Source: an optimization exercise on an open RTL-to-GDS flow (aim: small area and a short achievable clock period). Production flows keep margins and buffers that such runs may drop. At most, simulation tests tie the RTL to the original design; equivalence was not proved. The series may have gaps, and a smaller design here may also do less where the tests do not look. Function not checked in runs 1, 2, 5, 6 and 19 to 21: the RTL went through the layout flow alone.

File: flow/run.sh
#!/bin/bash
# Standard layout; synthesis skips Yosys's early "abc -fast" so that the full-adder
# trees written in the RTL reach extract_fa unchanged; repair aims at a large setup margin.
set -euo pipefail
bash standard.sh SYNTH_ARGS=-noabc SETUP_SLACK_MARGIN=12 CTS_CLUSTER_SIZE=20 CTS_CLUSTER_DIAMETER=80 finish > standard.log 2>&1
File: standard.sh
#!/bin/bash
# synth_recipe.tcl (not shown) runs the flow's synth.tcl, then flattens the netlist and writes it again
# the make line also repeats each setting of config.mk as NAME=value (left out here)
make -C /OpenROAD-flow-scripts/flow DESIGN_CONFIG=/design/flow/config.mk WORK_HOME=/design/flow/orfs CLKGATE_MAP_FILE= SYNTH_SCRIPT=/design/flow/synth_recipe.tcl "${@:-finish}"
File: config.mk
export PLATFORM = sky130hd
export DESIGN_NAME = hb_filter
export DESIGN_NICKNAME = hb_filter
export VERILOG_FILES = /design/flow/design.v
export SDC_FILE = /design/flow/constraint.sdc
export NUM_CORES = 4
export LEC_CHECK = 0
export CAP_MARGIN = 20
export CORE_MARGIN = 2
export CORE_UTILIZATION = 40
export SLEW_MARGIN = 20
File: constraint.sdc
create_clock -name core_clock -period 16.0 [get_ports {clk}]
set_input_delay 3.2000 -clock core_clock [delete_from_list [all_inputs] [get_ports {clk}]]
set_output_delay 3.2000 -clock core_clock [all_outputs]
set_load 0.01 [all_outputs]
File: design.v
module hb_filter(input logic clk,
                 input logic reset_n,
                 input logic signed [15:0] x_in,
                 output logic signed [15:0] y_out);
  logic signed [15:0] taps [0:24];
  always_ff @(posedge clk or negedge reset_n) begin
    if (~reset_n) begin
      for (int k = 0; k < 25; k = k + 1) taps[k] <= 16'sd0;
    end else begin
      for (int k = 24; k > 0; k = k - 1) taps[k] <= taps[k-1];
      taps[0] <= x_in;
    end
  end
  wire signed [16:0] pc3 = taps[4] + taps[18];
  wire signed [16:0] pc4 = taps[6] + taps[16];
  wire signed [16:0] pc5 = taps[8] + taps[14];
  logic signed [16:0] u1;
  always_ff @(posedge clk) u1 <= taps[0] + taps[22];
  logic signed [16:0] u2;
  always_ff @(posedge clk) u2 <= ~(taps[2] + taps[20]);
  logic signed [18:0] w35;
  always_ff @(posedge clk) w35 <= ~((pc5 * 19'sd2) + pc3);
  logic signed [16:0] u5;
  always_ff @(posedge clk) u5 <= pc5;
  logic signed [16:0] u6;
  always_ff @(posedge clk) u6 <= taps[10] + taps[12];
  logic signed [19:0] w4;
  always_ff @(posedge clk) w4 <= (pc4 * 20'sd4) + taps[24];
  logic signed [16:0] u4;
  always_ff @(posedge clk) u4 <= ~(pc4);
  wire s1, c2;
  assign s1 = u1[9] ^ u1[4];
  assign c2 = u1[9] & u1[4];
  wire s3, c4;
  assign s3 = u1[10] ^ u1[5] ^ u2[9];
  assign c4 = (u1[10] & u1[5]) | (u1[10] & u2[9]) | (u1[5] & u2[9]);
  wire s5, c6;
  assign s5 = u2[6] ^ u2[2] ^ w35[10];
  assign c6 = (u2[6] & u2[2]) | (u2[6] & w35[10]) | (u2[2] & w35[10]);
  wire s7, c8;
  assign s7 = u1[11] ^ u1[6] ^ u2[10];
  assign c8 = (u1[11] & u1[6]) | (u1[11] & u2[10]) | (u1[6] & u2[10]);
  wire s9, c10;
  assign s9 = u2[7] ^ u2[3] ^ w35[11];
  assign c10 = (u2[7] & u2[3]) | (u2[7] & w35[11]) | (u2[3] & w35[11]);
  wire s11, c12;
  assign s11 = w35[4] ^ w35[1] ^ u5[8];
  assign c12 = (w35[4] & w35[1]) | (w35[4] & u5[8]) | (w35[1] & u5[8]);
  wire s13, c14;
  assign s13 = u6[10] ^ u6[8];
  assign c14 = u6[10] & u6[8];
  wire s15, c16;
  assign s15 = u1[12] ^ u1[7] ^ u2[11];
  assign c16 = (u1[12] & u1[7]) | (u1[12] & u2[11]) | (u1[7] & u2[11]);
  wire s17, c18;
  assign s17 = u2[8] ^ u2[4] ^ w35[12];
  assign c18 = (u2[8] & u2[4]) | (u2[8] & w35[12]) | (u2[4] & w35[12]);
  wire s19, c20;
  assign s19 = w35[5] ^ w35[2] ^ u5[9];
  assign c20 = (w35[5] & w35[2]) | (w35[5] & u5[9]) | (w35[2] & u5[9]);
  wire s21, c22;
  assign s21 = u6[11] ^ u6[9] ^ u6[5];
  assign c22 = (u6[11] & u6[9]) | (u6[11] & u6[5]) | (u6[9] & u6[5]);
  wire s23, c24;
  assign s23 = u1[13] ^ u1[8] ^ u2[12];
  assign c24 = (u1[13] & u1[8]) | (u1[13] & u2[12]) | (u1[8] & u2[12]);
  wire s25, c26;
  assign s25 = u2[9] ^ u2[5] ^ w35[13];
  assign c26 = (u2[9] & u2[5]) | (u2[9] & w35[13]) | (u2[5] & w35[13]);
  wire s27, c28;
  assign s27 = w35[6] ^ w35[3] ^ u5[10];
  assign c28 = (w35[6] & w35[3]) | (w35[6] & u5[10]) | (w35[3] & u5[10]);
  wire s29, c30;
  assign s29 = u6[12] ^ u6[10] ^ u6[6];
  assign c30 = (u6[12] & u6[10]) | (u6[12] & u6[6]) | (u6[10] & u6[6]);
  wire s31, c32;
  assign s31 = u6[2] ^ u6[0];
  assign c32 = u6[2] & u6[0];
  wire s33, c34;
  assign s33 = u1[14] ^ u1[9] ^ u2[13];
  assign c34 = (u1[14] & u1[9]) | (u1[14] & u2[13]) | (u1[9] & u2[13]);
  wire s35, c36;
  assign s35 = u2[10] ^ u2[6] ^ w35[14];
  assign c36 = (u2[10] & u2[6]) | (u2[10] & w35[14]) | (u2[6] & w35[14]);
  wire s37, c38;
  assign s37 = w35[7] ^ w35[4] ^ u5[11];
  assign c38 = (w35[7] & w35[4]) | (w35[7] & u5[11]) | (w35[4] & u5[11]);
  wire s39, c40;
  assign s39 = u6[13] ^ u6[11] ^ u6[7];
  assign c40 = (u6[13] & u6[11]) | (u6[13] & u6[7]) | (u6[11] & u6[7]);
  wire s41, c42;
  assign s41 = u6[3] ^ u6[1] ^ w4[10];
  assign c42 = (u6[3] & u6[1]) | (u6[3] & w4[10]) | (u6[1] & w4[10]);
  wire s43, c44;
  assign s43 = w4[5] ^ u4[14];
  assign c44 = w4[5] & u4[14];
  wire s45, c46;
  assign s45 = u1[15] ^ u1[10] ^ u2[14];
  assign c46 = (u1[15] & u1[10]) | (u1[15] & u2[14]) | (u1[10] & u2[14]);
  wire s47, c48;
  assign s47 = u2[11] ^ u2[7] ^ w35[15];
  assign c48 = (u2[11] & u2[7]) | (u2[11] & w35[15]) | (u2[7] & w35[15]);
  wire s49, c50;
  assign s49 = w35[8] ^ w35[5] ^ u5[12];
  assign c50 = (w35[8] & w35[5]) | (w35[8] & u5[12]) | (w35[5] & u5[12]);
  wire s51, c52;
  assign s51 = u6[14] ^ u6[12] ^ u6[8];
  assign c52 = (u6[14] & u6[12]) | (u6[14] & u6[8]) | (u6[12] & u6[8]);
  wire s53, c54;
  assign s53 = u6[4] ^ u6[2] ^ w4[11];
  assign c54 = (u6[4] & u6[2]) | (u6[4] & w4[11]) | (u6[2] & w4[11]);
  wire s55, c56;
  assign s55 = w4[6] ^ u4[15] ^ u4[13];
  assign c56 = (w4[6] & u4[15]) | (w4[6] & u4[13]) | (u4[15] & u4[13]);
  wire s57, c58;
  assign s57 = u1[11] ^ u2[15] ^ u2[12];
  assign c58 = (u1[11] & u2[15]) | (u1[11] & u2[12]) | (u2[15] & u2[12]);
  wire s59, c60;
  assign s59 = u2[8] ^ w35[16] ^ w35[9];
  assign c60 = (u2[8] & w35[16]) | (u2[8] & w35[9]) | (w35[16] & w35[9]);
  wire s61, c62;
  assign s61 = w35[6] ^ u5[13] ^ u6[15];
  assign c62 = (w35[6] & u5[13]) | (w35[6] & u6[15]) | (u5[13] & u6[15]);
  wire s63, c64;
  assign s63 = u6[13] ^ u6[9] ^ u6[5];
  assign c64 = (u6[13] & u6[9]) | (u6[13] & u6[5]) | (u6[9] & u6[5]);
  wire s65, c66;
  assign s65 = u6[3] ^ w4[12] ^ w4[7];
  assign c66 = (u6[3] & w4[12]) | (u6[3] & w4[7]) | (w4[12] & w4[7]);
  wire s67, c68;
  assign s67 = u1[16] ^ u1[14] ^ u1[7];
  assign c68 = (u1[16] & u1[14]) | (u1[16] & u1[7]) | (u1[14] & u1[7]);
  wire s69, c70;
  assign s69 = u1[12] ^ u2[13] ^ u2[9];
  assign c70 = (u1[12] & u2[13]) | (u1[12] & u2[9]) | (u2[13] & u2[9]);
  wire s71, c72;
  assign s71 = w35[17] ^ w35[10] ^ w35[7];
  assign c72 = (w35[17] & w35[10]) | (w35[17] & w35[7]) | (w35[10] & w35[7]);
  wire s73, c74;
  assign s73 = u5[14] ^ u6[14] ^ u6[10];
  assign c74 = (u5[14] & u6[14]) | (u5[14] & u6[10]) | (u6[14] & u6[10]);
  wire s75, c76;
  assign s75 = u6[6] ^ u6[4] ^ w4[13];
  assign c76 = (u6[6] & u6[4]) | (u6[6] & w4[13]) | (u6[4] & w4[13]);
  wire s77, c78;
  assign s77 = w4[8] ^ u4[15] ^ taps[12][3];
  assign c78 = (w4[8] & u4[15]) | (w4[8] & taps[12][3]) | (u4[15] & taps[12][3]);
  wire s79, c80;
  assign s79 = ~u1[15] ^ ~u1[8];
  assign c80 = ~u1[15] & ~u1[8];
  wire s81, c82;
  assign s81 = u1[16] ^ u1[13] ^ u2[14];
  assign c82 = (u1[16] & u1[13]) | (u1[16] & u2[14]) | (u1[13] & u2[14]);
  wire s83, c84;
  assign s83 = u2[10] ^ w35[11] ^ w35[8];
  assign c84 = (u2[10] & w35[11]) | (u2[10] & w35[8]) | (w35[11] & w35[8]);
  wire s85, c86;
  assign s85 = u5[15] ^ u6[15] ^ u6[11];
  assign c86 = (u5[15] & u6[15]) | (u5[15] & u6[11]) | (u6[15] & u6[11]);
  wire s87, c88;
  assign s87 = u6[7] ^ u6[5] ^ w4[14];
  assign c88 = (u6[7] & u6[5]) | (u6[7] & w4[14]) | (u6[5] & w4[14]);
  wire s89, c90;
  assign s89 = w4[9] ^ taps[12][4];
  assign c90 = w4[9] & taps[12][4];
  wire s91, c92;
  assign s91 = u1[14] ^ u2[15] ^ u2[11];
  assign c92 = (u1[14] & u2[15]) | (u1[14] & u2[11]) | (u2[15] & u2[11]);
  wire s93, c94;
  assign s93 = w35[12] ^ w35[9] ^ u6[12];
  assign c94 = (w35[12] & w35[9]) | (w35[12] & u6[12]) | (w35[9] & u6[12]);
  wire s95, c96;
  assign s95 = u6[8] ^ u6[6];
  assign c96 = u6[8] & u6[6];
  wire s97, c98;
  assign s97 = u1[5] ^ u1[0];
  assign c98 = u1[5] & u1[0];
  wire s99, c100;
  assign s99 = u1[6] ^ u1[1] ^ u2[5];
  assign c100 = (u1[6] & u1[1]) | (u1[6] & u2[5]) | (u1[1] & u2[5]);
  wire s101, c102;
  assign s101 = u2[2] ^ w35[6];
  assign c102 = u2[2] & w35[6];
  wire s103, c104;
  assign s103 = u1[7] ^ u1[2] ^ u2[6];
  assign c104 = (u1[7] & u1[2]) | (u1[7] & u2[6]) | (u1[2] & u2[6]);
  wire s105, c106;
  assign s105 = u2[3] ^ w35[7] ^ w35[0];
  assign c106 = (u2[3] & w35[7]) | (u2[3] & w35[0]) | (w35[7] & w35[0]);
  wire s107, c108;
  assign s107 = u5[4] ^ u6[6] ^ u6[4];
  assign c108 = (u5[4] & u6[6]) | (u5[4] & u6[4]) | (u6[6] & u6[4]);
  wire s109, c110;
  assign s109 = u1[8] ^ u1[3] ^ u2[7];
  assign c110 = (u1[8] & u1[3]) | (u1[8] & u2[7]) | (u1[3] & u2[7]);
  wire s111, c112;
  assign s111 = u2[4] ^ u2[0] ^ w35[8];
  assign c112 = (u2[4] & u2[0]) | (u2[4] & w35[8]) | (u2[0] & w35[8]);
  wire s113, c114;
  assign s113 = w35[1] ^ u5[5] ^ u6[7];
  assign c114 = (w35[1] & u5[5]) | (w35[1] & u6[7]) | (u5[5] & u6[7]);
  wire s115, c116;
  assign s115 = u6[5] ^ u6[1] ^ w4[4];
  assign c116 = (u6[5] & u6[1]) | (u6[5] & w4[4]) | (u6[1] & w4[4]);
  wire s117, c118;
  assign s117 = u2[8] ^ u2[5] ^ u2[1];
  assign c118 = (u2[8] & u2[5]) | (u2[8] & u2[1]) | (u2[5] & u2[1]);
  wire s119, c120;
  assign s119 = w35[9] ^ w35[2] ^ u5[6];
  assign c120 = (w35[9] & w35[2]) | (w35[9] & u5[6]) | (w35[2] & u5[6]);
  wire s121, c122;
  assign s121 = u6[8] ^ u6[6] ^ u6[2];
  assign c122 = (u6[8] & u6[6]) | (u6[8] & u6[2]) | (u6[6] & u6[2]);
  wire s123, c124;
  assign s123 = w4[5] ^ w4[0] ^ u4[9];
  assign c124 = (w4[5] & w4[0]) | (w4[5] & u4[9]) | (w4[0] & u4[9]);
  wire s125, c126;
  assign s125 = u1[7] ^ u1[0] ^ w4[7];
  assign c126 = (u1[7] & u1[0]) | (u1[7] & w4[7]) | (u1[0] & w4[7]);
  wire s127, c128;
  assign s127 = w35[3] ^ w35[0] ^ u5[7];
  assign c128 = (w35[3] & w35[0]) | (w35[3] & u5[7]) | (w35[0] & u5[7]);
  wire s129, c130;
  assign s129 = u6[9] ^ u6[7] ^ u6[3];
  assign c130 = (u6[9] & u6[7]) | (u6[9] & u6[3]) | (u6[7] & u6[3]);
  wire s131, c132;
  assign s131 = w4[6] ^ w4[1] ^ u4[10];
  assign c132 = (w4[6] & w4[1]) | (w4[6] & u4[10]) | (w4[1] & u4[10]);
  wire s133, c134;
  assign s133 = u1[8] ^ u1[1] ^ u2[0];
  assign c134 = (u1[8] & u1[1]) | (u1[8] & u2[0]) | (u1[1] & u2[0]);
  wire s135, c136;
  assign s135 = u5[0] ^ w4[8] ^ w4[4];
  assign c136 = (u5[0] & w4[8]) | (u5[0] & w4[4]) | (w4[8] & w4[4]);
  wire s137, c138;
  assign s137 = u4[8] ^ c2;
  assign c138 = u4[8] & c2;
  wire s139, c140;
  assign s139 = u6[4] ^ u6[0] ^ w4[7];
  assign c140 = (u6[4] & u6[0]) | (u6[4] & w4[7]) | (u6[0] & w4[7]);
  wire s141, c142;
  assign s141 = w4[2] ^ u4[11] ^ u4[9];
  assign c142 = (w4[2] & u4[11]) | (w4[2] & u4[9]) | (u4[11] & u4[9]);
  wire s143, c144;
  assign s143 = u1[9] ^ u1[2] ^ u2[1];
  assign c144 = (u1[9] & u1[2]) | (u1[9] & u2[1]) | (u1[2] & u2[1]);
  wire s145, c146;
  assign s145 = u5[1] ^ w4[9] ^ w4[5];
  assign c146 = (u5[1] & w4[9]) | (u5[1] & w4[5]) | (w4[9] & w4[5]);
  wire s147, c148;
  assign s147 = s13 ^ c4 ^ c6;
  assign c148 = (s13 & c4) | (s13 & c6) | (c4 & c6);
  wire s149, c150;
  assign s149 = s7 ^ s9 ^ s11;
  assign c150 = (s7 & s9) | (s7 & s11) | (s9 & s11);
  wire s151, c152;
  assign s151 = u6[1] ^ w4[8] ^ w4[3];
  assign c152 = (u6[1] & w4[8]) | (u6[1] & w4[3]) | (w4[8] & w4[3]);
  wire s153, c154;
  assign s153 = u1[10] ^ u1[3] ^ u2[2];
  assign c154 = (u1[10] & u1[3]) | (u1[10] & u2[2]) | (u1[3] & u2[2]);
  wire s155, c156;
  assign s155 = u5[2] ^ w4[10] ^ w4[6];
  assign c156 = (u5[2] & w4[10]) | (u5[2] & w4[6]) | (w4[10] & w4[6]);
  wire s157, c158;
  assign s157 = u4[12] ^ u4[10] ^ c14;
  assign c158 = (u4[12] & u4[10]) | (u4[12] & c14) | (u4[10] & c14);
  wire s159, c160;
  assign s159 = c8 ^ c10 ^ c12;
  assign c160 = (c8 & c10) | (c8 & c12) | (c10 & c12);
  wire s161, c162;
  assign s161 = s15 ^ s17 ^ s19;
  assign c162 = (s15 & s17) | (s15 & s19) | (s17 & s19);
  wire s163, c164;
  assign s163 = w4[9] ^ w4[4] ^ u4[13];
  assign c164 = (w4[9] & w4[4]) | (w4[9] & u4[13]) | (w4[4] & u4[13]);
  wire s165, c166;
  assign s165 = u1[11] ^ u1[4] ^ u2[3];
  assign c166 = (u1[11] & u1[4]) | (u1[11] & u2[3]) | (u1[4] & u2[3]);
  wire s167, c168;
  assign s167 = u5[3] ^ w4[11] ^ w4[7];
  assign c168 = (u5[3] & w4[11]) | (u5[3] & w4[7]) | (w4[11] & w4[7]);
  wire s169, c170;
  assign s169 = u4[11] ^ s31 ^ c16;
  assign c170 = (u4[11] & s31) | (u4[11] & c16) | (s31 & c16);
  wire s171, c172;
  assign s171 = c18 ^ c20 ^ c22;
  assign c172 = (c18 & c20) | (c18 & c22) | (c20 & c22);
  wire s173, c174;
  assign s173 = s23 ^ s25 ^ s27;
  assign c174 = (s23 & s25) | (s23 & s27) | (s25 & s27);
  wire s175, c176;
  assign s175 = u1[12] ^ u1[5] ^ u2[4];
  assign c176 = (u1[12] & u1[5]) | (u1[12] & u2[4]) | (u1[5] & u2[4]);
  wire s177, c178;
  assign s177 = u5[4] ^ w4[12] ^ w4[8];
  assign c178 = (u5[4] & w4[12]) | (u5[4] & w4[8]) | (w4[12] & w4[8]);
  wire s179, c180;
  assign s179 = u4[12] ^ taps[12][0] ^ c32;
  assign c180 = (u4[12] & taps[12][0]) | (u4[12] & c32) | (taps[12][0] & c32);
  wire s181, c182;
  assign s181 = s43 ^ c24 ^ c26;
  assign c182 = (s43 & c24) | (s43 & c26) | (c24 & c26);
  wire s183, c184;
  assign s183 = c28 ^ c30 ^ s33;
  assign c184 = (c28 & c30) | (c28 & s33) | (c30 & s33);
  wire s185, c186;
  assign s185 = s35 ^ s37 ^ s39;
  assign c186 = (s35 & s37) | (s35 & s39) | (s37 & s39);
  wire s187, c188;
  assign s187 = u1[13] ^ u1[6] ^ u2[5];
  assign c188 = (u1[13] & u1[6]) | (u1[13] & u2[5]) | (u1[6] & u2[5]);
  wire s189, c190;
  assign s189 = u5[5] ^ w4[13] ^ w4[9];
  assign c190 = (u5[5] & w4[13]) | (u5[5] & w4[9]) | (w4[13] & w4[9]);
  wire s191, c192;
  assign s191 = taps[12][1] ^ c44 ^ c34;
  assign c192 = (taps[12][1] & c44) | (taps[12][1] & c34) | (c44 & c34);
  wire s193, c194;
  assign s193 = c36 ^ c38 ^ c40;
  assign c194 = (c36 & c38) | (c36 & c40) | (c38 & c40);
  wire s195, c196;
  assign s195 = c42 ^ s45 ^ s47;
  assign c196 = (c42 & s45) | (c42 & s47) | (s45 & s47);
  wire s197, c198;
  assign s197 = s49 ^ s51 ^ s53;
  assign c198 = (s49 & s51) | (s49 & s53) | (s51 & s53);
  wire s199, c200;
  assign s199 = u2[6] ^ u5[6] ^ w4[14];
  assign c200 = (u2[6] & u5[6]) | (u2[6] & w4[14]) | (u5[6] & w4[14]);
  wire s201, c202;
  assign s201 = ~w4[10] ^ ~u4[16] ^ u4[14];
  assign c202 = (~w4[10] & ~u4[16]) | (~w4[10] & u4[14]) | (~u4[16] & u4[14]);
  wire s203, c204;
  assign s203 = taps[12][2] ^ c46 ^ c48;
  assign c204 = (taps[12][2] & c46) | (taps[12][2] & c48) | (c46 & c48);
  wire s205, c206;
  assign s205 = c50 ^ c52 ^ c54;
  assign c206 = (c50 & c52) | (c50 & c54) | (c52 & c54);
  wire s207, c208;
  assign s207 = c56 ^ s57 ^ s59;
  assign c208 = (c56 & s57) | (c56 & s59) | (s57 & s59);
  wire s209, c210;
  assign s209 = s61 ^ s63 ^ s65;
  assign c210 = (s61 & s63) | (s61 & s65) | (s63 & s65);
  wire s211, c212;
  assign s211 = u2[16] ^ u2[7] ^ u5[7];
  assign c212 = (u2[16] & u2[7]) | (u2[16] & u5[7]) | (u2[7] & u5[7]);
  wire s213, c214;
  assign s213 = u6[16] ^ w4[15] ^ w4[11];
  assign c214 = (u6[16] & w4[15]) | (u6[16] & w4[11]) | (w4[15] & w4[11]);
  wire s215, c216;
  assign s215 = s79 ^ c58 ^ c60;
  assign c216 = (s79 & c58) | (s79 & c60) | (c58 & c60);
  wire s217, c218;
  assign s217 = c62 ^ c64 ^ c66;
  assign c218 = (c62 & c64) | (c62 & c66) | (c64 & c66);
  wire s219, c220;
  assign s219 = s69 ^ s71 ^ s73;
  assign c220 = (s69 & s71) | (s69 & s73) | (s71 & s73);
  wire s221, c222;
  assign s221 = ~(s75 ^ s77);
  assign c222 = s75 | s77;
  wire s223, c224;
  assign s223 = u1[9] ^ u2[8] ^ w35[18];
  assign c224 = (u1[9] & u2[8]) | (u1[9] & w35[18]) | (u2[8] & w35[18]);
  wire s225, c226;
  assign s225 = u5[8] ^ w4[16] ^ w4[12];
  assign c226 = (u5[8] & w4[16]) | (u5[8] & w4[12]) | (w4[16] & w4[12]);
  wire s227, c228;
  assign s227 = c80 ^ s89 ^ c70;
  assign c228 = (c80 & s89) | (c80 & c70) | (s89 & c70);
  wire s229, c230;
  assign s229 = c72 ^ c74 ^ c76;
  assign c230 = (c72 & c74) | (c72 & c76) | (c74 & c76);
  wire s231, c232;
  assign s231 = c78 ^ s81 ^ s83;
  assign c232 = (c78 & s81) | (c78 & s83) | (s81 & s83);
  wire s233, c234;
  assign s233 = ~(s85 ^ s87);
  assign c234 = s85 | s87;
  wire s235, c236;
  assign s235 = w4[15] ^ w4[10] ^ taps[12][5];
  assign c236 = (w4[15] & w4[10]) | (w4[15] & taps[12][5]) | (w4[10] & taps[12][5]);
  wire s237, c238;
  assign s237 = u1[10] ^ u2[9] ^ u5[16];
  assign c238 = (u1[10] & u2[9]) | (u1[10] & u5[16]) | (u2[9] & u5[16]);
  wire s239, c240;
  assign s239 = u5[9] ^ u6[16] ^ w4[17];
  assign c240 = (u5[9] & u6[16]) | (u5[9] & w4[17]) | (u6[16] & w4[17]);
  wire s241, c242;
  assign s241 = c90 ^ s95 ^ c82;
  assign c242 = (c90 & s95) | (c90 & c82) | (s95 & c82);
  wire s243, c244;
  assign s243 = c84 ^ c86 ^ c88;
  assign c244 = (c84 & c86) | (c84 & c88) | (c86 & c88);
  wire s245, c246;
  assign s245 = ~(s91 ^ s93);
  assign c246 = s91 | s93;
  wire s247, c248;
  assign s247 = u1[15] ^ u2[12] ^ w35[13];
  assign c248 = (u1[15] & u2[12]) | (u1[15] & w35[13]) | (u2[12] & w35[13]);
  wire s249, c250;
  assign s249 = w35[10] ^ u6[13] ^ u6[9];
  assign c250 = (w35[10] & u6[13]) | (w35[10] & u6[9]) | (u6[13] & u6[9]);
  wire s251, c252;
  assign s251 = u6[7] ^ w4[16] ^ w4[11];
  assign c252 = (u6[7] & w4[16]) | (u6[7] & w4[11]) | (w4[16] & w4[11]);
  wire s253, c254;
  assign s253 = u1[11] ^ u2[16] ^ u2[10];
  assign c254 = (u1[11] & u2[16]) | (u1[11] & u2[10]) | (u2[16] & u2[10]);
  wire s255, c256;
  assign s255 = u5[10] ^ w4[18] ^ w4[14];
  assign c256 = (u5[10] & w4[18]) | (u5[10] & w4[14]) | (w4[18] & w4[14]);
  wire s257, c258;
  assign s257 = taps[12][6] ^ c96 ^ c92;
  assign c258 = (taps[12][6] & c96) | (taps[12][6] & c92) | (c96 & c92);
  wire s259, c260;
  assign s259 = u2[13] ^ w35[14] ^ w35[11];
  assign c260 = (u2[13] & w35[14]) | (u2[13] & w35[11]) | (w35[14] & w35[11]);
  wire s261, c262;
  assign s261 = u6[14] ^ u6[10] ^ u6[8];
  assign c262 = (u6[14] & u6[10]) | (u6[14] & u6[8]) | (u6[10] & u6[8]);
  wire s263, c264;
  assign s263 = w4[19] ^ w4[17] ^ w4[12];
  assign c264 = (w4[19] & w4[17]) | (w4[19] & w4[12]) | (w4[17] & w4[12]);
  wire s265, c266;
  assign s265 = u1[16] ^ u1[12] ^ u2[11];
  assign c266 = (u1[16] & u1[12]) | (u1[16] & u2[11]) | (u1[12] & u2[11]);
  wire s267, c268;
  assign s267 = u2[14] ^ w35[15] ^ w35[12];
  assign c268 = (u2[14] & w35[15]) | (u2[14] & w35[12]) | (w35[15] & w35[12]);
  wire s269, c270;
  assign s269 = u6[15] ^ u6[11] ^ u6[9];
  assign c270 = (u6[15] & u6[11]) | (u6[15] & u6[9]) | (u6[11] & u6[9]);
  wire s271, c272;
  assign s271 = u2[15] ^ w35[16] ^ w35[13];
  assign c272 = (u2[15] & w35[16]) | (u2[15] & w35[13]) | (w35[16] & w35[13]);
  wire s273, c274;
  assign s273 = u6[12] ^ u6[10];
  assign c274 = u6[12] & u6[10];
  wire s275, c276;
  assign s275 = w35[17] ^ w35[14];
  assign c276 = w35[17] & w35[14];
  wire s277, c278;
  assign s277 = u1[3] ^ u2[2];
  assign c278 = u1[3] & u2[2];
  wire s279, c280;
  assign s279 = u1[4] ^ u2[3] ^ u2[0];
  assign c280 = (u1[4] & u2[3]) | (u1[4] & u2[0]) | (u2[3] & u2[0]);
  wire s281, c282;
  assign s281 = w35[4] ^ u5[1] ^ u6[3];
  assign c282 = (w35[4] & u5[1]) | (w35[4] & u6[3]) | (u5[1] & u6[3]);
  wire s283, c284;
  assign s283 = u2[4] ^ u2[1] ^ w35[5];
  assign c284 = (u2[4] & u2[1]) | (u2[4] & w35[5]) | (u2[1] & w35[5]);
  wire s285, c286;
  assign s285 = u5[2] ^ u6[4] ^ u6[2];
  assign c286 = (u5[2] & u6[4]) | (u5[2] & u6[2]) | (u6[4] & u6[2]);
  wire s287, c288;
  assign s287 = w4[1] ^ u4[5] ^ u4[3];
  assign c288 = (w4[1] & u4[5]) | (w4[1] & u4[3]) | (u4[5] & u4[3]);
  wire s289, c290;
  assign s289 = u5[3] ^ u6[5] ^ u6[3];
  assign c290 = (u5[3] & u6[5]) | (u5[3] & u6[3]) | (u6[5] & u6[3]);
  wire s291, c292;
  assign s291 = w4[2] ^ u4[6] ^ u4[4];
  assign c292 = (w4[2] & u4[6]) | (w4[2] & u4[4]) | (u4[6] & u4[4]);
  wire s293, c294;
  assign s293 = u1[4] ^ w4[4] ^ w4[0];
  assign c294 = (u1[4] & w4[4]) | (u1[4] & w4[0]) | (w4[4] & w4[0]);
  wire s295, c296;
  assign s295 = c98 ^ s101;
  assign c296 = c98 & s101;
  wire s297, c298;
  assign s297 = u6[0] ^ w4[3] ^ u4[7];
  assign c298 = (u6[0] & w4[3]) | (u6[0] & u4[7]) | (w4[3] & u4[7]);
  wire s299, c300;
  assign s299 = u1[5] ^ w4[5] ^ w4[1];
  assign c300 = (u1[5] & w4[5]) | (u1[5] & w4[1]) | (w4[5] & w4[1]);
  wire s301, c302;
  assign s301 = u4[5] ^ c102 ^ c100;
  assign c302 = (u4[5] & c102) | (u4[5] & c100) | (c102 & c100);
  wire s303, c304;
  assign s303 = s103 ^ s105 ^ s107;
  assign c304 = (s103 & s105) | (s103 & s107) | (s105 & s107);
  wire s305, c306;
  assign s305 = u1[6] ^ w4[6] ^ w4[2];
  assign c306 = (u1[6] & w4[6]) | (u1[6] & w4[2]) | (w4[6] & w4[2]);
  wire s307, c308;
  assign s307 = u4[8] ^ u4[6] ^ c104;
  assign c308 = (u4[8] & u4[6]) | (u4[8] & c104) | (u4[6] & c104);
  wire s309, c310;
  assign s309 = c106 ^ c108 ^ s109;
  assign c310 = (c106 & c108) | (c106 & s109) | (c108 & s109);
  wire s311, c312;
  assign s311 = s111 ^ s113 ^ s115;
  assign c312 = (s111 & s113) | (s111 & s115) | (s113 & s115);
  wire s313, c314;
  assign s313 = u4[7] ^ s1 ^ c110;
  assign c314 = (u4[7] & s1) | (u4[7] & c110) | (s1 & c110);
  wire s315, c316;
  assign s315 = c112 ^ c114 ^ c116;
  assign c316 = (c112 & c114) | (c112 & c116) | (c114 & c116);
  wire s317, c318;
  assign s317 = s117 ^ s119 ^ s121;
  assign c318 = (s117 & s119) | (s117 & s121) | (s119 & s121);
  wire s319, c320;
  assign s319 = w4[3] ^ s125;
  assign c320 = w4[3] & s125;
  wire s321, c322;
  assign s321 = c118 ^ c120 ^ c122;
  assign c322 = (c118 & c120) | (c118 & c122) | (c120 & c122);
  wire s323, c324;
  assign s323 = c124 ^ s127 ^ s129;
  assign c324 = (c124 & s127) | (c124 & s129) | (s127 & s129);
  wire s325, c326;
  assign s325 = s131 ^ s3 ^ s5;
  assign c326 = (s131 & s3) | (s131 & s5) | (s3 & s5);
  wire s327, c328;
  assign s327 = c126 ^ s133 ^ s135;
  assign c328 = (c126 & s133) | (c126 & s135) | (s133 & s135);
  wire s329, c330;
  assign s329 = c128 ^ c130 ^ c132;
  assign c330 = (c128 & c130) | (c128 & c132) | (c130 & c132);
  wire s331, c332;
  assign s331 = c134 ^ c136;
  assign c332 = c134 & c136;
  wire s333, c334;
  assign s333 = c138 ^ s139 ^ s141;
  assign c334 = (c138 & s139) | (c138 & s141) | (s139 & s141);
  wire s335, c336;
  assign s335 = ~s143 ^ ~s145 ^ s147;
  assign c336 = (~s143 & ~s145) | (~s143 & s147) | (~s145 & s147);
  wire s337, c338;
  assign s337 = c140 ^ c142 ^ s151;
  assign c338 = (c140 & c142) | (c140 & s151) | (c142 & s151);
  wire s339, c340;
  assign s339 = c144 ^ c146 ^ s153;
  assign c340 = (c144 & c146) | (c144 & s153) | (c146 & s153);
  wire s341, c342;
  assign s341 = s21 ^ s157 ^ c148;
  assign c342 = (s21 & s157) | (s21 & c148) | (s157 & c148);
  wire s343, c344;
  assign s343 = c150 ^ s159 ^ s161;
  assign c344 = (c150 & s159) | (c150 & s161) | (s159 & s161);
  wire s345, c346;
  assign s345 = c152 ^ s163 ^ s29;
  assign c346 = (c152 & s163) | (c152 & s29) | (s163 & s29);
  wire s347, c348;
  assign s347 = c154 ^ c156 ^ s165;
  assign c348 = (c154 & c156) | (c154 & s165) | (c156 & s165);
  wire s349, c350;
  assign s349 = c158 ^ c160 ^ c162;
  assign c350 = (c158 & c160) | (c158 & c162) | (c160 & c162);
  wire s351, c352;
  assign s351 = s169 ^ s171 ^ s173;
  assign c352 = (s169 & s171) | (s169 & s173) | (s171 & s173);
  wire s353, c354;
  assign s353 = c166 ^ c168 ^ s175;
  assign c354 = (c166 & c168) | (c166 & s175) | (c168 & s175);
  wire s355, c356;
  assign s355 = c164 ^ s41 ^ s179;
  assign c356 = (c164 & s41) | (c164 & s179) | (s41 & s179);
  wire s357, c358;
  assign s357 = c170 ^ c172 ^ c174;
  assign c358 = (c170 & c172) | (c170 & c174) | (c172 & c174);
  wire s359, c360;
  assign s359 = s181 ^ s183 ^ s185;
  assign c360 = (s181 & s183) | (s181 & s185) | (s183 & s185);
  wire s361, c362;
  assign s361 = c176 ^ c178 ^ s187;
  assign c362 = (c176 & c178) | (c176 & s187) | (c178 & s187);
  wire s363, c364;
  assign s363 = s55 ^ c180 ^ c182;
  assign c364 = (s55 & c180) | (s55 & c182) | (c180 & c182);
  wire s365, c366;
  assign s365 = c184 ^ c186 ^ s191;
  assign c366 = (c184 & c186) | (c184 & s191) | (c186 & s191);
  wire s367, c368;
  assign s367 = s193 ^ s195 ^ s197;
  assign c368 = (s193 & s195) | (s193 & s197) | (s195 & s197);
  wire s369, c370;
  assign s369 = c188 ^ c190 ^ s199;
  assign c370 = (c188 & c190) | (c188 & s199) | (c190 & s199);
  wire s371, c372;
  assign s371 = s201 ^ c192 ^ c194;
  assign c372 = (s201 & c192) | (s201 & c194) | (c192 & c194);
  wire s373, c374;
  assign s373 = c196 ^ c198 ^ s203;
  assign c374 = (c196 & c198) | (c196 & s203) | (c198 & s203);
  wire s375, c376;
  assign s375 = s205 ^ s207 ^ s209;
  assign c376 = (s205 & s207) | (s205 & s209) | (s207 & s209);
  wire s377, c378;
  assign s377 = c200 ^ c68 ^ s211;
  assign c378 = (c200 & c68) | (c200 & s211) | (c68 & s211);
  wire s379, c380;
  assign s379 = c202 ^ s221 ^ c204;
  assign c380 = (c202 & s221) | (c202 & c204) | (s221 & c204);
  wire s381, c382;
  assign s381 = c206 ^ c208 ^ c210;
  assign c382 = (c206 & c208) | (c206 & c210) | (c208 & c210);
  wire s383, c384;
  assign s383 = s215 ^ s217 ^ s219;
  assign c384 = (s215 & s217) | (s215 & s219) | (s217 & s219);
  wire s385, c386;
  assign s385 = u4[16] ^ c212 ^ c214;
  assign c386 = (u4[16] & c212) | (u4[16] & c214) | (c212 & c214);
  wire s387, c388;
  assign s387 = c222 ^ s233 ^ c216;
  assign c388 = (c222 & s233) | (c222 & c216) | (s233 & c216);
  wire s389, c390;
  assign s389 = c218 ^ c220 ^ s227;
  assign c390 = (c218 & c220) | (c218 & s227) | (c220 & s227);
  wire s391, c392;
  assign s391 = ~s223 ^ ~s225 ^ s229;
  assign c392 = (~s223 & ~s225) | (~s223 & s229) | (~s225 & s229);
  wire s393, c394;
  assign s393 = w4[13] ^ c224 ^ c226;
  assign c394 = (w4[13] & c224) | (w4[13] & c226) | (c224 & c226);
  wire s395, c396;
  assign s395 = s235 ^ c234 ^ s245;
  assign c396 = (s235 & c234) | (s235 & s245) | (c234 & s245);
  wire s397, c398;
  assign s397 = c228 ^ c230 ^ c232;
  assign c398 = (c228 & c230) | (c228 & c232) | (c230 & c232);
  wire s399, c400;
  assign s399 = ~s237 ^ ~s239 ^ s241;
  assign c400 = (~s237 & ~s239) | (~s237 & s241) | (~s239 & s241);
  wire s401, c402;
  assign s401 = c236 ^ c94 ^ s247;
  assign c402 = (c236 & c94) | (c236 & s247) | (c94 & s247);
  wire s403, c404;
  assign s403 = c238 ^ c240 ^ s253;
  assign c404 = (c238 & c240) | (c238 & s253) | (c240 & s253);
  wire s405, c406;
  assign s405 = s249 ^ s251 ^ c246;
  assign c406 = (s249 & s251) | (s249 & c246) | (s251 & c246);
  wire s407, c408;
  assign s407 = c242 ^ c244 ^ s257;
  assign c408 = (c242 & c244) | (c242 & s257) | (c244 & s257);
  wire s409, c410;
  assign s409 = ~u5[11] ^ ~w4[15] ^ taps[12][7];
  assign c410 = (~u5[11] & ~w4[15]) | (~u5[11] & taps[12][7]) | (~w4[15] & taps[12][7]);
  wire s411, c412;
  assign s411 = c248 ^ c250 ^ c252;
  assign c412 = (c248 & c250) | (c248 & c252) | (c250 & c252);
  wire s413, c414;
  assign s413 = s259 ^ s261 ^ s263;
  assign c414 = (s259 & s261) | (s259 & s263) | (s261 & s263);
  wire s415, c416;
  assign s415 = c254 ^ c256 ^ s265;
  assign c416 = (c254 & c256) | (c254 & s265) | (c256 & s265);
  wire s417, c418;
  assign s417 = w4[18] ^ w4[13] ^ taps[12][8];
  assign c418 = (w4[18] & w4[13]) | (w4[18] & taps[12][8]) | (w4[13] & taps[12][8]);
  wire s419, c420;
  assign s419 = u1[13] ^ u2[12] ^ u5[12];
  assign c420 = (u1[13] & u2[12]) | (u1[13] & u5[12]) | (u2[12] & u5[12]);
  wire s421, c422;
  assign s421 = c260 ^ c262 ^ c264;
  assign c422 = (c260 & c262) | (c260 & c264) | (c262 & c264);
  wire s423, c424;
  assign s423 = ~w4[16] ^ ~c266 ^ s267;
  assign c424 = (~w4[16] & ~c266) | (~w4[16] & s267) | (~c266 & s267);
  wire s425, c426;
  assign s425 = u1[14] ^ u2[13] ^ u5[13];
  assign c426 = (u1[14] & u2[13]) | (u1[14] & u5[13]) | (u2[13] & u5[13]);
  wire s427, c428;
  assign s427 = u6[16] ^ w4[19] ^ w4[17];
  assign c428 = (u6[16] & w4[19]) | (u6[16] & w4[17]) | (w4[19] & w4[17]);
  wire s429, c430;
  assign s429 = w4[14] ^ taps[12][9] ^ s273;
  assign c430 = (w4[14] & taps[12][9]) | (w4[14] & s273) | (taps[12][9] & s273);
  wire s431, c432;
  assign s431 = c268 ^ c270 ^ s271;
  assign c432 = (c268 & c270) | (c268 & s271) | (c270 & s271);
  wire s433, c434;
  assign s433 = u6[13] ^ u6[11] ^ w4[15];
  assign c434 = (u6[13] & u6[11]) | (u6[13] & w4[15]) | (u6[11] & w4[15]);
  wire s435, c436;
  assign s435 = u1[15] ^ u2[16] ^ u2[14];
  assign c436 = (u1[15] & u2[16]) | (u1[15] & u2[14]) | (u2[16] & u2[14]);
  wire s437, c438;
  assign s437 = u5[14] ^ w4[18];
  assign c438 = u5[14] & w4[18];
  wire s439, c440;
  assign s439 = taps[12][10] ^ c274 ^ s275;
  assign c440 = (taps[12][10] & c274) | (taps[12][10] & s275) | (c274 & s275);
  wire s441, c442;
  assign s441 = u1[16] ^ w35[15] ^ u6[14];
  assign c442 = (u1[16] & w35[15]) | (u1[16] & u6[14]) | (w35[15] & u6[14]);
  wire s443, c444;
  assign s443 = u6[12] ^ w4[19] ^ w4[16];
  assign c444 = (u6[12] & w4[19]) | (u6[12] & w4[16]) | (w4[19] & w4[16]);
  wire s445, c446;
  assign s445 = u2[15] ^ w35[18] ^ u5[15];
  assign c446 = (u2[15] & w35[18]) | (u2[15] & u5[15]) | (w35[18] & u5[15]);
  wire s447, c448;
  assign s447 = taps[12][11] ^ c276;
  assign c448 = taps[12][11] & c276;
  wire s449, c450;
  assign s449 = u2[16] ^ w35[16] ^ u5[16];
  assign c450 = (u2[16] & w35[16]) | (u2[16] & u5[16]) | (w35[16] & u5[16]);
  wire s451, c452;
  assign s451 = u6[15] ^ u6[13];
  assign c452 = u6[15] & u6[13];
  wire s453, c454;
  assign s453 = u1[2] ^ u2[1] ^ w35[2];
  assign c454 = (u1[2] & u2[1]) | (u1[2] & w35[2]) | (u2[1] & w35[2]);
  wire s455, c456;
  assign s455 = w35[3] ^ u5[0] ^ u6[2];
  assign c456 = (w35[3] & u5[0]) | (w35[3] & u6[2]) | (u5[0] & u6[2]);
  wire s457, c458;
  assign s457 = u6[0] ^ u4[3] ^ u4[1];
  assign c458 = (u6[0] & u4[3]) | (u6[0] & u4[1]) | (u4[3] & u4[1]);
  wire s459, c460;
  assign s459 = u6[1] ^ w4[0] ^ u4[4];
  assign c460 = (u6[1] & w4[0]) | (u6[1] & u4[4]) | (w4[0] & u4[4]);
  wire s461, c462;
  assign s461 = ~u1[2] ^ ~w4[2] ^ u4[2];
  assign c462 = (~u1[2] & ~w4[2]) | (~u1[2] & u4[2]) | (~w4[2] & u4[2]);
  wire s463, c464;
  assign s463 = c278 ^ s279;
  assign c464 = c278 & s279;
  wire s465, c466;
  assign s465 = u1[3] ^ w4[3];
  assign c466 = u1[3] & w4[3];
  wire s467, c468;
  assign s467 = s97 ^ c280 ^ c282;
  assign c468 = (s97 & c280) | (s97 & c282) | (c280 & c282);
  wire s469, c470;
  assign s469 = s283 ^ s285 ^ s287;
  assign c470 = (s283 & s285) | (s283 & s287) | (s285 & s287);
  wire s471, c472;
  assign s471 = c284 ^ c286 ^ c288;
  assign c472 = (c284 & c286) | (c284 & c288) | (c286 & c288);
  wire s473, c474;
  assign s473 = s289 ^ s291 ^ s99;
  assign c474 = (s289 & s291) | (s289 & s99) | (s291 & s99);
  wire s475, c476;
  assign s475 = ~(~s293 ^ s295);
  assign c476 = ~s293 | s295;
  wire s477, c478;
  assign s477 = c290 ^ c292 ^ s297;
  assign c478 = (c290 & c292) | (c290 & s297) | (c292 & s297);
  wire s479, c480;
  assign s479 = c294 ^ s299;
  assign c480 = c294 & s299;
  wire s481, c482;
  assign s481 = c296 ^ s301 ^ s303;
  assign c482 = (c296 & s301) | (c296 & s303) | (s301 & s303);
  wire s483, c484;
  assign s483 = c300 ^ s305;
  assign c484 = c300 & s305;
  wire s485, c486;
  assign s485 = c298 ^ c302 ^ c304;
  assign c486 = (c298 & c302) | (c298 & c304) | (c302 & c304);
  wire s487, c488;
  assign s487 = s307 ^ s309 ^ s311;
  assign c488 = (s307 & s309) | (s307 & s311) | (s309 & s311);
  wire s489, c490;
  assign s489 = s123 ^ c308 ^ c310;
  assign c490 = (s123 & c308) | (s123 & c310) | (c308 & c310);
  wire s491, c492;
  assign s491 = c312 ^ s313 ^ s315;
  assign c492 = (c312 & s313) | (c312 & s315) | (s313 & s315);
  wire s493, c494;
  assign s493 = ~c306 ^ ~s319 ^ s317;
  assign c494 = (~c306 & ~s319) | (~c306 & s317) | (~s319 & s317);
  wire s495, c496;
  assign s495 = s137 ^ c314 ^ c316;
  assign c496 = (s137 & c314) | (s137 & c316) | (c314 & c316);
  wire s497, c498;
  assign s497 = c318 ^ s321 ^ s323;
  assign c498 = (c318 & s321) | (c318 & s323) | (s321 & s323);
  wire s499, c500;
  assign s499 = ~c320 ^ s325 ^ ~s327;
  assign c500 = (~c320 & s325) | (~c320 & ~s327) | (s325 & ~s327);
  wire s501, c502;
  assign s501 = c322 ^ c324 ^ c326;
  assign c502 = (c322 & c324) | (c322 & c326) | (c324 & c326);
  wire s503, c504;
  assign s503 = s329 ^ s333 ^ s149;
  assign c504 = (s329 & s333) | (s329 & s149) | (s333 & s149);
  wire s505, c506;
  assign s505 = ~s331 ^ ~c328 ^ s335;
  assign c506 = (~s331 & ~c328) | (~s331 & s335) | (~c328 & s335);
  wire s507, c508;
  assign s507 = c330 ^ c334 ^ s337;
  assign c508 = (c330 & c334) | (c330 & s337) | (c334 & s337);
  wire s509, c510;
  assign s509 = s155 ^ c332 ^ s339;
  assign c510 = (s155 & c332) | (s155 & s339) | (c332 & s339);
  wire s511, c512;
  assign s511 = c336 ^ s341 ^ s343;
  assign c512 = (c336 & s341) | (c336 & s343) | (s341 & s343);
  wire s513, c514;
  assign s513 = s167 ^ c340 ^ s347;
  assign c514 = (s167 & c340) | (s167 & s347) | (c340 & s347);
  wire s515, c516;
  assign s515 = c338 ^ s345 ^ c342;
  assign c516 = (c338 & s345) | (c338 & c342) | (s345 & c342);
  wire s517, c518;
  assign s517 = c344 ^ s349 ^ s351;
  assign c518 = (c344 & s349) | (c344 & s351) | (s349 & s351);
  wire s519, c520;
  assign s519 = s177 ^ c348 ^ s353;
  assign c520 = (s177 & c348) | (s177 & s353) | (c348 & s353);
  wire s521, c522;
  assign s521 = c346 ^ s355 ^ c350;
  assign c522 = (c346 & s355) | (c346 & c350) | (s355 & c350);
  wire s523, c524;
  assign s523 = c352 ^ s357 ^ s359;
  assign c524 = (c352 & s357) | (c352 & s359) | (s357 & s359);
  wire s525, c526;
  assign s525 = s189 ^ c354 ^ s361;
  assign c526 = (s189 & c354) | (s189 & s361) | (c354 & s361);
  wire s527, c528;
  assign s527 = c356 ^ c358 ^ s363;
  assign c528 = (c356 & c358) | (c356 & s363) | (c358 & s363);
  wire s529, c530;
  assign s529 = c360 ^ s365 ^ s367;
  assign c530 = (c360 & s365) | (c360 & s367) | (s365 & s367);
  wire s531, c532;
  assign s531 = s67 ^ c362 ^ s369;
  assign c532 = (s67 & c362) | (s67 & s369) | (c362 & s369);
  wire s533, c534;
  assign s533 = c364 ^ c366 ^ s371;
  assign c534 = (c364 & c366) | (c364 & s371) | (c366 & s371);
  wire s535, c536;
  assign s535 = c368 ^ s373 ^ s375;
  assign c536 = (c368 & s373) | (c368 & s375) | (s373 & s375);
  wire s537, c538;
  assign s537 = s213 ^ c370 ^ s377;
  assign c538 = (s213 & c370) | (s213 & s377) | (c370 & s377);
  wire s539, c540;
  assign s539 = c372 ^ c374 ^ s379;
  assign c540 = (c372 & c374) | (c372 & s379) | (c374 & s379);
  wire s541, c542;
  assign s541 = c376 ^ s381 ^ s383;
  assign c542 = (c376 & s381) | (c376 & s383) | (s381 & s383);
  wire s543, c544;
  assign s543 = ~c378 ^ ~s385 ^ s231;
  assign c544 = (~c378 & ~s385) | (~c378 & s231) | (~s385 & s231);
  wire s545, c546;
  assign s545 = c380 ^ c382 ^ s387;
  assign c546 = (c380 & c382) | (c380 & s387) | (c382 & s387);
  wire s547, c548;
  assign s547 = c384 ^ s389 ^ s391;
  assign c548 = (c384 & s389) | (c384 & s391) | (s389 & s391);
  wire s549, c550;
  assign s549 = ~c386 ^ ~s393 ^ s243;
  assign c550 = (~c386 & ~s393) | (~c386 & s243) | (~s393 & s243);
  wire s551, c552;
  assign s551 = s395 ^ c388 ^ c390;
  assign c552 = (s395 & c388) | (s395 & c390) | (c388 & c390);
  wire s553, c554;
  assign s553 = c392 ^ s397 ^ s399;
  assign c554 = (c392 & s397) | (c392 & s399) | (s397 & s399);
  wire s555, c556;
  assign s555 = s255 ^ c394 ^ s403;
  assign c556 = (s255 & c394) | (s255 & s403) | (c394 & s403);
  wire s557, c558;
  assign s557 = s401 ^ c396 ^ s405;
  assign c558 = (s401 & c396) | (s401 & s405) | (c396 & s405);
  wire s559, c560;
  assign s559 = c398 ^ c400 ^ s407;
  assign c560 = (c398 & c400) | (c398 & s407) | (c400 & s407);
  wire s561, c562;
  assign s561 = s409 ^ c258 ^ c402;
  assign c562 = (s409 & c258) | (s409 & c402) | (c258 & c402);
  wire s563, c564;
  assign s563 = s411 ^ s413 ^ c406;
  assign c564 = (s411 & s413) | (s411 & c406) | (s413 & c406);
  wire s565, c566;
  assign s565 = ~c404 ^ ~s415 ^ c408;
  assign c566 = (~c404 & ~s415) | (~c404 & c408) | (~s415 & c408);
  wire s567, c568;
  assign s567 = c410 ^ s417 ^ s269;
  assign c568 = (c410 & s417) | (c410 & s269) | (s417 & s269);
  wire s569, c570;
  assign s569 = c412 ^ c414 ^ s421;
  assign c570 = (c412 & c414) | (c412 & s421) | (c414 & s421);
  wire s571, c572;
  assign s571 = ~s419 ^ ~c416 ^ s423;
  assign c572 = (~s419 & ~c416) | (~s419 & s423) | (~c416 & s423);
  wire s573, c574;
  assign s573 = c420 ^ s425 ^ s427;
  assign c574 = (c420 & s425) | (c420 & s427) | (s425 & s427);
  wire s575, c576;
  assign s575 = c418 ^ s429 ^ c422;
  assign c576 = (c418 & s429) | (c418 & c422) | (s429 & c422);
  wire s577, c578;
  assign s577 = ~(c424 ^ s431);
  assign c578 = c424 | s431;
  wire s579, c580;
  assign s579 = s437 ^ c426 ^ c428;
  assign c580 = (s437 & c426) | (s437 & c428) | (c426 & c428);
  wire s581, c582;
  assign s581 = c272 ^ s433 ^ c430;
  assign c582 = (c272 & s433) | (c272 & c430) | (s433 & c430);
  wire s583, c584;
  assign s583 = s435 ^ ~s439 ^ ~c432;
  assign c584 = (s435 & ~s439) | (s435 & ~c432) | (~s439 & ~c432);
  wire s585, c586;
  assign s585 = c438 ^ c436;
  assign c586 = c438 & c436;
  wire s587, c588;
  assign s587 = c434 ^ s441 ^ s443;
  assign c588 = (c434 & s441) | (c434 & s443) | (s441 & s443);
  wire s589, c590;
  assign s589 = s445 ^ ~s447 ^ ~c440;
  assign c590 = (s445 & ~s447) | (s445 & ~c440) | (~s447 & ~c440);
  wire s591, c592;
  assign s591 = w4[17] ^ taps[12][12] ^ s451;
  assign c592 = (w4[17] & taps[12][12]) | (w4[17] & s451) | (taps[12][12] & s451);
  wire s593, c594;
  assign s593 = c442 ^ c444 ^ c448;
  assign c594 = (c442 & c444) | (c442 & c448) | (c444 & c448);
  wire s595, c596;
  assign s595 = ~(~c446 ^ s449);
  assign c596 = ~c446 | s449;
  wire s597, c598;
  assign s597 = w35[17] ^ u6[14] ^ w4[18];
  assign c598 = (w35[17] & u6[14]) | (w35[17] & w4[18]) | (u6[14] & w4[18]);
  wire s599, c600;
  assign s599 = taps[12][13] ^ c452 ^ c450;
  assign c600 = (taps[12][13] & c452) | (taps[12][13] & c450) | (c452 & c450);
  wire s601, c602;
  assign s601 = u1[1] ^ u2[0];
  assign c602 = u1[1] & u2[0];
  wire s603, c604;
  assign s603 = u6[1] ^ u4[2] ^ u4[0];
  assign c604 = (u6[1] & u4[2]) | (u6[1] & u4[0]) | (u4[2] & u4[0]);
  wire s605, c606;
  assign s605 = ~u1[0] ^ ~w4[0];
  assign c606 = ~u1[0] & ~w4[0];
  wire s607, c608;
  assign s607 = s277 ^ c454 ^ s455;
  assign c608 = (s277 & c454) | (s277 & s455) | (c454 & s455);
  wire s609, c610;
  assign s609 = ~u1[1] ^ ~w4[1] ^ s457;
  assign c610 = (~u1[1] & ~w4[1]) | (~u1[1] & s457) | (~w4[1] & s457);
  wire s611, c612;
  assign s611 = c456 ^ c458 ^ s459;
  assign c612 = (c456 & c458) | (c456 & s459) | (c458 & s459);
  wire s613, c614;
  assign s613 = s461 ^ s281 ^ s463;
  assign c614 = (s461 & s281) | (s461 & s463) | (s281 & s463);
  wire s615, c616;
  assign s615 = c460 ^ c462 ^ c464;
  assign c616 = (c460 & c462) | (c460 & c464) | (c462 & c464);
  wire s617, c618;
  assign s617 = s465 ^ ~s467 ^ ~s469;
  assign c618 = (s465 & ~s467) | (s465 & ~s469) | (~s467 & ~s469);
  wire s619, c620;
  assign s619 = s475 ^ c468 ^ c470;
  assign c620 = (s475 & c468) | (s475 & c470) | (c468 & c470);
  wire s621, c622;
  assign s621 = c466 ^ ~s471 ^ ~s473;
  assign c622 = (c466 & ~s471) | (c466 & ~s473) | (~s471 & ~s473);
  wire s623, c624;
  assign s623 = c476 ^ c472 ^ c474;
  assign c624 = (c476 & c472) | (c476 & c474) | (c472 & c474);
  wire s625, c626;
  assign s625 = s479 ^ ~s477 ^ ~s481;
  assign c626 = (s479 & ~s477) | (s479 & ~s481) | (~s477 & ~s481);
  wire s627, c628;
  assign s627 = ~c480 ^ ~s483 ^ c478;
  assign c628 = (~c480 & ~s483) | (~c480 & c478) | (~s483 & c478);
  wire s629, c630;
  assign s629 = c482 ^ s485 ^ s487;
  assign c630 = (c482 & s485) | (c482 & s487) | (s485 & s487);
  wire s631, c632;
  assign s631 = c486 ^ c488 ^ s489;
  assign c632 = (c486 & c488) | (c486 & s489) | (c488 & s489);
  wire s633, c634;
  assign s633 = c484 ^ ~s491 ^ ~s493;
  assign c634 = (c484 & ~s491) | (c484 & ~s493) | (~s491 & ~s493);
  wire s635, c636;
  assign s635 = c490 ^ c492 ^ s495;
  assign c636 = (c490 & c492) | (c490 & s495) | (c492 & s495);
  wire s637, c638;
  assign s637 = c494 ^ s497 ^ s499;
  assign c638 = (c494 & s497) | (c494 & s499) | (s497 & s499);
  wire s639, c640;
  assign s639 = c496 ^ c498 ^ c500;
  assign c640 = (c496 & c498) | (c496 & c500) | (c498 & c500);
  wire s641, c642;
  assign s641 = s501 ^ s503 ^ s505;
  assign c642 = (s501 & s503) | (s501 & s505) | (s503 & s505);
  wire s643, c644;
  assign s643 = c502 ^ c504 ^ s507;
  assign c644 = (c502 & c504) | (c502 & s507) | (c504 & s507);
  wire s645, c646;
  assign s645 = s509 ^ ~c506 ^ ~s511;
  assign c646 = (s509 & ~c506) | (s509 & ~s511) | (~c506 & ~s511);
  wire s647, c648;
  assign s647 = c508 ^ ~c510 ^ ~s513;
  assign c648 = (c508 & ~c510) | (c508 & ~s513) | (~c510 & ~s513);
  wire s649, c650;
  assign s649 = s515 ^ c512 ^ s517;
  assign c650 = (s515 & c512) | (s515 & s517) | (c512 & s517);
  wire s651, c652;
  assign s651 = c516 ^ s521 ^ c518;
  assign c652 = (c516 & s521) | (c516 & c518) | (s521 & c518);
  wire s653, c654;
  assign s653 = ~c514 ^ ~s519 ^ s523;
  assign c654 = (~c514 & ~s519) | (~c514 & s523) | (~s519 & s523);
  wire s655, c656;
  assign s655 = c522 ^ s527 ^ c524;
  assign c656 = (c522 & s527) | (c522 & c524) | (s527 & c524);
  wire s657, c658;
  assign s657 = ~c520 ^ ~s525 ^ s529;
  assign c658 = (~c520 & ~s525) | (~c520 & s529) | (~s525 & s529);
  wire s659, c660;
  assign s659 = c528 ^ s533 ^ c530;
  assign c660 = (c528 & s533) | (c528 & c530) | (s533 & c530);
  wire s661, c662;
  assign s661 = ~c526 ^ ~s531 ^ s535;
  assign c662 = (~c526 & ~s531) | (~c526 & s535) | (~s531 & s535);
  wire s663, c664;
  assign s663 = c534 ^ s539 ^ c536;
  assign c664 = (c534 & s539) | (c534 & c536) | (s539 & c536);
  wire s665, c666;
  assign s665 = ~c532 ^ ~s537 ^ s541;
  assign c666 = (~c532 & ~s537) | (~c532 & s541) | (~s537 & s541);
  wire s667, c668;
  assign s667 = s543 ^ c540 ^ s545;
  assign c668 = (s543 & c540) | (s543 & s545) | (c540 & s545);
  wire s669, c670;
  assign s669 = c538 ^ ~c542 ^ ~s547;
  assign c670 = (c538 & ~c542) | (c538 & ~s547) | (~c542 & ~s547);
  wire s671, c672;
  assign s671 = c544 ^ s549 ^ c546;
  assign c672 = (c544 & s549) | (c544 & c546) | (s549 & c546);
  wire s673, c674;
  assign s673 = c548 ^ s551 ^ s553;
  assign c674 = (c548 & s551) | (c548 & s553) | (s551 & s553);
  wire s675, c676;
  assign s675 = c550 ^ s557 ^ c552;
  assign c676 = (c550 & s557) | (c550 & c552) | (s557 & c552);
  wire s677, c678;
  assign s677 = s555 ^ ~c554 ^ ~s559;
  assign c678 = (s555 & ~c554) | (s555 & ~s559) | (~c554 & ~s559);
  wire s679, c680;
  assign s679 = s561 ^ c558 ^ s563;
  assign c680 = (s561 & c558) | (s561 & s563) | (c558 & s563);
  wire s681, c682;
  assign s681 = c556 ^ ~c560 ^ ~s565;
  assign c682 = (c556 & ~c560) | (c556 & ~s565) | (~c560 & ~s565);
  wire s683, c684;
  assign s683 = s567 ^ c562 ^ s569;
  assign c684 = (s567 & c562) | (s567 & s569) | (c562 & s569);
  wire s685, c686;
  assign s685 = s571 ^ c564 ^ c566;
  assign c686 = (s571 & c564) | (s571 & c566) | (c564 & c566);
  wire s687, c688;
  assign s687 = c568 ^ s577 ^ c570;
  assign c688 = (c568 & s577) | (c568 & c570) | (s577 & c570);
  wire s689, c690;
  assign s689 = s573 ^ ~s575 ^ ~c572;
  assign c690 = (s573 & ~s575) | (s573 & ~c572) | (~s575 & ~c572);
  wire s691, c692;
  assign s691 = c578 ^ s581 ^ c576;
  assign c692 = (c578 & s581) | (c578 & c576) | (s581 & c576);
  wire s693, c694;
  assign s693 = c574 ^ s579 ^ s583;
  assign c694 = (c574 & s579) | (c574 & s583) | (s579 & s583);
  wire s695, c696;
  assign s695 = s585 ^ c580 ^ s589;
  assign c696 = (s585 & c580) | (s585 & s589) | (c580 & s589);
  wire s697, c698;
  assign s697 = ~s587 ^ ~c582 ^ c584;
  assign c698 = (~s587 & ~c582) | (~s587 & c584) | (~c582 & c584);
  wire s699, c700;
  assign s699 = s591 ^ s595 ^ c588;
  assign c700 = (s591 & s595) | (s591 & c588) | (s595 & c588);
  wire s701, c702;
  assign s701 = ~c586 ^ s593 ^ ~c590;
  assign c702 = (~c586 & s593) | (~c586 & ~c590) | (s593 & ~c590);
  wire s703, c704;
  assign s703 = s597 ^ c592 ^ c596;
  assign c704 = (s597 & c592) | (s597 & c596) | (c592 & c596);
  wire s705, c706;
  assign s705 = u6[16] ^ ~c594 ^ ~s599;
  assign c706 = (u6[16] & ~c594) | (u6[16] & ~s599) | (~c594 & ~s599);
  wire s707, c708;
  assign s707 = ~w35[18] ^ u6[15] ^ ~w4[19];
  assign c708 = (~w35[18] & u6[15]) | (~w35[18] & ~w4[19]) | (u6[15] & ~w4[19]);
  wire s709, c710;
  assign s709 = taps[12][14] ^ c598 ^ c600;
  assign c710 = (taps[12][14] & c598) | (taps[12][14] & c600) | (c598 & c600);
  wire s711, c712;
  assign s711 = w35[1] ^ u6[0];
  assign c712 = w35[1] & u6[0];
  wire s713, c714;
  assign s713 = c602 ^ s605 ^ s603;
  assign c714 = (c602 & s605) | (c602 & s603) | (s605 & s603);
  wire s715, c716;
  assign s715 = c606 ^ c604 ^ s607;
  assign c716 = (c606 & c604) | (c606 & s607) | (c604 & s607);
  wire s717, c718;
  assign s717 = c608 ^ c610 ^ s611;
  assign c718 = (c608 & c610) | (c608 & s611) | (c610 & s611);
  wire s719, c720;
  assign s719 = c612 ^ c614 ^ s615;
  assign c720 = (c612 & c614) | (c612 & s615) | (c614 & s615);
  wire s721, c722;
  assign s721 = ~c616 ^ c618 ^ ~s619;
  assign c722 = (~c616 & c618) | (~c616 & ~s619) | (c618 & ~s619);
  wire s723, c724;
  assign s723 = ~c620 ^ c622 ^ ~s623;
  assign c724 = (~c620 & c622) | (~c620 & ~s623) | (c622 & ~s623);
  wire s725, c726;
  assign s725 = c624 ^ s627 ^ s629;
  assign c726 = (c624 & s627) | (c624 & s629) | (s627 & s629);
  wire s727, c728;
  assign s727 = c628 ^ c630 ^ s631;
  assign c728 = (c628 & c630) | (c628 & s631) | (c630 & s631);
  wire s729, c730;
  assign s729 = c632 ^ s635 ^ s637;
  assign c730 = (c632 & s635) | (c632 & s637) | (s635 & s637);
  wire s731, c732;
  assign s731 = c636 ^ c638 ^ s639;
  assign c732 = (c636 & c638) | (c636 & s639) | (c638 & s639);
  wire s733, c734;
  assign s733 = c640 ^ s643 ^ c642;
  assign c734 = (c640 & s643) | (c640 & c642) | (s643 & c642);
  wire s735, c736;
  assign s735 = c644 ^ s647 ^ s649;
  assign c736 = (c644 & s647) | (c644 & s649) | (s647 & s649);
  wire s737, c738;
  assign s737 = c648 ^ c650 ^ s651;
  assign c738 = (c648 & c650) | (c648 & s651) | (c650 & s651);
  wire s739, c740;
  assign s739 = c652 ^ c654 ^ s655;
  assign c740 = (c652 & c654) | (c652 & s655) | (c654 & s655);
  wire s741, c742;
  assign s741 = c656 ^ c658 ^ s659;
  assign c742 = (c656 & c658) | (c656 & s659) | (c658 & s659);
  wire s743, c744;
  assign s743 = c660 ^ c662 ^ s663;
  assign c744 = (c660 & c662) | (c660 & s663) | (c662 & s663);
  wire s745, c746;
  assign s745 = c664 ^ s667 ^ c666;
  assign c746 = (c664 & s667) | (c664 & c666) | (s667 & c666);
  wire s747, c748;
  assign s747 = s671 ^ c668 ^ s673;
  assign c748 = (s671 & c668) | (s671 & s673) | (c668 & s673);
  wire s749, c750;
  assign s749 = c672 ^ s675 ^ c674;
  assign c750 = (c672 & s675) | (c672 & c674) | (s675 & c674);
  wire s751, c752;
  assign s751 = ~s679 ^ ~c676 ^ c678;
  assign c752 = (~s679 & ~c676) | (~s679 & c678) | (~c676 & c678);
  wire s753, c754;
  assign s753 = s683 ^ c680 ^ s685;
  assign c754 = (s683 & c680) | (s683 & s685) | (c680 & s685);
  wire s755, c756;
  assign s755 = ~c684 ^ ~s687 ^ s689;
  assign c756 = (~c684 & ~s687) | (~c684 & s689) | (~s687 & s689);
  wire s757, c758;
  assign s757 = ~c688 ^ ~s691 ^ c690;
  assign c758 = (~c688 & ~s691) | (~c688 & c690) | (~s691 & c690);
  wire s759, c760;
  assign s759 = s695 ^ c694 ^ s697;
  assign c760 = (s695 & c694) | (s695 & s697) | (c694 & s697);
  wire s761, c762;
  assign s761 = ~s699 ^ c696 ^ ~s701;
  assign c762 = (~s699 & c696) | (~s699 & ~s701) | (c696 & ~s701);
  wire s763, c764;
  assign s763 = s703 ^ c700 ^ c702;
  assign c764 = (s703 & c700) | (s703 & c702) | (c700 & c702);
  wire s765, c766;
  assign s765 = s707 ^ c704 ^ s709;
  assign c766 = (s707 & c704) | (s707 & s709) | (c704 & s709);
  wire s767, c768;
  assign s767 = ~u6[16] ^ ~taps[12][15] ^ c708;
  assign c768 = (~u6[16] & ~taps[12][15]) | (~u6[16] & c708) | (~taps[12][15] & c708);
  wire s769, c770;
  assign s769 = u1[0] ^ w35[0];
  assign c770 = u1[0] & w35[0];
  wire s771, c772;
  assign s771 = u4[1] ^ s711 ^ s601;
  assign c772 = (u4[1] & s711) | (u4[1] & s601) | (s711 & s601);
  wire s773, c774;
  assign s773 = c712 ^ s453 ^ s713;
  assign c774 = (c712 & s453) | (c712 & s713) | (s453 & s713);
  wire s775, c776;
  assign s775 = c714 ^ s609 ^ s715;
  assign c776 = (c714 & s609) | (c714 & s715) | (s609 & s715);
  wire s777, c778;
  assign s777 = s613 ^ c716 ^ s717;
  assign c778 = (s613 & c716) | (s613 & s717) | (c716 & s717);
  wire s779, c780;
  assign s779 = ~c718 ^ s617 ^ ~s719;
  assign c780 = (~c718 & s617) | (~c718 & ~s719) | (s617 & ~s719);
  wire s781, c782;
  assign s781 = ~s621 ^ c720 ^ ~s721;
  assign c782 = (~s621 & c720) | (~s621 & ~s721) | (c720 & ~s721);
  wire s783, c784;
  assign s783 = c722 ^ s723 ^ s625;
  assign c784 = (c722 & s723) | (c722 & s625) | (s723 & s625);
  wire s785, c786;
  assign s785 = ~c724 ^ ~c626 ^ s725;
  assign c786 = (~c724 & ~c626) | (~c724 & s725) | (~c626 & s725);
  wire s787, c788;
  assign s787 = s633 ^ ~c726 ^ ~s727;
  assign c788 = (s633 & ~c726) | (s633 & ~s727) | (~c726 & ~s727);
  wire s789, c790;
  assign s789 = c634 ^ ~c728 ^ ~s729;
  assign c790 = (c634 & ~c728) | (c634 & ~s729) | (~c728 & ~s729);
  wire s791, c792;
  assign s791 = c730 ^ s731 ^ s641;
  assign c792 = (c730 & s731) | (c730 & s641) | (s731 & s641);
  wire s793, c794;
  assign s793 = ~c732 ^ s645 ^ ~s733;
  assign c794 = (~c732 & s645) | (~c732 & ~s733) | (s645 & ~s733);
  wire s795, c796;
  assign s795 = c646 ^ ~c734 ^ ~s735;
  assign c796 = (c646 & ~c734) | (c646 & ~s735) | (~c734 & ~s735);
  wire s797, c798;
  assign s797 = s653 ^ c736 ^ s737;
  assign c798 = (s653 & c736) | (s653 & s737) | (c736 & s737);
  wire s799, c800;
  assign s799 = s657 ^ c738 ^ s739;
  assign c800 = (s657 & c738) | (s657 & s739) | (c738 & s739);
  wire s801, c802;
  assign s801 = s661 ^ c740 ^ s741;
  assign c802 = (s661 & c740) | (s661 & s741) | (c740 & s741);
  wire s803, c804;
  assign s803 = s665 ^ c742 ^ s743;
  assign c804 = (s665 & c742) | (s665 & s743) | (c742 & s743);
  wire s805, c806;
  assign s805 = s669 ^ ~c744 ^ ~s745;
  assign c806 = (s669 & ~c744) | (s669 & ~s745) | (~c744 & ~s745);
  wire s807, c808;
  assign s807 = c670 ^ ~c746 ^ ~s747;
  assign c808 = (c670 & ~c746) | (c670 & ~s747) | (~c746 & ~s747);
  wire s809, c810;
  assign s809 = s677 ^ ~s749 ^ ~c748;
  assign c810 = (s677 & ~s749) | (s677 & ~c748) | (~s749 & ~c748);
  wire s811, c812;
  assign s811 = ~s681 ^ c750 ^ ~s751;
  assign c812 = (~s681 & c750) | (~s681 & ~s751) | (c750 & ~s751);
  wire s813, c814;
  assign s813 = ~c682 ^ s753 ^ ~c752;
  assign c814 = (~c682 & s753) | (~c682 & ~c752) | (s753 & ~c752);
  wire s815, c816;
  assign s815 = ~c686 ^ s755 ^ ~c754;
  assign c816 = (~c686 & s755) | (~c686 & ~c754) | (s755 & ~c754);
  wire s817, c818;
  assign s817 = s693 ^ c756 ^ s757;
  assign c818 = (s693 & c756) | (s693 & s757) | (c756 & s757);
  wire s819, c820;
  assign s819 = c692 ^ ~c758 ^ ~s759;
  assign c820 = (c692 & ~c758) | (c692 & ~s759) | (~c758 & ~s759);
  wire s821, c822;
  assign s821 = c698 ^ s761 ^ c760;
  assign c822 = (c698 & s761) | (c698 & c760) | (s761 & c760);
  wire s823, c824;
  assign s823 = ~s705 ^ ~c762 ^ s763;
  assign c824 = (~s705 & ~c762) | (~s705 & s763) | (~c762 & s763);
  wire s825, c826;
  assign s825 = c706 ^ ~s765 ^ ~c764;
  assign c826 = (c706 & ~s765) | (c706 & ~c764) | (~s765 & ~c764);
  wire s827, c828;
  assign s827 = s767 ^ c710 ^ c766;
  assign c828 = (s767 & c710) | (s767 & c766) | (c710 & c766);
  logic r0_0_0;
  logic r0_0_1;
  logic r0_1_0;
  logic r0_1_1;
  logic r0_2_0;
  logic r0_2_1;
  logic r0_3_0;
  logic r0_3_1;
  logic r0_4_0;
  logic r0_4_1;
  logic r0_5_0;
  logic r0_5_1;
  logic r0_6_0;
  logic r0_6_1;
  logic r0_7_0;
  logic r0_7_1;
  logic r0_8_0;
  logic r0_8_1;
  logic r0_9_0;
  logic r0_9_1;
  logic r0_10_0;
  logic r0_10_1;
  logic r0_11_0;
  logic r0_11_1;
  logic r0_12_0;
  logic r0_12_1;
  logic r0_13_0;
  logic r0_13_1;
  logic r0_14_0;
  logic r0_14_1;
  logic r0_15_0;
  logic r0_15_1;
  logic r0_16_0;
  logic r0_16_1;
  logic r0_17_0;
  logic r0_17_1;
  logic r0_18_0;
  logic r0_18_1;
  logic r0_19_0;
  logic r0_19_1;
  logic r0_20_0;
  logic r0_20_1;
  logic r0_21_0;
  logic r0_21_1;
  logic r0_22_0;
  logic r0_22_1;
  logic r0_23_0;
  logic r0_23_1;
  logic r0_24_0;
  logic r0_24_1;
  logic r0_25_0;
  logic r0_25_1;
  logic r0_26_0;
  logic r0_26_1;
  logic r0_27_0;
  logic r0_27_1;
  logic r0_28_0;
  logic r0_28_1;
  logic r0_29_0;
  logic r0_29_1;
  logic r0_30_0;
  logic r0_30_1;
  always_ff @(posedge clk or negedge reset_n)
    if (~reset_n) begin
      r0_0_0 <= 1'b1;
      r0_0_1 <= 1'b1;
      r0_1_0 <= 1'b0;
      r0_1_1 <= 1'b1;
      r0_2_0 <= 1'b1;
      r0_2_1 <= 1'b0;
      r0_3_0 <= 1'b0;
      r0_3_1 <= 1'b1;
      r0_4_0 <= 1'b0;
      r0_4_1 <= 1'b1;
      r0_5_0 <= 1'b0;
      r0_5_1 <= 1'b0;
      r0_6_0 <= 1'b0;
      r0_6_1 <= 1'b0;
      r0_7_0 <= 1'b1;
      r0_7_1 <= 1'b1;
      r0_8_0 <= 1'b0;
      r0_8_1 <= 1'b0;
      r0_9_0 <= 1'b0;
      r0_9_1 <= 1'b0;
      r0_10_0 <= 1'b0;
      r0_10_1 <= 1'b1;
      r0_11_0 <= 1'b0;
      r0_11_1 <= 1'b0;
      r0_12_0 <= 1'b1;
      r0_12_1 <= 1'b1;
      r0_13_0 <= 1'b0;
      r0_13_1 <= 1'b1;
      r0_14_0 <= 1'b1;
      r0_14_1 <= 1'b1;
      r0_15_0 <= 1'b0;
      r0_15_1 <= 1'b1;
      r0_16_0 <= 1'b0;
      r0_16_1 <= 1'b1;
      r0_17_0 <= 1'b1;
      r0_17_1 <= 1'b0;
      r0_18_0 <= 1'b1;
      r0_18_1 <= 1'b1;
      r0_19_0 <= 1'b0;
      r0_19_1 <= 1'b1;
      r0_20_0 <= 1'b0;
      r0_20_1 <= 1'b1;
      r0_21_0 <= 1'b1;
      r0_21_1 <= 1'b1;
      r0_22_0 <= 1'b0;
      r0_22_1 <= 1'b1;
      r0_23_0 <= 1'b1;
      r0_23_1 <= 1'b1;
      r0_24_0 <= 1'b0;
      r0_24_1 <= 1'b1;
      r0_25_0 <= 1'b1;
      r0_25_1 <= 1'b1;
      r0_26_0 <= 1'b0;
      r0_26_1 <= 1'b0;
      r0_27_0 <= 1'b0;
      r0_27_1 <= 1'b0;
      r0_28_0 <= 1'b0;
      r0_28_1 <= 1'b0;
      r0_29_0 <= 1'b0;
      r0_29_1 <= 1'b0;
      r0_30_0 <= 1'b0;
      r0_30_1 <= 1'b1;
    end else begin
      r0_0_0 <= s769;
      r0_0_1 <= u4[0];
      r0_1_0 <= c770;
      r0_1_1 <= s771;
      r0_2_0 <= c772;
      r0_2_1 <= s773;
      r0_3_0 <= c774;
      r0_3_1 <= s775;
      r0_4_0 <= c776;
      r0_4_1 <= s777;
      r0_5_0 <= c778;
      r0_5_1 <= s779;
      r0_6_0 <= c780;
      r0_6_1 <= s781;
      r0_7_0 <= c782;
      r0_7_1 <= s783;
      r0_8_0 <= c784;
      r0_8_1 <= s785;
      r0_9_0 <= c786;
      r0_9_1 <= s787;
      r0_10_0 <= c788;
      r0_10_1 <= s789;
      r0_11_0 <= c790;
      r0_11_1 <= s791;
      r0_12_0 <= c792;
      r0_12_1 <= s793;
      r0_13_0 <= c794;
      r0_13_1 <= s795;
      r0_14_0 <= c796;
      r0_14_1 <= s797;
      r0_15_0 <= c798;
      r0_15_1 <= s799;
      r0_16_0 <= c800;
      r0_16_1 <= s801;
      r0_17_0 <= c802;
      r0_17_1 <= s803;
      r0_18_0 <= c804;
      r0_18_1 <= s805;
      r0_19_0 <= c806;
      r0_19_1 <= s807;
      r0_20_0 <= c808;
      r0_20_1 <= s809;
      r0_21_0 <= c810;
      r0_21_1 <= s811;
      r0_22_0 <= c812;
      r0_22_1 <= s813;
      r0_23_0 <= c814;
      r0_23_1 <= s815;
      r0_24_0 <= c816;
      r0_24_1 <= s817;
      r0_25_0 <= c818;
      r0_25_1 <= s819;
      r0_26_0 <= c820;
      r0_26_1 <= s821;
      r0_27_0 <= c822;
      r0_27_1 <= s823;
      r0_28_0 <= c824;
      r0_28_1 <= s825;
      r0_29_0 <= c826;
      r0_29_1 <= s827;
      r0_30_0 <= c828;
      r0_30_1 <= c768;
    end
  wire s829, c830;
  assign s829 = r0_17_0 ^ r0_17_1;
  assign c830 = r0_17_0 & r0_17_1;
  wire s831, c832;
  assign s831 = r0_18_0 ^ taps[0][14];
  assign c832 = r0_18_0 & taps[0][14];
  wire s833, c834;
  assign s833 = r0_6_0 ^ taps[0][4] ^ taps[0][0];
  assign c834 = (r0_6_0 & taps[0][4]) | (r0_6_0 & taps[0][0]) | (taps[0][4] & taps[0][0]);
  wire s835, c836;
  assign s835 = r0_7_1 ^ taps[0][5] ^ taps[0][1];
  assign c836 = (r0_7_1 & taps[0][5]) | (r0_7_1 & taps[0][1]) | (taps[0][5] & taps[0][1]);
  wire s837, c838;
  assign s837 = r0_8_0 ^ taps[0][6] ^ taps[0][2];
  assign c838 = (r0_8_0 & taps[0][6]) | (r0_8_0 & taps[0][2]) | (taps[0][6] & taps[0][2]);
  wire s839, c840;
  assign s839 = r0_9_0 ^ taps[0][5] ^ taps[0][0];
  assign c840 = (r0_9_0 & taps[0][5]) | (r0_9_0 & taps[0][0]) | (taps[0][5] & taps[0][0]);
  wire s841, c842;
  assign s841 = ~r0_9_1 ^ ~taps[0][7];
  assign c842 = ~r0_9_1 & ~taps[0][7];
  wire s843, c844;
  assign s843 = r0_10_0 ^ r0_10_1 ^ taps[0][8];
  assign c844 = (r0_10_0 & r0_10_1) | (r0_10_0 & taps[0][8]) | (r0_10_1 & taps[0][8]);
  wire s845, c846;
  assign s845 = ~taps[0][6] ^ taps[0][4] ^ ~taps[0][1];
  assign c846 = (~taps[0][6] & taps[0][4]) | (~taps[0][6] & ~taps[0][1]) | (taps[0][4] & ~taps[0][1]);
  wire s847, c848;
  assign s847 = r0_11_1 ^ taps[0][7] ^ taps[0][2];
  assign c848 = (r0_11_1 & taps[0][7]) | (r0_11_1 & taps[0][2]) | (taps[0][7] & taps[0][2]);
  wire s849, c850;
  assign s849 = r0_11_0 ^ taps[0][9] ^ taps[0][5];
  assign c850 = (r0_11_0 & taps[0][9]) | (r0_11_0 & taps[0][5]) | (taps[0][9] & taps[0][5]);
  wire s851, c852;
  assign s851 = r0_12_0 ^ taps[0][8] ^ taps[0][3];
  assign c852 = (r0_12_0 & taps[0][8]) | (r0_12_0 & taps[0][3]) | (taps[0][8] & taps[0][3]);
  wire s853, c854;
  assign s853 = r0_12_1 ^ taps[0][10] ^ taps[0][6];
  assign c854 = (r0_12_1 & taps[0][10]) | (r0_12_1 & taps[0][6]) | (taps[0][10] & taps[0][6]);
  wire s855, c856;
  assign s855 = r0_13_0 ^ r0_13_1 ^ taps[0][11];
  assign c856 = (r0_13_0 & r0_13_1) | (r0_13_0 & taps[0][11]) | (r0_13_1 & taps[0][11]);
  wire s857, c858;
  assign s857 = ~taps[0][9] ^ taps[0][7] ^ ~taps[0][4];
  assign c858 = (~taps[0][9] & taps[0][7]) | (~taps[0][9] & ~taps[0][4]) | (taps[0][7] & ~taps[0][4]);
  wire s859, c860;
  assign s859 = r0_14_1 ^ taps[0][10] ^ taps[0][5];
  assign c860 = (r0_14_1 & taps[0][10]) | (r0_14_1 & taps[0][5]) | (taps[0][10] & taps[0][5]);
  wire s861, c862;
  assign s861 = r0_14_0 ^ taps[0][12] ^ taps[0][8];
  assign c862 = (r0_14_0 & taps[0][12]) | (r0_14_0 & taps[0][8]) | (taps[0][12] & taps[0][8]);
  wire s863, c864;
  assign s863 = r0_15_0 ^ r0_15_1 ^ taps[0][11];
  assign c864 = (r0_15_0 & r0_15_1) | (r0_15_0 & taps[0][11]) | (r0_15_1 & taps[0][11]);
  wire s865, c866;
  assign s865 = ~taps[0][13] ^ ~taps[0][9] ^ taps[0][6];
  assign c866 = (~taps[0][13] & ~taps[0][9]) | (~taps[0][13] & taps[0][6]) | (~taps[0][9] & taps[0][6]);
  wire s867, c868;
  assign s867 = r0_16_0 ^ r0_16_1 ^ taps[0][12];
  assign c868 = (r0_16_0 & r0_16_1) | (r0_16_0 & taps[0][12]) | (r0_16_1 & taps[0][12]);
  wire s869, c870;
  assign s869 = ~taps[0][14] ^ ~taps[0][10] ^ taps[0][7];
  assign c870 = (~taps[0][14] & ~taps[0][10]) | (~taps[0][14] & taps[0][7]) | (~taps[0][10] & taps[0][7]);
  wire s871, c872;
  assign s871 = taps[0][15] ^ taps[0][13] ^ taps[0][8];
  assign c872 = (taps[0][15] & taps[0][13]) | (taps[0][15] & taps[0][8]) | (taps[0][13] & taps[0][8]);
  wire s873, c874;
  assign s873 = ~(~taps[0][11] ^ s829);
  assign c874 = ~taps[0][11] | s829;
  wire s875, c876;
  assign s875 = r0_18_1 ^ taps[0][12];
  assign c876 = r0_18_1 & taps[0][12];
  wire s877, c878;
  assign s877 = taps[0][9] ^ c830 ^ s831;
  assign c878 = (taps[0][9] & c830) | (taps[0][9] & s831) | (c830 & s831);
  wire s879, c880;
  assign s879 = r0_19_0 ^ r0_19_1 ^ taps[0][15];
  assign c880 = (r0_19_0 & r0_19_1) | (r0_19_0 & taps[0][15]) | (r0_19_1 & taps[0][15]);
  wire s881, c882;
  assign s881 = taps[0][13] ^ ~taps[0][10] ^ ~c832;
  assign c882 = (taps[0][13] & ~taps[0][10]) | (taps[0][13] & ~c832) | (~taps[0][10] & ~c832);
  wire s883, c884;
  assign s883 = r0_20_0 ^ r0_20_1 ^ taps[0][14];
  assign c884 = (r0_20_0 & r0_20_1) | (r0_20_0 & taps[0][14]) | (r0_20_1 & taps[0][14]);
  wire s885, c886;
  assign s885 = taps[0][11];
  assign c886 = taps[0][11];
  wire s887, c888;
  assign s887 = r0_21_1 ^ taps[0][15] ^ taps[0][12];
  assign c888 = (r0_21_1 & taps[0][15]) | (r0_21_1 & taps[0][12]) | (taps[0][15] & taps[0][12]);
  wire s889, c890;
  assign s889 = r0_22_0 ^ r0_22_1;
  assign c890 = r0_22_0 & r0_22_1;
  wire s891, c892;
  assign s891 = r0_23_0 ^ taps[0][14];
  assign c892 = r0_23_0 & taps[0][14];
  wire s893, c894;
  assign s893 = r0_2_0 ^ r0_2_1;
  assign c894 = r0_2_0 & r0_2_1;
  wire s895, c896;
  assign s895 = r0_3_0 ^ r0_3_1;
  assign c896 = r0_3_0 & r0_3_1;
  wire s897, c898;
  assign s897 = r0_4_0 ^ r0_4_1 ^ taps[0][0];
  assign c898 = (r0_4_0 & r0_4_1) | (r0_4_0 & taps[0][0]) | (r0_4_1 & taps[0][0]);
  wire s899, c900;
  assign s899 = r0_5_0 ^ ~r0_5_1 ^ ~taps[0][3];
  assign c900 = (r0_5_0 & ~r0_5_1) | (r0_5_0 & ~taps[0][3]) | (~r0_5_1 & ~taps[0][3]);
  wire s901, c902;
  assign s901 = ~(r0_6_1 ^ taps[0][2]);
  assign c902 = r0_6_1 | taps[0][2];
  wire s903, c904;
  assign s903 = ~r0_7_0 ^ ~taps[0][3] ^ c834;
  assign c904 = (~r0_7_0 & ~taps[0][3]) | (~r0_7_0 & c834) | (~taps[0][3] & c834);
  wire s905, c906;
  assign s905 = ~r0_8_1 ^ ~taps[0][4] ^ c836;
  assign c906 = (~r0_8_1 & ~taps[0][4]) | (~r0_8_1 & c836) | (~taps[0][4] & c836);
  wire s907, c908;
  assign s907 = ~taps[0][3] ^ s841 ^ ~c838;
  assign c908 = (~taps[0][3] & s841) | (~taps[0][3] & ~c838) | (s841 & ~c838);
  wire s909, c910;
  assign s909 = ~c842 ^ ~c840 ^ s843;
  assign c910 = (~c842 & ~c840) | (~c842 & s843) | (~c840 & s843);
  wire s911, c912;
  assign s911 = c844 ^ c846 ^ s849;
  assign c912 = (c844 & c846) | (c844 & s849) | (c846 & s849);
  wire s913, c914;
  assign s913 = ~c848 ^ c850 ^ ~s851;
  assign c914 = (~c848 & c850) | (~c848 & ~s851) | (c850 & ~s851);
  wire s915, c916;
  assign s915 = c854 ^ s855 ^ s857;
  assign c916 = (c854 & s855) | (c854 & s857) | (s855 & s857);
  wire s917, c918;
  assign s917 = c856 ^ c858 ^ s861;
  assign c918 = (c856 & c858) | (c856 & s861) | (c858 & s861);
  wire s919, c920;
  assign s919 = c860 ^ s863 ^ s865;
  assign c920 = (c860 & s863) | (c860 & s865) | (s863 & s865);
  wire s921, c922;
  assign s921 = c864 ^ c866 ^ s867;
  assign c922 = (c864 & c866) | (c864 & s867) | (c866 & s867);
  wire s923, c924;
  assign s923 = c868 ^ c870 ^ s871;
  assign c924 = (c868 & c870) | (c868 & s871) | (c870 & s871);
  wire s925, c926;
  assign s925 = c872 ^ c874 ^ s877;
  assign c926 = (c872 & c874) | (c872 & s877) | (c874 & s877);
  wire s927, c928;
  assign s927 = c876 ^ s879 ^ s881;
  assign c928 = (c876 & s879) | (c876 & s881) | (s879 & s881);
  wire s929, c930;
  assign s929 = s885 ^ c880 ^ s883;
  assign c930 = (s885 & c880) | (s885 & s883) | (c880 & s883);
  wire s931, c932;
  assign s931 = c886 ^ ~r0_21_0 ^ ~c884;
  assign c932 = (c886 & ~r0_21_0) | (c886 & ~c884) | (~r0_21_0 & ~c884);
  wire s933, c934;
  assign s933 = taps[0][13] ^ s889 ^ c888;
  assign c934 = (taps[0][13] & s889) | (taps[0][13] & c888) | (s889 & c888);
  wire s935, c936;
  assign s935 = ~(c890 ^ s891);
  assign c936 = c890 | s891;
  wire s937, c938;
  assign s937 = r0_24_0 ^ r0_24_1 ^ taps[0][15];
  assign c938 = (r0_24_0 & r0_24_1) | (r0_24_0 & taps[0][15]) | (r0_24_1 & taps[0][15]);
  wire s939, c940;
  assign s939 = ~r0_25_0 ^ r0_25_1;
  assign c940 = ~r0_25_0 & r0_25_1;
  wire s941, c942;
  assign s941 = r0_26_0 ^ ~r0_26_1;
  assign c942 = r0_26_0 & ~r0_26_1;
  wire s943, c944;
  assign s943 = ~r0_27_0 ^ r0_27_1;
  assign c944 = ~r0_27_0 & r0_27_1;
  wire s945, c946;
  assign s945 = r0_28_0 ^ ~r0_28_1;
  assign c946 = r0_28_0 & ~r0_28_1;
  wire s947, c948;
  assign s947 = ~r0_29_0 ^ r0_29_1;
  assign c948 = ~r0_29_0 & r0_29_1;
  wire s949, c950;
  assign s949 = r0_30_0 ^ r0_30_1;
  assign c950 = r0_30_0 & r0_30_1;
  wire s951, c952;
  assign s951 = ~taps[0][0] ^ s893;
  assign c952 = ~taps[0][0] & s893;
  wire s953, c954;
  assign s953 = taps[0][1] ^ ~c894 ^ ~s895;
  assign c954 = (taps[0][1] & ~c894) | (taps[0][1] & ~s895) | (~c894 & ~s895);
  wire s955, c956;
  assign s955 = taps[0][2] ^ ~c896 ^ ~s897;
  assign c956 = (taps[0][2] & ~c896) | (taps[0][2] & ~s897) | (~c896 & ~s897);
  wire s957, c958;
  assign s957 = taps[0][1] ^ c898 ^ s899;
  assign c958 = (taps[0][1] & c898) | (taps[0][1] & s899) | (c898 & s899);
  wire s959, c960;
  assign s959 = ~s901 ^ ~c900 ^ s833;
  assign c960 = (~s901 & ~c900) | (~s901 & s833) | (~c900 & s833);
  wire s961, c962;
  assign s961 = c902 ^ ~s835 ^ ~s903;
  assign c962 = (c902 & ~s835) | (c902 & ~s903) | (~s835 & ~s903);
  wire s963, c964;
  assign s963 = s837 ^ c904 ^ s905;
  assign c964 = (s837 & c904) | (s837 & s905) | (c904 & s905);
  wire s965, c966;
  assign s965 = ~s839 ^ c906 ^ ~s907;
  assign c966 = (~s839 & c906) | (~s839 & ~s907) | (c906 & ~s907);
  wire s967, c968;
  assign s967 = ~s845 ^ c908 ^ ~s909;
  assign c968 = (~s845 & c908) | (~s845 & ~s909) | (c908 & ~s909);
  wire s969, c970;
  assign s969 = s847 ^ ~c910 ^ ~s911;
  assign c970 = (s847 & ~c910) | (s847 & ~s911) | (~c910 & ~s911);
  wire s971, c972;
  assign s971 = s853 ^ c912 ^ s913;
  assign c972 = (s853 & c912) | (s853 & s913) | (c912 & s913);
  wire s973, c974;
  assign s973 = c852 ^ ~c914 ^ ~s915;
  assign c974 = (c852 & ~c914) | (c852 & ~s915) | (~c914 & ~s915);
  wire s975, c976;
  assign s975 = s859 ^ ~c916 ^ ~s917;
  assign c976 = (s859 & ~c916) | (s859 & ~s917) | (~c916 & ~s917);
  wire s977, c978;
  assign s977 = ~c862 ^ ~c918 ^ s919;
  assign c978 = (~c862 & ~c918) | (~c862 & s919) | (~c918 & s919);
  wire s979, c980;
  assign s979 = s869 ^ c920 ^ s921;
  assign c980 = (s869 & c920) | (s869 & s921) | (c920 & s921);
  wire s981, c982;
  assign s981 = s873 ^ c922 ^ s923;
  assign c982 = (s873 & c922) | (s873 & s923) | (c922 & s923);
  wire s983, c984;
  assign s983 = s875 ^ ~c924 ^ ~s925;
  assign c984 = (s875 & ~c924) | (s875 & ~s925) | (~c924 & ~s925);
  wire s985, c986;
  assign s985 = ~c878 ^ ~c926 ^ s927;
  assign c986 = (~c878 & ~c926) | (~c878 & s927) | (~c926 & s927);
  wire s987, c988;
  assign s987 = c882 ^ s929 ^ c928;
  assign c988 = (c882 & s929) | (c882 & c928) | (s929 & c928);
  wire s989, c990;
  assign s989 = ~s887 ^ c930 ^ ~s931;
  assign c990 = (~s887 & c930) | (~s887 & ~s931) | (c930 & ~s931);
  wire s991, c992;
  assign s991 = ~(c932 ^ s933);
  assign c992 = c932 | s933;
  wire s993, c994;
  assign s993 = r0_23_1 ^ ~s935 ^ ~c934;
  assign c994 = (r0_23_1 & ~s935) | (r0_23_1 & ~c934) | (~s935 & ~c934);
  wire s995, c996;
  assign s995 = ~c892 ^ s937 ^ ~c936;
  assign c996 = (~c892 & s937) | (~c892 & ~c936) | (s937 & ~c936);
  wire s997, c998;
  assign s997 = ~(s939 ^ ~c938);
  assign c998 = s939 | ~c938;
  wire s999, c1000;
  assign s999 = ~(c940 ^ s941);
  assign c1000 = c940 | s941;
  wire s1001, c1002;
  assign s1001 = ~(c942 ^ s943);
  assign c1002 = c942 | s943;
  wire s1003, c1004;
  assign s1003 = ~(c944 ^ s945);
  assign c1004 = c944 | s945;
  wire s1005, c1006;
  assign s1005 = ~(c946 ^ s947);
  assign c1006 = c946 | s947;
  wire s1007, c1008;
  assign s1007 = ~(c948 ^ s949);
  assign c1008 = c948 | s949;
  wire [30:0] ca1 = {c1006, c1004, c1002, c1000, c998, ~c996, ~c994, c992, ~c990, ~c988, ~c986, ~c984, c982, c980, c978, c976, c974, ~c972, c970, c968, ~c966, ~c964, c962, ~c960, c958, ~c956, ~c954, c952, s951, r0_1_0, r0_0_0};
  wire [30:0] cb1 = {s1007, s1005, s1003, s1001, s999, s997, ~s995, ~s993, s991, ~s989, ~s987, ~s985, ~s983, s981, s979, s977, s975, s973, ~s971, s969, s967, ~s965, ~s963, s961, ~s959, s957, ~s955, ~s953, 1'b1, r0_1_1, r0_0_1};
  wire [30:0] cs1 = ca1 + cb1;
  always_ff @(posedge clk or negedge reset_n)
    if (~reset_n) y_out <= 16'sd0; else y_out <= cs1[30:15];
endmodule
==> impl_metrics.py, run 1 <==
metrics = {
    "timing": {
        "setup-tns-final_ns": 0,
        "fin_ws_ns": 11.67,
        "slew_viol_final": 0,
    },
    "cts": {
        "htree_levels": 2,
        "cts_setup_buffers": 54,
        "cts_resized": 327,
    },
    "layout": {
        "multiInputGateArea_mm2": 0.0165,
        "clkCellAreaFrac_pct": 3.23,
        "multi_input_cells": 1258,
        "seq_share_pct": 40.6,
        "dominant_cells": "multi-input combinational cells",
    },
    "setup_path": {
        "critPathMostFrequentCell": "a21oi_2",
        "timing.critical_path.slowest_cell_delay_ns": 0.49,
        "cp_max_fo": 3,
        "start_kind": "flop",
        "cp_data_arrival_time_ns": 4.85,
    },
    "run_status": {
        "status": "complete, no violations",
    },
    "placed_design": {
        "dpl.hpwl_mm": 61.8,
    },
    "logic_synthesis": {
        "yosys.area_share.xor_xnor_pct": 3.17,
        "syn_inst": 2190,
    },
    "detailed_routing": {
        "drt-initial-drc-count": 1061,
    },
    "floorplanning": {
        "tap_cells": 1040,
    },
}
[run 1: stage by stage]
step,util (%),area (um^2),std cells
floorplan,-,31500,2190
global placement,42.6,33100,3264
detailed placement,42.6,33100,3264
CTS,45.6,35400,3388
global route,46.6,36200,3441
finish,46.6,36200,3443
[run 1: critical path, delay by kind of cell, from the launching register on]
kind / cells / cell delay [ns]
simple gates: 2 / 0.18
fa+ha+maj: 4 / 1.28
compound gates: 8 / 1.64
xor+xnor: 2 / 0.28
flops: 1 / 0.42
buf+inv: 4 / 0.46
[run 1: metal layers]
layer	up-vias	wire, um	track usage, %	part of all wire (%)
met2	395	35300	31.3	45
met1	8830	34700	27.6	45
met4	2	2690	6.12	3.4
met5	-	16	0	0.021
li1	7371	-	-	-
met3	123	5200	5.29	6.7
[run 1: registers in the layout, indices dropped and copies added, names as in the netlist, 16 cells and up]
name	count
taps	400
u1	17
u2	17
u4	17
u5	17
u6	17
w35	19
w4	20
y_out	16
[run 1: worst max-delay path by stage]
stage / to / slack [ns] / cells past startpoint
global route: w35[16] / 11.51 / 20
finish: w35[18] / 11.67 / 20
global placement: taps[7][14] / 10.31 / 3
floorplan: w35[16] / 12.00 / 18
CTS: y_out[4] / 11.66 / 1
detailed placement: taps[9][14] / 10.24 / 3
[run 1: synth_stat cells, types with 11 or more instances]
cell type	count	area share (%)
xnor2_1	69	1.9
o21bai_1	20	0.48
a21o_1	59	1.4
nand3_1	17	0.27
dfxtp_1	124	7.9
nand2b_1	17	0.34
a31oi_1	11	0.22
nor2_1	36	0.43
ha_1	200	8.0
xor2_1	45	1.3
fa_1	468	30
o21ai_0	50	0.80
dfrtp_1	448	36
nand2_1	45	0.54
a21oi_1	99	1.6
dfstp_2	30	2.5
inv_1	326	3.9
### M1 wires, run 1

Drawn at 1.5 px/um.
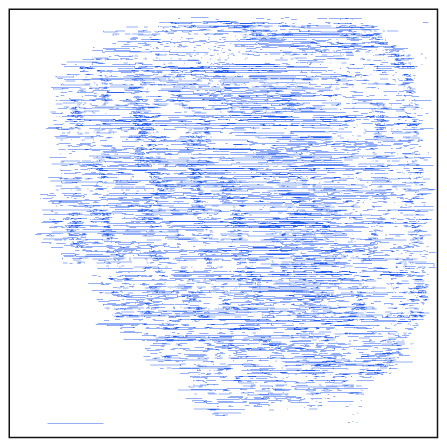
The wires run mostly horizontal. The layer carries 34.7 mm of wire. 2907 nets have wire on it.

### M2 wires, run 1

Drawn at 1.5 px/um.
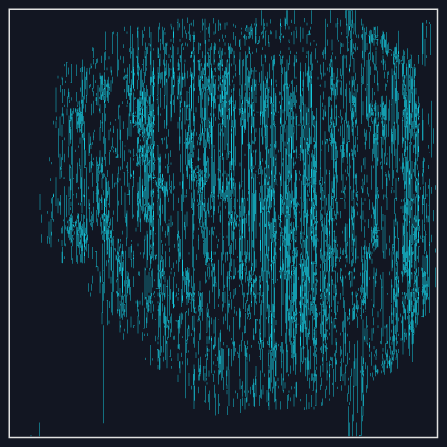
The layer holds 45% of the routed length. The wires run mostly vertical.
drt total wl: 77.9 mm
M2 GR Usage: 31.3%
Via Count: 16700

### M3 wires, run 1

Drawn at 3 px/um.
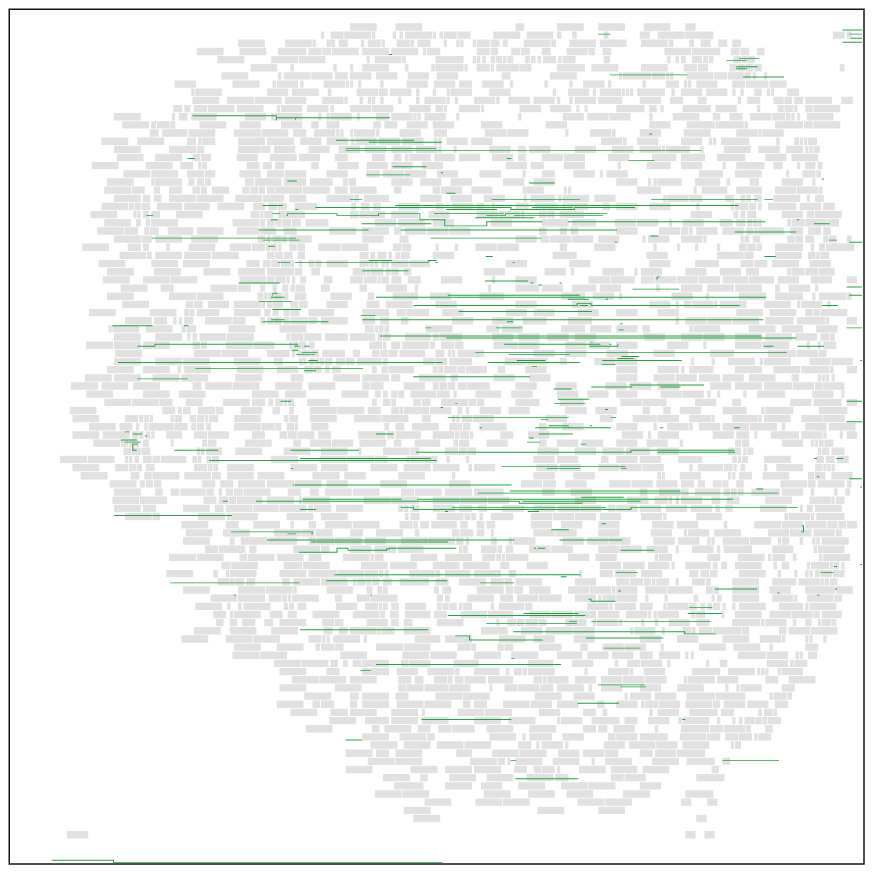
The longest straight run is 133 um. The wires run mostly horizontal.

### Met4 routing, run 1

Drawn at 2 px/um.
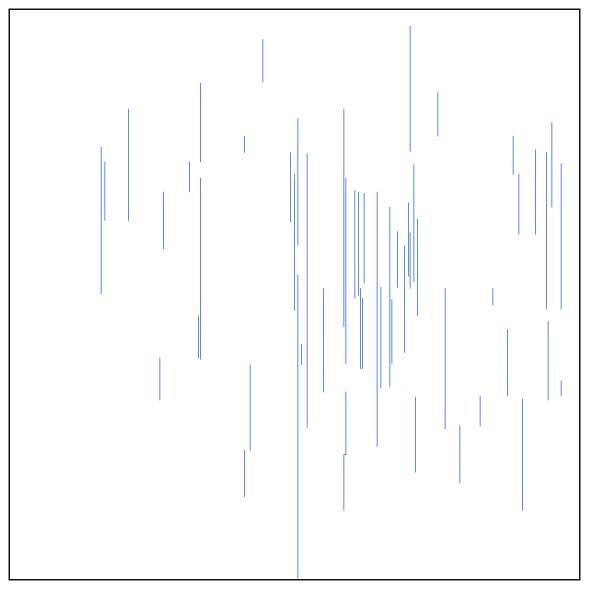
37 nets have wire on it. The layer holds 3.5% of the routed length.

## Run 2: what changed since run 1
--- a/flow/run.sh
+++ b/flow/run.sh
@@ -4,2 +4,2 @@
 set -euo pipefail
-bash standard.sh SYNTH_ARGS=-noabc SETUP_SLACK_MARGIN=12 CTS_CLUSTER_SIZE=20 CTS_CLUSTER_DIAMETER=80 finish > standard.log 2>&1
+bash standard.sh SYNTH_ARGS=-noabc SETUP_SLACK_MARGIN=12 CTS_CLUSTER_SIZE=30 CTS_CLUSTER_DIAMETER=100 finish > standard.log 2>&1
### M1 wires, run 2

Drawn at 1.5 px/um.
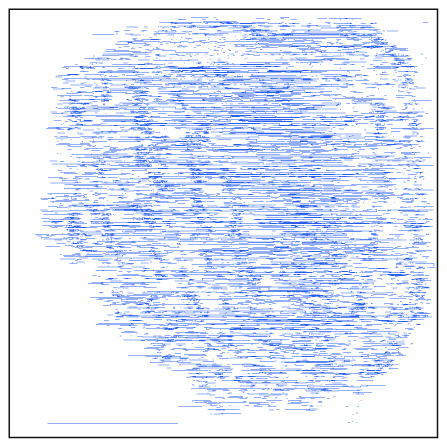
The layer holds 47% of the routed length. The layer carries 36.1 mm of wire.
Via Count: 16600
met1 Use GR: 28.9%
drt total wl: 76.9 mm

==> run 2 against run 1 <==
  * Still clean on timing, DRC and antenna
  * Critical path depth down 19
  * Clock skew up 0.035 ns
  * Cell area down 1.1%
  * Flip-flop and latch count unchanged
  * Cell count down 0.76%
  * Global-route usage down 0.19 points
  * Core utilization down 0.52 points
  * Largest cell class unchanged
==> impl_metrics.py, run 2 <==
metrics = {
    "run_status": {
        "status": "complete, no violations",
    },
    "detailed_routing": {
        "avgRoutedWirePerCell_um": 22.5,
        "drt-initial-drc-count": 1117,
    },
    "layout": {
        "largest_reg_flops": 400,
        "top_register": "taps",
        "final_area_mm2": 0.0358,
        "multiInputGateArea_mm2": 0.0165,
        "top_regs": "taps (400), w4 (20), w35 (19)",
    },
    "setup_path": {
        "critPathTopFamily": "flip-flops",
        "cp_max_fo": 1,
        "start_kind": "flop",
        "timing.critical_path.slowest_cell_delay_ns": 0.40,
        "cp_data_arrival_time_ns": 1.15,
        "crit_buf_inv": 1,
    },
    "logic_synthesis": {
        "syn_inst": 2190,
        "synth_top_area_share_pct": 35.6,
        "yosys.area.top_type": "dfrtp_1",
        "yosysMostFrequentCell": "fa_1",
        "synth.top_cells.by_count": "468 x fa_1, 448 x dfrtp_1, 326 x inv_1",
        "synth_area_leaders": "dfrtp_1 36%, fa_1 30%, ha_1 8.0%",
    },
    "cts": {
        "htree_levels": 1,
    },
    "timing": {
        "slew_viol_final": 0,
        "setup_violations": 0,
        "setup-tns-final_ns": 0,
    },
    "placed_design": {
        "place_area_mm2": 0.0331,
        "dpl.hpwl_mm": 61.8,
    },
    "global_routing": {
        "grt-ovfl-total": 0,
    },
}
### The clock network, run 2

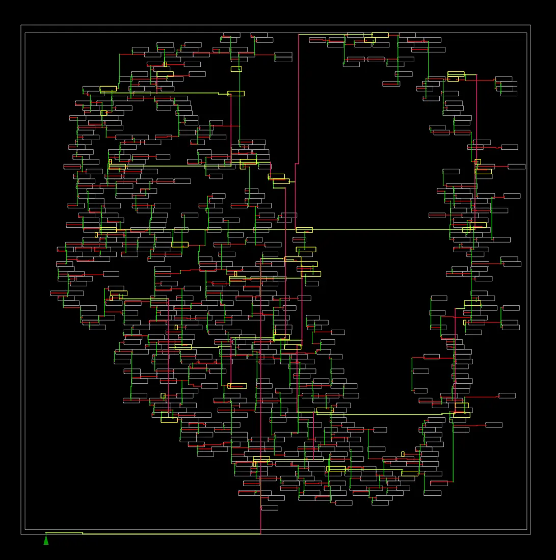
Clock Sinks: 602
Seq cells: 602
Clk Latency, worst-skew pair: 0.64 ns
clock buf count: 41

## run 2: layout make-up
class,count,area share (%)
Antenna cell,2,0.0140
Timing Repair Buffer,137,3.30
Inverter,326,3.42
Tap cell,1040,3.63
Multi-Input combinational cell,1258,45.9
Clock inverter,11,0.482
Sequential cell,602,41.1
Clock buffer,41,2.15
## run 2: worst paths after layout
check                      slack [ns]    endpoint  cells past startpoint        start
hold / removal                   0.34      r0_0_1                      0        u4[0]
hold reg to reg                  0.34      r0_0_1                      0        u4[0]
setup / recovery                11.65    y_out[4]                      1     y_out[4]
min in group asynchronous        2.51  taps[5][2]                      1      reset_n
max in group asynchronous       12.24     r0_23_0                      3      reset_n
setup reg to reg                11.68     w35[18]                     20  taps[14][0]
## run 2: timing repair
| item | in CTS | in global routing |
|---|---|---|
| gates resized for setup | 335 | 62 |
| pin swaps | 75 | 77 |
| endpoints found under the setup margin | 457 | 299 |
| buffers inserted | 52 | 47 |
## run 2: kinds of logic after synthesis
group	count (synthesis)	share of synthesized area, %
adders and majority gates	668	37.7
AOI/OAI and AO/OA	307	6.42
DFF	602	46.0
and+or+nand+nor	166	2.62
buffers and inverters	330	3.94
muxes	3	0.0954
xor gates and xnor gates	114	3.17
## run 2: metal layers
metal	track usage [%]	wire [um]
met5	0	13
met4	4.39	1710
met3	2.92	3570
met2	31.8	35600
met1	28.9	36100
## run 2: per-stage QoR
step	hold slack (ns)	utilization, %	instances	setup WS [ns]
2_1_floorplan	0.317	-	2190	12.00
3_3_place_gp	0.327	42.6	3264	10.31
3_5_place_dp	0.327	42.6	3264	10.24
4_1_cts	0.344	45.3	3368	11.59
5_1_grt	0.356	46.1	3415	11.48
6_report	0.336	46.1	3417	11.65
## Run 3: what changed since run 2
--- a/design.v
+++ b/design.v
@@ -1735,4 +1735,3 @@
   wire [30:0] cs1 = ca1 + cb1;
-  always_ff @(posedge clk or negedge reset_n)
-    if (~reset_n) y_out <= 16'sd0; else y_out <= cs1[30:15];
+  always_ff @(posedge clk) y_out <= cs1[30:15];
 endmodule
--- a/flow/run.sh
+++ b/flow/run.sh
@@ -4,2 +4,2 @@
 set -euo pipefail
-bash standard.sh SYNTH_ARGS=-noabc SETUP_SLACK_MARGIN=12 CTS_CLUSTER_SIZE=30 CTS_CLUSTER_DIAMETER=100 finish > standard.log 2>&1
+bash standard.sh SYNTH_ARGS=-noabc SETUP_SLACK_MARGIN=11.5 CTS_CLUSTER_SIZE=20 CTS_CLUSTER_DIAMETER=80 finish > standard.log 2>&1
### Met4 routing, run 3

Drawn at 2 px/um.
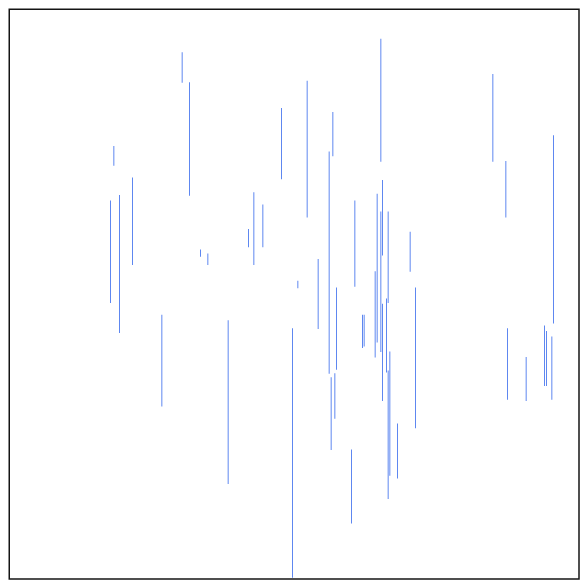
The layer holds 2.6% of the routed length. The wires run mostly vertical.
Via Count: 16600
drt total wl: 77.3 mm

==> run 3 against run 2 <==
  * Critical path type unchanged
  * Synthesized area shrank 0.25%
  * Non-clock buffer count shrank 75
  * Synthesized cell count is the same
  * First-iteration DRC count shrank 0.36%
==> impl_metrics.py, run 3 <==
metrics = {
    "run_status": {
        "status": "complete, no violations",
    },
    "timing": {
        "timing.hold.ws_ns": 0.343,
        "fin_ws_ns": 11.57,
        "setup_violations": 0,
    },
    "detailed_routing": {
        "drt-initial-drc-count": 1113,
        "avgRoutedWirePerCell_um": 23.0,
    },
    "logic_synthesis": {
        "yosys.area.top_type": "dfrtp_1",
        "syn_area_per_cell_um2": 14.3,
        "synth_top_area_share_pct": 34.4,
        "syn_inst": 2190,
        "synth.top_cells.by_count": "468 x fa_1, 432 x dfrtp_1, 326 x inv_1",
    },
    "setup_path": {
        "rr_startpoint": "u6[14]",
        "start_kind": "flop",
        "crit_start": "y_out[10]",
        "timing.critical_path.slowest_cell_delay_ns": 0.33,
        "crit_buf_inv": 1,
        "cp_max_fo": 1,
    },
    "cts": {
        "cts.sinks": 602,
        "clock_latency_ns": 0.60,
        "cts_made_buffers": 39,
        "cts_tree": "yes",
        "htree_levels": 2,
        "clock_path_buffers": 3,
    },
    "placed_design": {
        "dp_slack_ns": 9.51,
        "place_area_mm2": 0.0331,
        "dp.cells": 3265,
    },
    "worst_hold_path": {
        "hp-start": "taps[15][3]",
    },
    "global_routing": {
        "grt-ovfl-total": 0,
    },
    "layout": {
        "stdcell_count": 3360,
        "largest_reg_flops": 400,
        "antennaDiodeCount": 0,
        "final_area_mm2": 0.0347,
    },
}
### M2 wires, run 3

Drawn at 1.5 px/um.
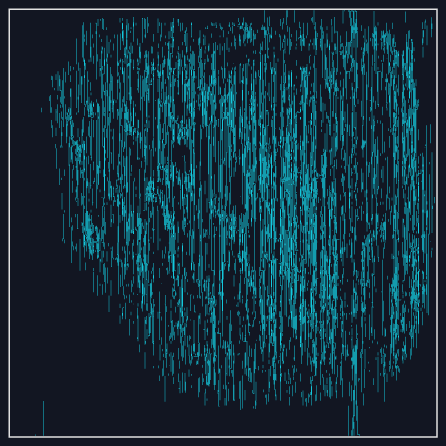
The wires run mostly vertical. The longest straight run is 105 um.
M2 GR Usage: 32.1%

## run 3: changes by cell type after synthesis, sizes merged
cell,delta
dfrtp,-16
dfxtp,+16
## run 3: metal layers
layer | vias up | GRT usage [%] | part of all wire, %
li1 | 7227 | - | -
met1 | 8873 | 28.9 | 46
met2 | 366 | 32.1 | 46
met3 | 105 | 3.31 | 5.0
met4 | 0 | 5.33 | 2.6
met5 | - | 0 | 0
## run 3: path summary, 6_finish.rpt
path | to | slack, ns | cells after the start
worst max-delay path | y_out[10] | 11.57 | 1
worst min register to register | taps[16][3] | 0.34 | 0
min in group asynchronous | taps[7][1] | 2.55 | 1
worst min-delay path | taps[16][3] | 0.34 | 0
worst max register to register | r0_16_1 | 11.63 | 9
max in group asynchronous | r0_21_1 | 11.77 | 4
## run 3: what timing repair did
action / in CTS / in global routing
pin swaps: 7 / 14
resized for setup: 50 / 40
endpoints found under the setup margin: 218 / 95
setup buffers: 6 / 17
hold buffers: 0 / 0
## run 3: area by class of cell
type | count | area (um^2)
sequential | 602 | 14400
inverter | 326 | 1220
fill | 7013 | 42900
multi-input combinational | 1258 | 15900
clock buffer | 62 | 1080
timing repair buffer | 62 | 589
clock inverter | 10 | 123
tap | 1040 | 1300
## run 3: worst register-to-register path: cells and delay by family (launching register included)
kind | cells | cell delay [ns]
buffers and inverters | 2 | 0.15
adders and majority gates | 7 | 3.43
DFF | 1 | 0.72
## run 3: logic make-up (layout without fill, tap and decap cells)
group	count (synthesis)	after routing	share of synthesized area (%)
compound gates	307	307	6.43
xor+xnor	114	114	3.18
fa+ha+maj	668	668	37.8
buf+inv	330	460	3.95
flops	602	602	45.9
mux	3	3	0.0957
simple gates	166	166	2.62
## Run 4: what changed since run 3
--- a/flow/run.sh
+++ b/flow/run.sh
@@ -4,2 +4,2 @@
 set -euo pipefail
-bash standard.sh SYNTH_ARGS=-noabc SETUP_SLACK_MARGIN=11.5 CTS_CLUSTER_SIZE=20 CTS_CLUSTER_DIAMETER=80 finish > standard.log 2>&1
+bash standard.sh SYNTH_ARGS=-noabc SETUP_SLACK_MARGIN=11.7 CTS_CLUSTER_SIZE=20 CTS_CLUSTER_DIAMETER=80 finish > standard.log 2>&1
### M2 wires, run 4

Drawn at 1.5 px/um.
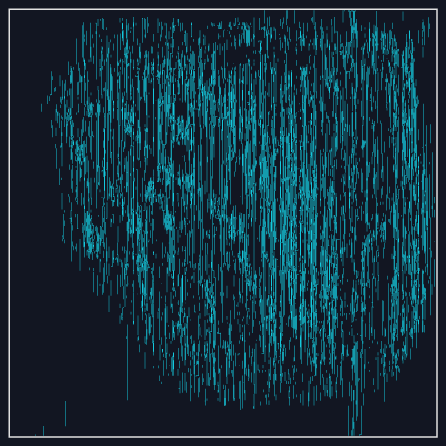
The wires run mostly vertical. The longest straight run is 105 um. The layer holds 46% of the routed length. 2606 nets have wire on it. The layer carries 36.3 mm of wire.

==> run 4 against run 3 <==
  * First-iteration DRC count shrank 4.9%
  * Synthesized cell count did not move
  * Largest cell class unchanged
  * Register-to-register slack better by 0.08 ns
  * Cell area rose by 1.0%
==> impl_metrics.py, run 4 <==
metrics = {
    "run_status": {
        "status": "complete, no violations",
    },
    "worst_hold_path": {
        "holdPathStages": 0,
        "hp-start": "taps[15][3]",
        "holdPathEnd": "taps[16][3]",
    },
    "placed_design": {
        "dp_slack_ns": 9.51,
        "place_area_mm2": 0.0331,
    },
    "timing": {
        "layout_min_cycle_time_ns": 4.29,
        "setup_violations": 0,
        "fin_ws_ns": 11.71,
    },
    "setup_path": {
        "rr_startpoint": "taps[8][0]",
        "start_kind": "flop",
        "worst-path-stages": 19,
        "reg2reg_slack_ns": 11.71,
        "r2r_end": "w35[16]",
        "cp_max_fo": 4,
        "crit_buf_inv": 1,
        "worstRegToRegCells": 19,
    },
    "layout": {
        "n_fill_cell": 6985,
        "largest_reg_flops": 400,
    },
    "cts": {
        "cts.sinks": 602,
        "cts_made_buffers": 39,
        "holdBufCountCts": 0,
        "clock_latency_ns": 0.59,
        "cts_tree": "yes",
        "htree_levels": 2,
        "clock_path_buffers": 3,
    },
    "detailed_routing": {
        "avgRoutedWirePerCell_um": 23.1,
    },
    "logic_synthesis": {
        "synth.top_cells.by_count": "468 x fa_1, 432 x dfrtp_1, 326 x inv_1",
        "syn_inst": 2190,
        "syn_area_per_cell_um2": 14.3,
        "synth_top_area_share_pct": 34.4,
        "yosys.area.top_type": "dfrtp_1",
    },
    "global_routing": {
        "grt-ovfl-total": 0,
    },
}
### M1 wires, run 4

Drawn at 1.5 px/um.
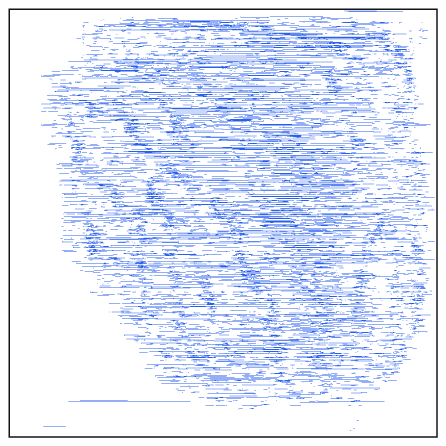
The wires run mostly horizontal. 2867 nets have wire on it.
Via Count: 16600
met1 Use GR: 28.9%
drt total wl: 78.0 mm

run 4: cell counts after synthesis:
Identical to the previous run, type by type.
run 4: cells by family after synthesis:
family | share of synthesized area, %
AOI/OAI and AO/OA | 6.43
adders and majority gates | 37.8
buffers and inverters | 3.95
and+or+nand+nor | 2.62
DFF | 45.9
muxes | 0.0957
xor gates and xnor gates | 3.18
run 4: stage by stage:
step                cells  hold slack, ns
global route         3378           0.349
global placement     3265           0.331
floorplan            2190           0.317
CTS                  3354           0.344
finish               3379           0.344
detailed placement   3265           0.335
run 4: what timing repair did:
| item | in CTS | in global routing |
|---|---|---|
| setup endpoints to repair | 265 | 151 |
| pin swaps | 19 | 34 |
| gates resized for setup | 140 | 73 |
| gates cloned | 0 | 1 |
| buffers inserted | 17 | 23 |
run 4: final cells by class:
type / count / area [um^2] / share of cell area, %
inverters: 326 / 1220 / 3.49
clock inverters: 10 / 123 / 0.350
clock buffers: 62 / 1080 / 3.09
well taps: 1040 / 1300 / 3.71
flip-flops and latches: 602 / 14500 / 41.3
diodes: 1 / 2.50 / 0.00714
repair buffers: 80 / 709 / 2.03
multi-input cells: 1258 / 16100 / 46.0
run 4: metal layers:
metal / vias to the layer above / GRT usage (%) / part of all wire [%]
met1: 8902 / 28.9 / 46
met3: 105 / 3.50 / 5.0
met2: 344 / 32.2 / 46
li1: 7251 / - / -
met5: - / 0 / 0.017
met4: 2 / 5.32 / 2.7
run 4: worst max-delay path by stage:
stage	start	to	slack, ns
after floorplan	taps[8][0]	w35[16]	11.86
after global placement	reset_n	taps[23][12]	9.65
after detailed placement	reset_n	taps[23][12]	9.51
after CTS	taps[14][0]	w35[16]	11.67
after global routing	taps[8][0]	w35[16]	11.48
final	taps[8][0]	w35[16]	11.71
run 4: worst reg2reg max path: stages, from the launching register on:
cell	delay [ns]
dfrtp_1	0.43
ha_4	0.18
fa_2	0.34
a21o_1	0.19
a21oi_2	0.18
o21bai_2	0.10
a211oi_2	0.32
o31ai_2	0.12
xor2_1	0.17
buf_4	0.16
fa_1	0.52
ha_4	0.21
a21o_1	0.17
a21oi_2	0.17
nand2_1	0.10
a21oi_2	0.20
a21oi_4	0.07
a211o_1	0.31
a21oi_2	0.15
xor2_1	0.14
--- run 5: outline of the changes from run 4 ---
design.v: 1737 -> 1737 lines; modules unchanged: 0
  hb_filter: edited, 1737 -> 1737 lines
### The clock network, run 5

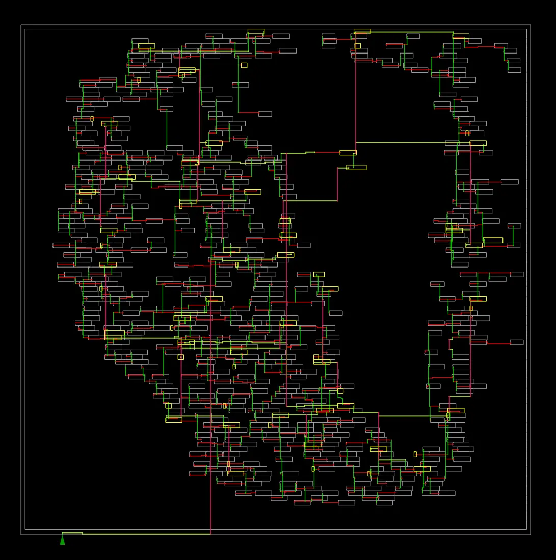
Inserted Clock Buffers: 40
clock buf count: 59

==> run 5 against run 4 <==
  * Worst setup slack worse by 0.0045 ns
  * Register-to-register slack hardly changed
  * Flip-flop and latch count stayed put
  * Clock-buffer cell count is 3 lower
==> impl_metrics.py, run 5 <==
metrics = {
    "global_routing": {
        "grt.met1_usage_pct": 29.6,
        "grt-ovfl-total": 0,
        "top_usage_layer": "met2",
    },
    "logic_synthesis": {
        "syn_area_per_cell_um2": 14.3,
        "synthMuxAreaShare_pct": 0.234,
        "yosys.area.top_type": "dfrtp_1",
        "synth_compound_area_share_pct": 6.10,
        "synth.top_cells.by_count": "467 x fa_1, 434 x dfrtp_1, 325 x inv_1",
        "synth_top_area_share_pct": 34.4,
        "syn_inst": 2203,
    },
    "setup_path": {
        "rr_startpoint": "taps[8][0]",
        "start_kind": "flop",
        "worstRegToRegCells": 19,
        "r2r_end": "w35[18]",
        "reg2reg_slack_ns": 11.71,
    },
    "worst_hold_path": {
        "holdPathEnd": "taps[6][6]",
        "holdPathStages": 0,
    },
    "placed_design": {
        "dp_slack_ns": 10.32,
        "place_area_mm2": 0.0333,
    },
    "run_status": {
        "status": "complete, no violations",
    },
    "timing": {
        "fin_ws_ns": 11.71,
        "setup_violations": 0,
    },
    "cts": {
        "holdBufCountCts": 0,
        "clock_path_buffers": 3,
        "cts.sinks": 602,
    },
    "layout": {
        "n_fill_cell": 6950,
    },
    "detailed_routing": {
        "dr_wl_met3_mm": 3.18,
        "wl_met2_mm": 36.8,
        "top_layer_used": "met4",
        "met1_length_mm": 36.8,
    },
}
### M1 wires, run 5

Drawn at 1.5 px/um.
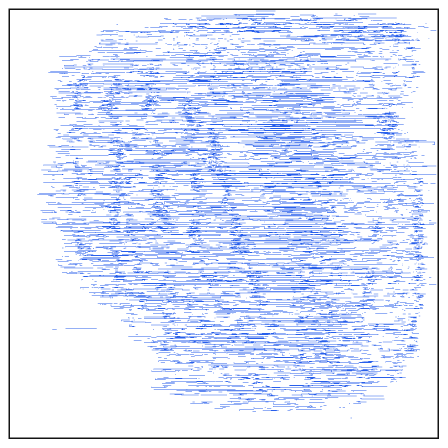
The layer carries 36.8 mm of wire. 2857 nets have wire on it. The wires run mostly horizontal. The layer holds 47% of the routed length.

-- run 5: cell count changes after synthesis, sizes merged, moves of 7 or more --
cell	delta
a21o	-25
a21oi	-21
nor2	+21
o21ai	-15
nor3	+11
o31ai	+10
nand2b	-9
xor2	-8
a311oi	+7
and2	+7
o211ai	+7
or2	+7
xnor2	+7
-- run 5: worst max-delay path, stage by stage, from the launching register on --
cell and delay (ns):
dfrtp_1 0.39, ha_2 0.21, fa_2 0.36, a21o_1 0.18, a21oi_2 0.18, o21bai_1 0.11
a21oi_2 0.21, o21bai_2 0.12, a21oi_2 0.18, buf_4 0.15, o21ai_4 0.09, mux2_4 0.33
fa_2 0.56, ha_4 0.22, a21oi_2 0.13, nor2_1 0.06, nor2_2 0.16, nor2_1 0.08
a2111oi_2 0.34, o211ai_1 0.13
-- run 5: kinds of logic (layout without fill, tap and decap cells) --
kind of cell	Yosys count	after routing
xor+xnor	113	113
compound gates	269	269
other cells	0	2
simple gates	214	214
flops	602	602
mux	7	7
fa+ha+maj	669	669
buf+inv	329	476
-- run 5: repair_timing --
item	in CTS	in global routing
resized for setup	145	106
setup endpoints to repair	284	186
setup buffers	28	13
pin swaps	29	41
cloned	1	0
-- run 5: worst max-delay path by stage --
stage / start / end / slack (ns) / cells past startpoint
global route: taps[14][0] / w35[18] / 11.54 / 19
global placement: reset_n / r0_19_1 / 10.43 / 3
CTS: taps[14][0] / w35[18] / 11.69 / 19
detailed placement: reset_n / r0_19_1 / 10.32 / 3
finish: taps[8][0] / w35[18] / 11.71 / 19
floorplan: taps[8][0] / w35[18] / 11.79 / 18
-- run 5: per-stage QoR --
step | instances | hold slack [ns]
2_1_floorplan | 2203 | 0.324
3_3_place_gp | 3286 | 0.332
3_5_place_dp | 3286 | 0.332
4_1_cts | 3387 | 0.335
5_1_grt | 3400 | 0.341
6_report | 3402 | 0.333
-- run 5: layout make-up --
type / count / area [um^2] / share of cell area (%)
diodes: 2 / 5.00 / 0.0141
clock buffers: 59 / 1070 / 3.02
clock inverters: 13 / 199 / 0.561
inverters: 325 / 1220 / 3.44
multi-input cells: 1272 / 16500 / 46.4
flip-flops and latches: 602 / 14500 / 40.9
well taps: 1050 / 1310 / 3.70
repair buffers: 79 / 694 / 1.96
## Run 6: what changed since run 5
--- a/flow/run.sh
+++ b/flow/run.sh
@@ -4,2 +4,2 @@
 set -euo pipefail
-bash standard.sh SYNTH_ARGS=-noabc SETUP_SLACK_MARGIN=11.7 CTS_CLUSTER_SIZE=20 CTS_CLUSTER_DIAMETER=80 finish > standard.log 2>&1
+bash standard.sh SYNTH_ARGS=-noabc SETUP_SLACK_MARGIN=11.85 CTS_CLUSTER_SIZE=20 CTS_CLUSTER_DIAMETER=80 finish > standard.log 2>&1
### M3 wires, run 6

Drawn at 3 px/um.
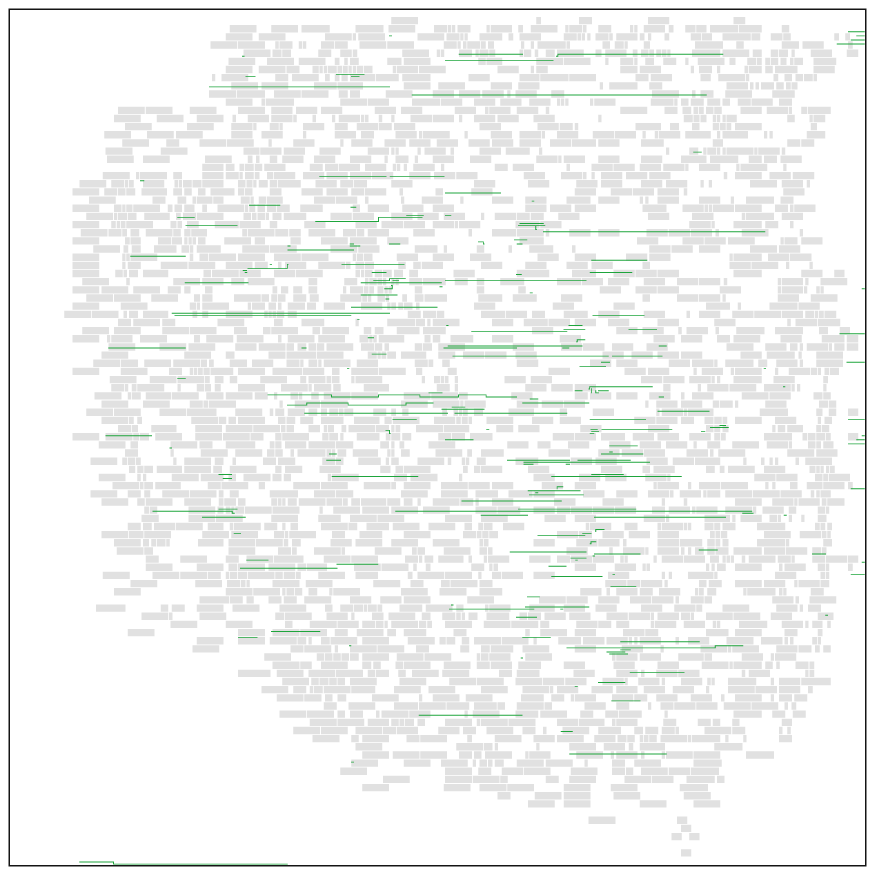
The wires run mostly horizontal. 122 nets have wire on it. The longest straight run is 119 um. The layer holds 3.5% of the routed length.
GR Layer Usage met3: 2.00%
Via Count: 16900
drt total wl: 79.4 mm

==> run 6 against run 5 <==
  * Register-to-register slack about the same
  * Still clean on timing, DRC and antenna
  * Core utilization grew 0.86 points
  * Critical endpoint is now w35[17]
  * Cell area grew 1.9%
  * Maximum frequency down 0.35%
  * Critical path depth is 1 higher
  * Non-clock buffer count up 39
  * Clock skew rose by 0.0049 ns
==> impl_metrics.py, run 6 <==
metrics = {
    "run_status": {
        "status": "complete, no violations",
    },
    "cts": {
        "htree_levels": 2,
        "cts_made_buffers": 38,
        "cts.sinks": 602,
        "clock_path_buffers": 3,
        "cts_resized": 230,
        "holdBufCountCts": 0,
    },
    "logic_synthesis": {
        "synth_top_area_share_pct": 34.4,
        "yosys.area.top_type": "dfrtp_1",
        "syn_inst": 2203,
    },
    "layout": {
        "n_fill_cell": 6960,
        "top_regs": "taps (400), w4 (20), w35 (19)",
        "stdcell_count": 3438,
        "seq_area_mm2": 0.0146,
        "multiInputGateArea_mm2": 0.0168,
    },
    "setup_path": {
        "worstRegToRegCells": 20,
        "r2r_end": "w35[17]",
        "reg2reg_slack_ns": 11.69,
        "start_kind": "flop",
    },
    "timing": {
        "fin_ws_ns": 11.69,
        "timing.hold.ws_ns": 0.336,
        "setup_violations": 0,
    },
    "placed_design": {
        "dp_slack_ns": 10.08,
        "dp.cells": 3286,
    },
    "worst_hold_path": {
        "holdPathEnd": "taps[20][1]",
        "holdPathStages": 0,
        "hp-class": "reg2reg",
    },
    "floorplanning": {
        "num_rows": 103,
    },
    "global_routing": {
        "grt_use_total_pct": 20.1,
    },
}
### M1 wires, run 6

Drawn at 1.5 px/um.
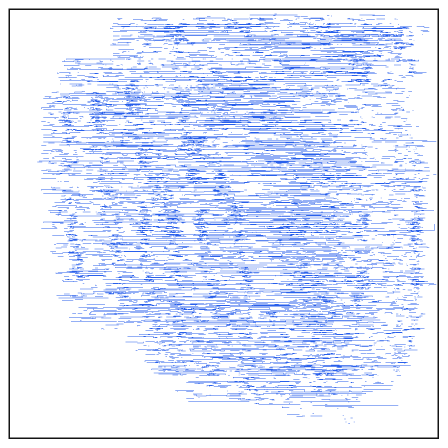
The wires run mostly horizontal. The layer holds 46% of the routed length. The layer carries 36.8 mm of wire. 2893 nets have wire on it.

-- run 6: cell families (layout without fill, tap and decap cells) --
logic type	count (synthesis)	in the layout	share of synthesized area (%)
xor+xnor	113	113	3.13
other cells	0	2	0
fa+ha+maj	669	669	37.6
simple gates	214	214	3.46
flops	602	602	45.6
compound gates	269	269	6.10
mux	7	7	0.234
buf+inv	329	512	3.91
-- run 6: per-layer routing --
metal / track usage (%) / vias up / part of all wire (%)
met5: 0 / - / 0
met4: 5.34 / 0 / 2.6
met3: 2.00 / 97 / 3.5
met2: 32.8 / 323 / 48
met1: 29.0 / 9054 / 46
li1: - / 7396 / -
-- run 6: how the worst max path moves through the flow --
stage / start / endpoint / slack (ns) / cells after the start
global placement: reset_n / r0_16_1 / 10.17 / 3
global route: taps[14][0] / w35[16] / 11.47 / 17
detailed placement: reset_n / r0_16_1 / 10.08 / 3
floorplan: taps[8][0] / w35[18] / 11.87 / 18
finish: taps[14][0] / w35[17] / 11.69 / 20
CTS: taps[8][0] / w35[15] / 11.69 / 18
-- run 6: cell type report --
type,count,share of cell area (%)
Inverter,325,3.38
Sequential cell,602,40.4
Tap cell,1050,3.63
Multi-Input combinational cell,1272,46.3
Timing Repair Buffer,118,2.88
Clock inverter,8,0.339
Antenna cell,2,0.0138
Clock buffer,61,3.04
-- run 6: worst max-delay path, stage by stage, from the launching register on --
cell	delay [ns]
dfrtp_1	0.42
ha_4	0.19
fa_2	0.35
a21o_1	0.21
a21oi_2	0.18
o21bai_1	0.12
a21oi_2	0.21
o21bai_2	0.12
a21oi_2	0.17
buf_4	0.16
xor2_4	0.16
inv_2	0.06
fa_1	0.50
ha_4	0.32
o21ai_2	0.05
nand2b_1	0.12
nand2_2	0.12
o21ai_4	0.22
a41oi_4	0.15
o31ai_2	0.25
xnor2_1	0.15
-- run 6: through the flow --
step | utilization [%] | area [um^2]
global route | 46.0 | 36200
CTS | 45.0 | 35400
global placement | 42.3 | 33300
finish | 46.0 | 36200
detailed placement | 42.3 | 33300
floorplan | - | 31600
==> run 7: too many edits to list; what changed since run 6 <==
design.v: 1737 -> 1983 lines; modules unchanged: 0
  hb_filter: edited, 1737 -> 1983 lines
==> flow/run.sh (replaced) <==
#!/bin/bash
# Standard layout; synthesis skips Yosys's early "abc -fast" so that the full-adder
# trees written in the RTL reach extract_fa unchanged; repair aims at a large setup margin.
set -euo pipefail
bash standard.sh SYNTH_ARGS=-noabc SETUP_SLACK_MARGIN=11.7 CTS_CLUSTER_SIZE=20 CTS_CLUSTER_DIAMETER=80 finish > standard.log 2>&1
### Met4 routing, run 7

Drawn at 2 px/um.
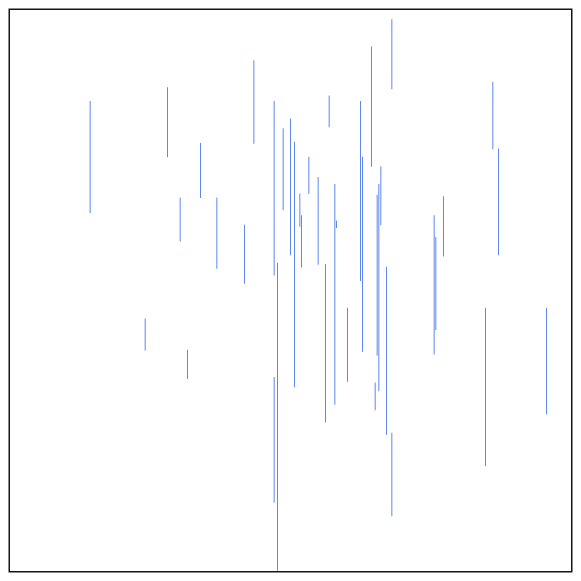
The layer holds 2.9% of the routed length. 26 nets have wire on it. The layer carries 2160 um of wire. The wires run mostly vertical. The longest straight run is 154 um.

==> run 7 against run 6 <==
  * Still clean
  * Synthesized area fell by 3.2%
  * Clock skew rose by 0.0046 ns
  * Worst setup slack got worse by 0.0029 ns
  * Clock-buffer cell count fell by 1
  * Register-to-register slack barely moved
  * Worst hold slack got worse by 0.0073 ns
  * Wire length fell by 8.0%
  * Maximum frequency barely moved
  * Die area fell by 3.1%
  * Synthesized cell count fell by 9.0%
  * Core utilization fell by 0.44 points
==> impl_metrics.py, run 7 <==
metrics = {
    "placed_design": {
        "dp_slack_ns": 9.26,
        "dp.cells": 3018,
    },
    "setup_path": {
        "r2r_end": "w35[18]",
        "timing.critical_path.slowest_cell_delay_ns": 0.56,
        "slowest_stage": "fa_2",
        "crit_start": "taps[8][0]",
        "worst-path-stages": 17,
        "critPathTopFamily": "compound AO/OA/AOI/OAI gates",
        "crit_buf_inv": 2,
        "reg2reg_slack_ns": 11.69,
        "start_kind": "flop",
        "path_cells": "ha_4 > fa_2 > a21o_1 > a21o_1 > a21oi_2 > inv_1 > a21oi_2 > xor2_2 > inv_1 > fa_2 > ha_4 > a211o_1 > o311a_4 > a211oi_4 > o21ai_2 > o41ai_2 > xnor2_1",
        "crit_end": "w35[18]",
    },
    "cts": {
        "htree_levels": 2,
        "cts_made_buffers": 38,
    },
    "timing": {
        "tightest_slew_ns": 0.992,
        "fin_ws_ns": 11.69,
        "setup_violations": 0,
    },
    "floorplanning": {
        "num_rows": 101,
        "die_w_um": 281,
    },
    "global_routing": {
        "grt_use_total_pct": 19.7,
    },
    "logic_synthesis": {
        "synth_top_area_share_pct": 35.5,
    },
    "worst_hold_path": {
        "hp-class": "reg2reg",
    },
    "layout": {
        "multiInputGateArea_mm2": 0.0154,
        "stdcell_count": 3149,
    },
    "run_status": {
        "status": "complete, no violations",
    },
}
### M2 wires, run 7

Drawn at 1.5 px/um.
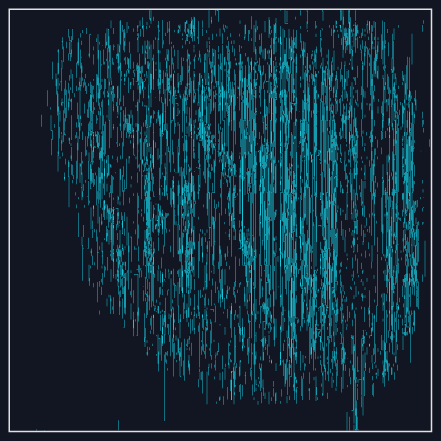
The wires run mostly vertical. 2453 nets have wire on it. The longest straight run is 140 um. The layer holds 46% of the routed length.
drt total wl: 73.0 mm
M2 GR Usage: 30.8%
Via Count: 15000

## run 7: cells by family (layout without fill, tap and decap cells)
logic type      count (synthesis)  after routing  share of synthesized area [%]
compound gates                161            161                           3.46
xor+xnor                       81             81                           2.32
fa+ha+maj                     678            678                           40.5
buf+inv                       343            506                           4.21
flops                         605            605                           47.3
mux                             2              2                         0.0695
other cells                     0              3                              0
simple gates                  135            135                           2.19
## run 7: timing repair
action,in CTS,in global routing
setup endpoints to repair,280,189
cloned,0,1
gates resized for setup,194,100
pin swaps,19,37
buffers inserted,22,35
hold buffers,0,0
## run 7: worst min-delay path by stage
stage	slack [ns]	depth (start not counted)	endpoint	startpoint
floorplan	0.30	0	r0_0_1	u4[0]
global placement	0.33	0	r0_0_1	u4[0]
detailed placement	0.33	0	r0_0_1	u4[0]
CTS	0.32	0	taps[24][7]	taps[23][7]
global route	0.34	0	taps[12][6]	taps[11][6]
finish	0.33	0	taps[12][6]	taps[11][6]
## run 7: final cells by class
type,count,area share [%]
Sequential cell,605,42.3
Multi-Input combinational cell,1057,44.5
Timing Repair Buffer,96,2.45
Clock buffer,60,2.99
Clock inverter,10,0.456
Inverter,340,3.69
Tap cell,978,3.54
Antenna cell,3,0.0217
## run 7: layer usage
| metal | vias to the layer above | part of all wire [%] | track usage, % |
|---|---|---|---|
| li1 | 6467 | - | - |
| met1 | 8128 | 45 | 27.6 |
| met2 | 327 | 46 | 30.8 |
| met3 | 97 | 5.7 | 4.50 |
| met4 | 0 | 3.0 | 5.81 |
| met5 | - | 0 | 0 |
## run 7: metrics by stage
| stage | util, % | hold WS, ns | area (um^2) |
|---|---|---|---|
| after floorplan | - | 0.301 | 30600 |
| after global placement | 42.4 | 0.331 | 32200 |
| after detailed placement | 42.4 | 0.326 | 32200 |
| after CTS | 44.7 | 0.322 | 33900 |
| after global routing | 45.6 | 0.343 | 34500 |
| final | 45.6 | 0.328 | 34500 |
## Run 8: what changed since run 7
--- a/flow/run.sh
+++ b/flow/run.sh
@@ -4,2 +4,2 @@
 set -euo pipefail
-bash standard.sh SYNTH_ARGS=-noabc SETUP_SLACK_MARGIN=11.7 CTS_CLUSTER_SIZE=20 CTS_CLUSTER_DIAMETER=80 finish > standard.log 2>&1
+bash standard.sh SYNTH_ARGS=-noabc SETUP_SLACK_MARGIN=11.55 CORE_UTILIZATION=55 CTS_CLUSTER_SIZE=20 CTS_CLUSTER_DIAMETER=80 finish > standard.log 2>&1
### M3 wires, run 8

Drawn at 3 px/um.
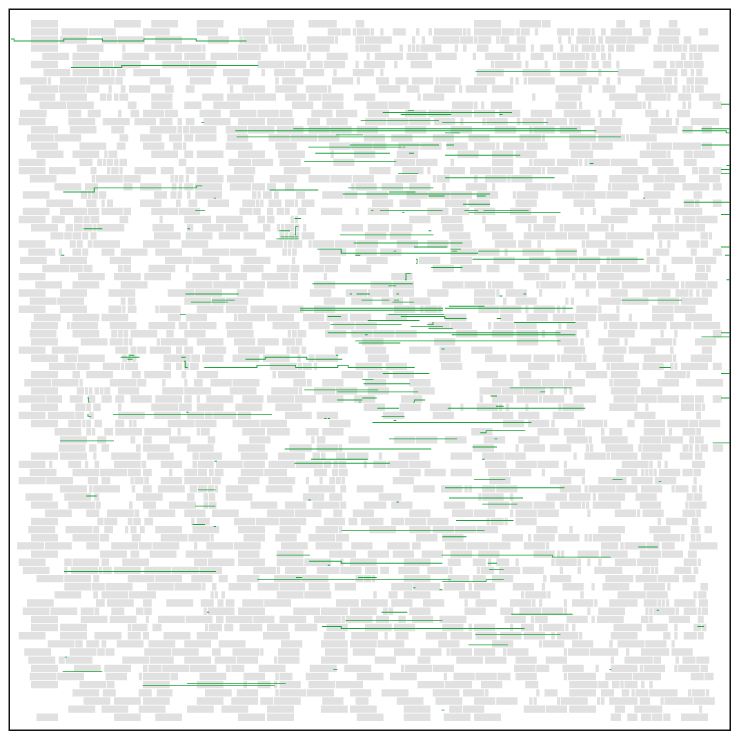
The layer holds 4.8% of the routed length. The layer carries 3350 um of wire. The wires run mostly horizontal. 131 nets have wire on it.

==> run 8 against run 7 <==
  * Still clean
  * Sequential share of layout area grew 0.96 points
  * Clock skew decreased by 0.015 ns
  * Cell area fell by 2.9%
  * First-iteration DRC count fell by 11%
  * Critical path depth fell by 16
  * Critical path type is now reg2out
  * Critical endpoint is now y_out[9]
  * Highest routed layer unchanged
==> impl_metrics.py, run 8 <==
metrics = {
    "run_status": {
        "status": "complete, no violations",
    },
    "cts": {
        "cts_made_buffers": 39,
        "cts.sinks": 605,
        "root_buffer": "clkbuf_16",
        "htree_levels": 2,
        "cts_tree": "yes",
    },
    "placed_design": {
        "io_buffers": 33,
        "dp_slack_ns": 10.20,
        "routabilityCongestion": 0.930,
    },
    "setup_path": {
        "crit_buf_inv": 1,
        "critPathTopFamily": "flip-flops",
        "timing.critical_path.slowest_cell_delay_ns": 0.33,
        "reg2reg_slack_ns": 11.62,
        "crit_start": "y_out[9]",
        "start_kind": "flop",
        "slowest_stage": "dfxtp_1",
    },
    "layout": {
        "final_cell_mix": "519 x fa_1, 419 x dfrtp_1, 340 x inv_1",
        "drive_above_1_share_pct": 9.35,
    },
    "detailed_routing": {
        "drt_wl_total_mm": 70.1,
        "vias": 14800,
    },
    "logic_synthesis": {
        "synth_top_family_by_area": "adder cells",
        "synthMuxAreaShare_pct": 0.0695,
        "synth-simple-area-share_pct": 2.19,
        "synth_top_area_share_pct": 35.5,
        "synth_fa_ha_area_share_pct": 40.5,
        "yosys.area_share.xor_xnor_pct": 2.32,
    },
    "global_routing": {
        "grt_max_degree": 116,
        "grt_use_total_pct": 26.5,
    },
    "floorplanning": {
        "num_rows": 86,
        "dieArea_mm2": 0.0575,
    },
    "timing": {
        "fin_ws_ns": 11.61,
        "setup_violations": 0,
        "tightest_slew_ns": 0.896,
    },
    "worst_hold_path": {
        "hp-class": "reg2reg",
    },
}
### The clock network, run 8

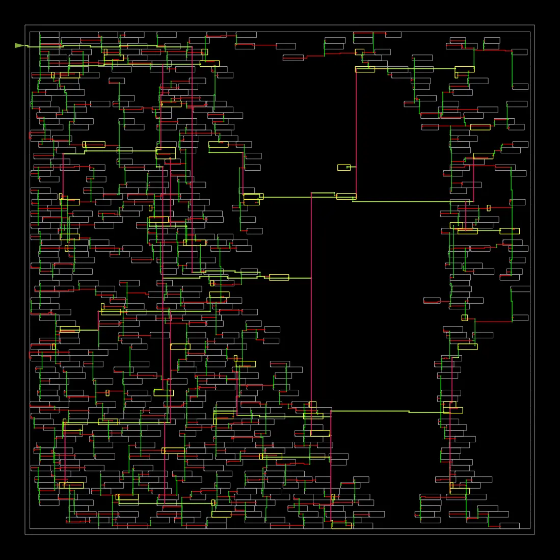
Clk Latency, worst-skew pair: 0.59 ns
Worst Skew: 0.0226 ns
clock buf count: 63
Seq cells: 605

## run 8: routing by layer
metal | global-route usage, % | part of all wire [%] | vias to the layer above
met4 | 7.57 | 2.8 | 0
li1 | - | - | 6375
met3 | 3.86 | 4.8 | 96
met1 | 41.8 | 49 | 7973
met2 | 39.0 | 43 | 334
met5 | 0 | 0 | -
## run 8: worst paths after layout
check                              to  cells past startpoint
setup / recovery             y_out[9]                      1
hold / removal                 r0_0_1                      0
min in group asynchronous  taps[4][2]                      1
setup reg to reg              w35[17]                     18
max in group asynchronous     r0_24_1                      3
hold reg to reg                r0_0_1                      0
## run 8: logic make-up after synthesis
group	count (synthesis)
AOI/OAI and AO/OA	161
adders and majority gates	678
xor gates and xnor gates	81
DFF	605
and+or+nand+nor	135
buffers and inverters	343
muxes	2
## run 8: stage by stage
step                hold slack [ns]  std cells  instance area (um^2)
floorplan                     0.301       2005                 30600
global placement              0.321       2788                 31900
detailed placement            0.328       2788                 31900
CTS                           0.339       2865                 33300
global route                  0.341       2877                 33600
finish                        0.343       2878                 33600
## run 8: cell type report
cell class / instances / area (um^2)
Sequential cell: 605 / 14500
Tap cell: 748 / 936
Inverter: 340 / 1280
Clock buffer: 63 / 1110
Multi-Input combinational cell: 1057 / 15100
Timing Repair Buffer: 55 / 520
Clock inverter: 9 / 110
Fill cell: 4291 / 21500
Antenna cell: 1 / 2.50
## run 8: repair_timing
item	in CTS	in global routing
gates resized for setup	53	66
endpoints found under the setup margin	106	89
pin swaps	5	16
buffers inserted	5	11
hold buffers	0	0
## Run 9: what changed since run 8
==> flow/run.sh (replaced) <==
#!/bin/bash
# Standard layout; synthesis skips Yosys's early "abc -fast" so that the full-adder
# trees written in the RTL reach extract_fa unchanged; repair aims at a large setup margin.
set -euo pipefail
bash standard.sh SYNTH_ARGS=-noabc SETUP_SLACK_MARGIN=11.55 CORE_UTILIZATION=65 PLACE_DENSITY=0.75 CTS_CLUSTER_SIZE=20 CTS_CLUSTER_DIAMETER=80 finish > standard.log 2>&1
### M3 wires, run 9

Drawn at 3 px/um.
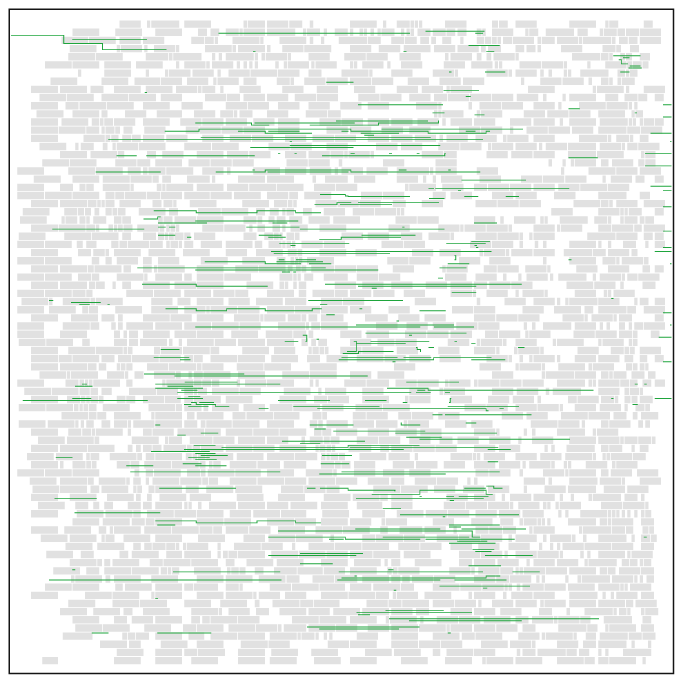
The layer carries 5160 um of wire. 189 nets have wire on it. The longest straight run is 125 um. The wires run mostly horizontal. The layer holds 7.6% of the routed length.

==> run 9 against run 8 <==
  * Non-clock buffer count is 9 higher
  * Flip-flop and latch count stayed put
  * First-iteration DRC count is 43% higher
  * Clock skew is 0.028 ns higher
  * Critical endpoint is now w35[18]
==> impl_metrics.py, run 9 <==
metrics = {
    "run_status": {
        "status": "complete, no violations",
    },
    "placed_design": {
        "dp_slack_ns": 10.77,
        "routabilityCongestion": 0.979,
        "io_buffers": 33,
        "place_area_mm2": 0.0317,
    },
    "cts": {
        "cts_tree": "yes",
        "clock_latency_ns": 0.60,
        "cts.sinks": 605,
        "root_buffer": "clkbuf_16",
        "cts_setup_buffers": 4,
        "cts_resized": 52,
        "cts_made_buffers": 39,
        "htree_levels": 2,
    },
    "layout": {
        "seq_area_mm2": 0.0146,
        "final_cell_mix": "518 x fa_1, 419 x dfrtp_1, 340 x inv_1",
        "n_fill_cell": 2956,
        "drive_above_1_share_pct": 9.41,
        "multiInputGateArea_mm2": 0.0150,
        "stdcell_count": 2746,
    },
    "timing": {
        "fin_ws_ns": 11.61,
        "timing.hold.ws_ns": 0.326,
        "setup_violations": 0,
    },
    "detailed_routing": {
        "vias": 15200,
        "drt_wl_total_mm": 68.3,
    },
    "floorplanning": {
        "num_rows": 79,
    },
    "worst_hold_path": {
        "hp-class": "reg2reg",
    },
    "global_routing": {
        "grt_use_total_pct": 29.6,
        "grt_max_degree": 188,
    },
    "logic_synthesis": {
        "synth_top_area_share_pct": 35.5,
    },
    "setup_path": {
        "start_kind": "flop",
    },
}
### Met4 routing, run 9

Drawn at 3 px/um.
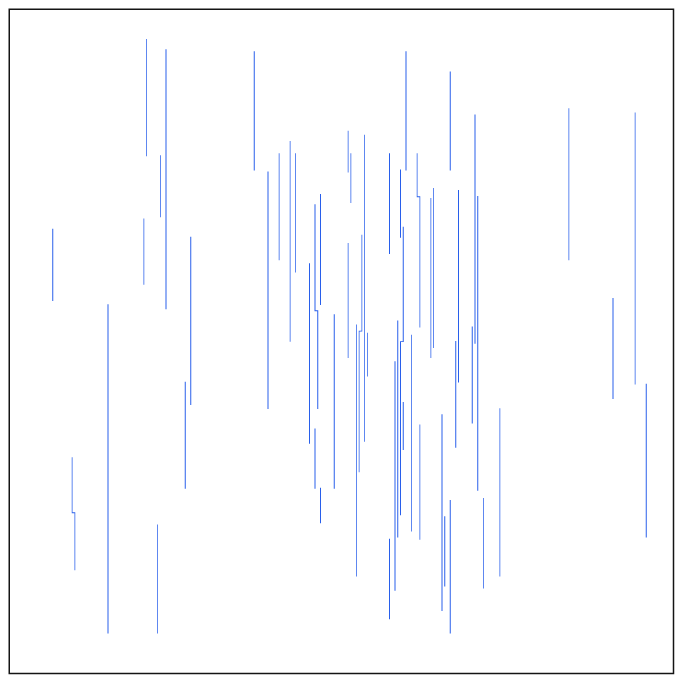
The longest straight run is 110 um. The layer carries 2760 um of wire. 40 nets have wire on it. The layer holds 4.0% of the routed length.

-- run 9: cell counts after synthesis --
Identical to the previous run, type by type.
-- run 9: path summary, 6_finish.rpt --
path	cells after the start	slack [ns]	endpoint	start
max	17	11.61	w35[18]	taps[14][0]
min	0	0.33	taps[18][0]	taps[17][0]
max reg2reg	17	11.61	w35[18]	taps[14][0]
min reg2reg	0	0.33	taps[18][0]	taps[17][0]
max in group asynchronous	2	12.13	taps[0][8]	reset_n
min in group asynchronous	1	2.53	taps[4][1]	reset_n
-- run 9: layout make-up --
| cell class | instances | area share, % |
|---|---|---|
| Antenna cell | 3 | 0.0225 |
| Clock buffer | 63 | 3.26 |
| Clock inverter | 7 | 0.300 |
| Inverter | 340 | 3.82 |
| Multi-Input combinational cell | 1057 | 44.9 |
| Sequential cell | 605 | 43.6 |
| Tap cell | 607 | 2.27 |
| Timing Repair Buffer | 64 | 1.78 |
-- run 9: cell families (layout without fill, tap and decap cells) --
| logic type | count (synthesis) | after routing | share of synthesized area [%] |
|---|---|---|---|
| XOR/XNOR | 81 | 81 | 2.32 |
| AO/OA/AOI/OAI | 161 | 161 | 3.46 |
| flip-flops | 605 | 605 | 47.3 |
| buffers and inverters | 343 | 474 | 4.21 |
| multiplexers | 2 | 2 | 0.0695 |
| AND/OR/NAND/NOR | 135 | 135 | 2.19 |
| adder cells (fa/ha/maj) | 678 | 678 | 40.5 |
| other | 0 | 3 | 0 |
-- run 9: routing by layer --
metal	vias up	part of all wire, %	GRT usage [%]
met5	-	0	0
met4	0	4.0	9.94
met3	133	7.6	6.81
met2	501	45	44.2
met1	8178	43	44.3
li1	6396	-	-
-- run 9: worst max-delay path, cell delays in order (launching register included) --
cell and delay [ns]:
dfrtp_1 0.39, ha_2 0.20, fa_2 0.35, a21o_1 0.17, a21o_1 0.18, a21oi_2 0.15, inv_1 0.08, a21oi_2 0.13
xor2_1 0.18, inv_1 0.09, fa_1 0.62, ha_4 0.24, a211o_1 0.28, o311a_4 0.41, a211oi_4 0.28, o21ai_2 0.10
o41ai_2 0.31, xnor2_1 0.16
## Run 10: what changed since run 9
==> flow/run.sh (replaced) <==
#!/bin/bash
# Standard layout; synthesis skips Yosys's early "abc -fast" so that the full-adder
# trees written in the RTL reach extract_fa unchanged; repair aims at a large setup margin.
set -euo pipefail
bash standard.sh SYNTH_ARGS=-noabc SETUP_SLACK_MARGIN=11.55 CORE_UTILIZATION=55 CTS_CLUSTER_SIZE=25 CTS_CLUSTER_DIAMETER=90 finish > standard.log 2>&1
### M2 wires, run 10

Drawn at 2 px/um.
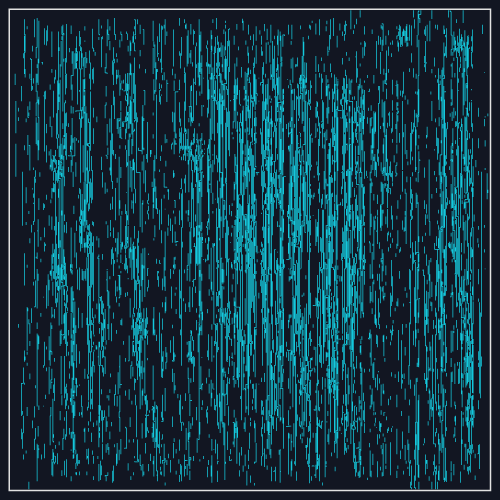
The layer holds 44% of the routed length. 2348 nets have wire on it.
Via Count: 14700
M2 GR Usage: 38.8%
drt total wl: 69.7 mm

==> run 10 against run 9 <==
  * Still clean on timing, DRC and antenna
  * Flip-flop and latch count is the same
  * Non-clock buffer count down 3
  * Cell area is essentially flat
==> impl_metrics.py, run 10 <==
metrics = {
    "cts": {
        "clock_latency_ns": 0.61,
        "cts_tree": "yes",
        "cts.sinks": 605,
        "htree_levels": 1,
        "cts_made_buffers": 31,
        "root_buffer": "clkbuf_16",
    },
    "detailed_routing": {
        "drc": 0,
        "vias_per_cell": 5.10,
    },
    "worst_hold_path": {
        "hp-start": "taps[17][14]",
        "holdPathStages": 0,
        "hp-class": "reg2reg",
        "holdPathEnd": "taps[18][14]",
    },
    "setup_path": {
        "r2r_end": "r0_15_1",
        "worstRegToRegCells": 9,
        "reg2reg_slack_ns": 11.65,
        "cp_data_arrival_time_ns": 1.19,
        "critPathTopFamily": "flip-flops",
        "cp-end-kind": "output port",
        "critPathKind": "reg2out",
        "start_kind": "flop",
        "slowest_stage": "dfxtp_1",
        "rr_startpoint": "u2_l[4]",
        "cp_max_fo": 1,
        "crit_buf_inv": 1,
        "timing.critical_path.slowest_cell_delay_ns": 0.31,
        "path_cells": "dlygate4sd2_1",
    },
    "logic_synthesis": {
        "yosys.area.top_type": "dfrtp_1",
        "synth_compound_area_share_pct": 3.46,
        "yosysSeqAreaShare_pct": 47.3,
        "synth_fa_ha_area_share_pct": 40.5,
        "yosys_most_used_dff": "dfrtp_1",
        "synth_top_family_by_area": "adder cells",
        "synth_top_area_share_pct": 35.5,
        "synth_warnings": 2,
        "synthMuxAreaShare_pct": 0.0695,
        "synth.top_cells.by_count": "520 x fa_1, 434 x dfrtp_1, 340 x inv_1",
        "synth-simple-area-share_pct": 2.19,
        "yosys.area_share.xor_xnor_pct": 2.32,
        "yosysUniqueCellTypes": 53,
    },
    "timing": {
        "clock_skew_ns": 0.0202,
        "min_period_over_period_pct": 27.4,
        "max_slew_margin_pct": 43.6,
        "hold_viol": 0,
        "setup_violations": 0,
    },
    "layout": {
        "drive_above_1_share_pct": 9.48,
        "n_fill_cell": 4281,
        "final_cell_mix": "519 x fa_1, 418 x dfrtp_1, 339 x inv_1",
        "stdcell_count": 2871,
    },
    "placed_design": {
        "place_area_mm2": 0.0319,
        "routabilityCongestion": 0.930,
        "io_buffers": 33,
    },
    "global_routing": {
        "grt_use_total_pct": 26.2,
        "grt-ovfl-total": 0,
        "grt_max_degree": 116,
    },
    "floorplanning": {
        "num_rows": 86,
        "die_w_um": 240,
    },
    "run": {
        "drv_cap": 0,
    },
    "run_status": {
        "status": "complete, no violations",
    },
}
### M1 wires, run 10

Drawn at 1.5 px/um.
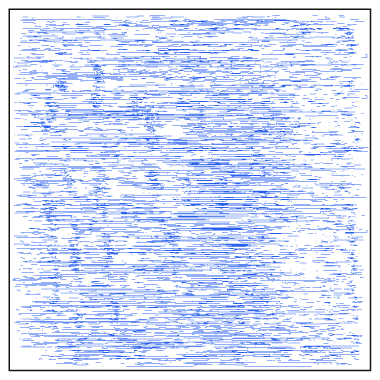
The layer holds 48% of the routed length. 2643 nets have wire on it.
met1 Use GR: 40.7%

==> run 10: how the worst max path moves through the flow <==
stage	startpoint	to	slack (ns)	depth (start not counted)
6_report	y_out[8]	y_out[8]	11.61	1
3_3_place_gp	reset_n	taps[1][14]	10.29	3
5_1_grt	taps[14][1]	w35[18]	11.47	17
2_1_floorplan	taps[8][0]	w35[18]	11.88	17
4_1_cts	taps[8][0]	w35[17]	11.55	18
3_5_place_dp	reset_n	taps[2][14]	10.20	3
==> run 10: layout make-up <==
cell class / count / area (um^2) / area share (%)
Inverter: 340 / 1280 / 3.82
Clock buffer: 48 / 840 / 2.51
Antenna cell: 2 / 5.00 / 0.0150
Sequential cell: 605 / 14500 / 43.5
Multi-Input combinational cell: 1057 / 15100 / 45.1
Clock inverter: 10 / 169 / 0.505
Timing Repair Buffer: 61 / 573 / 1.71
Tap cell: 748 / 936 / 2.80
==> run 10: cells by family after synthesis <==
logic type / after synthesis
mux: 2
xor+xnor: 81
compound gates: 161
flops: 605
fa+ha+maj: 678
simple gates: 135
buf+inv: 343
==> run 10: per-stage QoR <==
step / hold slack (ns) / setup WS (ns)
finish: 0.344 / 11.61
global placement: 0.321 / 10.29
global route: 0.351 / 11.47
CTS: 0.343 / 11.55
floorplan: 0.301 / 11.88
detailed placement: 0.328 / 10.20
==> run 10: repair_timing <==
action,in CTS,in global routing
hold buffers,0,0
setup endpoints to repair,106,96
setup buffers,5,17
gates resized for setup,54,78
gates cloned,0,0
pin swaps,4,23
==> run 10: per-layer routing <==
metal	GRT usage [%]	vias to the layer above	wire, um
li1	-	6361	-
met2	38.8	370	30400
met3	4.83	97	4290
met4	6.19	0	1880
met1	40.7	7823	33100
met5	0	-	0
## Run 11: what changed since run 10
==> flow/run.sh (replaced) <==
#!/bin/bash
# Standard layout; synthesis skips Yosys's early "abc -fast" so that the full-adder
# trees written in the RTL reach extract_fa unchanged; repair aims at a large setup margin.
set -euo pipefail
bash standard.sh SYNTH_ARGS=-noabc SETUP_SLACK_MARGIN=11.65 CORE_UTILIZATION=55 CTS_CLUSTER_SIZE=20 CTS_CLUSTER_DIAMETER=80 finish > standard.log 2>&1
### The clock network, run 11

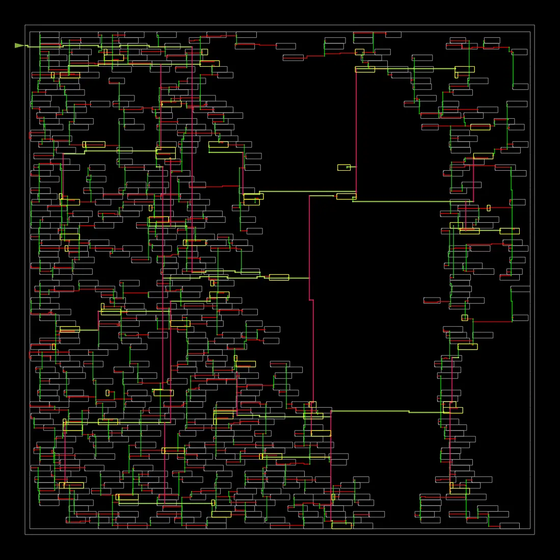
Worst Skew: 0.0226 ns
Inserted Clock Buffers: 39

==> run 11 against run 10 <==
  * First-iteration DRC count up 4.0%
  * Wire length up 0.93%
  * Sequential share of layout area down 0.27 points
  * Critical path depth unchanged
  * Critical path type unchanged
  * Register-to-register slack better by 0.10 ns
  * Synthesized cell count unchanged
  * Non-clock buffer count up 7
  * Core utilization up 0.68 points
  * Still clean
  * Critical endpoint is now y_out[15]
==> impl_metrics.py, run 11 <==
metrics = {
    "setup_path": {
        "cp_max_fo": 1,
        "crit_buf_inv": 1,
        "path_cells": "clkdlybuf4s15_2",
        "rr_startpoint": "w35[9]",
        "critPathKind": "reg2out",
        "timing.critical_path.slowest_cell_delay_ns": 0.31,
        "slowest_stage": "dfxtp_1",
        "cp_data_arrival_time_ns": 1.10,
        "start_kind": "flop",
        "worst-path-stages": 1,
        "crit_start": "y_out[15]",
        "cp-end-kind": "output port",
    },
    "detailed_routing": {
        "drt_wl_total_mm": 70.4,
        "vias_per_cell": 5.13,
        "drc": 0,
        "vias": 14800,
    },
    "logic_synthesis": {
        "synth.top_cells.by_count": "520 x fa_1, 434 x dfrtp_1, 340 x inv_1",
        "synth_warnings": 2,
        "yosys_most_used_dff": "dfrtp_1",
        "yosys.area.top_type": "dfrtp_1",
        "yosysSeqAreaShare_pct": 47.3,
        "yosysUniqueCellTypes": 53,
        "synth_top_area_share_pct": 35.5,
    },
    "cts": {
        "holdBufCountCts": 0,
        "cts.sinks": 605,
        "root_buffer": "clkbuf_16",
        "htree_levels": 2,
        "clock_latency_ns": 0.59,
        "cts_tree": "yes",
    },
    "worst_hold_path": {
        "hp-start": "u4[0]",
        "hp-class": "reg2reg",
        "holdPathStages": 0,
    },
    "floorplanning": {
        "num_rows": 86,
    },
    "layout": {
        "n_fill_cell": 4262,
        "final_cell_mix": "517 x fa_1, 417 x dfrtp_1, 339 x inv_1",
        "stdcell_count": 2891,
        "drive_above_1_share_pct": 12.4,
    },
    "global_routing": {
        "grt-ovfl-total": 0,
        "grt_use_total_pct": 26.5,
        "grt_max_degree": 116,
    },
    "placed_design": {
        "routabilityCongestion": 0.930,
        "io_buffers": 33,
    },
    "timing": {
        "max_slew_margin_pct": 44.3,
        "min_period_over_period_pct": 26.9,
        "setup_violations": 0,
    },
    "run": {
        "drv_cap": 0,
    },
    "run_status": {
        "status": "complete, no violations",
    },
}
### M1 wires, run 11

Drawn at 1.5 px/um.
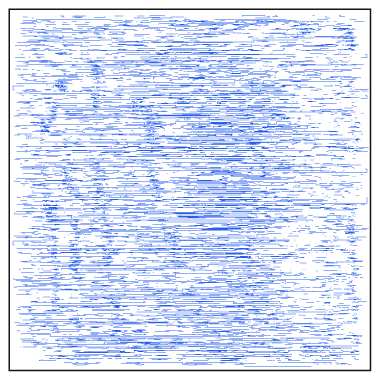
The wires run mostly horizontal. The longest straight run is 95.7 um. The layer carries 34.2 mm of wire. 2659 nets have wire on it. The layer holds 49% of the routed length.

run 11: changes by cell type in the layout (fill, tap and decap cells not counted), sizes merged:
cell	delta
buf	+21
clkbuf	+16
dlygate4sd2	-10
clkdlybuf4s15	-5
bufinv	-2
clkinvlp	+2
inv	-2
clkinv	+1
diode	-1
run 11: per-layer routing:
layer  routed length (um)  vias up  part of all wire [%]  track usage [%]
met5                    0        -                     0                0
li1                     -     6398                     -                -
met3                 3550      104                   5.0             3.86
met1                34200     8009                    49             41.7
met4                 2020        0                   2.9             7.42
met2                30600      314                    43             39.0
run 11: kinds of logic after synthesis:
group / synth area share (%)
compound gates: 3.46
xor+xnor: 2.32
fa+ha+maj: 40.5
buf+inv: 4.21
flops: 47.3
mux: 0.0695
simple gates: 2.19
run 11: per-stage QoR:
| stage | hold WS, ns | cell area, um^2 | utilization, % | setup WS, ns |
|---|---|---|---|---|
| after global placement | 0.321 | 31900 | 57.9 | 10.29 |
| after floorplan | 0.301 | 30600 | - | 11.88 |
| after CTS | 0.339 | 33300 | 60.5 | 11.65 |
| final | 0.342 | 33800 | 61.3 | 11.70 |
| after detailed placement | 0.328 | 31900 | 57.9 | 10.20 |
| after global routing | 0.341 | 33800 | 61.3 | 11.56 |
run 11: layout make-up:
cell class                      instances  area [um^2]  share of cell area [%]
Timing Repair Buffer                   68          569                    1.68
Multi-Input combinational cell       1057        15200                    44.9
Inverter                              340         1280                    3.78
Antenna cell                            1         2.50                 0.00740
Clock inverter                          9          110                   0.326
Tap cell                              748          936                    2.77
Sequential cell                       605        14600                    43.2
Clock buffer                           63         1110                    3.28
run 11: timing repair:
item,4_1_cts,5_1_grt
gates resized for setup,131,97
setup buffers,6,23
setup endpoints to repair,114,150
pin swaps,10,22
gates cloned,0,0
run 11: worst paths after layout:
path	to	slack [ns]
setup / recovery	y_out[15]	11.70
hold / removal	r0_0_1	0.34
setup reg to reg	r0_16_1	11.75
hold reg to reg	r0_0_1	0.34
max in group asynchronous	r0_24_1	12.01
min in group asynchronous	taps[5][1]	2.59
## Run 12: what changed since run 11
==> flow/run.sh (replaced) <==
#!/bin/bash
# Standard layout; synthesis skips Yosys's early "abc -fast" so that the full-adder
# trees written in the RTL reach extract_fa unchanged; repair aims at a large setup margin.
set -euo pipefail
bash standard.sh SYNTH_ARGS=-noabc SETUP_SLACK_MARGIN=11.75 CORE_UTILIZATION=55 CTS_CLUSTER_SIZE=20 CTS_CLUSTER_DIAMETER=80 finish > standard.log 2>&1
### M1 wires, run 12

Drawn at 1.5 px/um.
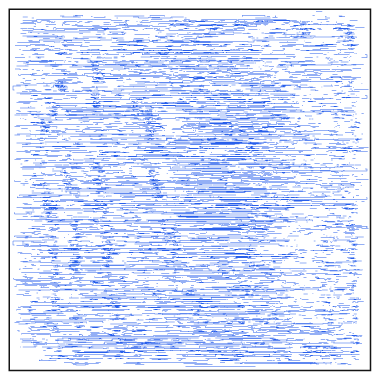
The layer carries 34.0 mm of wire. The wires run mostly horizontal. 2682 nets have wire on it. The longest straight run is 95.7 um. The layer holds 48% of the routed length.

==> run 12 against run 11 <==
  * Core utilization grew 0.77 points
  * Cell area grew 1.3%
  * Die area is the same
  * Clock skew grew 0.0035 ns
  * Global-route usage grew 0.13 points
  * Worst hold slack is essentially flat
==> impl_metrics.py, run 12 <==
metrics = {
    "run_status": {
        "status": "complete, no violations",
    },
    "logic_synthesis": {
        "yosysUniqueCellTypes": 53,
        "synth-simple-area-share_pct": 2.19,
        "synth_warnings": 2,
        "yosys.area.top_type": "dfrtp_1",
        "synth_fa_ha_area_share_pct": 40.5,
        "synth_top_area_share_pct": 35.5,
        "synth_compound_area_share_pct": 3.46,
        "yosys_most_used_dff": "dfrtp_1",
    },
    "setup_path": {
        "critPathKind": "reg2out",
        "timing.critical_path.slowest_cell_delay_ns": 0.33,
        "slowest_stage": "dfxtp_2",
    },
    "detailed_routing": {
        "vias_per_cell": 5.10,
    },
    "layout": {
        "n_fill_cell": 4223,
        "multiInputGateArea_mm2": 0.0153,
    },
    "timing": {
        "setup_violations": 0,
        "min_period_over_period_pct": 26.4,
    },
    "cts": {
        "clock_latency_ns": 0.59,
        "root_buffer": "clkbuf_16",
        "cts_tree": "yes",
    },
    "global_routing": {
        "grt-ovfl-total": 0,
        "grt_use_total_pct": 26.6,
    },
    "worst_hold_path": {
        "hp-class": "reg2reg",
    },
    "placed_design": {
        "routabilityCongestion": 0.930,
    },
}
### M2 wires, run 12

Drawn at 2 px/um.
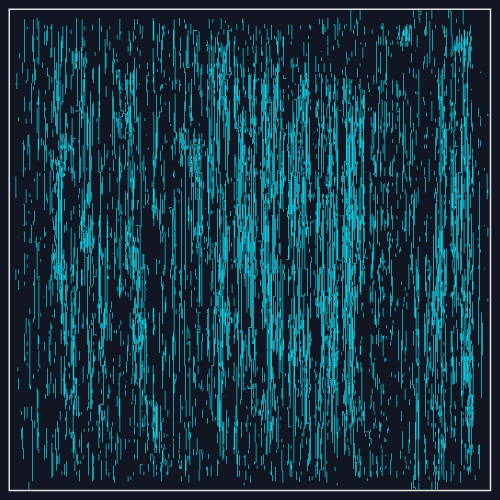
2386 nets have wire on it. The wires run mostly vertical. The layer holds 44% of the routed length.
M2 GR Usage: 39.3%
Via Count: 14900
drt total wl: 70.7 mm

-- run 12: changes by cell type in the layout (fill, tap and decap cells not counted), sizes merged --
cell | previous run | this run
clkdlybuf4s15 | 1 | 0
clkbuf | 64 | 63
buf | 50 | 80
-- run 12: routing by layer --
layer  up-vias  GRT usage [%]  part of all wire [%]
met4         0           7.51                   2.6
li1       6450              -                     -
met1      8002           41.8                    48
met2       342           39.3                    44
met3        98           3.84                   5.3
met5         -              0                     0
-- run 12: repair_timing --
action,in CTS,in global routing
endpoints found under the setup margin,172,120
resized for setup,196,96
buffers inserted,19,38
pin swaps,18,42
-- run 12: cell type report --
| class | instances | area share, % |
|---|---|---|
| multi-input cells | 1057 | 44.7 |
| diodes | 1 | 0.00731 |
| inverters | 340 | 3.73 |
| clock inverters | 9 | 0.322 |
| clock buffers | 63 | 3.24 |
| well taps | 748 | 2.74 |
| flip-flops and latches | 605 | 42.8 |
| repair buffers | 96 | 2.44 |
-- run 12: path summary, 6_finish.rpt --
kind	cells after the start	slack (ns)	to	start
max in group asynchronous	3	12.03	r0_24_1	reset_n
worst max register to register	11	11.78	r0_16_1	u6_l[3]
worst min register to register	0	0.34	r0_0_1	u4[0]
worst min-delay path	0	0.34	r0_0_1	u4[0]
worst max-delay path	1	11.77	y_out[9]	y_out[9]
min in group asynchronous	1	2.59	taps[5][1]	reset_n
-- run 12: metrics by stage --
stage | setup slack [ns] | cell area (um^2) | cells | hold slack [ns]
2_1_floorplan | 11.88 | 30600 | 2005 | 0.301
3_3_place_gp | 10.29 | 31900 | 2788 | 0.321
3_5_place_dp | 10.20 | 31900 | 2788 | 0.328
4_1_cts | 11.68 | 33500 | 2879 | 0.339
5_1_grt | 11.63 | 34200 | 2918 | 0.341
6_report | 11.77 | 34200 | 2919 | 0.342
## Run 13: what changed since run 12
==> flow/run.sh (replaced) <==
#!/bin/bash
# Standard layout; synthesis skips Yosys's early "abc -fast" so that the full-adder
# trees written in the RTL reach extract_fa unchanged; repair aims at a large setup margin.
set -euo pipefail
bash standard.sh SYNTH_ARGS=-noabc SETUP_SLACK_MARGIN=11.65 CORE_UTILIZATION=55 PLACE_DENSITY=0.7 CTS_CLUSTER_SIZE=25 CTS_CLUSTER_DIAMETER=90 finish > standard.log 2>&1
### M3 wires, run 13

Drawn at 3 px/um.
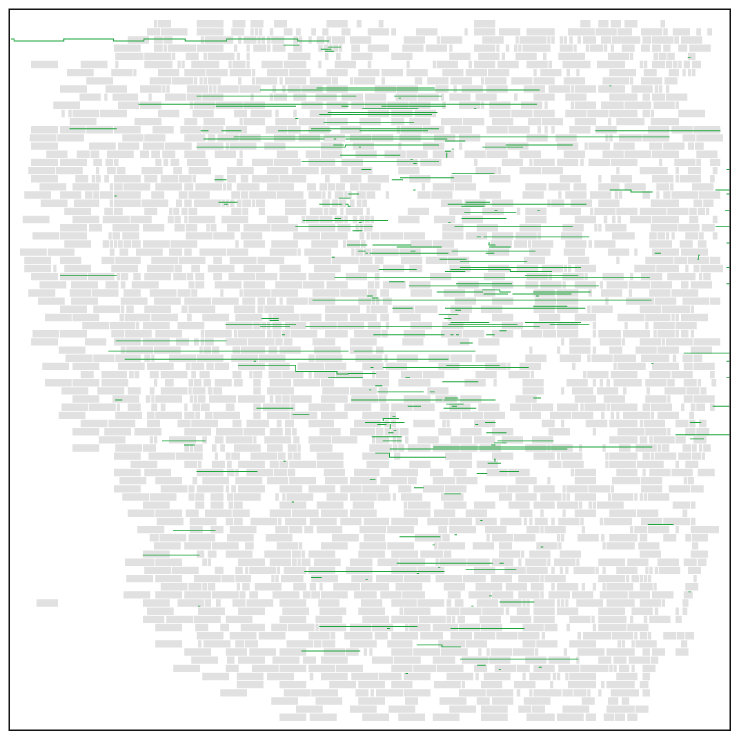
The longest straight run is 145 um. The wires run mostly horizontal.
Via Count: 15000
GR Layer Usage met3: 4.30%
drt total wl: 68.8 mm

==> run 13 against run 12 <==
  * The layout now fails its checks (antenna rules)
  * Global-route usage decreased by 0.70 points
  * Maximum frequency decreased by 2.6%
  * Critical path type is now reg2reg
  * Critical endpoint is now w35[17]
  * Register-to-register slack got worse by 0.12 ns
  * Cell area decreased by 1.7%
  * Clock-buffer cell count decreased by 14
==> impl_metrics.py, run 13 <==
metrics = {
    "worst_hold_path": {
        "hp-class": "reg2reg",
    },
    "logic_synthesis": {
        "synth-simple-area-share_pct": 2.19,
        "synth_fa_ha_area_share_pct": 40.5,
        "yosysUniqueCellTypes": 53,
        "syn_area_mm2": 0.0306,
        "yosys_most_used_dff": "dfrtp_1",
        "synth_warnings": 2,
        "synth_compound_area_share_pct": 3.46,
        "yosys.area.top_type": "dfrtp_1",
    },
    "detailed_routing": {
        "ant_nets": 1,
        "top_layer_used": "met4",
        "met1_length_mm": 30.8,
        "dr_wl_met3_mm": 3.62,
        "wl_met2_mm": 31.4,
        "vias_per_cell": 5.19,
    },
    "cts": {
        "cts_tree": "yes",
        "htree_levels": 1,
        "root_buffer": "clkbuf_16",
        "path_clk_slew_ns": 0.10,
    },
    "setup_path": {
        "critPathKind": "reg2reg",
        "slowest_stage": "fa_2",
        "cp-end-kind": "flop",
        "timing.critical_path.slowest_cell_delay_ns": 0.47,
    },
    "global_routing": {
        "grt_use_total_pct": 25.9,
    },
    "timing": {
        "min_period_over_period_pct": 27.1,
        "tightest_slew_ns": 0.691,
        "fin_ws_ns": 11.66,
        "timing.hold.ws_ns": 0.336,
        "setup-tns-final_ns": 0,
    },
    "run_status": {
        "so_faults": "antenna rules",
        "status": "complete, but fails checks",
    },
    "layout": {
        "final_common_cell": "fa_1",
        "stdcell_count": 2889,
        "n_fill_cell": 4169,
        "top_register": "taps",
        "multiInputGateArea_mm2": 0.0152,
        "final_area_mm2": 0.0337,
    },
    "placed_design": {
        "routabilityCongestion": 0.982,
        "place_area_mm2": 0.0319,
        "dp_slack_ns": 10.19,
        "dp.cells": 2786,
        "dpl.hpwl_mm": 55.7,
    },
    "floorplanning": {
        "dieArea_mm2": 0.0575,
    },
}
### The clock network, run 13

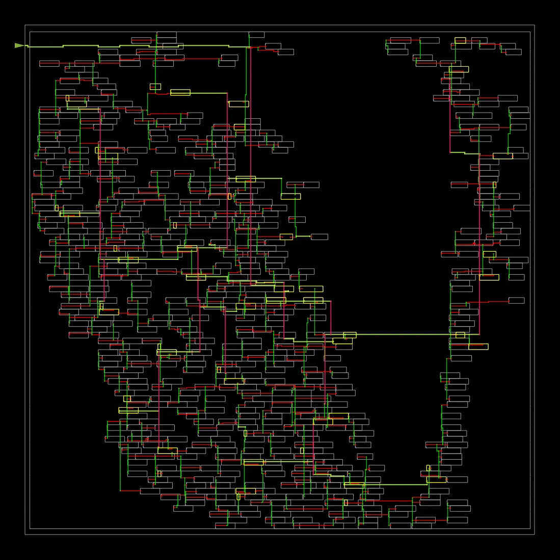
Clock Sinks: 605
Inserted Clock Buffers: 30
clock buf count: 49
Clk Latency, worst-skew pair: 0.62 ns

## run 13: cell counts after synthesis
Identical to the previous run, type by type.
## run 13: repair_timing
action                                  CTS  global route
cloned                                    1             0
setup buffers                            18            23
gates resized for setup                 149            90
endpoints found under the setup margin  314           127
pin swaps                                14            22
## run 13: area by class of cell
cell class	instances	area share, %
repair buffers	78	1.97
clock buffers	49	2.53
multi-input cells	1057	45.2
flip-flops and latches	605	43.4
diodes	6	0.0446
clock inverters	6	0.294
well taps	748	2.78
inverters	340	3.79
## run 13: kinds of logic (layout without fill, tap and decap cells)
logic type                 count (synthesis)  in the layout
muxes                                      2              2
adders and majority gates                678            678
other                                      0              6
and+or+nand+nor                          135            135
DFF                                      605            605
AOI/OAI and AO/OA                        161            161
xor gates and xnor gates                  81             81
buffers and inverters                    343            473
## run 13: path summary, 6_finish.rpt
check                            startpoint          to  slack (ns)  cells after the start
worst min-delay path                  u4[0]      r0_0_1        0.34                      0
worst max-delay path            taps[14][0]     w35[17]       11.66                     19
max in group asynchronous           reset_n     r0_16_0       11.97                      3
worst max register to register  taps[14][0]     w35[17]       11.66                     19
worst min register to register        u4[0]      r0_0_1        0.34                      0
min in group asynchronous           reset_n  taps[5][7]        2.56                      1
## run 13: layer usage
layer  global-route usage (%)  vias up
met5                        0        -
met4                     9.15        0
met3                     4.30      118
met2                     39.8      377
met1                     38.2     8090
li1                         -     6400
## run 13: worst register-to-register path, cell delays in order, from the launching register on
cell     delay, ns
dfrtp_1       0.43
ha_4          0.20
fa_2          0.36
a21o_1        0.17
a21o_1        0.20
a21oi_4       0.20
o21ai_2       0.11
a21oi_1       0.17
xor2_1        0.27
inv_1         0.12
fa_2          0.47
ha_1          0.23
a21o_1        0.21
a21oi_2       0.18
nor2b_1       0.13
a41oi_4       0.23
nand2_2       0.09
a31o_1        0.24
a21oi_2       0.15
xor2_1        0.15
## Run 14: what changed since run 13
==> flow/run.sh (replaced) <==
#!/bin/bash
# Standard layout; synthesis skips Yosys's early "abc -fast" so that the full-adder
# trees written in the RTL reach extract_fa unchanged; repair aims at a large setup margin.
set -euo pipefail
bash standard.sh SYNTH_ARGS=-noabc SETUP_SLACK_MARGIN=11.6 CORE_UTILIZATION=55 CTS_CLUSTER_SIZE=25 CTS_CLUSTER_DIAMETER=90 finish > standard.log 2>&1
### The clock network, run 14

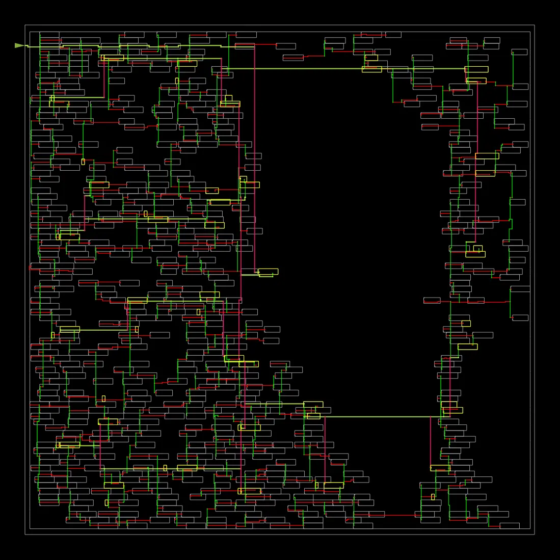
Inserted Clock Buffers: 31
Clk Latency, worst-skew pair: 0.61 ns

==> run 14 against run 13 <==
  * Now clean on timing, DRC and antenna
  * Maximum frequency decreased by 0.73%
  * Non-clock buffer count decreased by 19
  * Cell area decreased by 0.72%
  * Global-route usage increased by 0.23 points
  * Register-to-register slack got worse by 0.03 ns
  * Synthesized area unchanged
  * Critical path type unchanged
  * Critical endpoint unchanged
==> impl_metrics.py, run 14 <==
metrics = {
    "worst_hold_path": {
        "holdPathStages": 0,
        "hp-start": "taps[17][14]",
        "holdPathEnd": "taps[18][14]",
        "hp-class": "reg2reg",
    },
    "placed_design": {
        "routabilityCongestion": 0.930,
        "dpl.hpwl_mm": 57.3,
        "dp_slack_ns": 10.20,
        "place_area_mm2": 0.0319,
    },
    "run_status": {
        "status": "complete, no violations",
    },
    "detailed_routing": {
        "ant_nets": 0,
        "vias_per_cell": 5.10,
        "vias": 14600,
        "drt_wl_total_mm": 69.7,
    },
    "layout": {
        "multiInputGateArea_mm2": 0.0151,
        "stdcell_count": 2869,
        "top_register": "taps",
        "final_common_cell": "fa_1",
        "n_fill_cell": 4272,
        "seq_area_mm2": 0.0146,
        "final_area_mm2": 0.0334,
    },
    "timing": {
        "min_period_over_period_pct": 27.3,
        "timing.hold.ws_ns": 0.342,
        "tightest_slew_ns": 0.869,
        "fin_ws_ns": 11.63,
        "setup-tns-final_ns": 0,
    },
    "setup_path": {
        "reg2reg_slack_ns": 11.63,
        "r2r_end": "w35[17]",
        "worstRegToRegCells": 17,
        "start_kind": "flop",
        "cp_max_fo": 4,
        "cp-end-kind": "flop",
        "rr_startpoint": "taps[8][0]",
        "critPathKind": "reg2reg",
    },
    "logic_synthesis": {
        "synth_fa_ha_area_share_pct": 40.5,
        "yosysUniqueCellTypes": 53,
        "synth-simple-area-share_pct": 2.19,
        "synth_warnings": 2,
        "synth_compound_area_share_pct": 3.46,
        "yosys.area.top_type": "dfrtp_1",
        "syn_area_mm2": 0.0306,
        "yosys_most_used_dff": "dfrtp_1",
    },
    "cts": {
        "cts_tree": "yes",
        "root_buffer": "clkbuf_16",
        "path_clk_slew_ns": 0.10,
        "htree_levels": 1,
        "cts.sinks": 605,
    },
    "global_routing": {
        "grt_pass1_wl_mm": 106,
        "grt_use_total_pct": 26.2,
    },
}
### Met4 routing, run 14

Drawn at 3 px/um.
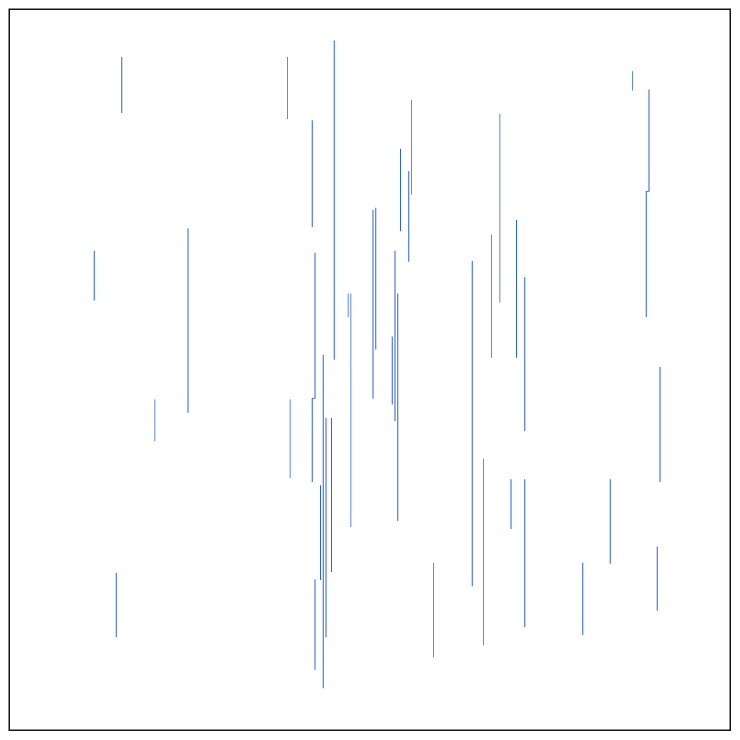
The longest straight run is 111 um. 26 nets have wire on it.

run 14: cell count changes in the layout (fill, tap and decap cells not counted), sizes merged:
cell	change
buf	-33
clkbuf	+7
clkdlybuf4s15	+7
inv	+5
diode	-4
clkinv	-3
bufinv	+2
bufbuf	-1
run 14: critical path, stage by stage (launching register included):
cell and delay, ns:
dfrtp_1 0.40, ha_1 0.24, fa_2 0.36, a21o_1 0.16, a21o_1 0.21, a21oi_2 0.20, o21ai_2 0.12, a211oi_2 0.29
xnor2_1 0.19, inv_1 0.09, fa_1 0.59, ha_4 0.23, and3_1 0.24, a41oi_2 0.30, nand2_1 0.13, a31o_1 0.23
a21oi_1 0.18, xor2_1 0.15
run 14: logic make-up (layout without fill, tap and decap cells):
logic type,after synthesis,count (layout)
compound gates,161,161
xor+xnor,81,81
fa+ha+maj,678,678
buf+inv,343,457
flops,605,605
mux,2,2
other cells,0,2
simple gates,135,135
run 14: worst max-delay path by stage:
stage / start / to / slack [ns] / depth (start not counted)
final: taps[8][0] / w35[17] / 11.63 / 17
after global routing: taps[8][0] / w35[17] / 11.42 / 18
after CTS: taps[8][0] / w35[18] / 11.60 / 17
after detailed placement: reset_n / taps[2][14] / 10.20 / 3
after global placement: reset_n / taps[1][14] / 10.29 / 3
after floorplan: taps[8][0] / w35[18] / 11.88 / 17
run 14: timing repair:
item | in CTS | in global routing
pin swaps | 10 | 16
setup buffers | 5 | 15
endpoints found under the setup margin | 112 | 106
cloned | 0 | 0
resized for setup | 101 | 73
hold buffers | 0 | 0
run 14: layout make-up:
type                    count  share of cell area (%)
multi-input cells        1057                    45.1
flip-flops and latches    605                    43.6
inverters                 340                    3.82
well taps                 748                    2.80
clock buffers              48                    2.51
repair buffers             59                    1.59
clock inverters            10                   0.506
diodes                      2                  0.0150
run 14: metal layers:
metal	global-route usage, %	part of all wire, %	vias up
li1	-	-	6358
met1	40.7	48	7843
met2	38.8	44	357
met3	4.83	5.9	88
met4	6.19	2.6	0
met5	0	0	-
## Run 15: what changed since run 14
==> flow/run.sh (replaced) <==
#!/bin/bash
# Standard layout; synthesis skips Yosys's early "abc -fast" so that the full-adder
# trees written in the RTL reach extract_fa unchanged; repair aims at a large setup margin.
set -euo pipefail
bash standard.sh SYNTH_ARGS=-noabc SETUP_SLACK_MARGIN=11.65 CORE_UTILIZATION=55 GPL_TIMING_DRIVEN=0 CTS_CLUSTER_SIZE=25 CTS_CLUSTER_DIAMETER=90 finish > standard.log 2>&1
### M2 wires, run 15

Drawn at 2 px/um.
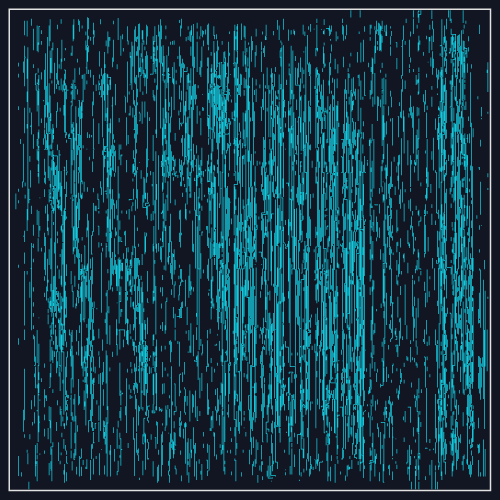
The layer holds 46% of the routed length. The layer carries 32.9 mm of wire. 2431 nets have wire on it. The longest straight run is 115 um. The wires run mostly vertical.
drt total wl: 72.2 mm
M2 GR Usage: 41.3%
Via Count: 15000

==> run 15 against run 14 <==
  * Clock-buffer cell count grew 4
  * Synthesized area is the same
  * Flip-flop and latch count is the same
  * Cell area grew 2.3%
  * Cell count grew 1.4%
==> impl_metrics.py, run 15 <==
metrics = {
    "logic_synthesis": {
        "yosys.area.top_type": "dfrtp_1",
        "synth_warnings": 2,
        "syn_area_mm2": 0.0306,
        "yosys_most_used_dff": "dfrtp_1",
    },
    "setup_path": {
        "worstRegToRegCells": 17,
        "start_kind": "flop",
        "crit_end": "y_out[11]",
        "critPathTopFamily": "flip-flops",
        "cp_max_fo": 1,
        "r2r_end": "w35[18]",
        "slowest_stage": "dfxtp_1",
    },
    "detailed_routing": {
        "ant_nets": 0,
        "vias_per_cell": 5.16,
    },
    "cts": {
        "htree_levels": 2,
        "cts.sinks": 605,
        "clock_latency_ns": 0.59,
        "cts_tree": "yes",
    },
    "layout": {
        "multiInputGateArea_mm2": 0.0153,
        "n_fill_cell": 4139,
        "top_register": "taps",
    },
    "run_status": {
        "status": "complete, no violations",
    },
    "placed_design": {
        "routabilityCongestion": 0.924,
        "dpl.hpwl_mm": 57.8,
    },
    "timing": {
        "tightest_slew_ns": 0.838,
    },
    "global_routing": {
        "grt_use_total_pct": 27.1,
    },
}
### Met4 routing, run 15

Drawn at 3 px/um.
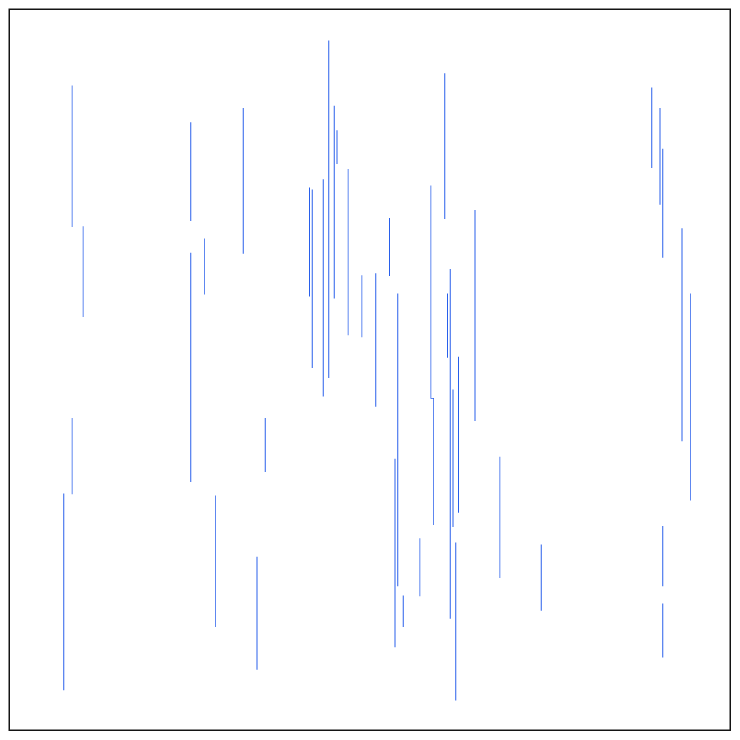
The wires run mostly vertical. 28 nets have wire on it. The layer carries 1980 um of wire. The longest straight run is 116 um. The layer holds 2.7% of the routed length.

## run 15: cell counts after synthesis
No cell type changed its count.
## run 15: kinds of logic after synthesis
| family | after synthesis | share of synthesized area, % |
|---|---|---|
| AO/OA/AOI/OAI | 161 | 3.46 |
| XOR/XNOR | 81 | 2.32 |
| buffers and inverters | 343 | 4.21 |
| AND/OR/NAND/NOR | 135 | 2.19 |
| adder cells (fa/ha/maj) | 678 | 40.5 |
| flip-flops | 605 | 47.3 |
| multiplexers | 2 | 0.0695 |
## run 15: cell type report
class                           instances  share of cell area (%)
Tap cell                              748                    2.74
Multi-Input combinational cell       1057                    44.8
Inverter                              340                    3.74
Timing Repair Buffer                   94                    2.57
Antenna cell                            1                 0.00733
Buffer                                  3                  0.0330
Clock buffer                           52                    2.87
Clock inverter                         10                   0.407
Sequential cell                       605                    42.8
## run 15: repair_timing
item                       4_1_cts  5_1_grt
setup endpoints to repair      139       50
pin swaps                       15       28
resized for setup              123      115
cloned                           1        1
setup buffers                   35       20
## run 15: stage by stage
step / worst slack (ns) / instance area, um^2 / TNS [ns] / hold slack, ns
floorplan: 11.88 / 30600 / 0 / 0.301
global placement: -7.73 / 31900 / -3374.49 / 0.318
detailed placement: 10.81 / 32000 / 0 / 0.321
CTS: 11.60 / 33700 / 0 / 0.335
global route: 11.50 / 34200 / 0 / 0.345
finish: 11.69 / 34200 / 0 / 0.330
## run 15: worst min-delay path by stage
stage | from | endpoint | cells past startpoint
after floorplan | u4[0] | r0_0_1 | 0
after global placement | u4[0] | r0_0_1 | 0
after detailed placement | u4[0] | r0_0_1 | 0
after CTS | u4[0] | r0_0_1 | 0
after global routing | u4[0] | r0_0_1 | 0
final | u4[0] | r0_0_1 | 0
## run 15: layer usage
| metal | share of wire, % | vias to the layer above | track usage, % |
|---|---|---|---|
| met2 | 46 | 310 | 41.3 |
| li1 | - | 6435 | - |
| met1 | 48 | 8178 | 41.6 |
| met5 | 0 | - | 0 |
| met3 | 4.0 | 93 | 3.48 |
| met4 | 2.7 | 0 | 7.75 |
## Run 16: what changed since run 15
==> flow/run.sh (replaced) <==
#!/bin/bash
# Standard layout; synthesis skips Yosys's early "abc -fast" so that the full-adder
# trees written in the RTL reach extract_fa unchanged; repair aims at a large setup margin.
set -euo pipefail
bash standard.sh SYNTH_ARGS=-noabc SETUP_SLACK_MARGIN=11.65 CORE_UTILIZATION=55 GPL_ROUTABILITY_DRIVEN=0 CTS_CLUSTER_SIZE=25 CTS_CLUSTER_DIAMETER=90 finish > standard.log 2>&1
### The clock network, run 16

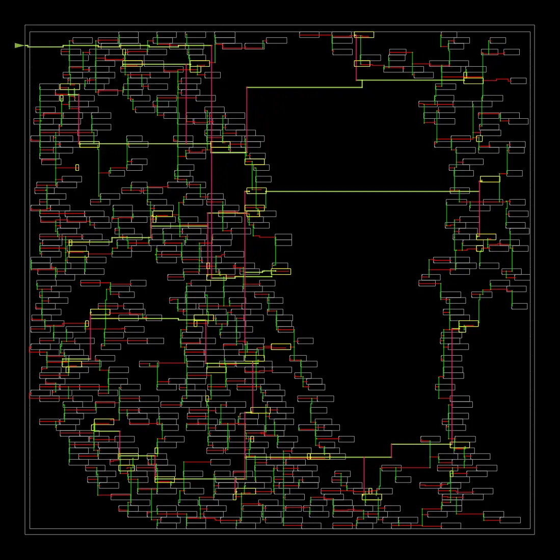
Clk Latency, worst-skew pair: 0.63 ns
Inserted Clock Buffers: 30

==> run 16 against run 15 <==
  * Worst setup slack better by 0.028 ns
  * Register-to-register slack better by 0.02 ns
  * Critical path type unchanged
  * Die area stayed put
  * Largest cell class unchanged
  * Non-clock buffer count is 23 lower
==> impl_metrics.py, run 16 <==
metrics = {
    "setup_path": {
        "crit_end": "y_out[14]",
        "r2r_end": "w35[18]",
        "slowest_stage": "dfxtp_2",
        "start_kind": "flop",
        "critPathKind": "reg2out",
        "worstRegToRegCells": 17,
    },
    "cts": {
        "htree_levels": 1,
        "cts_tree": "yes",
        "cts.sinks": 605,
    },
    "timing": {
        "setup-tns-final_ns": 0,
        "tightest_slew_ns": 1.03,
    },
    "run_status": {
        "status": "complete, no violations",
    },
    "global_routing": {
        "grt_use_total_pct": 25.6,
    },
    "detailed_routing": {
        "drt_wl_total_mm": 68.2,
        "vias": 14900,
        "vias_per_cell": 5.17,
        "ant_nets": 0,
    },
    "logic_synthesis": {
        "syn_area_mm2": 0.0306,
        "synth_warnings": 2,
        "yosys.area.top_type": "dfrtp_1",
    },
    "layout": {
        "n_fill_cell": 4238,
        "antennaDiodeCount": 0,
    },
    "worst_hold_path": {
        "holdPathEnd": "taps[4][8]",
        "holdPathStages": 0,
        "hp-start": "taps[3][8]",
    },
    "placed_design": {
        "dpl.hpwl_mm": 55.6,
    },
}
### M2 wires, run 16

Drawn at 2 px/um.
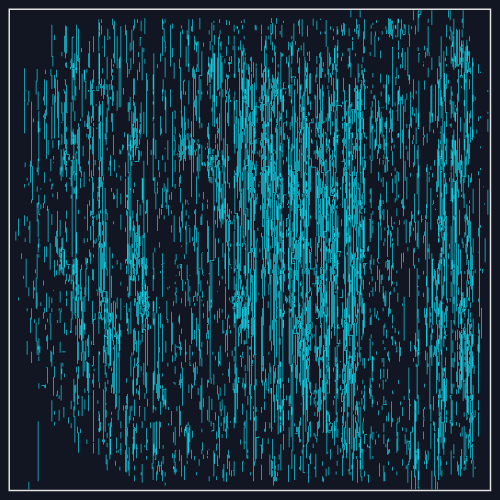
The layer holds 43% of the routed length. The longest straight run is 101 um. 2394 nets have wire on it. The layer carries 29.6 mm of wire.

-- run 16: final cells by class --
| cell class | instances | area [um^2] | area share (%) |
|---|---|---|---|
| multi-input combinational | 1057 | 15100 | 45.2 |
| sequential | 605 | 14600 | 43.7 |
| inverter | 340 | 1280 | 3.82 |
| tap | 748 | 936 | 2.80 |
| clock buffer | 50 | 857 | 2.56 |
| timing repair buffer | 74 | 587 | 1.76 |
| clock inverter | 6 | 81.3 | 0.243 |
-- run 16: worst reg2reg max path, cell delays in order (launching register included) --
cell,delay [ns]
dfrtp_1,0.39
ha_2,0.21
fa_2,0.36
a21o_1,0.17
a21o_1,0.19
a21oi_2,0.17
inv_1,0.07
a21oi_2,0.14
xor2_1,0.20
inv_1,0.08
fa_1,0.52
ha_4,0.22
a211o_1,0.26
o311a_1,0.42
a211oi_4,0.33
o21ai_2,0.10
o41ai_2,0.25
xnor2_1,0.16
-- run 16: per-stage QoR --
stage	area, um^2	worst slack (ns)	util [%]	hold WS, ns
2_1_floorplan	30600	11.88	-	0.301
6_report	33400	11.72	60.7	0.334
5_1_grt	33400	11.54	60.7	0.342
4_1_cts	33000	11.65	59.8	0.336
3_3_place_gp	31900	10.64	57.9	0.331
3_5_place_dp	31900	10.58	57.9	0.329
-- run 16: metal layers --
layer | up-vias | routed length, um | track usage [%]
met5 | - | 0 | 0
li1 | 6381 | - | -
met4 | 0 | 2420 | 7.75
met3 | 126 | 4270 | 4.94
met1 | 8004 | 31800 | 38.9
met2 | 387 | 29600 | 37.8
-- run 16: cells by family after synthesis --
family / Yosys count / synth area share, %
DFF: 605 / 47.3
xor gates and xnor gates: 81 / 2.32
AOI/OAI and AO/OA: 161 / 3.46
adders and majority gates: 678 / 40.5
muxes: 2 / 0.0695
buffers and inverters: 343 / 4.21
and+or+nand+nor: 135 / 2.19
-- run 16: what timing repair did --
item / in CTS / in global routing
resized for setup: 123 / 88
pin swaps: 12 / 16
setup endpoints to repair: 111 / 88
buffers inserted: 9 / 28
## Run 17: what changed since run 16
==> flow/run.sh (replaced) <==
#!/bin/bash
# Standard layout; synthesis skips Yosys's early "abc -fast" so that the full-adder
# trees written in the RTL reach extract_fa unchanged; repair aims at a large setup margin.
set -euo pipefail
bash standard.sh SYNTH_ARGS=-noabc SETUP_SLACK_MARGIN=11.55 CTS_CLUSTER_SIZE=20 CTS_CLUSTER_DIAMETER=80 finish > standard.log 2>&1
### M3 wires, run 17

Drawn at 3 px/um.
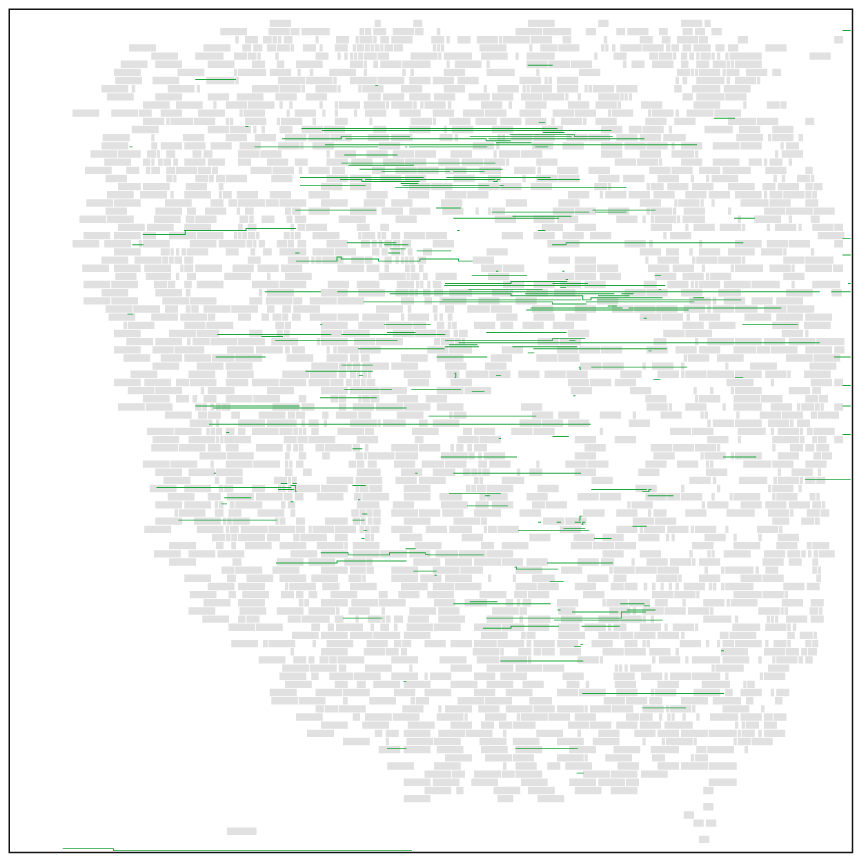
123 nets have wire on it. The longest straight run is 161 um. The layer carries 4190 um of wire. The layer holds 5.8% of the routed length.

==> run 17 against run 16 <==
  * Synthesized cell count did not move
  * Via count barely moved
  * Wire length rose by 5.7%
  * Critical path depth did not move
  * Critical endpoint is now y_out[9]
==> impl_metrics.py, run 17 <==
metrics = {
    "run_status": {
        "status": "complete, no violations",
    },
    "timing": {
        "fmax_ghz": 0.227,
        "fin_ws_ns": 11.60,
        "min_period_over_period_pct": 27.5,
        "slew_viol_final": 0,
        "hold_viol": 0,
        "tightest_slew_ns": 0.942,
        "layout_min_cycle_time_ns": 4.40,
        "setup-tns-final_ns": 0,
    },
    "cts": {
        "clock_latency_ns": 0.60,
        "root_buffer": "clkbuf_16",
        "cts_tree": "yes",
        "cts.sinks": 605,
        "htree_levels": 2,
        "cts_made_buffers": 38,
    },
    "detailed_routing": {
        "avgRoutedWirePerCell_um": 23.1,
        "drt_wl_total_mm": 72.1,
        "vias": 14900,
        "vias_per_cell": 4.78,
        "firstDrtPassIters": 5,
        "drc": 0,
        "ant_nets": 0,
    },
    "placed_design": {
        "io_buffers": 33,
        "dpl.hpwl_mm": 58.7,
        "dp.cells": 3018,
        "dp_slack_ns": 9.26,
    },
    "global_routing": {
        "grt_use_total_pct": 19.6,
        "grt-ovfl-total": 0,
    },
    "setup_path": {
        "critPathTopFamily": "flip-flops",
        "critPathKind": "reg2out",
        "cp_data_arrival_time_ns": 1.20,
        "worstPathRequired_ns": 12.80,
        "start_kind": "flop",
        "path_cells": "dlygate4sd2_1",
        "slowest_stage": "dfxtp_1",
        "cp_max_fo": 1,
    },
    "logic_synthesis": {
        "yosys_most_used_dff": "dfrtp_1",
        "yosys.area.top_type": "dfrtp_1",
        "yosysUniqueCellTypes": 53,
        "syn_inst": 2005,
        "syn_area_mm2": 0.0306,
        "synth_warnings": 2,
        "synth.top_cells.by_count": "520 x fa_1, 434 x dfrtp_1, 340 x inv_1",
        "async_reset_ff_share_pct": 76.4,
    },
    "layout": {
        "multiInputGateArea_mm2": 0.0151,
        "largest_reg_flops": 400,
        "areaGrowthSynthToFinish_pct": 11.0,
        "top_regs": "taps (400), w4 (20), w35 (19)",
        "n_fill_cell": 6706,
        "seq_area_mm2": 0.0145,
        "final_cell_mix": "518 x fa_1, 420 x dfrtp_1, 340 x inv_1",
    },
    "floorplanning": {
        "initial_core_util_pct": 40.3,
        "io_pins": 34,
        "die_w_um": 281,
    },
}
### The clock network, run 17

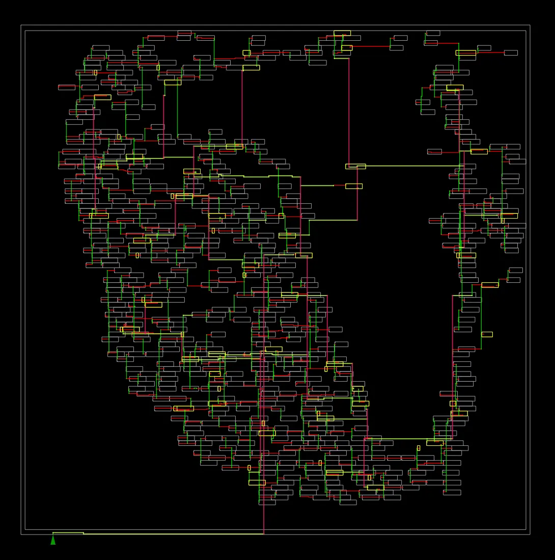
Worst Skew: 0.0352 ns

==> run 17: metal layers <==
metal	global-route usage [%]	vias to the layer above	share of wire (%)
met2	30.8	331	46
met5	0	-	0
li1	-	6398	-
met1	27.6	8079	45
met4	5.65	0	3.0
met3	4.44	97	5.8
==> run 17: final timing paths <==
check | startpoint | end | slack [ns] | depth (start not counted)
worst min-delay path | taps[11][6] | taps[12][6] | 0.33 | 0
min in group asynchronous | reset_n | taps[7][1] | 2.57 | 1
worst max-delay path | y_out[9] | y_out[9] | 11.60 | 1
worst min register to register | taps[11][6] | taps[12][6] | 0.33 | 0
worst max register to register | taps[14][1] | w35[17] | 11.62 | 16
max in group asynchronous | reset_n | r0_28_0 | 11.79 | 4
==> run 17: kinds of logic after synthesis <==
kind of cell / Yosys count / synth area share [%]
multiplexers: 2 / 0.0695
AO/OA/AOI/OAI: 161 / 3.46
flip-flops: 605 / 47.3
AND/OR/NAND/NOR: 135 / 2.19
buffers and inverters: 343 / 4.21
adder cells (fa/ha/maj): 678 / 40.5
XOR/XNOR: 81 / 2.32
==> run 17: per-stage QoR <==
stage	hold slack, ns	cell area, um^2	util, %
detailed placement	0.326	32200	42.4
global placement	0.331	32200	42.4
floorplan	0.301	30600	-
CTS	0.322	33700	44.5
finish	0.327	34000	44.8
global route	0.343	33900	44.8
==> run 17: layout make-up <==
cell class                      instances  area share [%]
Inverter                              340            3.76
Timing Repair Buffer                   65            1.87
Clock inverter                         10           0.464
Sequential cell                       605            42.8
Tap cell                              978            3.60
Antenna cell                            3          0.0221
Clock buffer                           60            3.04
Multi-Input combinational cell       1057            44.4
==> run 17: what timing repair did <==
action                                  4_1_cts  5_1_grt
gates resized for setup                      78       54
endpoints found under the setup margin      266      143
setup buffers                                16       11
pin swaps                                    15       12
==> run 17: worst reg2reg max path, cell delays in order, from the launching register on <==
cell and delay (ns):
dfrtp_1 0.46, ha_1 0.32, a21oi_2 0.23, a2bb2oi_4 0.23, a21oi_1 0.10, a21oi_1 0.26
xor2_2 0.24, inv_1 0.09, fa_1 0.49, ha_1 0.36, a2111oi_2 0.34, o21ai_1 0.26
a41oi_4 0.29, nand2_1 0.12, a31o_1 0.22, a21oi_1 0.16, xor2_1 0.14
## Run 18: what changed since run 17
--- a/flow/run.sh
+++ b/flow/run.sh
@@ -4,2 +4,2 @@
 set -euo pipefail
-bash standard.sh SYNTH_ARGS=-noabc SETUP_SLACK_MARGIN=11.55 CTS_CLUSTER_SIZE=20 CTS_CLUSTER_DIAMETER=80 finish > standard.log 2>&1
+bash standard.sh SYNTH_ARGS=-noabc SETUP_SLACK_MARGIN=11.65 CORE_UTILIZATION=55 CTS_CLUSTER_SIZE=25 CTS_CLUSTER_DIAMETER=90 finish > standard.log 2>&1
### The clock network, run 18

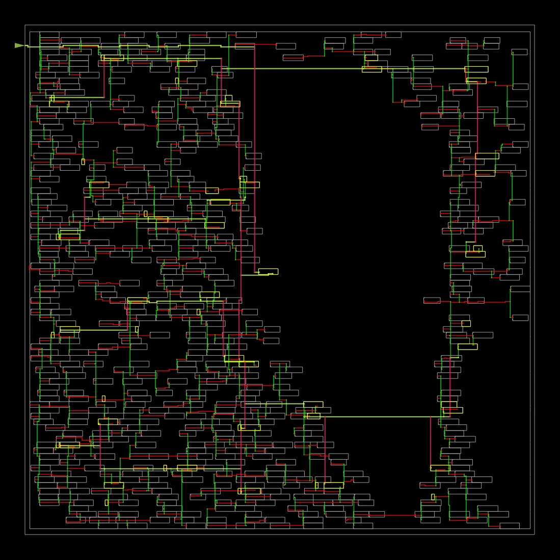
clock buf count: 48
Worst Skew: 0.0203 ns

==> run 18 against run 17 <==
  * Critical path depth did not move
  * Sequential share of layout area rose by 0.55 points
  * Global-route usage rose by 6.5 points
  * Via count fell by 1.0%
  * Worst hold slack improved by 0.017 ns
  * Register-to-register slack improved by 0.14 ns
  * Core utilization rose by 16 points
  * Largest cell class unchanged
  * Highest routed layer unchanged
==> impl_metrics.py, run 18 <==
metrics = {
    "layout": {
        "final_cell_mix": "515 x fa_1, 417 x dfrtp_1, 339 x inv_1",
        "largest_reg_flops": 400,
        "final_util_pct": 61.2,
        "final_area_mm2": 0.0337,
        "top_regs": "taps (400), w4 (20), w35 (19)",
    },
    "floorplanning": {
        "io_pins": 34,
        "initial_core_util_pct": 55.5,
    },
    "setup_path": {
        "rr_startpoint": "w35[10]",
        "worstPathRequired_ns": 12.80,
        "critPathKind": "reg2out",
        "path_cells": "buf_2",
        "cp_data_arrival_time_ns": 1.07,
        "start_kind": "flop",
        "reg2reg_slack_ns": 11.76,
    },
    "logic_synthesis": {
        "syn_area_mm2": 0.0306,
        "yosys_most_used_dff": "dfrtp_1",
        "async_reset_ff_share_pct": 76.4,
        "yosysUniqueCellTypes": 53,
    },
    "detailed_routing": {
        "avgRoutedWirePerCell_um": 24.2,
        "vias": 14800,
        "drc": 0,
        "drt_wl_total_mm": 70.0,
    },
    "worst_hold_path": {
        "hp-start": "taps[17][14]",
    },
    "cts": {
        "root_buffer": "clkbuf_16",
        "clock_latency_ns": 0.61,
        "htree_levels": 1,
        "cts_tree": "yes",
    },
    "placed_design": {
        "dpl.hpwl_mm": 57.3,
        "io_buffers": 33,
        "dp_slack_ns": 10.20,
        "dp.cells": 2788,
    },
    "global_routing": {
        "grt-ovfl-total": 0,
        "grt_use_total_pct": 26.2,
    },
    "timing": {
        "slew_viol_final": 0,
        "hold_viol": 0,
        "min_period_over_period_pct": 26.7,
    },
    "run_status": {
        "status": "complete, no violations",
    },
}
### M1 wires, run 18

Drawn at 1.5 px/um.
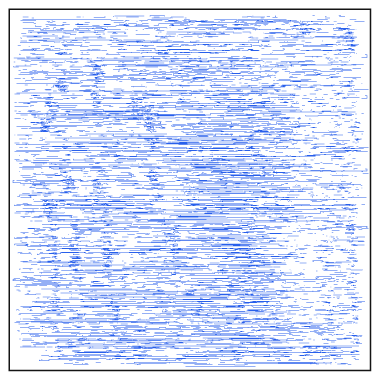
The layer holds 47% of the routed length. The layer carries 33.2 mm of wire. The longest straight run is 95.7 um. 2674 nets have wire on it.

==> run 18: cell types whose count changed in the layout (fill, tap and decap cells not counted), moves of 6 or more <==
| cell | change |
|---|---|
| ha_1 | -7 |
| dfxtp_1 | -19 |
| dfxtp_4 | +25 |
| dlygate4sd2_1 | -14 |
| buf_2 | +16 |
| clkbuf_16 | -7 |
| a21oi_1 | -6 |
| buf_4 | +22 |
| dfxtp_2 | -6 |
==> run 18: final timing paths <==
| path | to | cells after the start |
|---|---|---|
| worst max-delay path | y_out[9] | 1 |
| worst min-delay path | taps[18][14] | 0 |
| worst max register to register | r0_20_1 | 9 |
| worst min register to register | taps[18][14] | 0 |
| max in group asynchronous | taps[3][12] | 3 |
| min in group asynchronous | taps[4][2] | 1 |
==> run 18: logic make-up after synthesis <==
kind of cell    share of synthesized area [%]
compound gates                           3.46
xor+xnor                                 2.32
fa+ha+maj                                40.5
buf+inv                                  4.21
flops                                    47.3
mux                                    0.0695
simple gates                             2.19
==> run 18: what timing repair did <==
item	in CTS	in global routing
pin swaps	11	22
resized for setup	147	89
buffers inserted	12	34
endpoints found under the setup margin	116	137
==> run 18: area by class of cell <==
cell class / count / area (um^2) / area share (%)
clock buffers: 48 / 840 / 2.49
diodes: 2 / 5.00 / 0.0148
clock inverters: 10 / 169 / 0.501
repair buffers: 85 / 691 / 2.05
well taps: 748 / 936 / 2.77
inverters: 340 / 1280 / 3.78
multi-input cells: 1057 / 15200 / 45.0
flip-flops and latches: 605 / 14600 / 43.3
==> run 18: metal layers <==
layer | vias to the layer above | share of wire (%) | track usage, %
li1 | 6404 | - | -
met1 | 7887 | 47 | 40.7
met2 | 372 | 44 | 38.9
met3 | 92 | 6.4 | 4.85
met4 | 0 | 2.6 | 6.14
met5 | - | 0 | 0
## Run 19: large edit since run 18, in outline
design.v: 1983 -> 1982 lines; modules unchanged: 0
  hb_filter: edited, 1983 -> 1982 lines
==> flow/run.sh (replaced) <==
#!/bin/bash
# Standard layout; synthesis skips Yosys's early "abc -fast" so that the full-adder
# trees written in the RTL reach extract_fa unchanged; repair aims at a large setup margin.
set -euo pipefail
bash standard.sh SYNTH_ARGS=-noabc SETUP_SLACK_MARGIN=11.65 CORE_UTILIZATION=55 CTS_CLUSTER_SIZE=20 CTS_CLUSTER_DIAMETER=80 finish > standard.log 2>&1
### M1 wires, run 19

Drawn at 1.5 px/um.
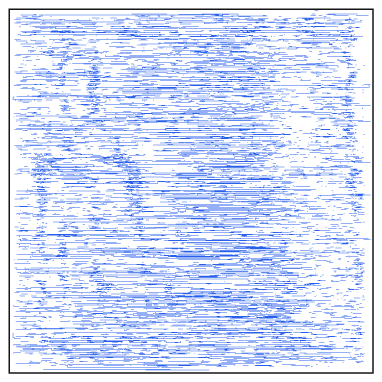
The longest straight run is 112 um. The wires run mostly horizontal. The layer carries 34.9 mm of wire. 2708 nets have wire on it.
drt total wl: 73.8 mm
met1 Use GR: 41.1%

==> run 19 against run 18 <==
  * Non-clock buffer count is 39 lower
  * First-iteration DRC count is 13% higher
  * Synthesized area is 1.4% higher
  * Flip-flop and latch count is 3 lower
  * Worst setup slack worse by 0.030 ns
  * Cell count is 1.7% higher
  * Clock skew is 0.0012 ns lower
  * Critical path type unchanged
  * Highest routed layer unchanged
==> impl_metrics.py, run 19 <==
metrics = {
    "logic_synthesis": {
        "yosys.area.top_type": "dfrtp_1",
        "yosys_most_used_dff": "dfrtp_1",
        "synth_area_leaders": "dfrtp_1 35%, fa_1 34%, dfxtp_1 9.2%",
        "yosysUniqueCellTypes": 63,
        "async_reset_ff_share_pct": 76.2,
        "syn_area_mm2": 0.0310,
    },
    "floorplanning": {
        "io_pins": 34,
        "dieArea_mm2": 0.0583,
        "initial_core_util_pct": 55.3,
    },
    "cts": {
        "cts_tree": "yes",
        "cts_resized": 122,
        "root_buffer": "clkbuf_16",
        "clock_latency_ns": 0.58,
        "holdBufCountCts": 0,
        "cts_setup_buffers": 2,
        "htree_levels": 2,
    },
    "setup_path": {
        "slowest_stage": "dfxtp_1",
        "cp_max_fo": 1,
        "cp_data_arrival_time_ns": 1.10,
        "worstPathRequired_ns": 12.80,
        "path_cells": "clkdlybuf4s15_2",
        "start_kind": "flop",
        "rr_startpoint": "w35[10]",
        "critPathKind": "reg2out",
    },
    "placed_design": {
        "dpl.hpwl_mm": 60.6,
        "io_buffers": 33,
        "routabilityCongestion": 0.929,
        "dp.cells": 2865,
    },
    "global_routing": {
        "grt_use_total_pct": 27.2,
        "grt-ovfl-total": 0,
        "grt_max_degree": 87,
    },
    "timing": {
        "clock_skew_ns": 0.0191,
        "max_slew_margin_pct": 35.8,
        "hold_viol": 0,
        "tightest_slew_ns": 0.963,
    },
    "detailed_routing": {
        "avgRoutedWirePerCell_um": 25.1,
        "drc": 0,
    },
    "worst_hold_path": {
        "hp-start": "taps[24][0]",
    },
    "layout": {
        "final_cell_mix": "518 x fa_1, 421 x dfrtp_1, 342 x inv_1",
        "drive_above_1_share_pct": 10.3,
        "top_regs": "taps (400), w4 (20), w35 (19)",
        "largest_reg_flops": 400,
    },
    "run_status": {
        "status": "complete, no violations",
    },
}
### M2 wires, run 19

Drawn at 2 px/um.
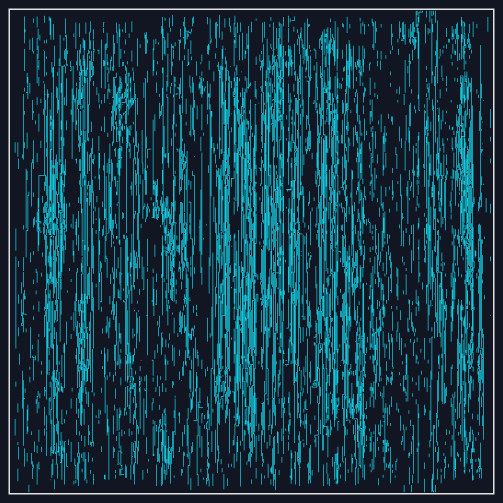
The layer carries 33.0 mm of wire. The longest straight run is 97.9 um. The layer holds 45% of the routed length. The wires run mostly vertical.

[run 19: cell count changes after synthesis, moves of 9 or more]
cell / delta
a21o_1: +15
a21oi_1: +11
a31oi_1: +10
nor2_1: +10
o21ai_0: +23
o21ai_1: -9
[run 19: cells by family (layout without fill, tap and decap cells)]
logic type	after synthesis	after routing	synth area share (%)
other	0	2	0
flip-flops	602	602	46.4
XOR/XNOR	79	79	2.23
adder cells (fa/ha/maj)	678	678	40.0
AO/OA/AOI/OAI	218	218	4.75
buffers and inverters	350	457	4.27
AND/OR/NAND/NOR	150	150	2.34
multiplexers	2	2	0.0646
[run 19: worst reg2reg max path: stages, from the launching register on]
cell and delay [ns]:
dfxtp_1 0.60, fa_1 0.53, fa_1 0.44, fa_1 0.51, fa_1 0.57, fa_1 0.46, fa_1 0.49, inv_1 0.05
fa_1 0.49, inv_1 0.04
[run 19: cell type report]
cell class              instances  area (um^2)  share of cell area (%)
inverters                     342         1280                    3.79
multi-input cells            1127        15500                    45.9
clock buffers                  61         1060                    3.12
well taps                     756          946                    2.79
repair buffers                 46          392                    1.16
diodes                          2         5.00                  0.0148
clock inverters                 8          130                   0.384
flip-flops and latches        602        14500                    42.8
[run 19: routing by layer]
| layer | share of wire (%) | GRT usage, % |
|---|---|---|
| met4 | 2.4 | 6.49 |
| met1 | 47 | 41.1 |
| met3 | 5.6 | 6.36 |
| met2 | 45 | 40.6 |
| met5 | 0 | 0 |
[run 19: final timing paths]
kind                               endpoint  cells past startpoint  slack (ns)
worst min-delay path                  w4[0]                      0        0.35
worst max register to register      r0_11_1                      9       11.73
worst max-delay path               y_out[2]                      1       11.70
worst min register to register        w4[0]                      0        0.35
min in group asynchronous        taps[3][3]                      1        2.58
max in group asynchronous       taps[0][15]                      2       11.90
[run 19: through the flow]
step                instance area (um^2)  worst slack (ns)  util [%]
finish                             33900             11.70      60.4
global route                       33900             11.59      60.4
CTS                                33700             11.65      60.0
detailed placement                 32300             10.38      57.6
global placement                   32300             10.47      57.6
floorplan                          31000             11.89         -
## Run 20: what changed since run 19
==> flow/run.sh (replaced) <==
#!/bin/bash
# Standard layout; synthesis skips Yosys's early "abc -fast" so that the full-adder
# trees written in the RTL reach extract_fa unchanged; repair aims at a large setup margin.
set -euo pipefail
bash standard.sh SYNTH_ARGS=-noabc SETUP_SLACK_MARGIN=11.65 CORE_UTILIZATION=50 CTS_CLUSTER_SIZE=25 CTS_CLUSTER_DIAMETER=90 finish > standard.log 2>&1
### Met4 routing, run 20

Drawn at 3 px/um.
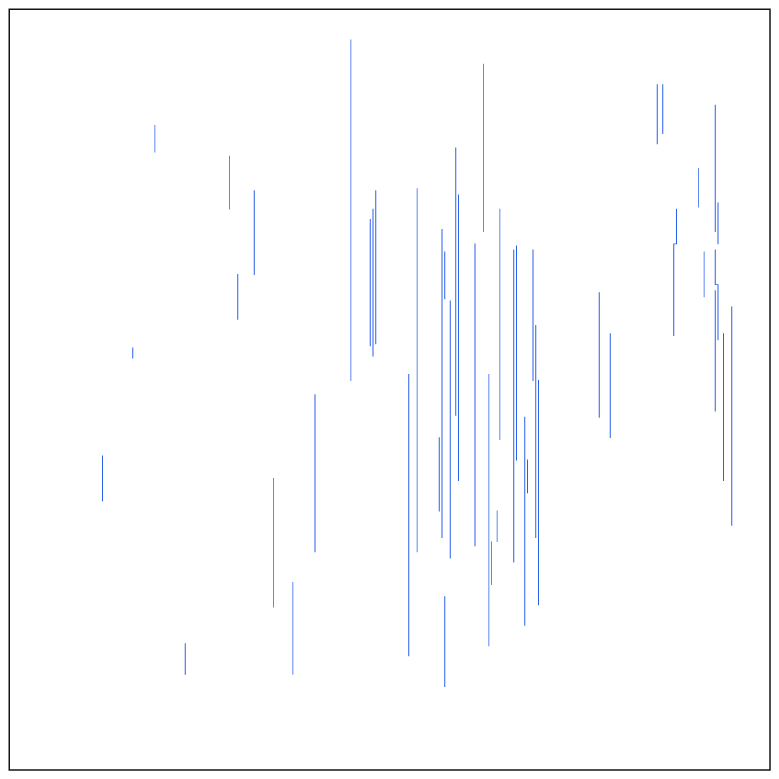
37 nets have wire on it. The longest straight run is 121 um. The wires run mostly vertical.
Via Count: 15600
drt total wl: 73.6 mm

==> run 20 against run 19 <==
  * Critical path depth unchanged
  * Global-route usage down 2.5 points
  * Die area up 9.8%
  * Core utilization down 5.2 points
  * Maximum frequency about the same
  * Worst hold slack worse by 0.0094 ns
  * Clock-buffer cell count down 6
  * Via count up 1.7%
==> impl_metrics.py, run 20 <==
metrics = {
    "cts": {
        "cts_tree": "yes",
        "htree_levels": 2,
        "clock_latency_ns": 0.59,
    },
    "placed_design": {
        "dp.cells": 2897,
        "dp_slack_ns": 11.01,
    },
    "global_routing": {
        "grt-ovfl-total": 0,
        "grt_use_total_pct": 24.7,
        "grt_max_degree": 188,
    },
    "setup_path": {
        "slowest_stage": "dfxtp_1",
        "worstPathRequired_ns": 12.80,
        "cp_max_fo": 1,
        "critPathKind": "reg2out",
        "worst-path-stages": 1,
        "path_cells": "clkdlybuf4s15_1",
        "reg2reg_slack_ns": 11.71,
        "crit_end": "y_out[7]",
        "cp_data_arrival_time_ns": 1.10,
        "r2r_end": "w35[18]",
    },
    "layout": {
        "top_regs": "taps (400), w4 (20), w35 (19)",
        "final_cell_mix": "520 x fa_1, 420 x dfrtp_1, 342 x inv_1",
        "final_area_mm2": 0.0340,
        "largest_reg_flops": 400,
    },
    "run_status": {
        "status": "complete, no violations",
    },
    "logic_synthesis": {
        "synth_area_leaders": "dfrtp_1 35%, fa_1 34%, dfxtp_1 9.2%",
        "async_reset_ff_share_pct": 76.2,
    },
    "detailed_routing": {
        "drc": 0,
    },
    "floorplanning": {
        "dieArea_mm2": 0.0640,
        "initial_core_util_pct": 50.4,
    },
    "timing": {
        "tightest_slew_ns": 0.976,
        "fin_ws_ns": 11.70,
    },
}
### The clock network, run 20

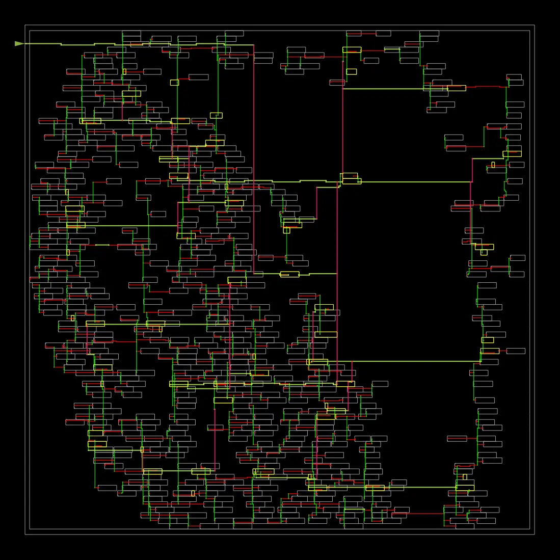
Clock Sinks: 602
Inserted Clock Buffers: 35
Seq cells: 602

run 20: cell counts after synthesis:
Identical to the previous run, type by type.
run 20: layout make-up:
class                           count  area [um^2]  share of cell area [%]
Clock buffer                       55         1000                    2.96
Timing Repair Buffer               53          465                    1.37
Inverter                          342         1280                    3.78
Clock inverter                      9          136                   0.402
Sequential cell                   602        14500                    42.8
Tap cell                          790          988                    2.91
Multi-Input combinational cell   1127        15500                    45.8
run 20: cell families (layout without fill, tap and decap cells):
logic type      Yosys count  count (layout)  synth area share (%)
compound gates          218             218                  4.75
xor+xnor                 79              79                  2.23
fa+ha+maj               678             678                  40.0
buf+inv                 350             459                  4.27
flops                   602             602                  46.4
mux                       2               2                0.0646
simple gates            150             150                  2.34
run 20: worst min path at each step:
stage                     start          end
floorplan           taps[24][0]        w4[0]
global placement    taps[24][0]        w4[0]
detailed placement  taps[24][0]        w4[0]
CTS                 taps[15][3]  taps[16][3]
global route         taps[5][3]   taps[6][3]
finish              taps[15][3]  taps[16][3]
run 20: worst reg2reg max path, delay by kind of cell (launching register included):
family / cells / cell delay [ns]
adder cells (fa/ha/maj): 4 / 1.45
flip-flops: 1 / 0.40
XOR/XNOR: 2 / 0.31
AND/OR/NAND/NOR: 2 / 0.39
AO/OA/AOI/OAI: 8 / 1.66
run 20: repair_timing:
action	CTS	global route
pin swaps	6	15
endpoints found under the setup margin	70	299
gates cloned	0	1
resized for setup	96	97
buffers inserted	2	14
run 20: metal layers:
layer | vias up | global-route usage, % | share of wire (%)
met4 | 0 | 7.25 | 3.2
met3 | 112 | 3.28 | 4.4
li1 | 6639 | - | -
met2 | 376 | 38.7 | 46
met5 | - | 0 | 0
met1 | 8495 | 36.7 | 46
## Run 21: what changed since run 20
==> flow/run.sh (replaced) <==
#!/bin/bash
# Standard layout; synthesis skips Yosys's early "abc -fast" so that the full-adder
# trees written in the RTL reach extract_fa unchanged; repair aims at a large setup margin.
set -euo pipefail
bash standard.sh SYNTH_ARGS=-noabc SETUP_SLACK_MARGIN=11.65 CORE_UTILIZATION=55 CTS_CLUSTER_SIZE=25 CTS_CLUSTER_DIAMETER=90 finish > standard.log 2>&1
### Met4 routing, run 21

Drawn at 3 px/um.
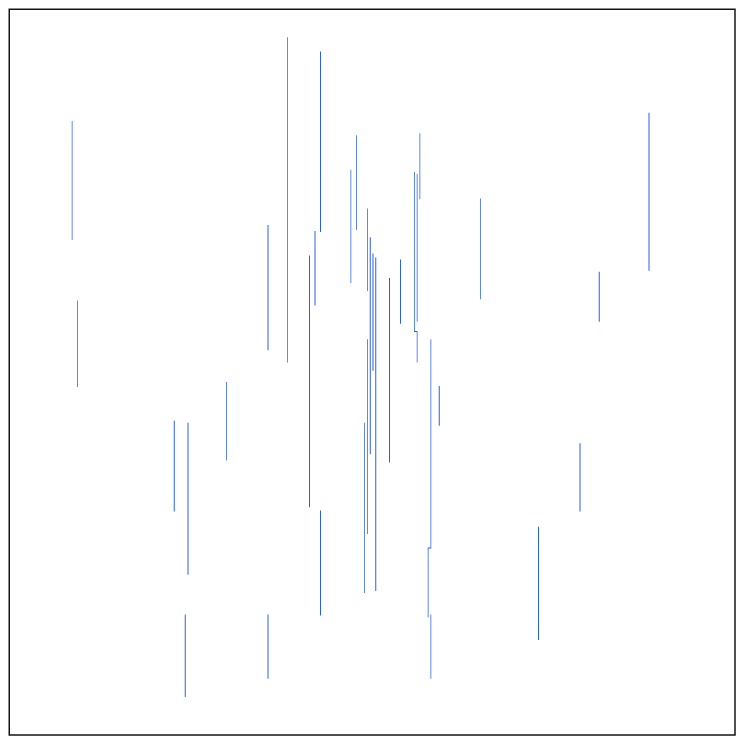
The layer carries 1520 um of wire. 23 nets have wire on it.

==> run 21 against run 20 <==
  * Flip-flop and latch count unchanged
  * Clock skew up 0.0017 ns
  * Critical path depth unchanged
  * Worst setup slack better by 0.014 ns
  * Clock-buffer cell count down 7
  * Still clean on timing, DRC and antenna
==> impl_metrics.py, run 21 <==
metrics = {
    "setup_path": {
        "crit_end": "y_out[12]",
        "critPathKind": "reg2out",
        "cp_max_fo": 1,
        "worstPathRequired_ns": 12.80,
        "slowest_stage": "dfxtp_1",
        "cp_data_arrival_time_ns": 1.09,
    },
    "logic_synthesis": {
        "async_reset_ff_share_pct": 76.2,
        "synth-simple-area-share_pct": 2.34,
        "synth_compound_area_share_pct": 4.75,
        "yosys.area_share.xor_xnor_pct": 2.23,
    },
    "detailed_routing": {
        "drt_wl_total_mm": 73.5,
    },
    "placed_design": {
        "dp.cells": 2865,
    },
    "floorplanning": {
        "initial_core_util_pct": 55.3,
        "dieArea_mm2": 0.0583,
    },
    "timing": {
        "tightest_slew_ns": 0.976,
        "fin_ws_ns": 11.71,
    },
    "cts": {
        "cts.sinks": 602,
        "cts_tree": "yes",
        "clock_latency_ns": 0.64,
    },
    "layout": {
        "final_cell_mix": "519 x fa_1, 421 x dfrtp_1, 342 x inv_1",
        "seq_area_mm2": 0.0145,
        "multiInputGateArea_mm2": 0.0155,
    },
    "global_routing": {
        "grt-ovfl-total": 0,
    },
    "run_status": {
        "status": "complete, no violations",
    },
}
### M3 wires, run 21

Drawn at 3 px/um.
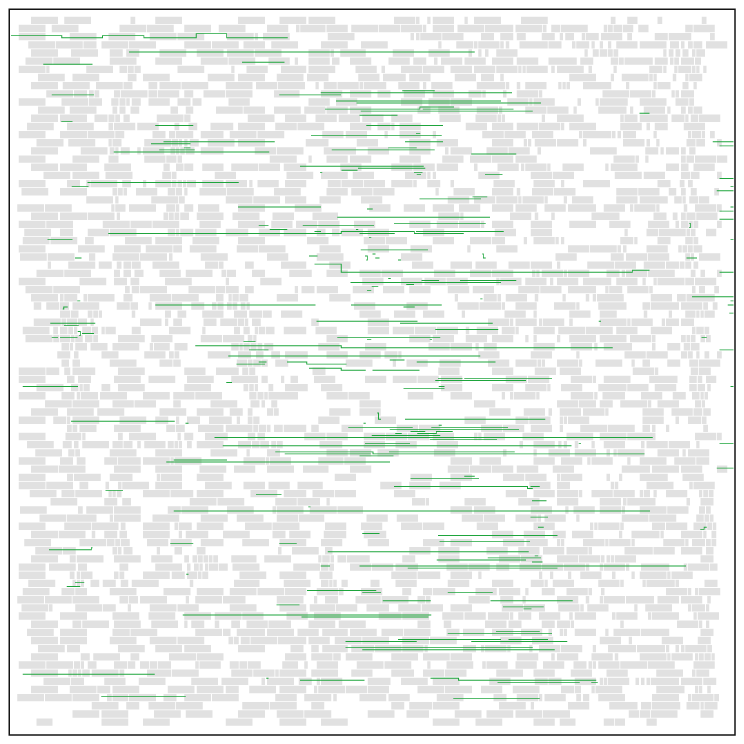
The layer holds 6.1% of the routed length. The wires run mostly horizontal. The layer carries 4510 um of wire. 141 nets have wire on it.

-- run 21: cell counts after synthesis --
Identical to the previous run, type by type.
-- run 21: cell type report --
cell class	instances	area share, %
antenna	1	0.00743
multi-input combinational	1127	46.1
clock buffer	48	2.56
sequential	602	43.1
tap	756	2.81
clock inverter	10	0.368
inverter	342	3.81
timing repair buffer	51	1.23
-- run 21: worst min path at each step --
| stage | start | endpoint | slack (ns) | cells past startpoint |
|---|---|---|---|---|
| after floorplan | taps[24][0] | w4[0] | 0.32 | 0 |
| after global placement | taps[24][0] | w4[0] | 0.33 | 0 |
| after detailed placement | taps[24][0] | w4[0] | 0.33 | 0 |
| after CTS | taps[1][8] | taps[2][8] | 0.35 | 0 |
| after global routing | taps[1][8] | taps[2][8] | 0.35 | 0 |
| final | taps[17][13] | taps[18][13] | 0.34 | 0 |
-- run 21: cell families (layout without fill, tap and decap cells) --
family          after synthesis  count (layout)
simple gates                150             150
xor+xnor                     79              79
fa+ha+maj                   678             678
compound gates              218             218
other cells                   0               1
mux                           2               2
flops                       602             602
buf+inv                     350             451
-- run 21: stage by stage --
step	instance area (um^2)	utilization [%]	hold slack, ns
global placement	32300	57.6	0.326
finish	33700	60.1	0.336
global route	33700	60.1	0.349
detailed placement	32300	57.6	0.329
floorplan	31000	-	0.324
CTS	33400	59.6	0.346
-- run 21: timing repair --
item / CTS / global route
setup endpoints to repair: 203 / 188
pin swaps: 5 / 4
setup buffers: 2 / 11
resized for setup: 133 / 74
-- run 21: routing by layer --
layer | wire length [um] | up-vias | track usage (%)
met3 | 4510 | 76 | 5.80
met5 | 0 | - | 0
met2 | 32700 | 355 | 40.3
li1 | - | 6651 | -
met1 | 34800 | 8260 | 41.3
met4 | 1520 | 0 | 5.72

==> gallery <==
M3 wires.
Drawn at 3 px/um.
shot_01.png
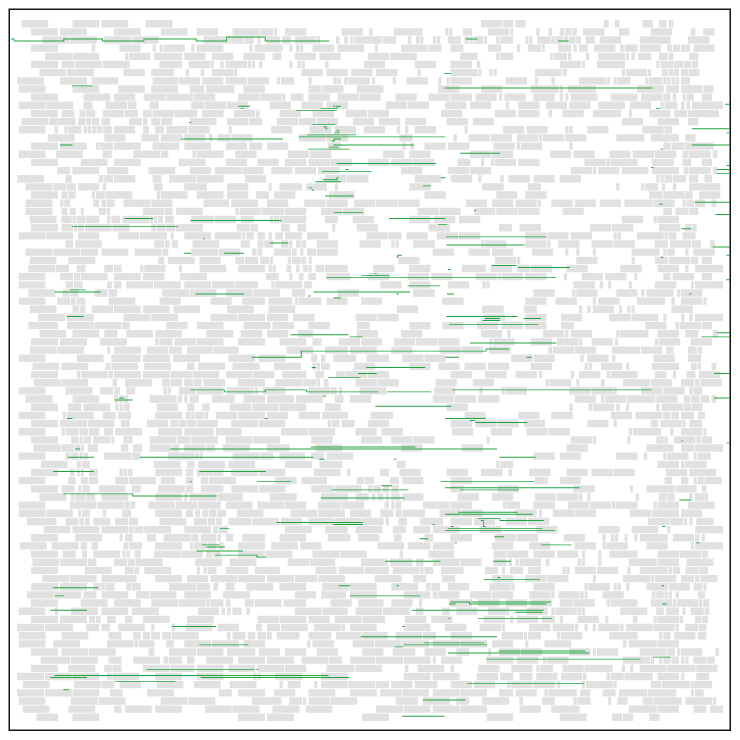
shot_02.png
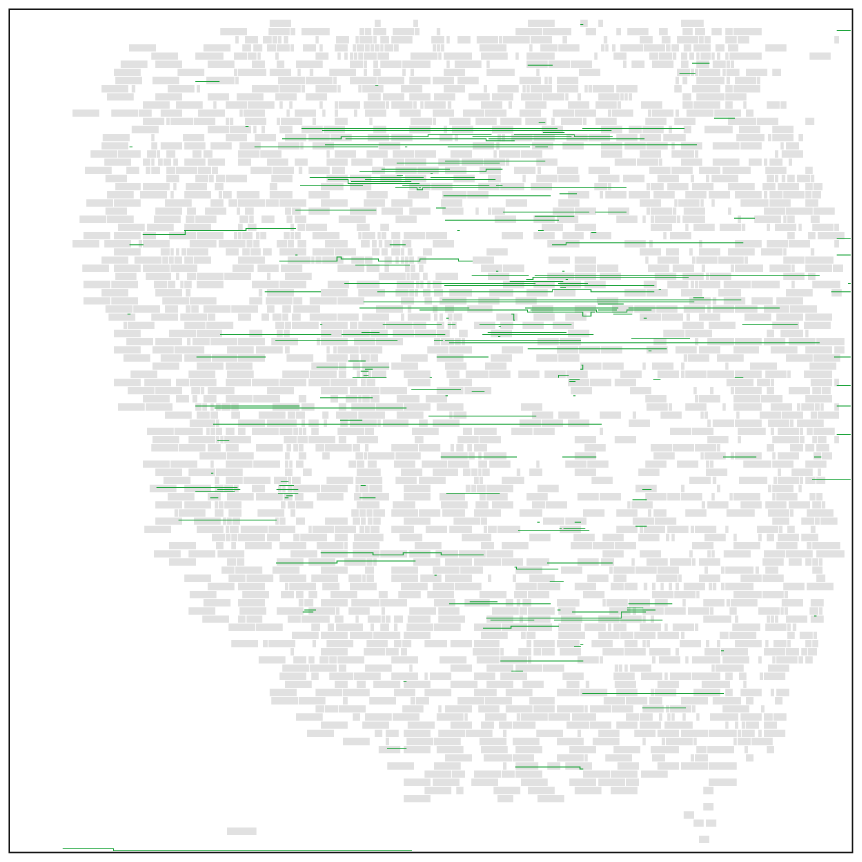
shot_03.png
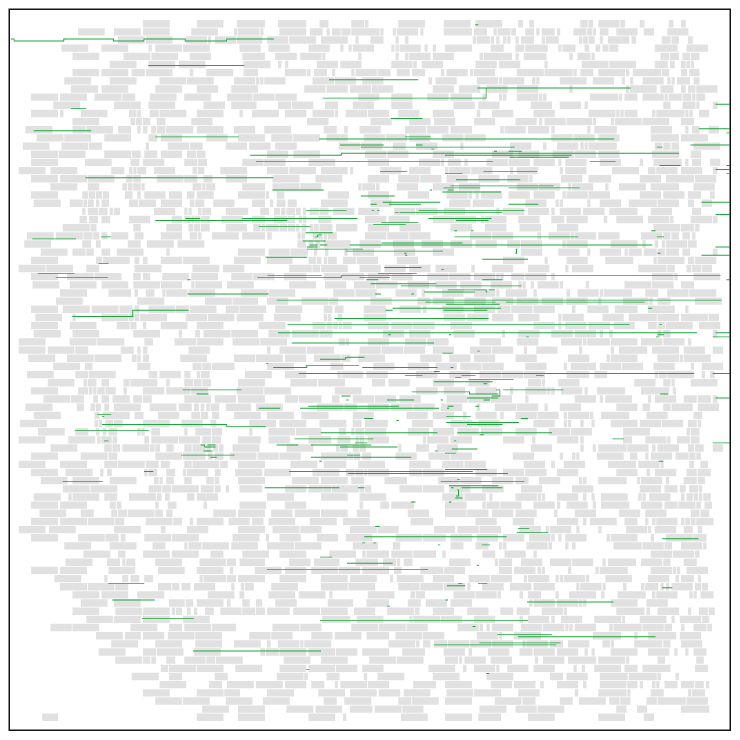
shot_04.png
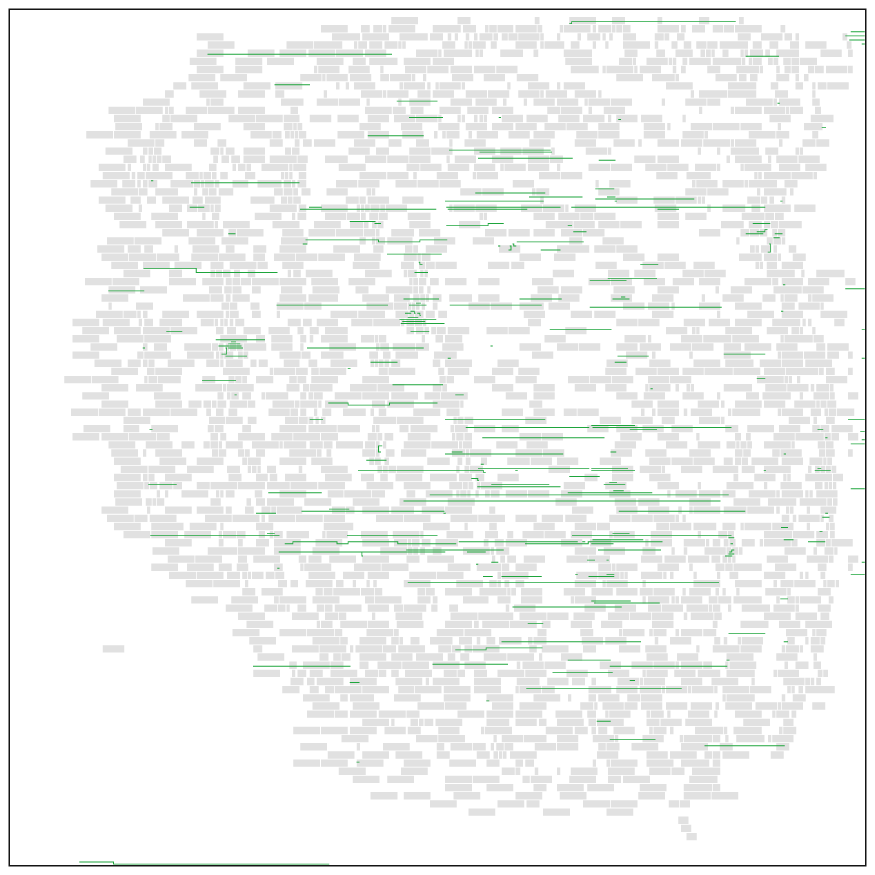
shot_05.png
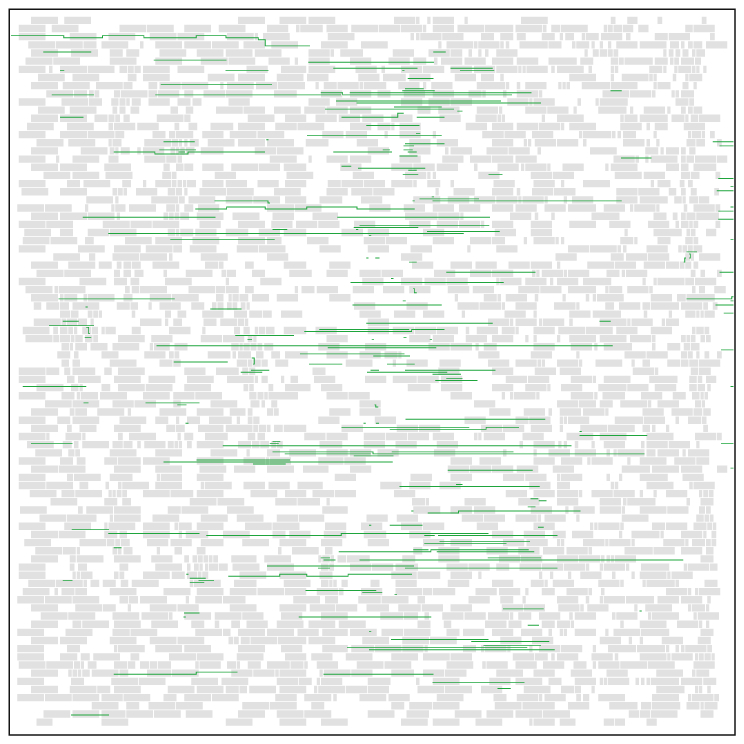
shot_06.png
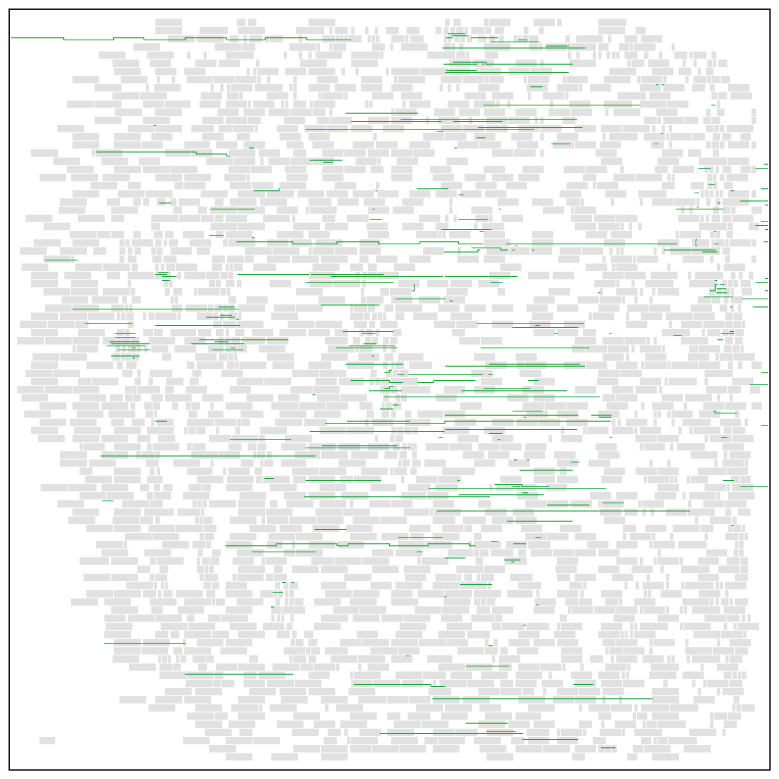
For run 16, see shot_03.png.
For run 7, see shot_02.png.
For run 15, see shot_01.png.
For run 19, see shot_05.png.
For run 5, see shot_04.png.
For run 20, see shot_06.png.

Key to shot_01.png:
The layer carries 2890 um of wire. The wires run mostly horizontal. The longest straight run is 109 um. 127 nets have wire on it.


==> screenshots <==
M3 wires.
Drawn at 3 px/um.
image #1
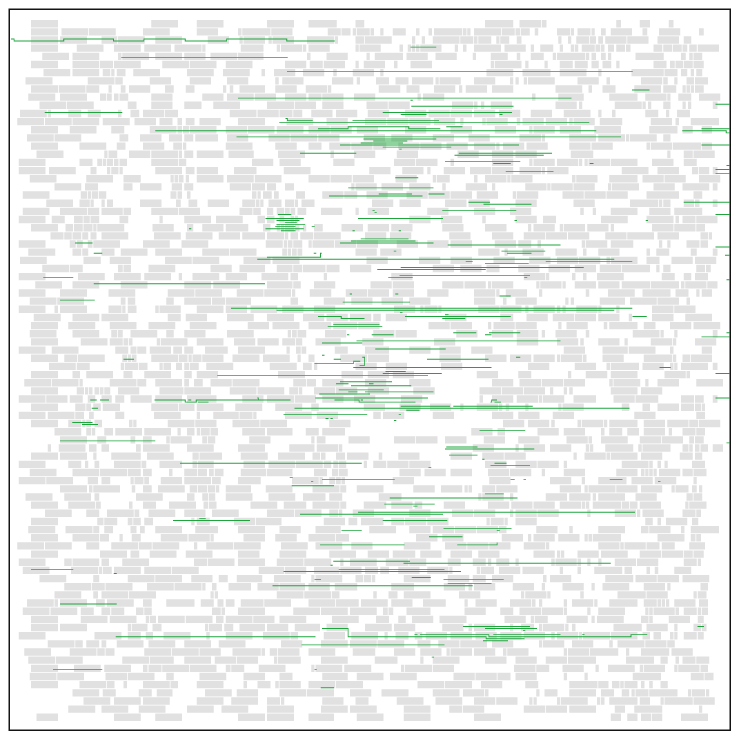
image #2
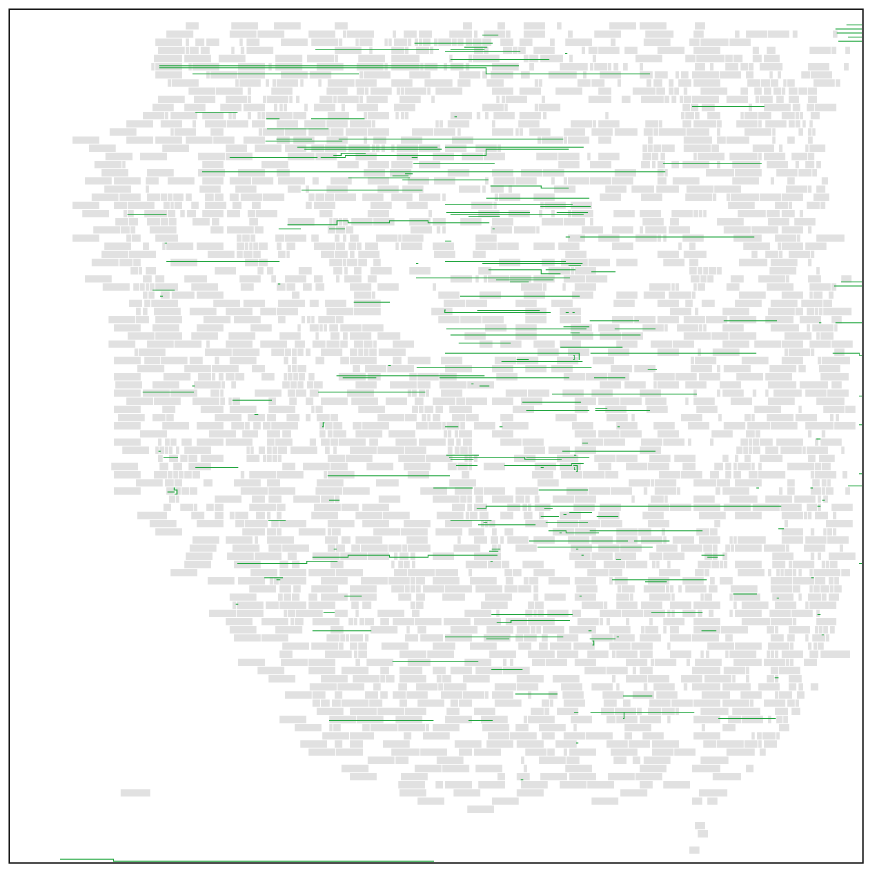
- image #1 = run 18
- image #2 = run 4

==> port drivers added, routing unchanged <==
In the flow no input, the clock included, has a driving cell. The finished layouts below were timed again as built, in two steps. Step 1: set_driving_cell puts a clkbuf_16 on clk and a buf_2 on each other input, an assumption about the parent block. Step 2 also shifts input and output timing later by t, the mid clock arrival at the registers, as if the neighbouring blocks saw the same clock. Slacks: ideal ports / drivers / drivers and shift; pairs: ideal ports / drivers.
run | t (ns) | slack for setup (ns) | worst setup path at the end | worst register clock-pin slew, ns | worst data-port slew with drivers (ns)
run 1 | 0.635 | 11.672 / 11.651 / 11.651 | input, reset recovery | 0.08 / 0.08 | 0.06
run 2 | 0.675 | 11.645 / 11.583 / 11.567 | input, reset recovery | 0.11 / 0.11 | 0.06
run 3 | 0.650 | 11.572 / 11.508 / 11.088 | input, reset recovery | 0.08 / 0.08 | 0.09
run 4 | 0.647 | 11.712 / 11.682 / 11.235 | input, reset recovery | 0.08 / 0.08 | 0.18
run 5 | 0.656 | 11.707 / 11.688 / 11.233 | input, reset recovery | 0.09 / 0.09 | 0.09
run 6 | 0.654 | 11.692 / 11.692 / 11.381 | input, reset recovery | 0.09 / 0.09 | 0.12
run 7 | 0.650 | 11.689 / 11.681 / 11.250 | input, reset recovery | 0.09 / 0.09 | 0.11
run 8 | 0.631 | 11.610 / 11.553 / 11.264 | input, reset recovery | 0.08 / 0.08 | 0.06
run 9 | 0.631 | 11.608 / 11.585 / 11.503 | input, reset recovery | 0.08 / 0.08 | 0.05
run 10 | 0.662 | 11.608 / 11.548 / 11.274 | input, reset recovery | 0.10 / 0.10 | 0.06
run 11 | 0.633 | 11.700 / 11.643 / 11.376 | input, reset recovery | 0.08 / 0.08 | 0.06
run 12 | 0.633 | 11.775 / 11.717 / 11.390 | input, reset recovery | 0.09 / 0.09 | 0.06
run 13 | 0.665 | 11.663 / 11.663 / 11.285 | input, reset recovery | 0.10 / 0.10 | 0.07
run 14 | 0.663 | 11.631 / 11.593 / 11.274 | input, reset recovery | 0.10 / 0.10 | 0.06
run 15 | 0.635 | 11.691 / 11.629 / 11.403 | input, reset recovery | 0.10 / 0.10 | 0.06
run 16 | 0.669 | 11.719 / 11.659 / 11.318 | input, reset recovery | 0.10 / 0.10 | 0.05
run 17 | 0.648 | 11.596 / 11.535 / 11.096 | input, reset recovery | 0.09 / 0.09 | 0.11
run 18 | 0.663 | 11.730 / 11.671 / 11.387 | input, reset recovery | 0.10 / 0.10 | 0.06
run 19 | 0.636 | 11.700 / 11.638 / 11.275 | input, reset recovery | 0.09 / 0.09 | 0.05
run 20 | 0.635 | 11.699 / 11.635 / 11.352 | input, reset recovery | 0.10 / 0.10 | 0.05
run 21 | 0.686 | 11.713 / 11.654 / 11.283 | input, reset recovery | 0.10 / 0.10 | 0.05
The setup slack of run 17, which loses most, moves by -0.061 ns with the drivers and by -0.500 ns with both steps. Setup slack includes reset recovery checks.
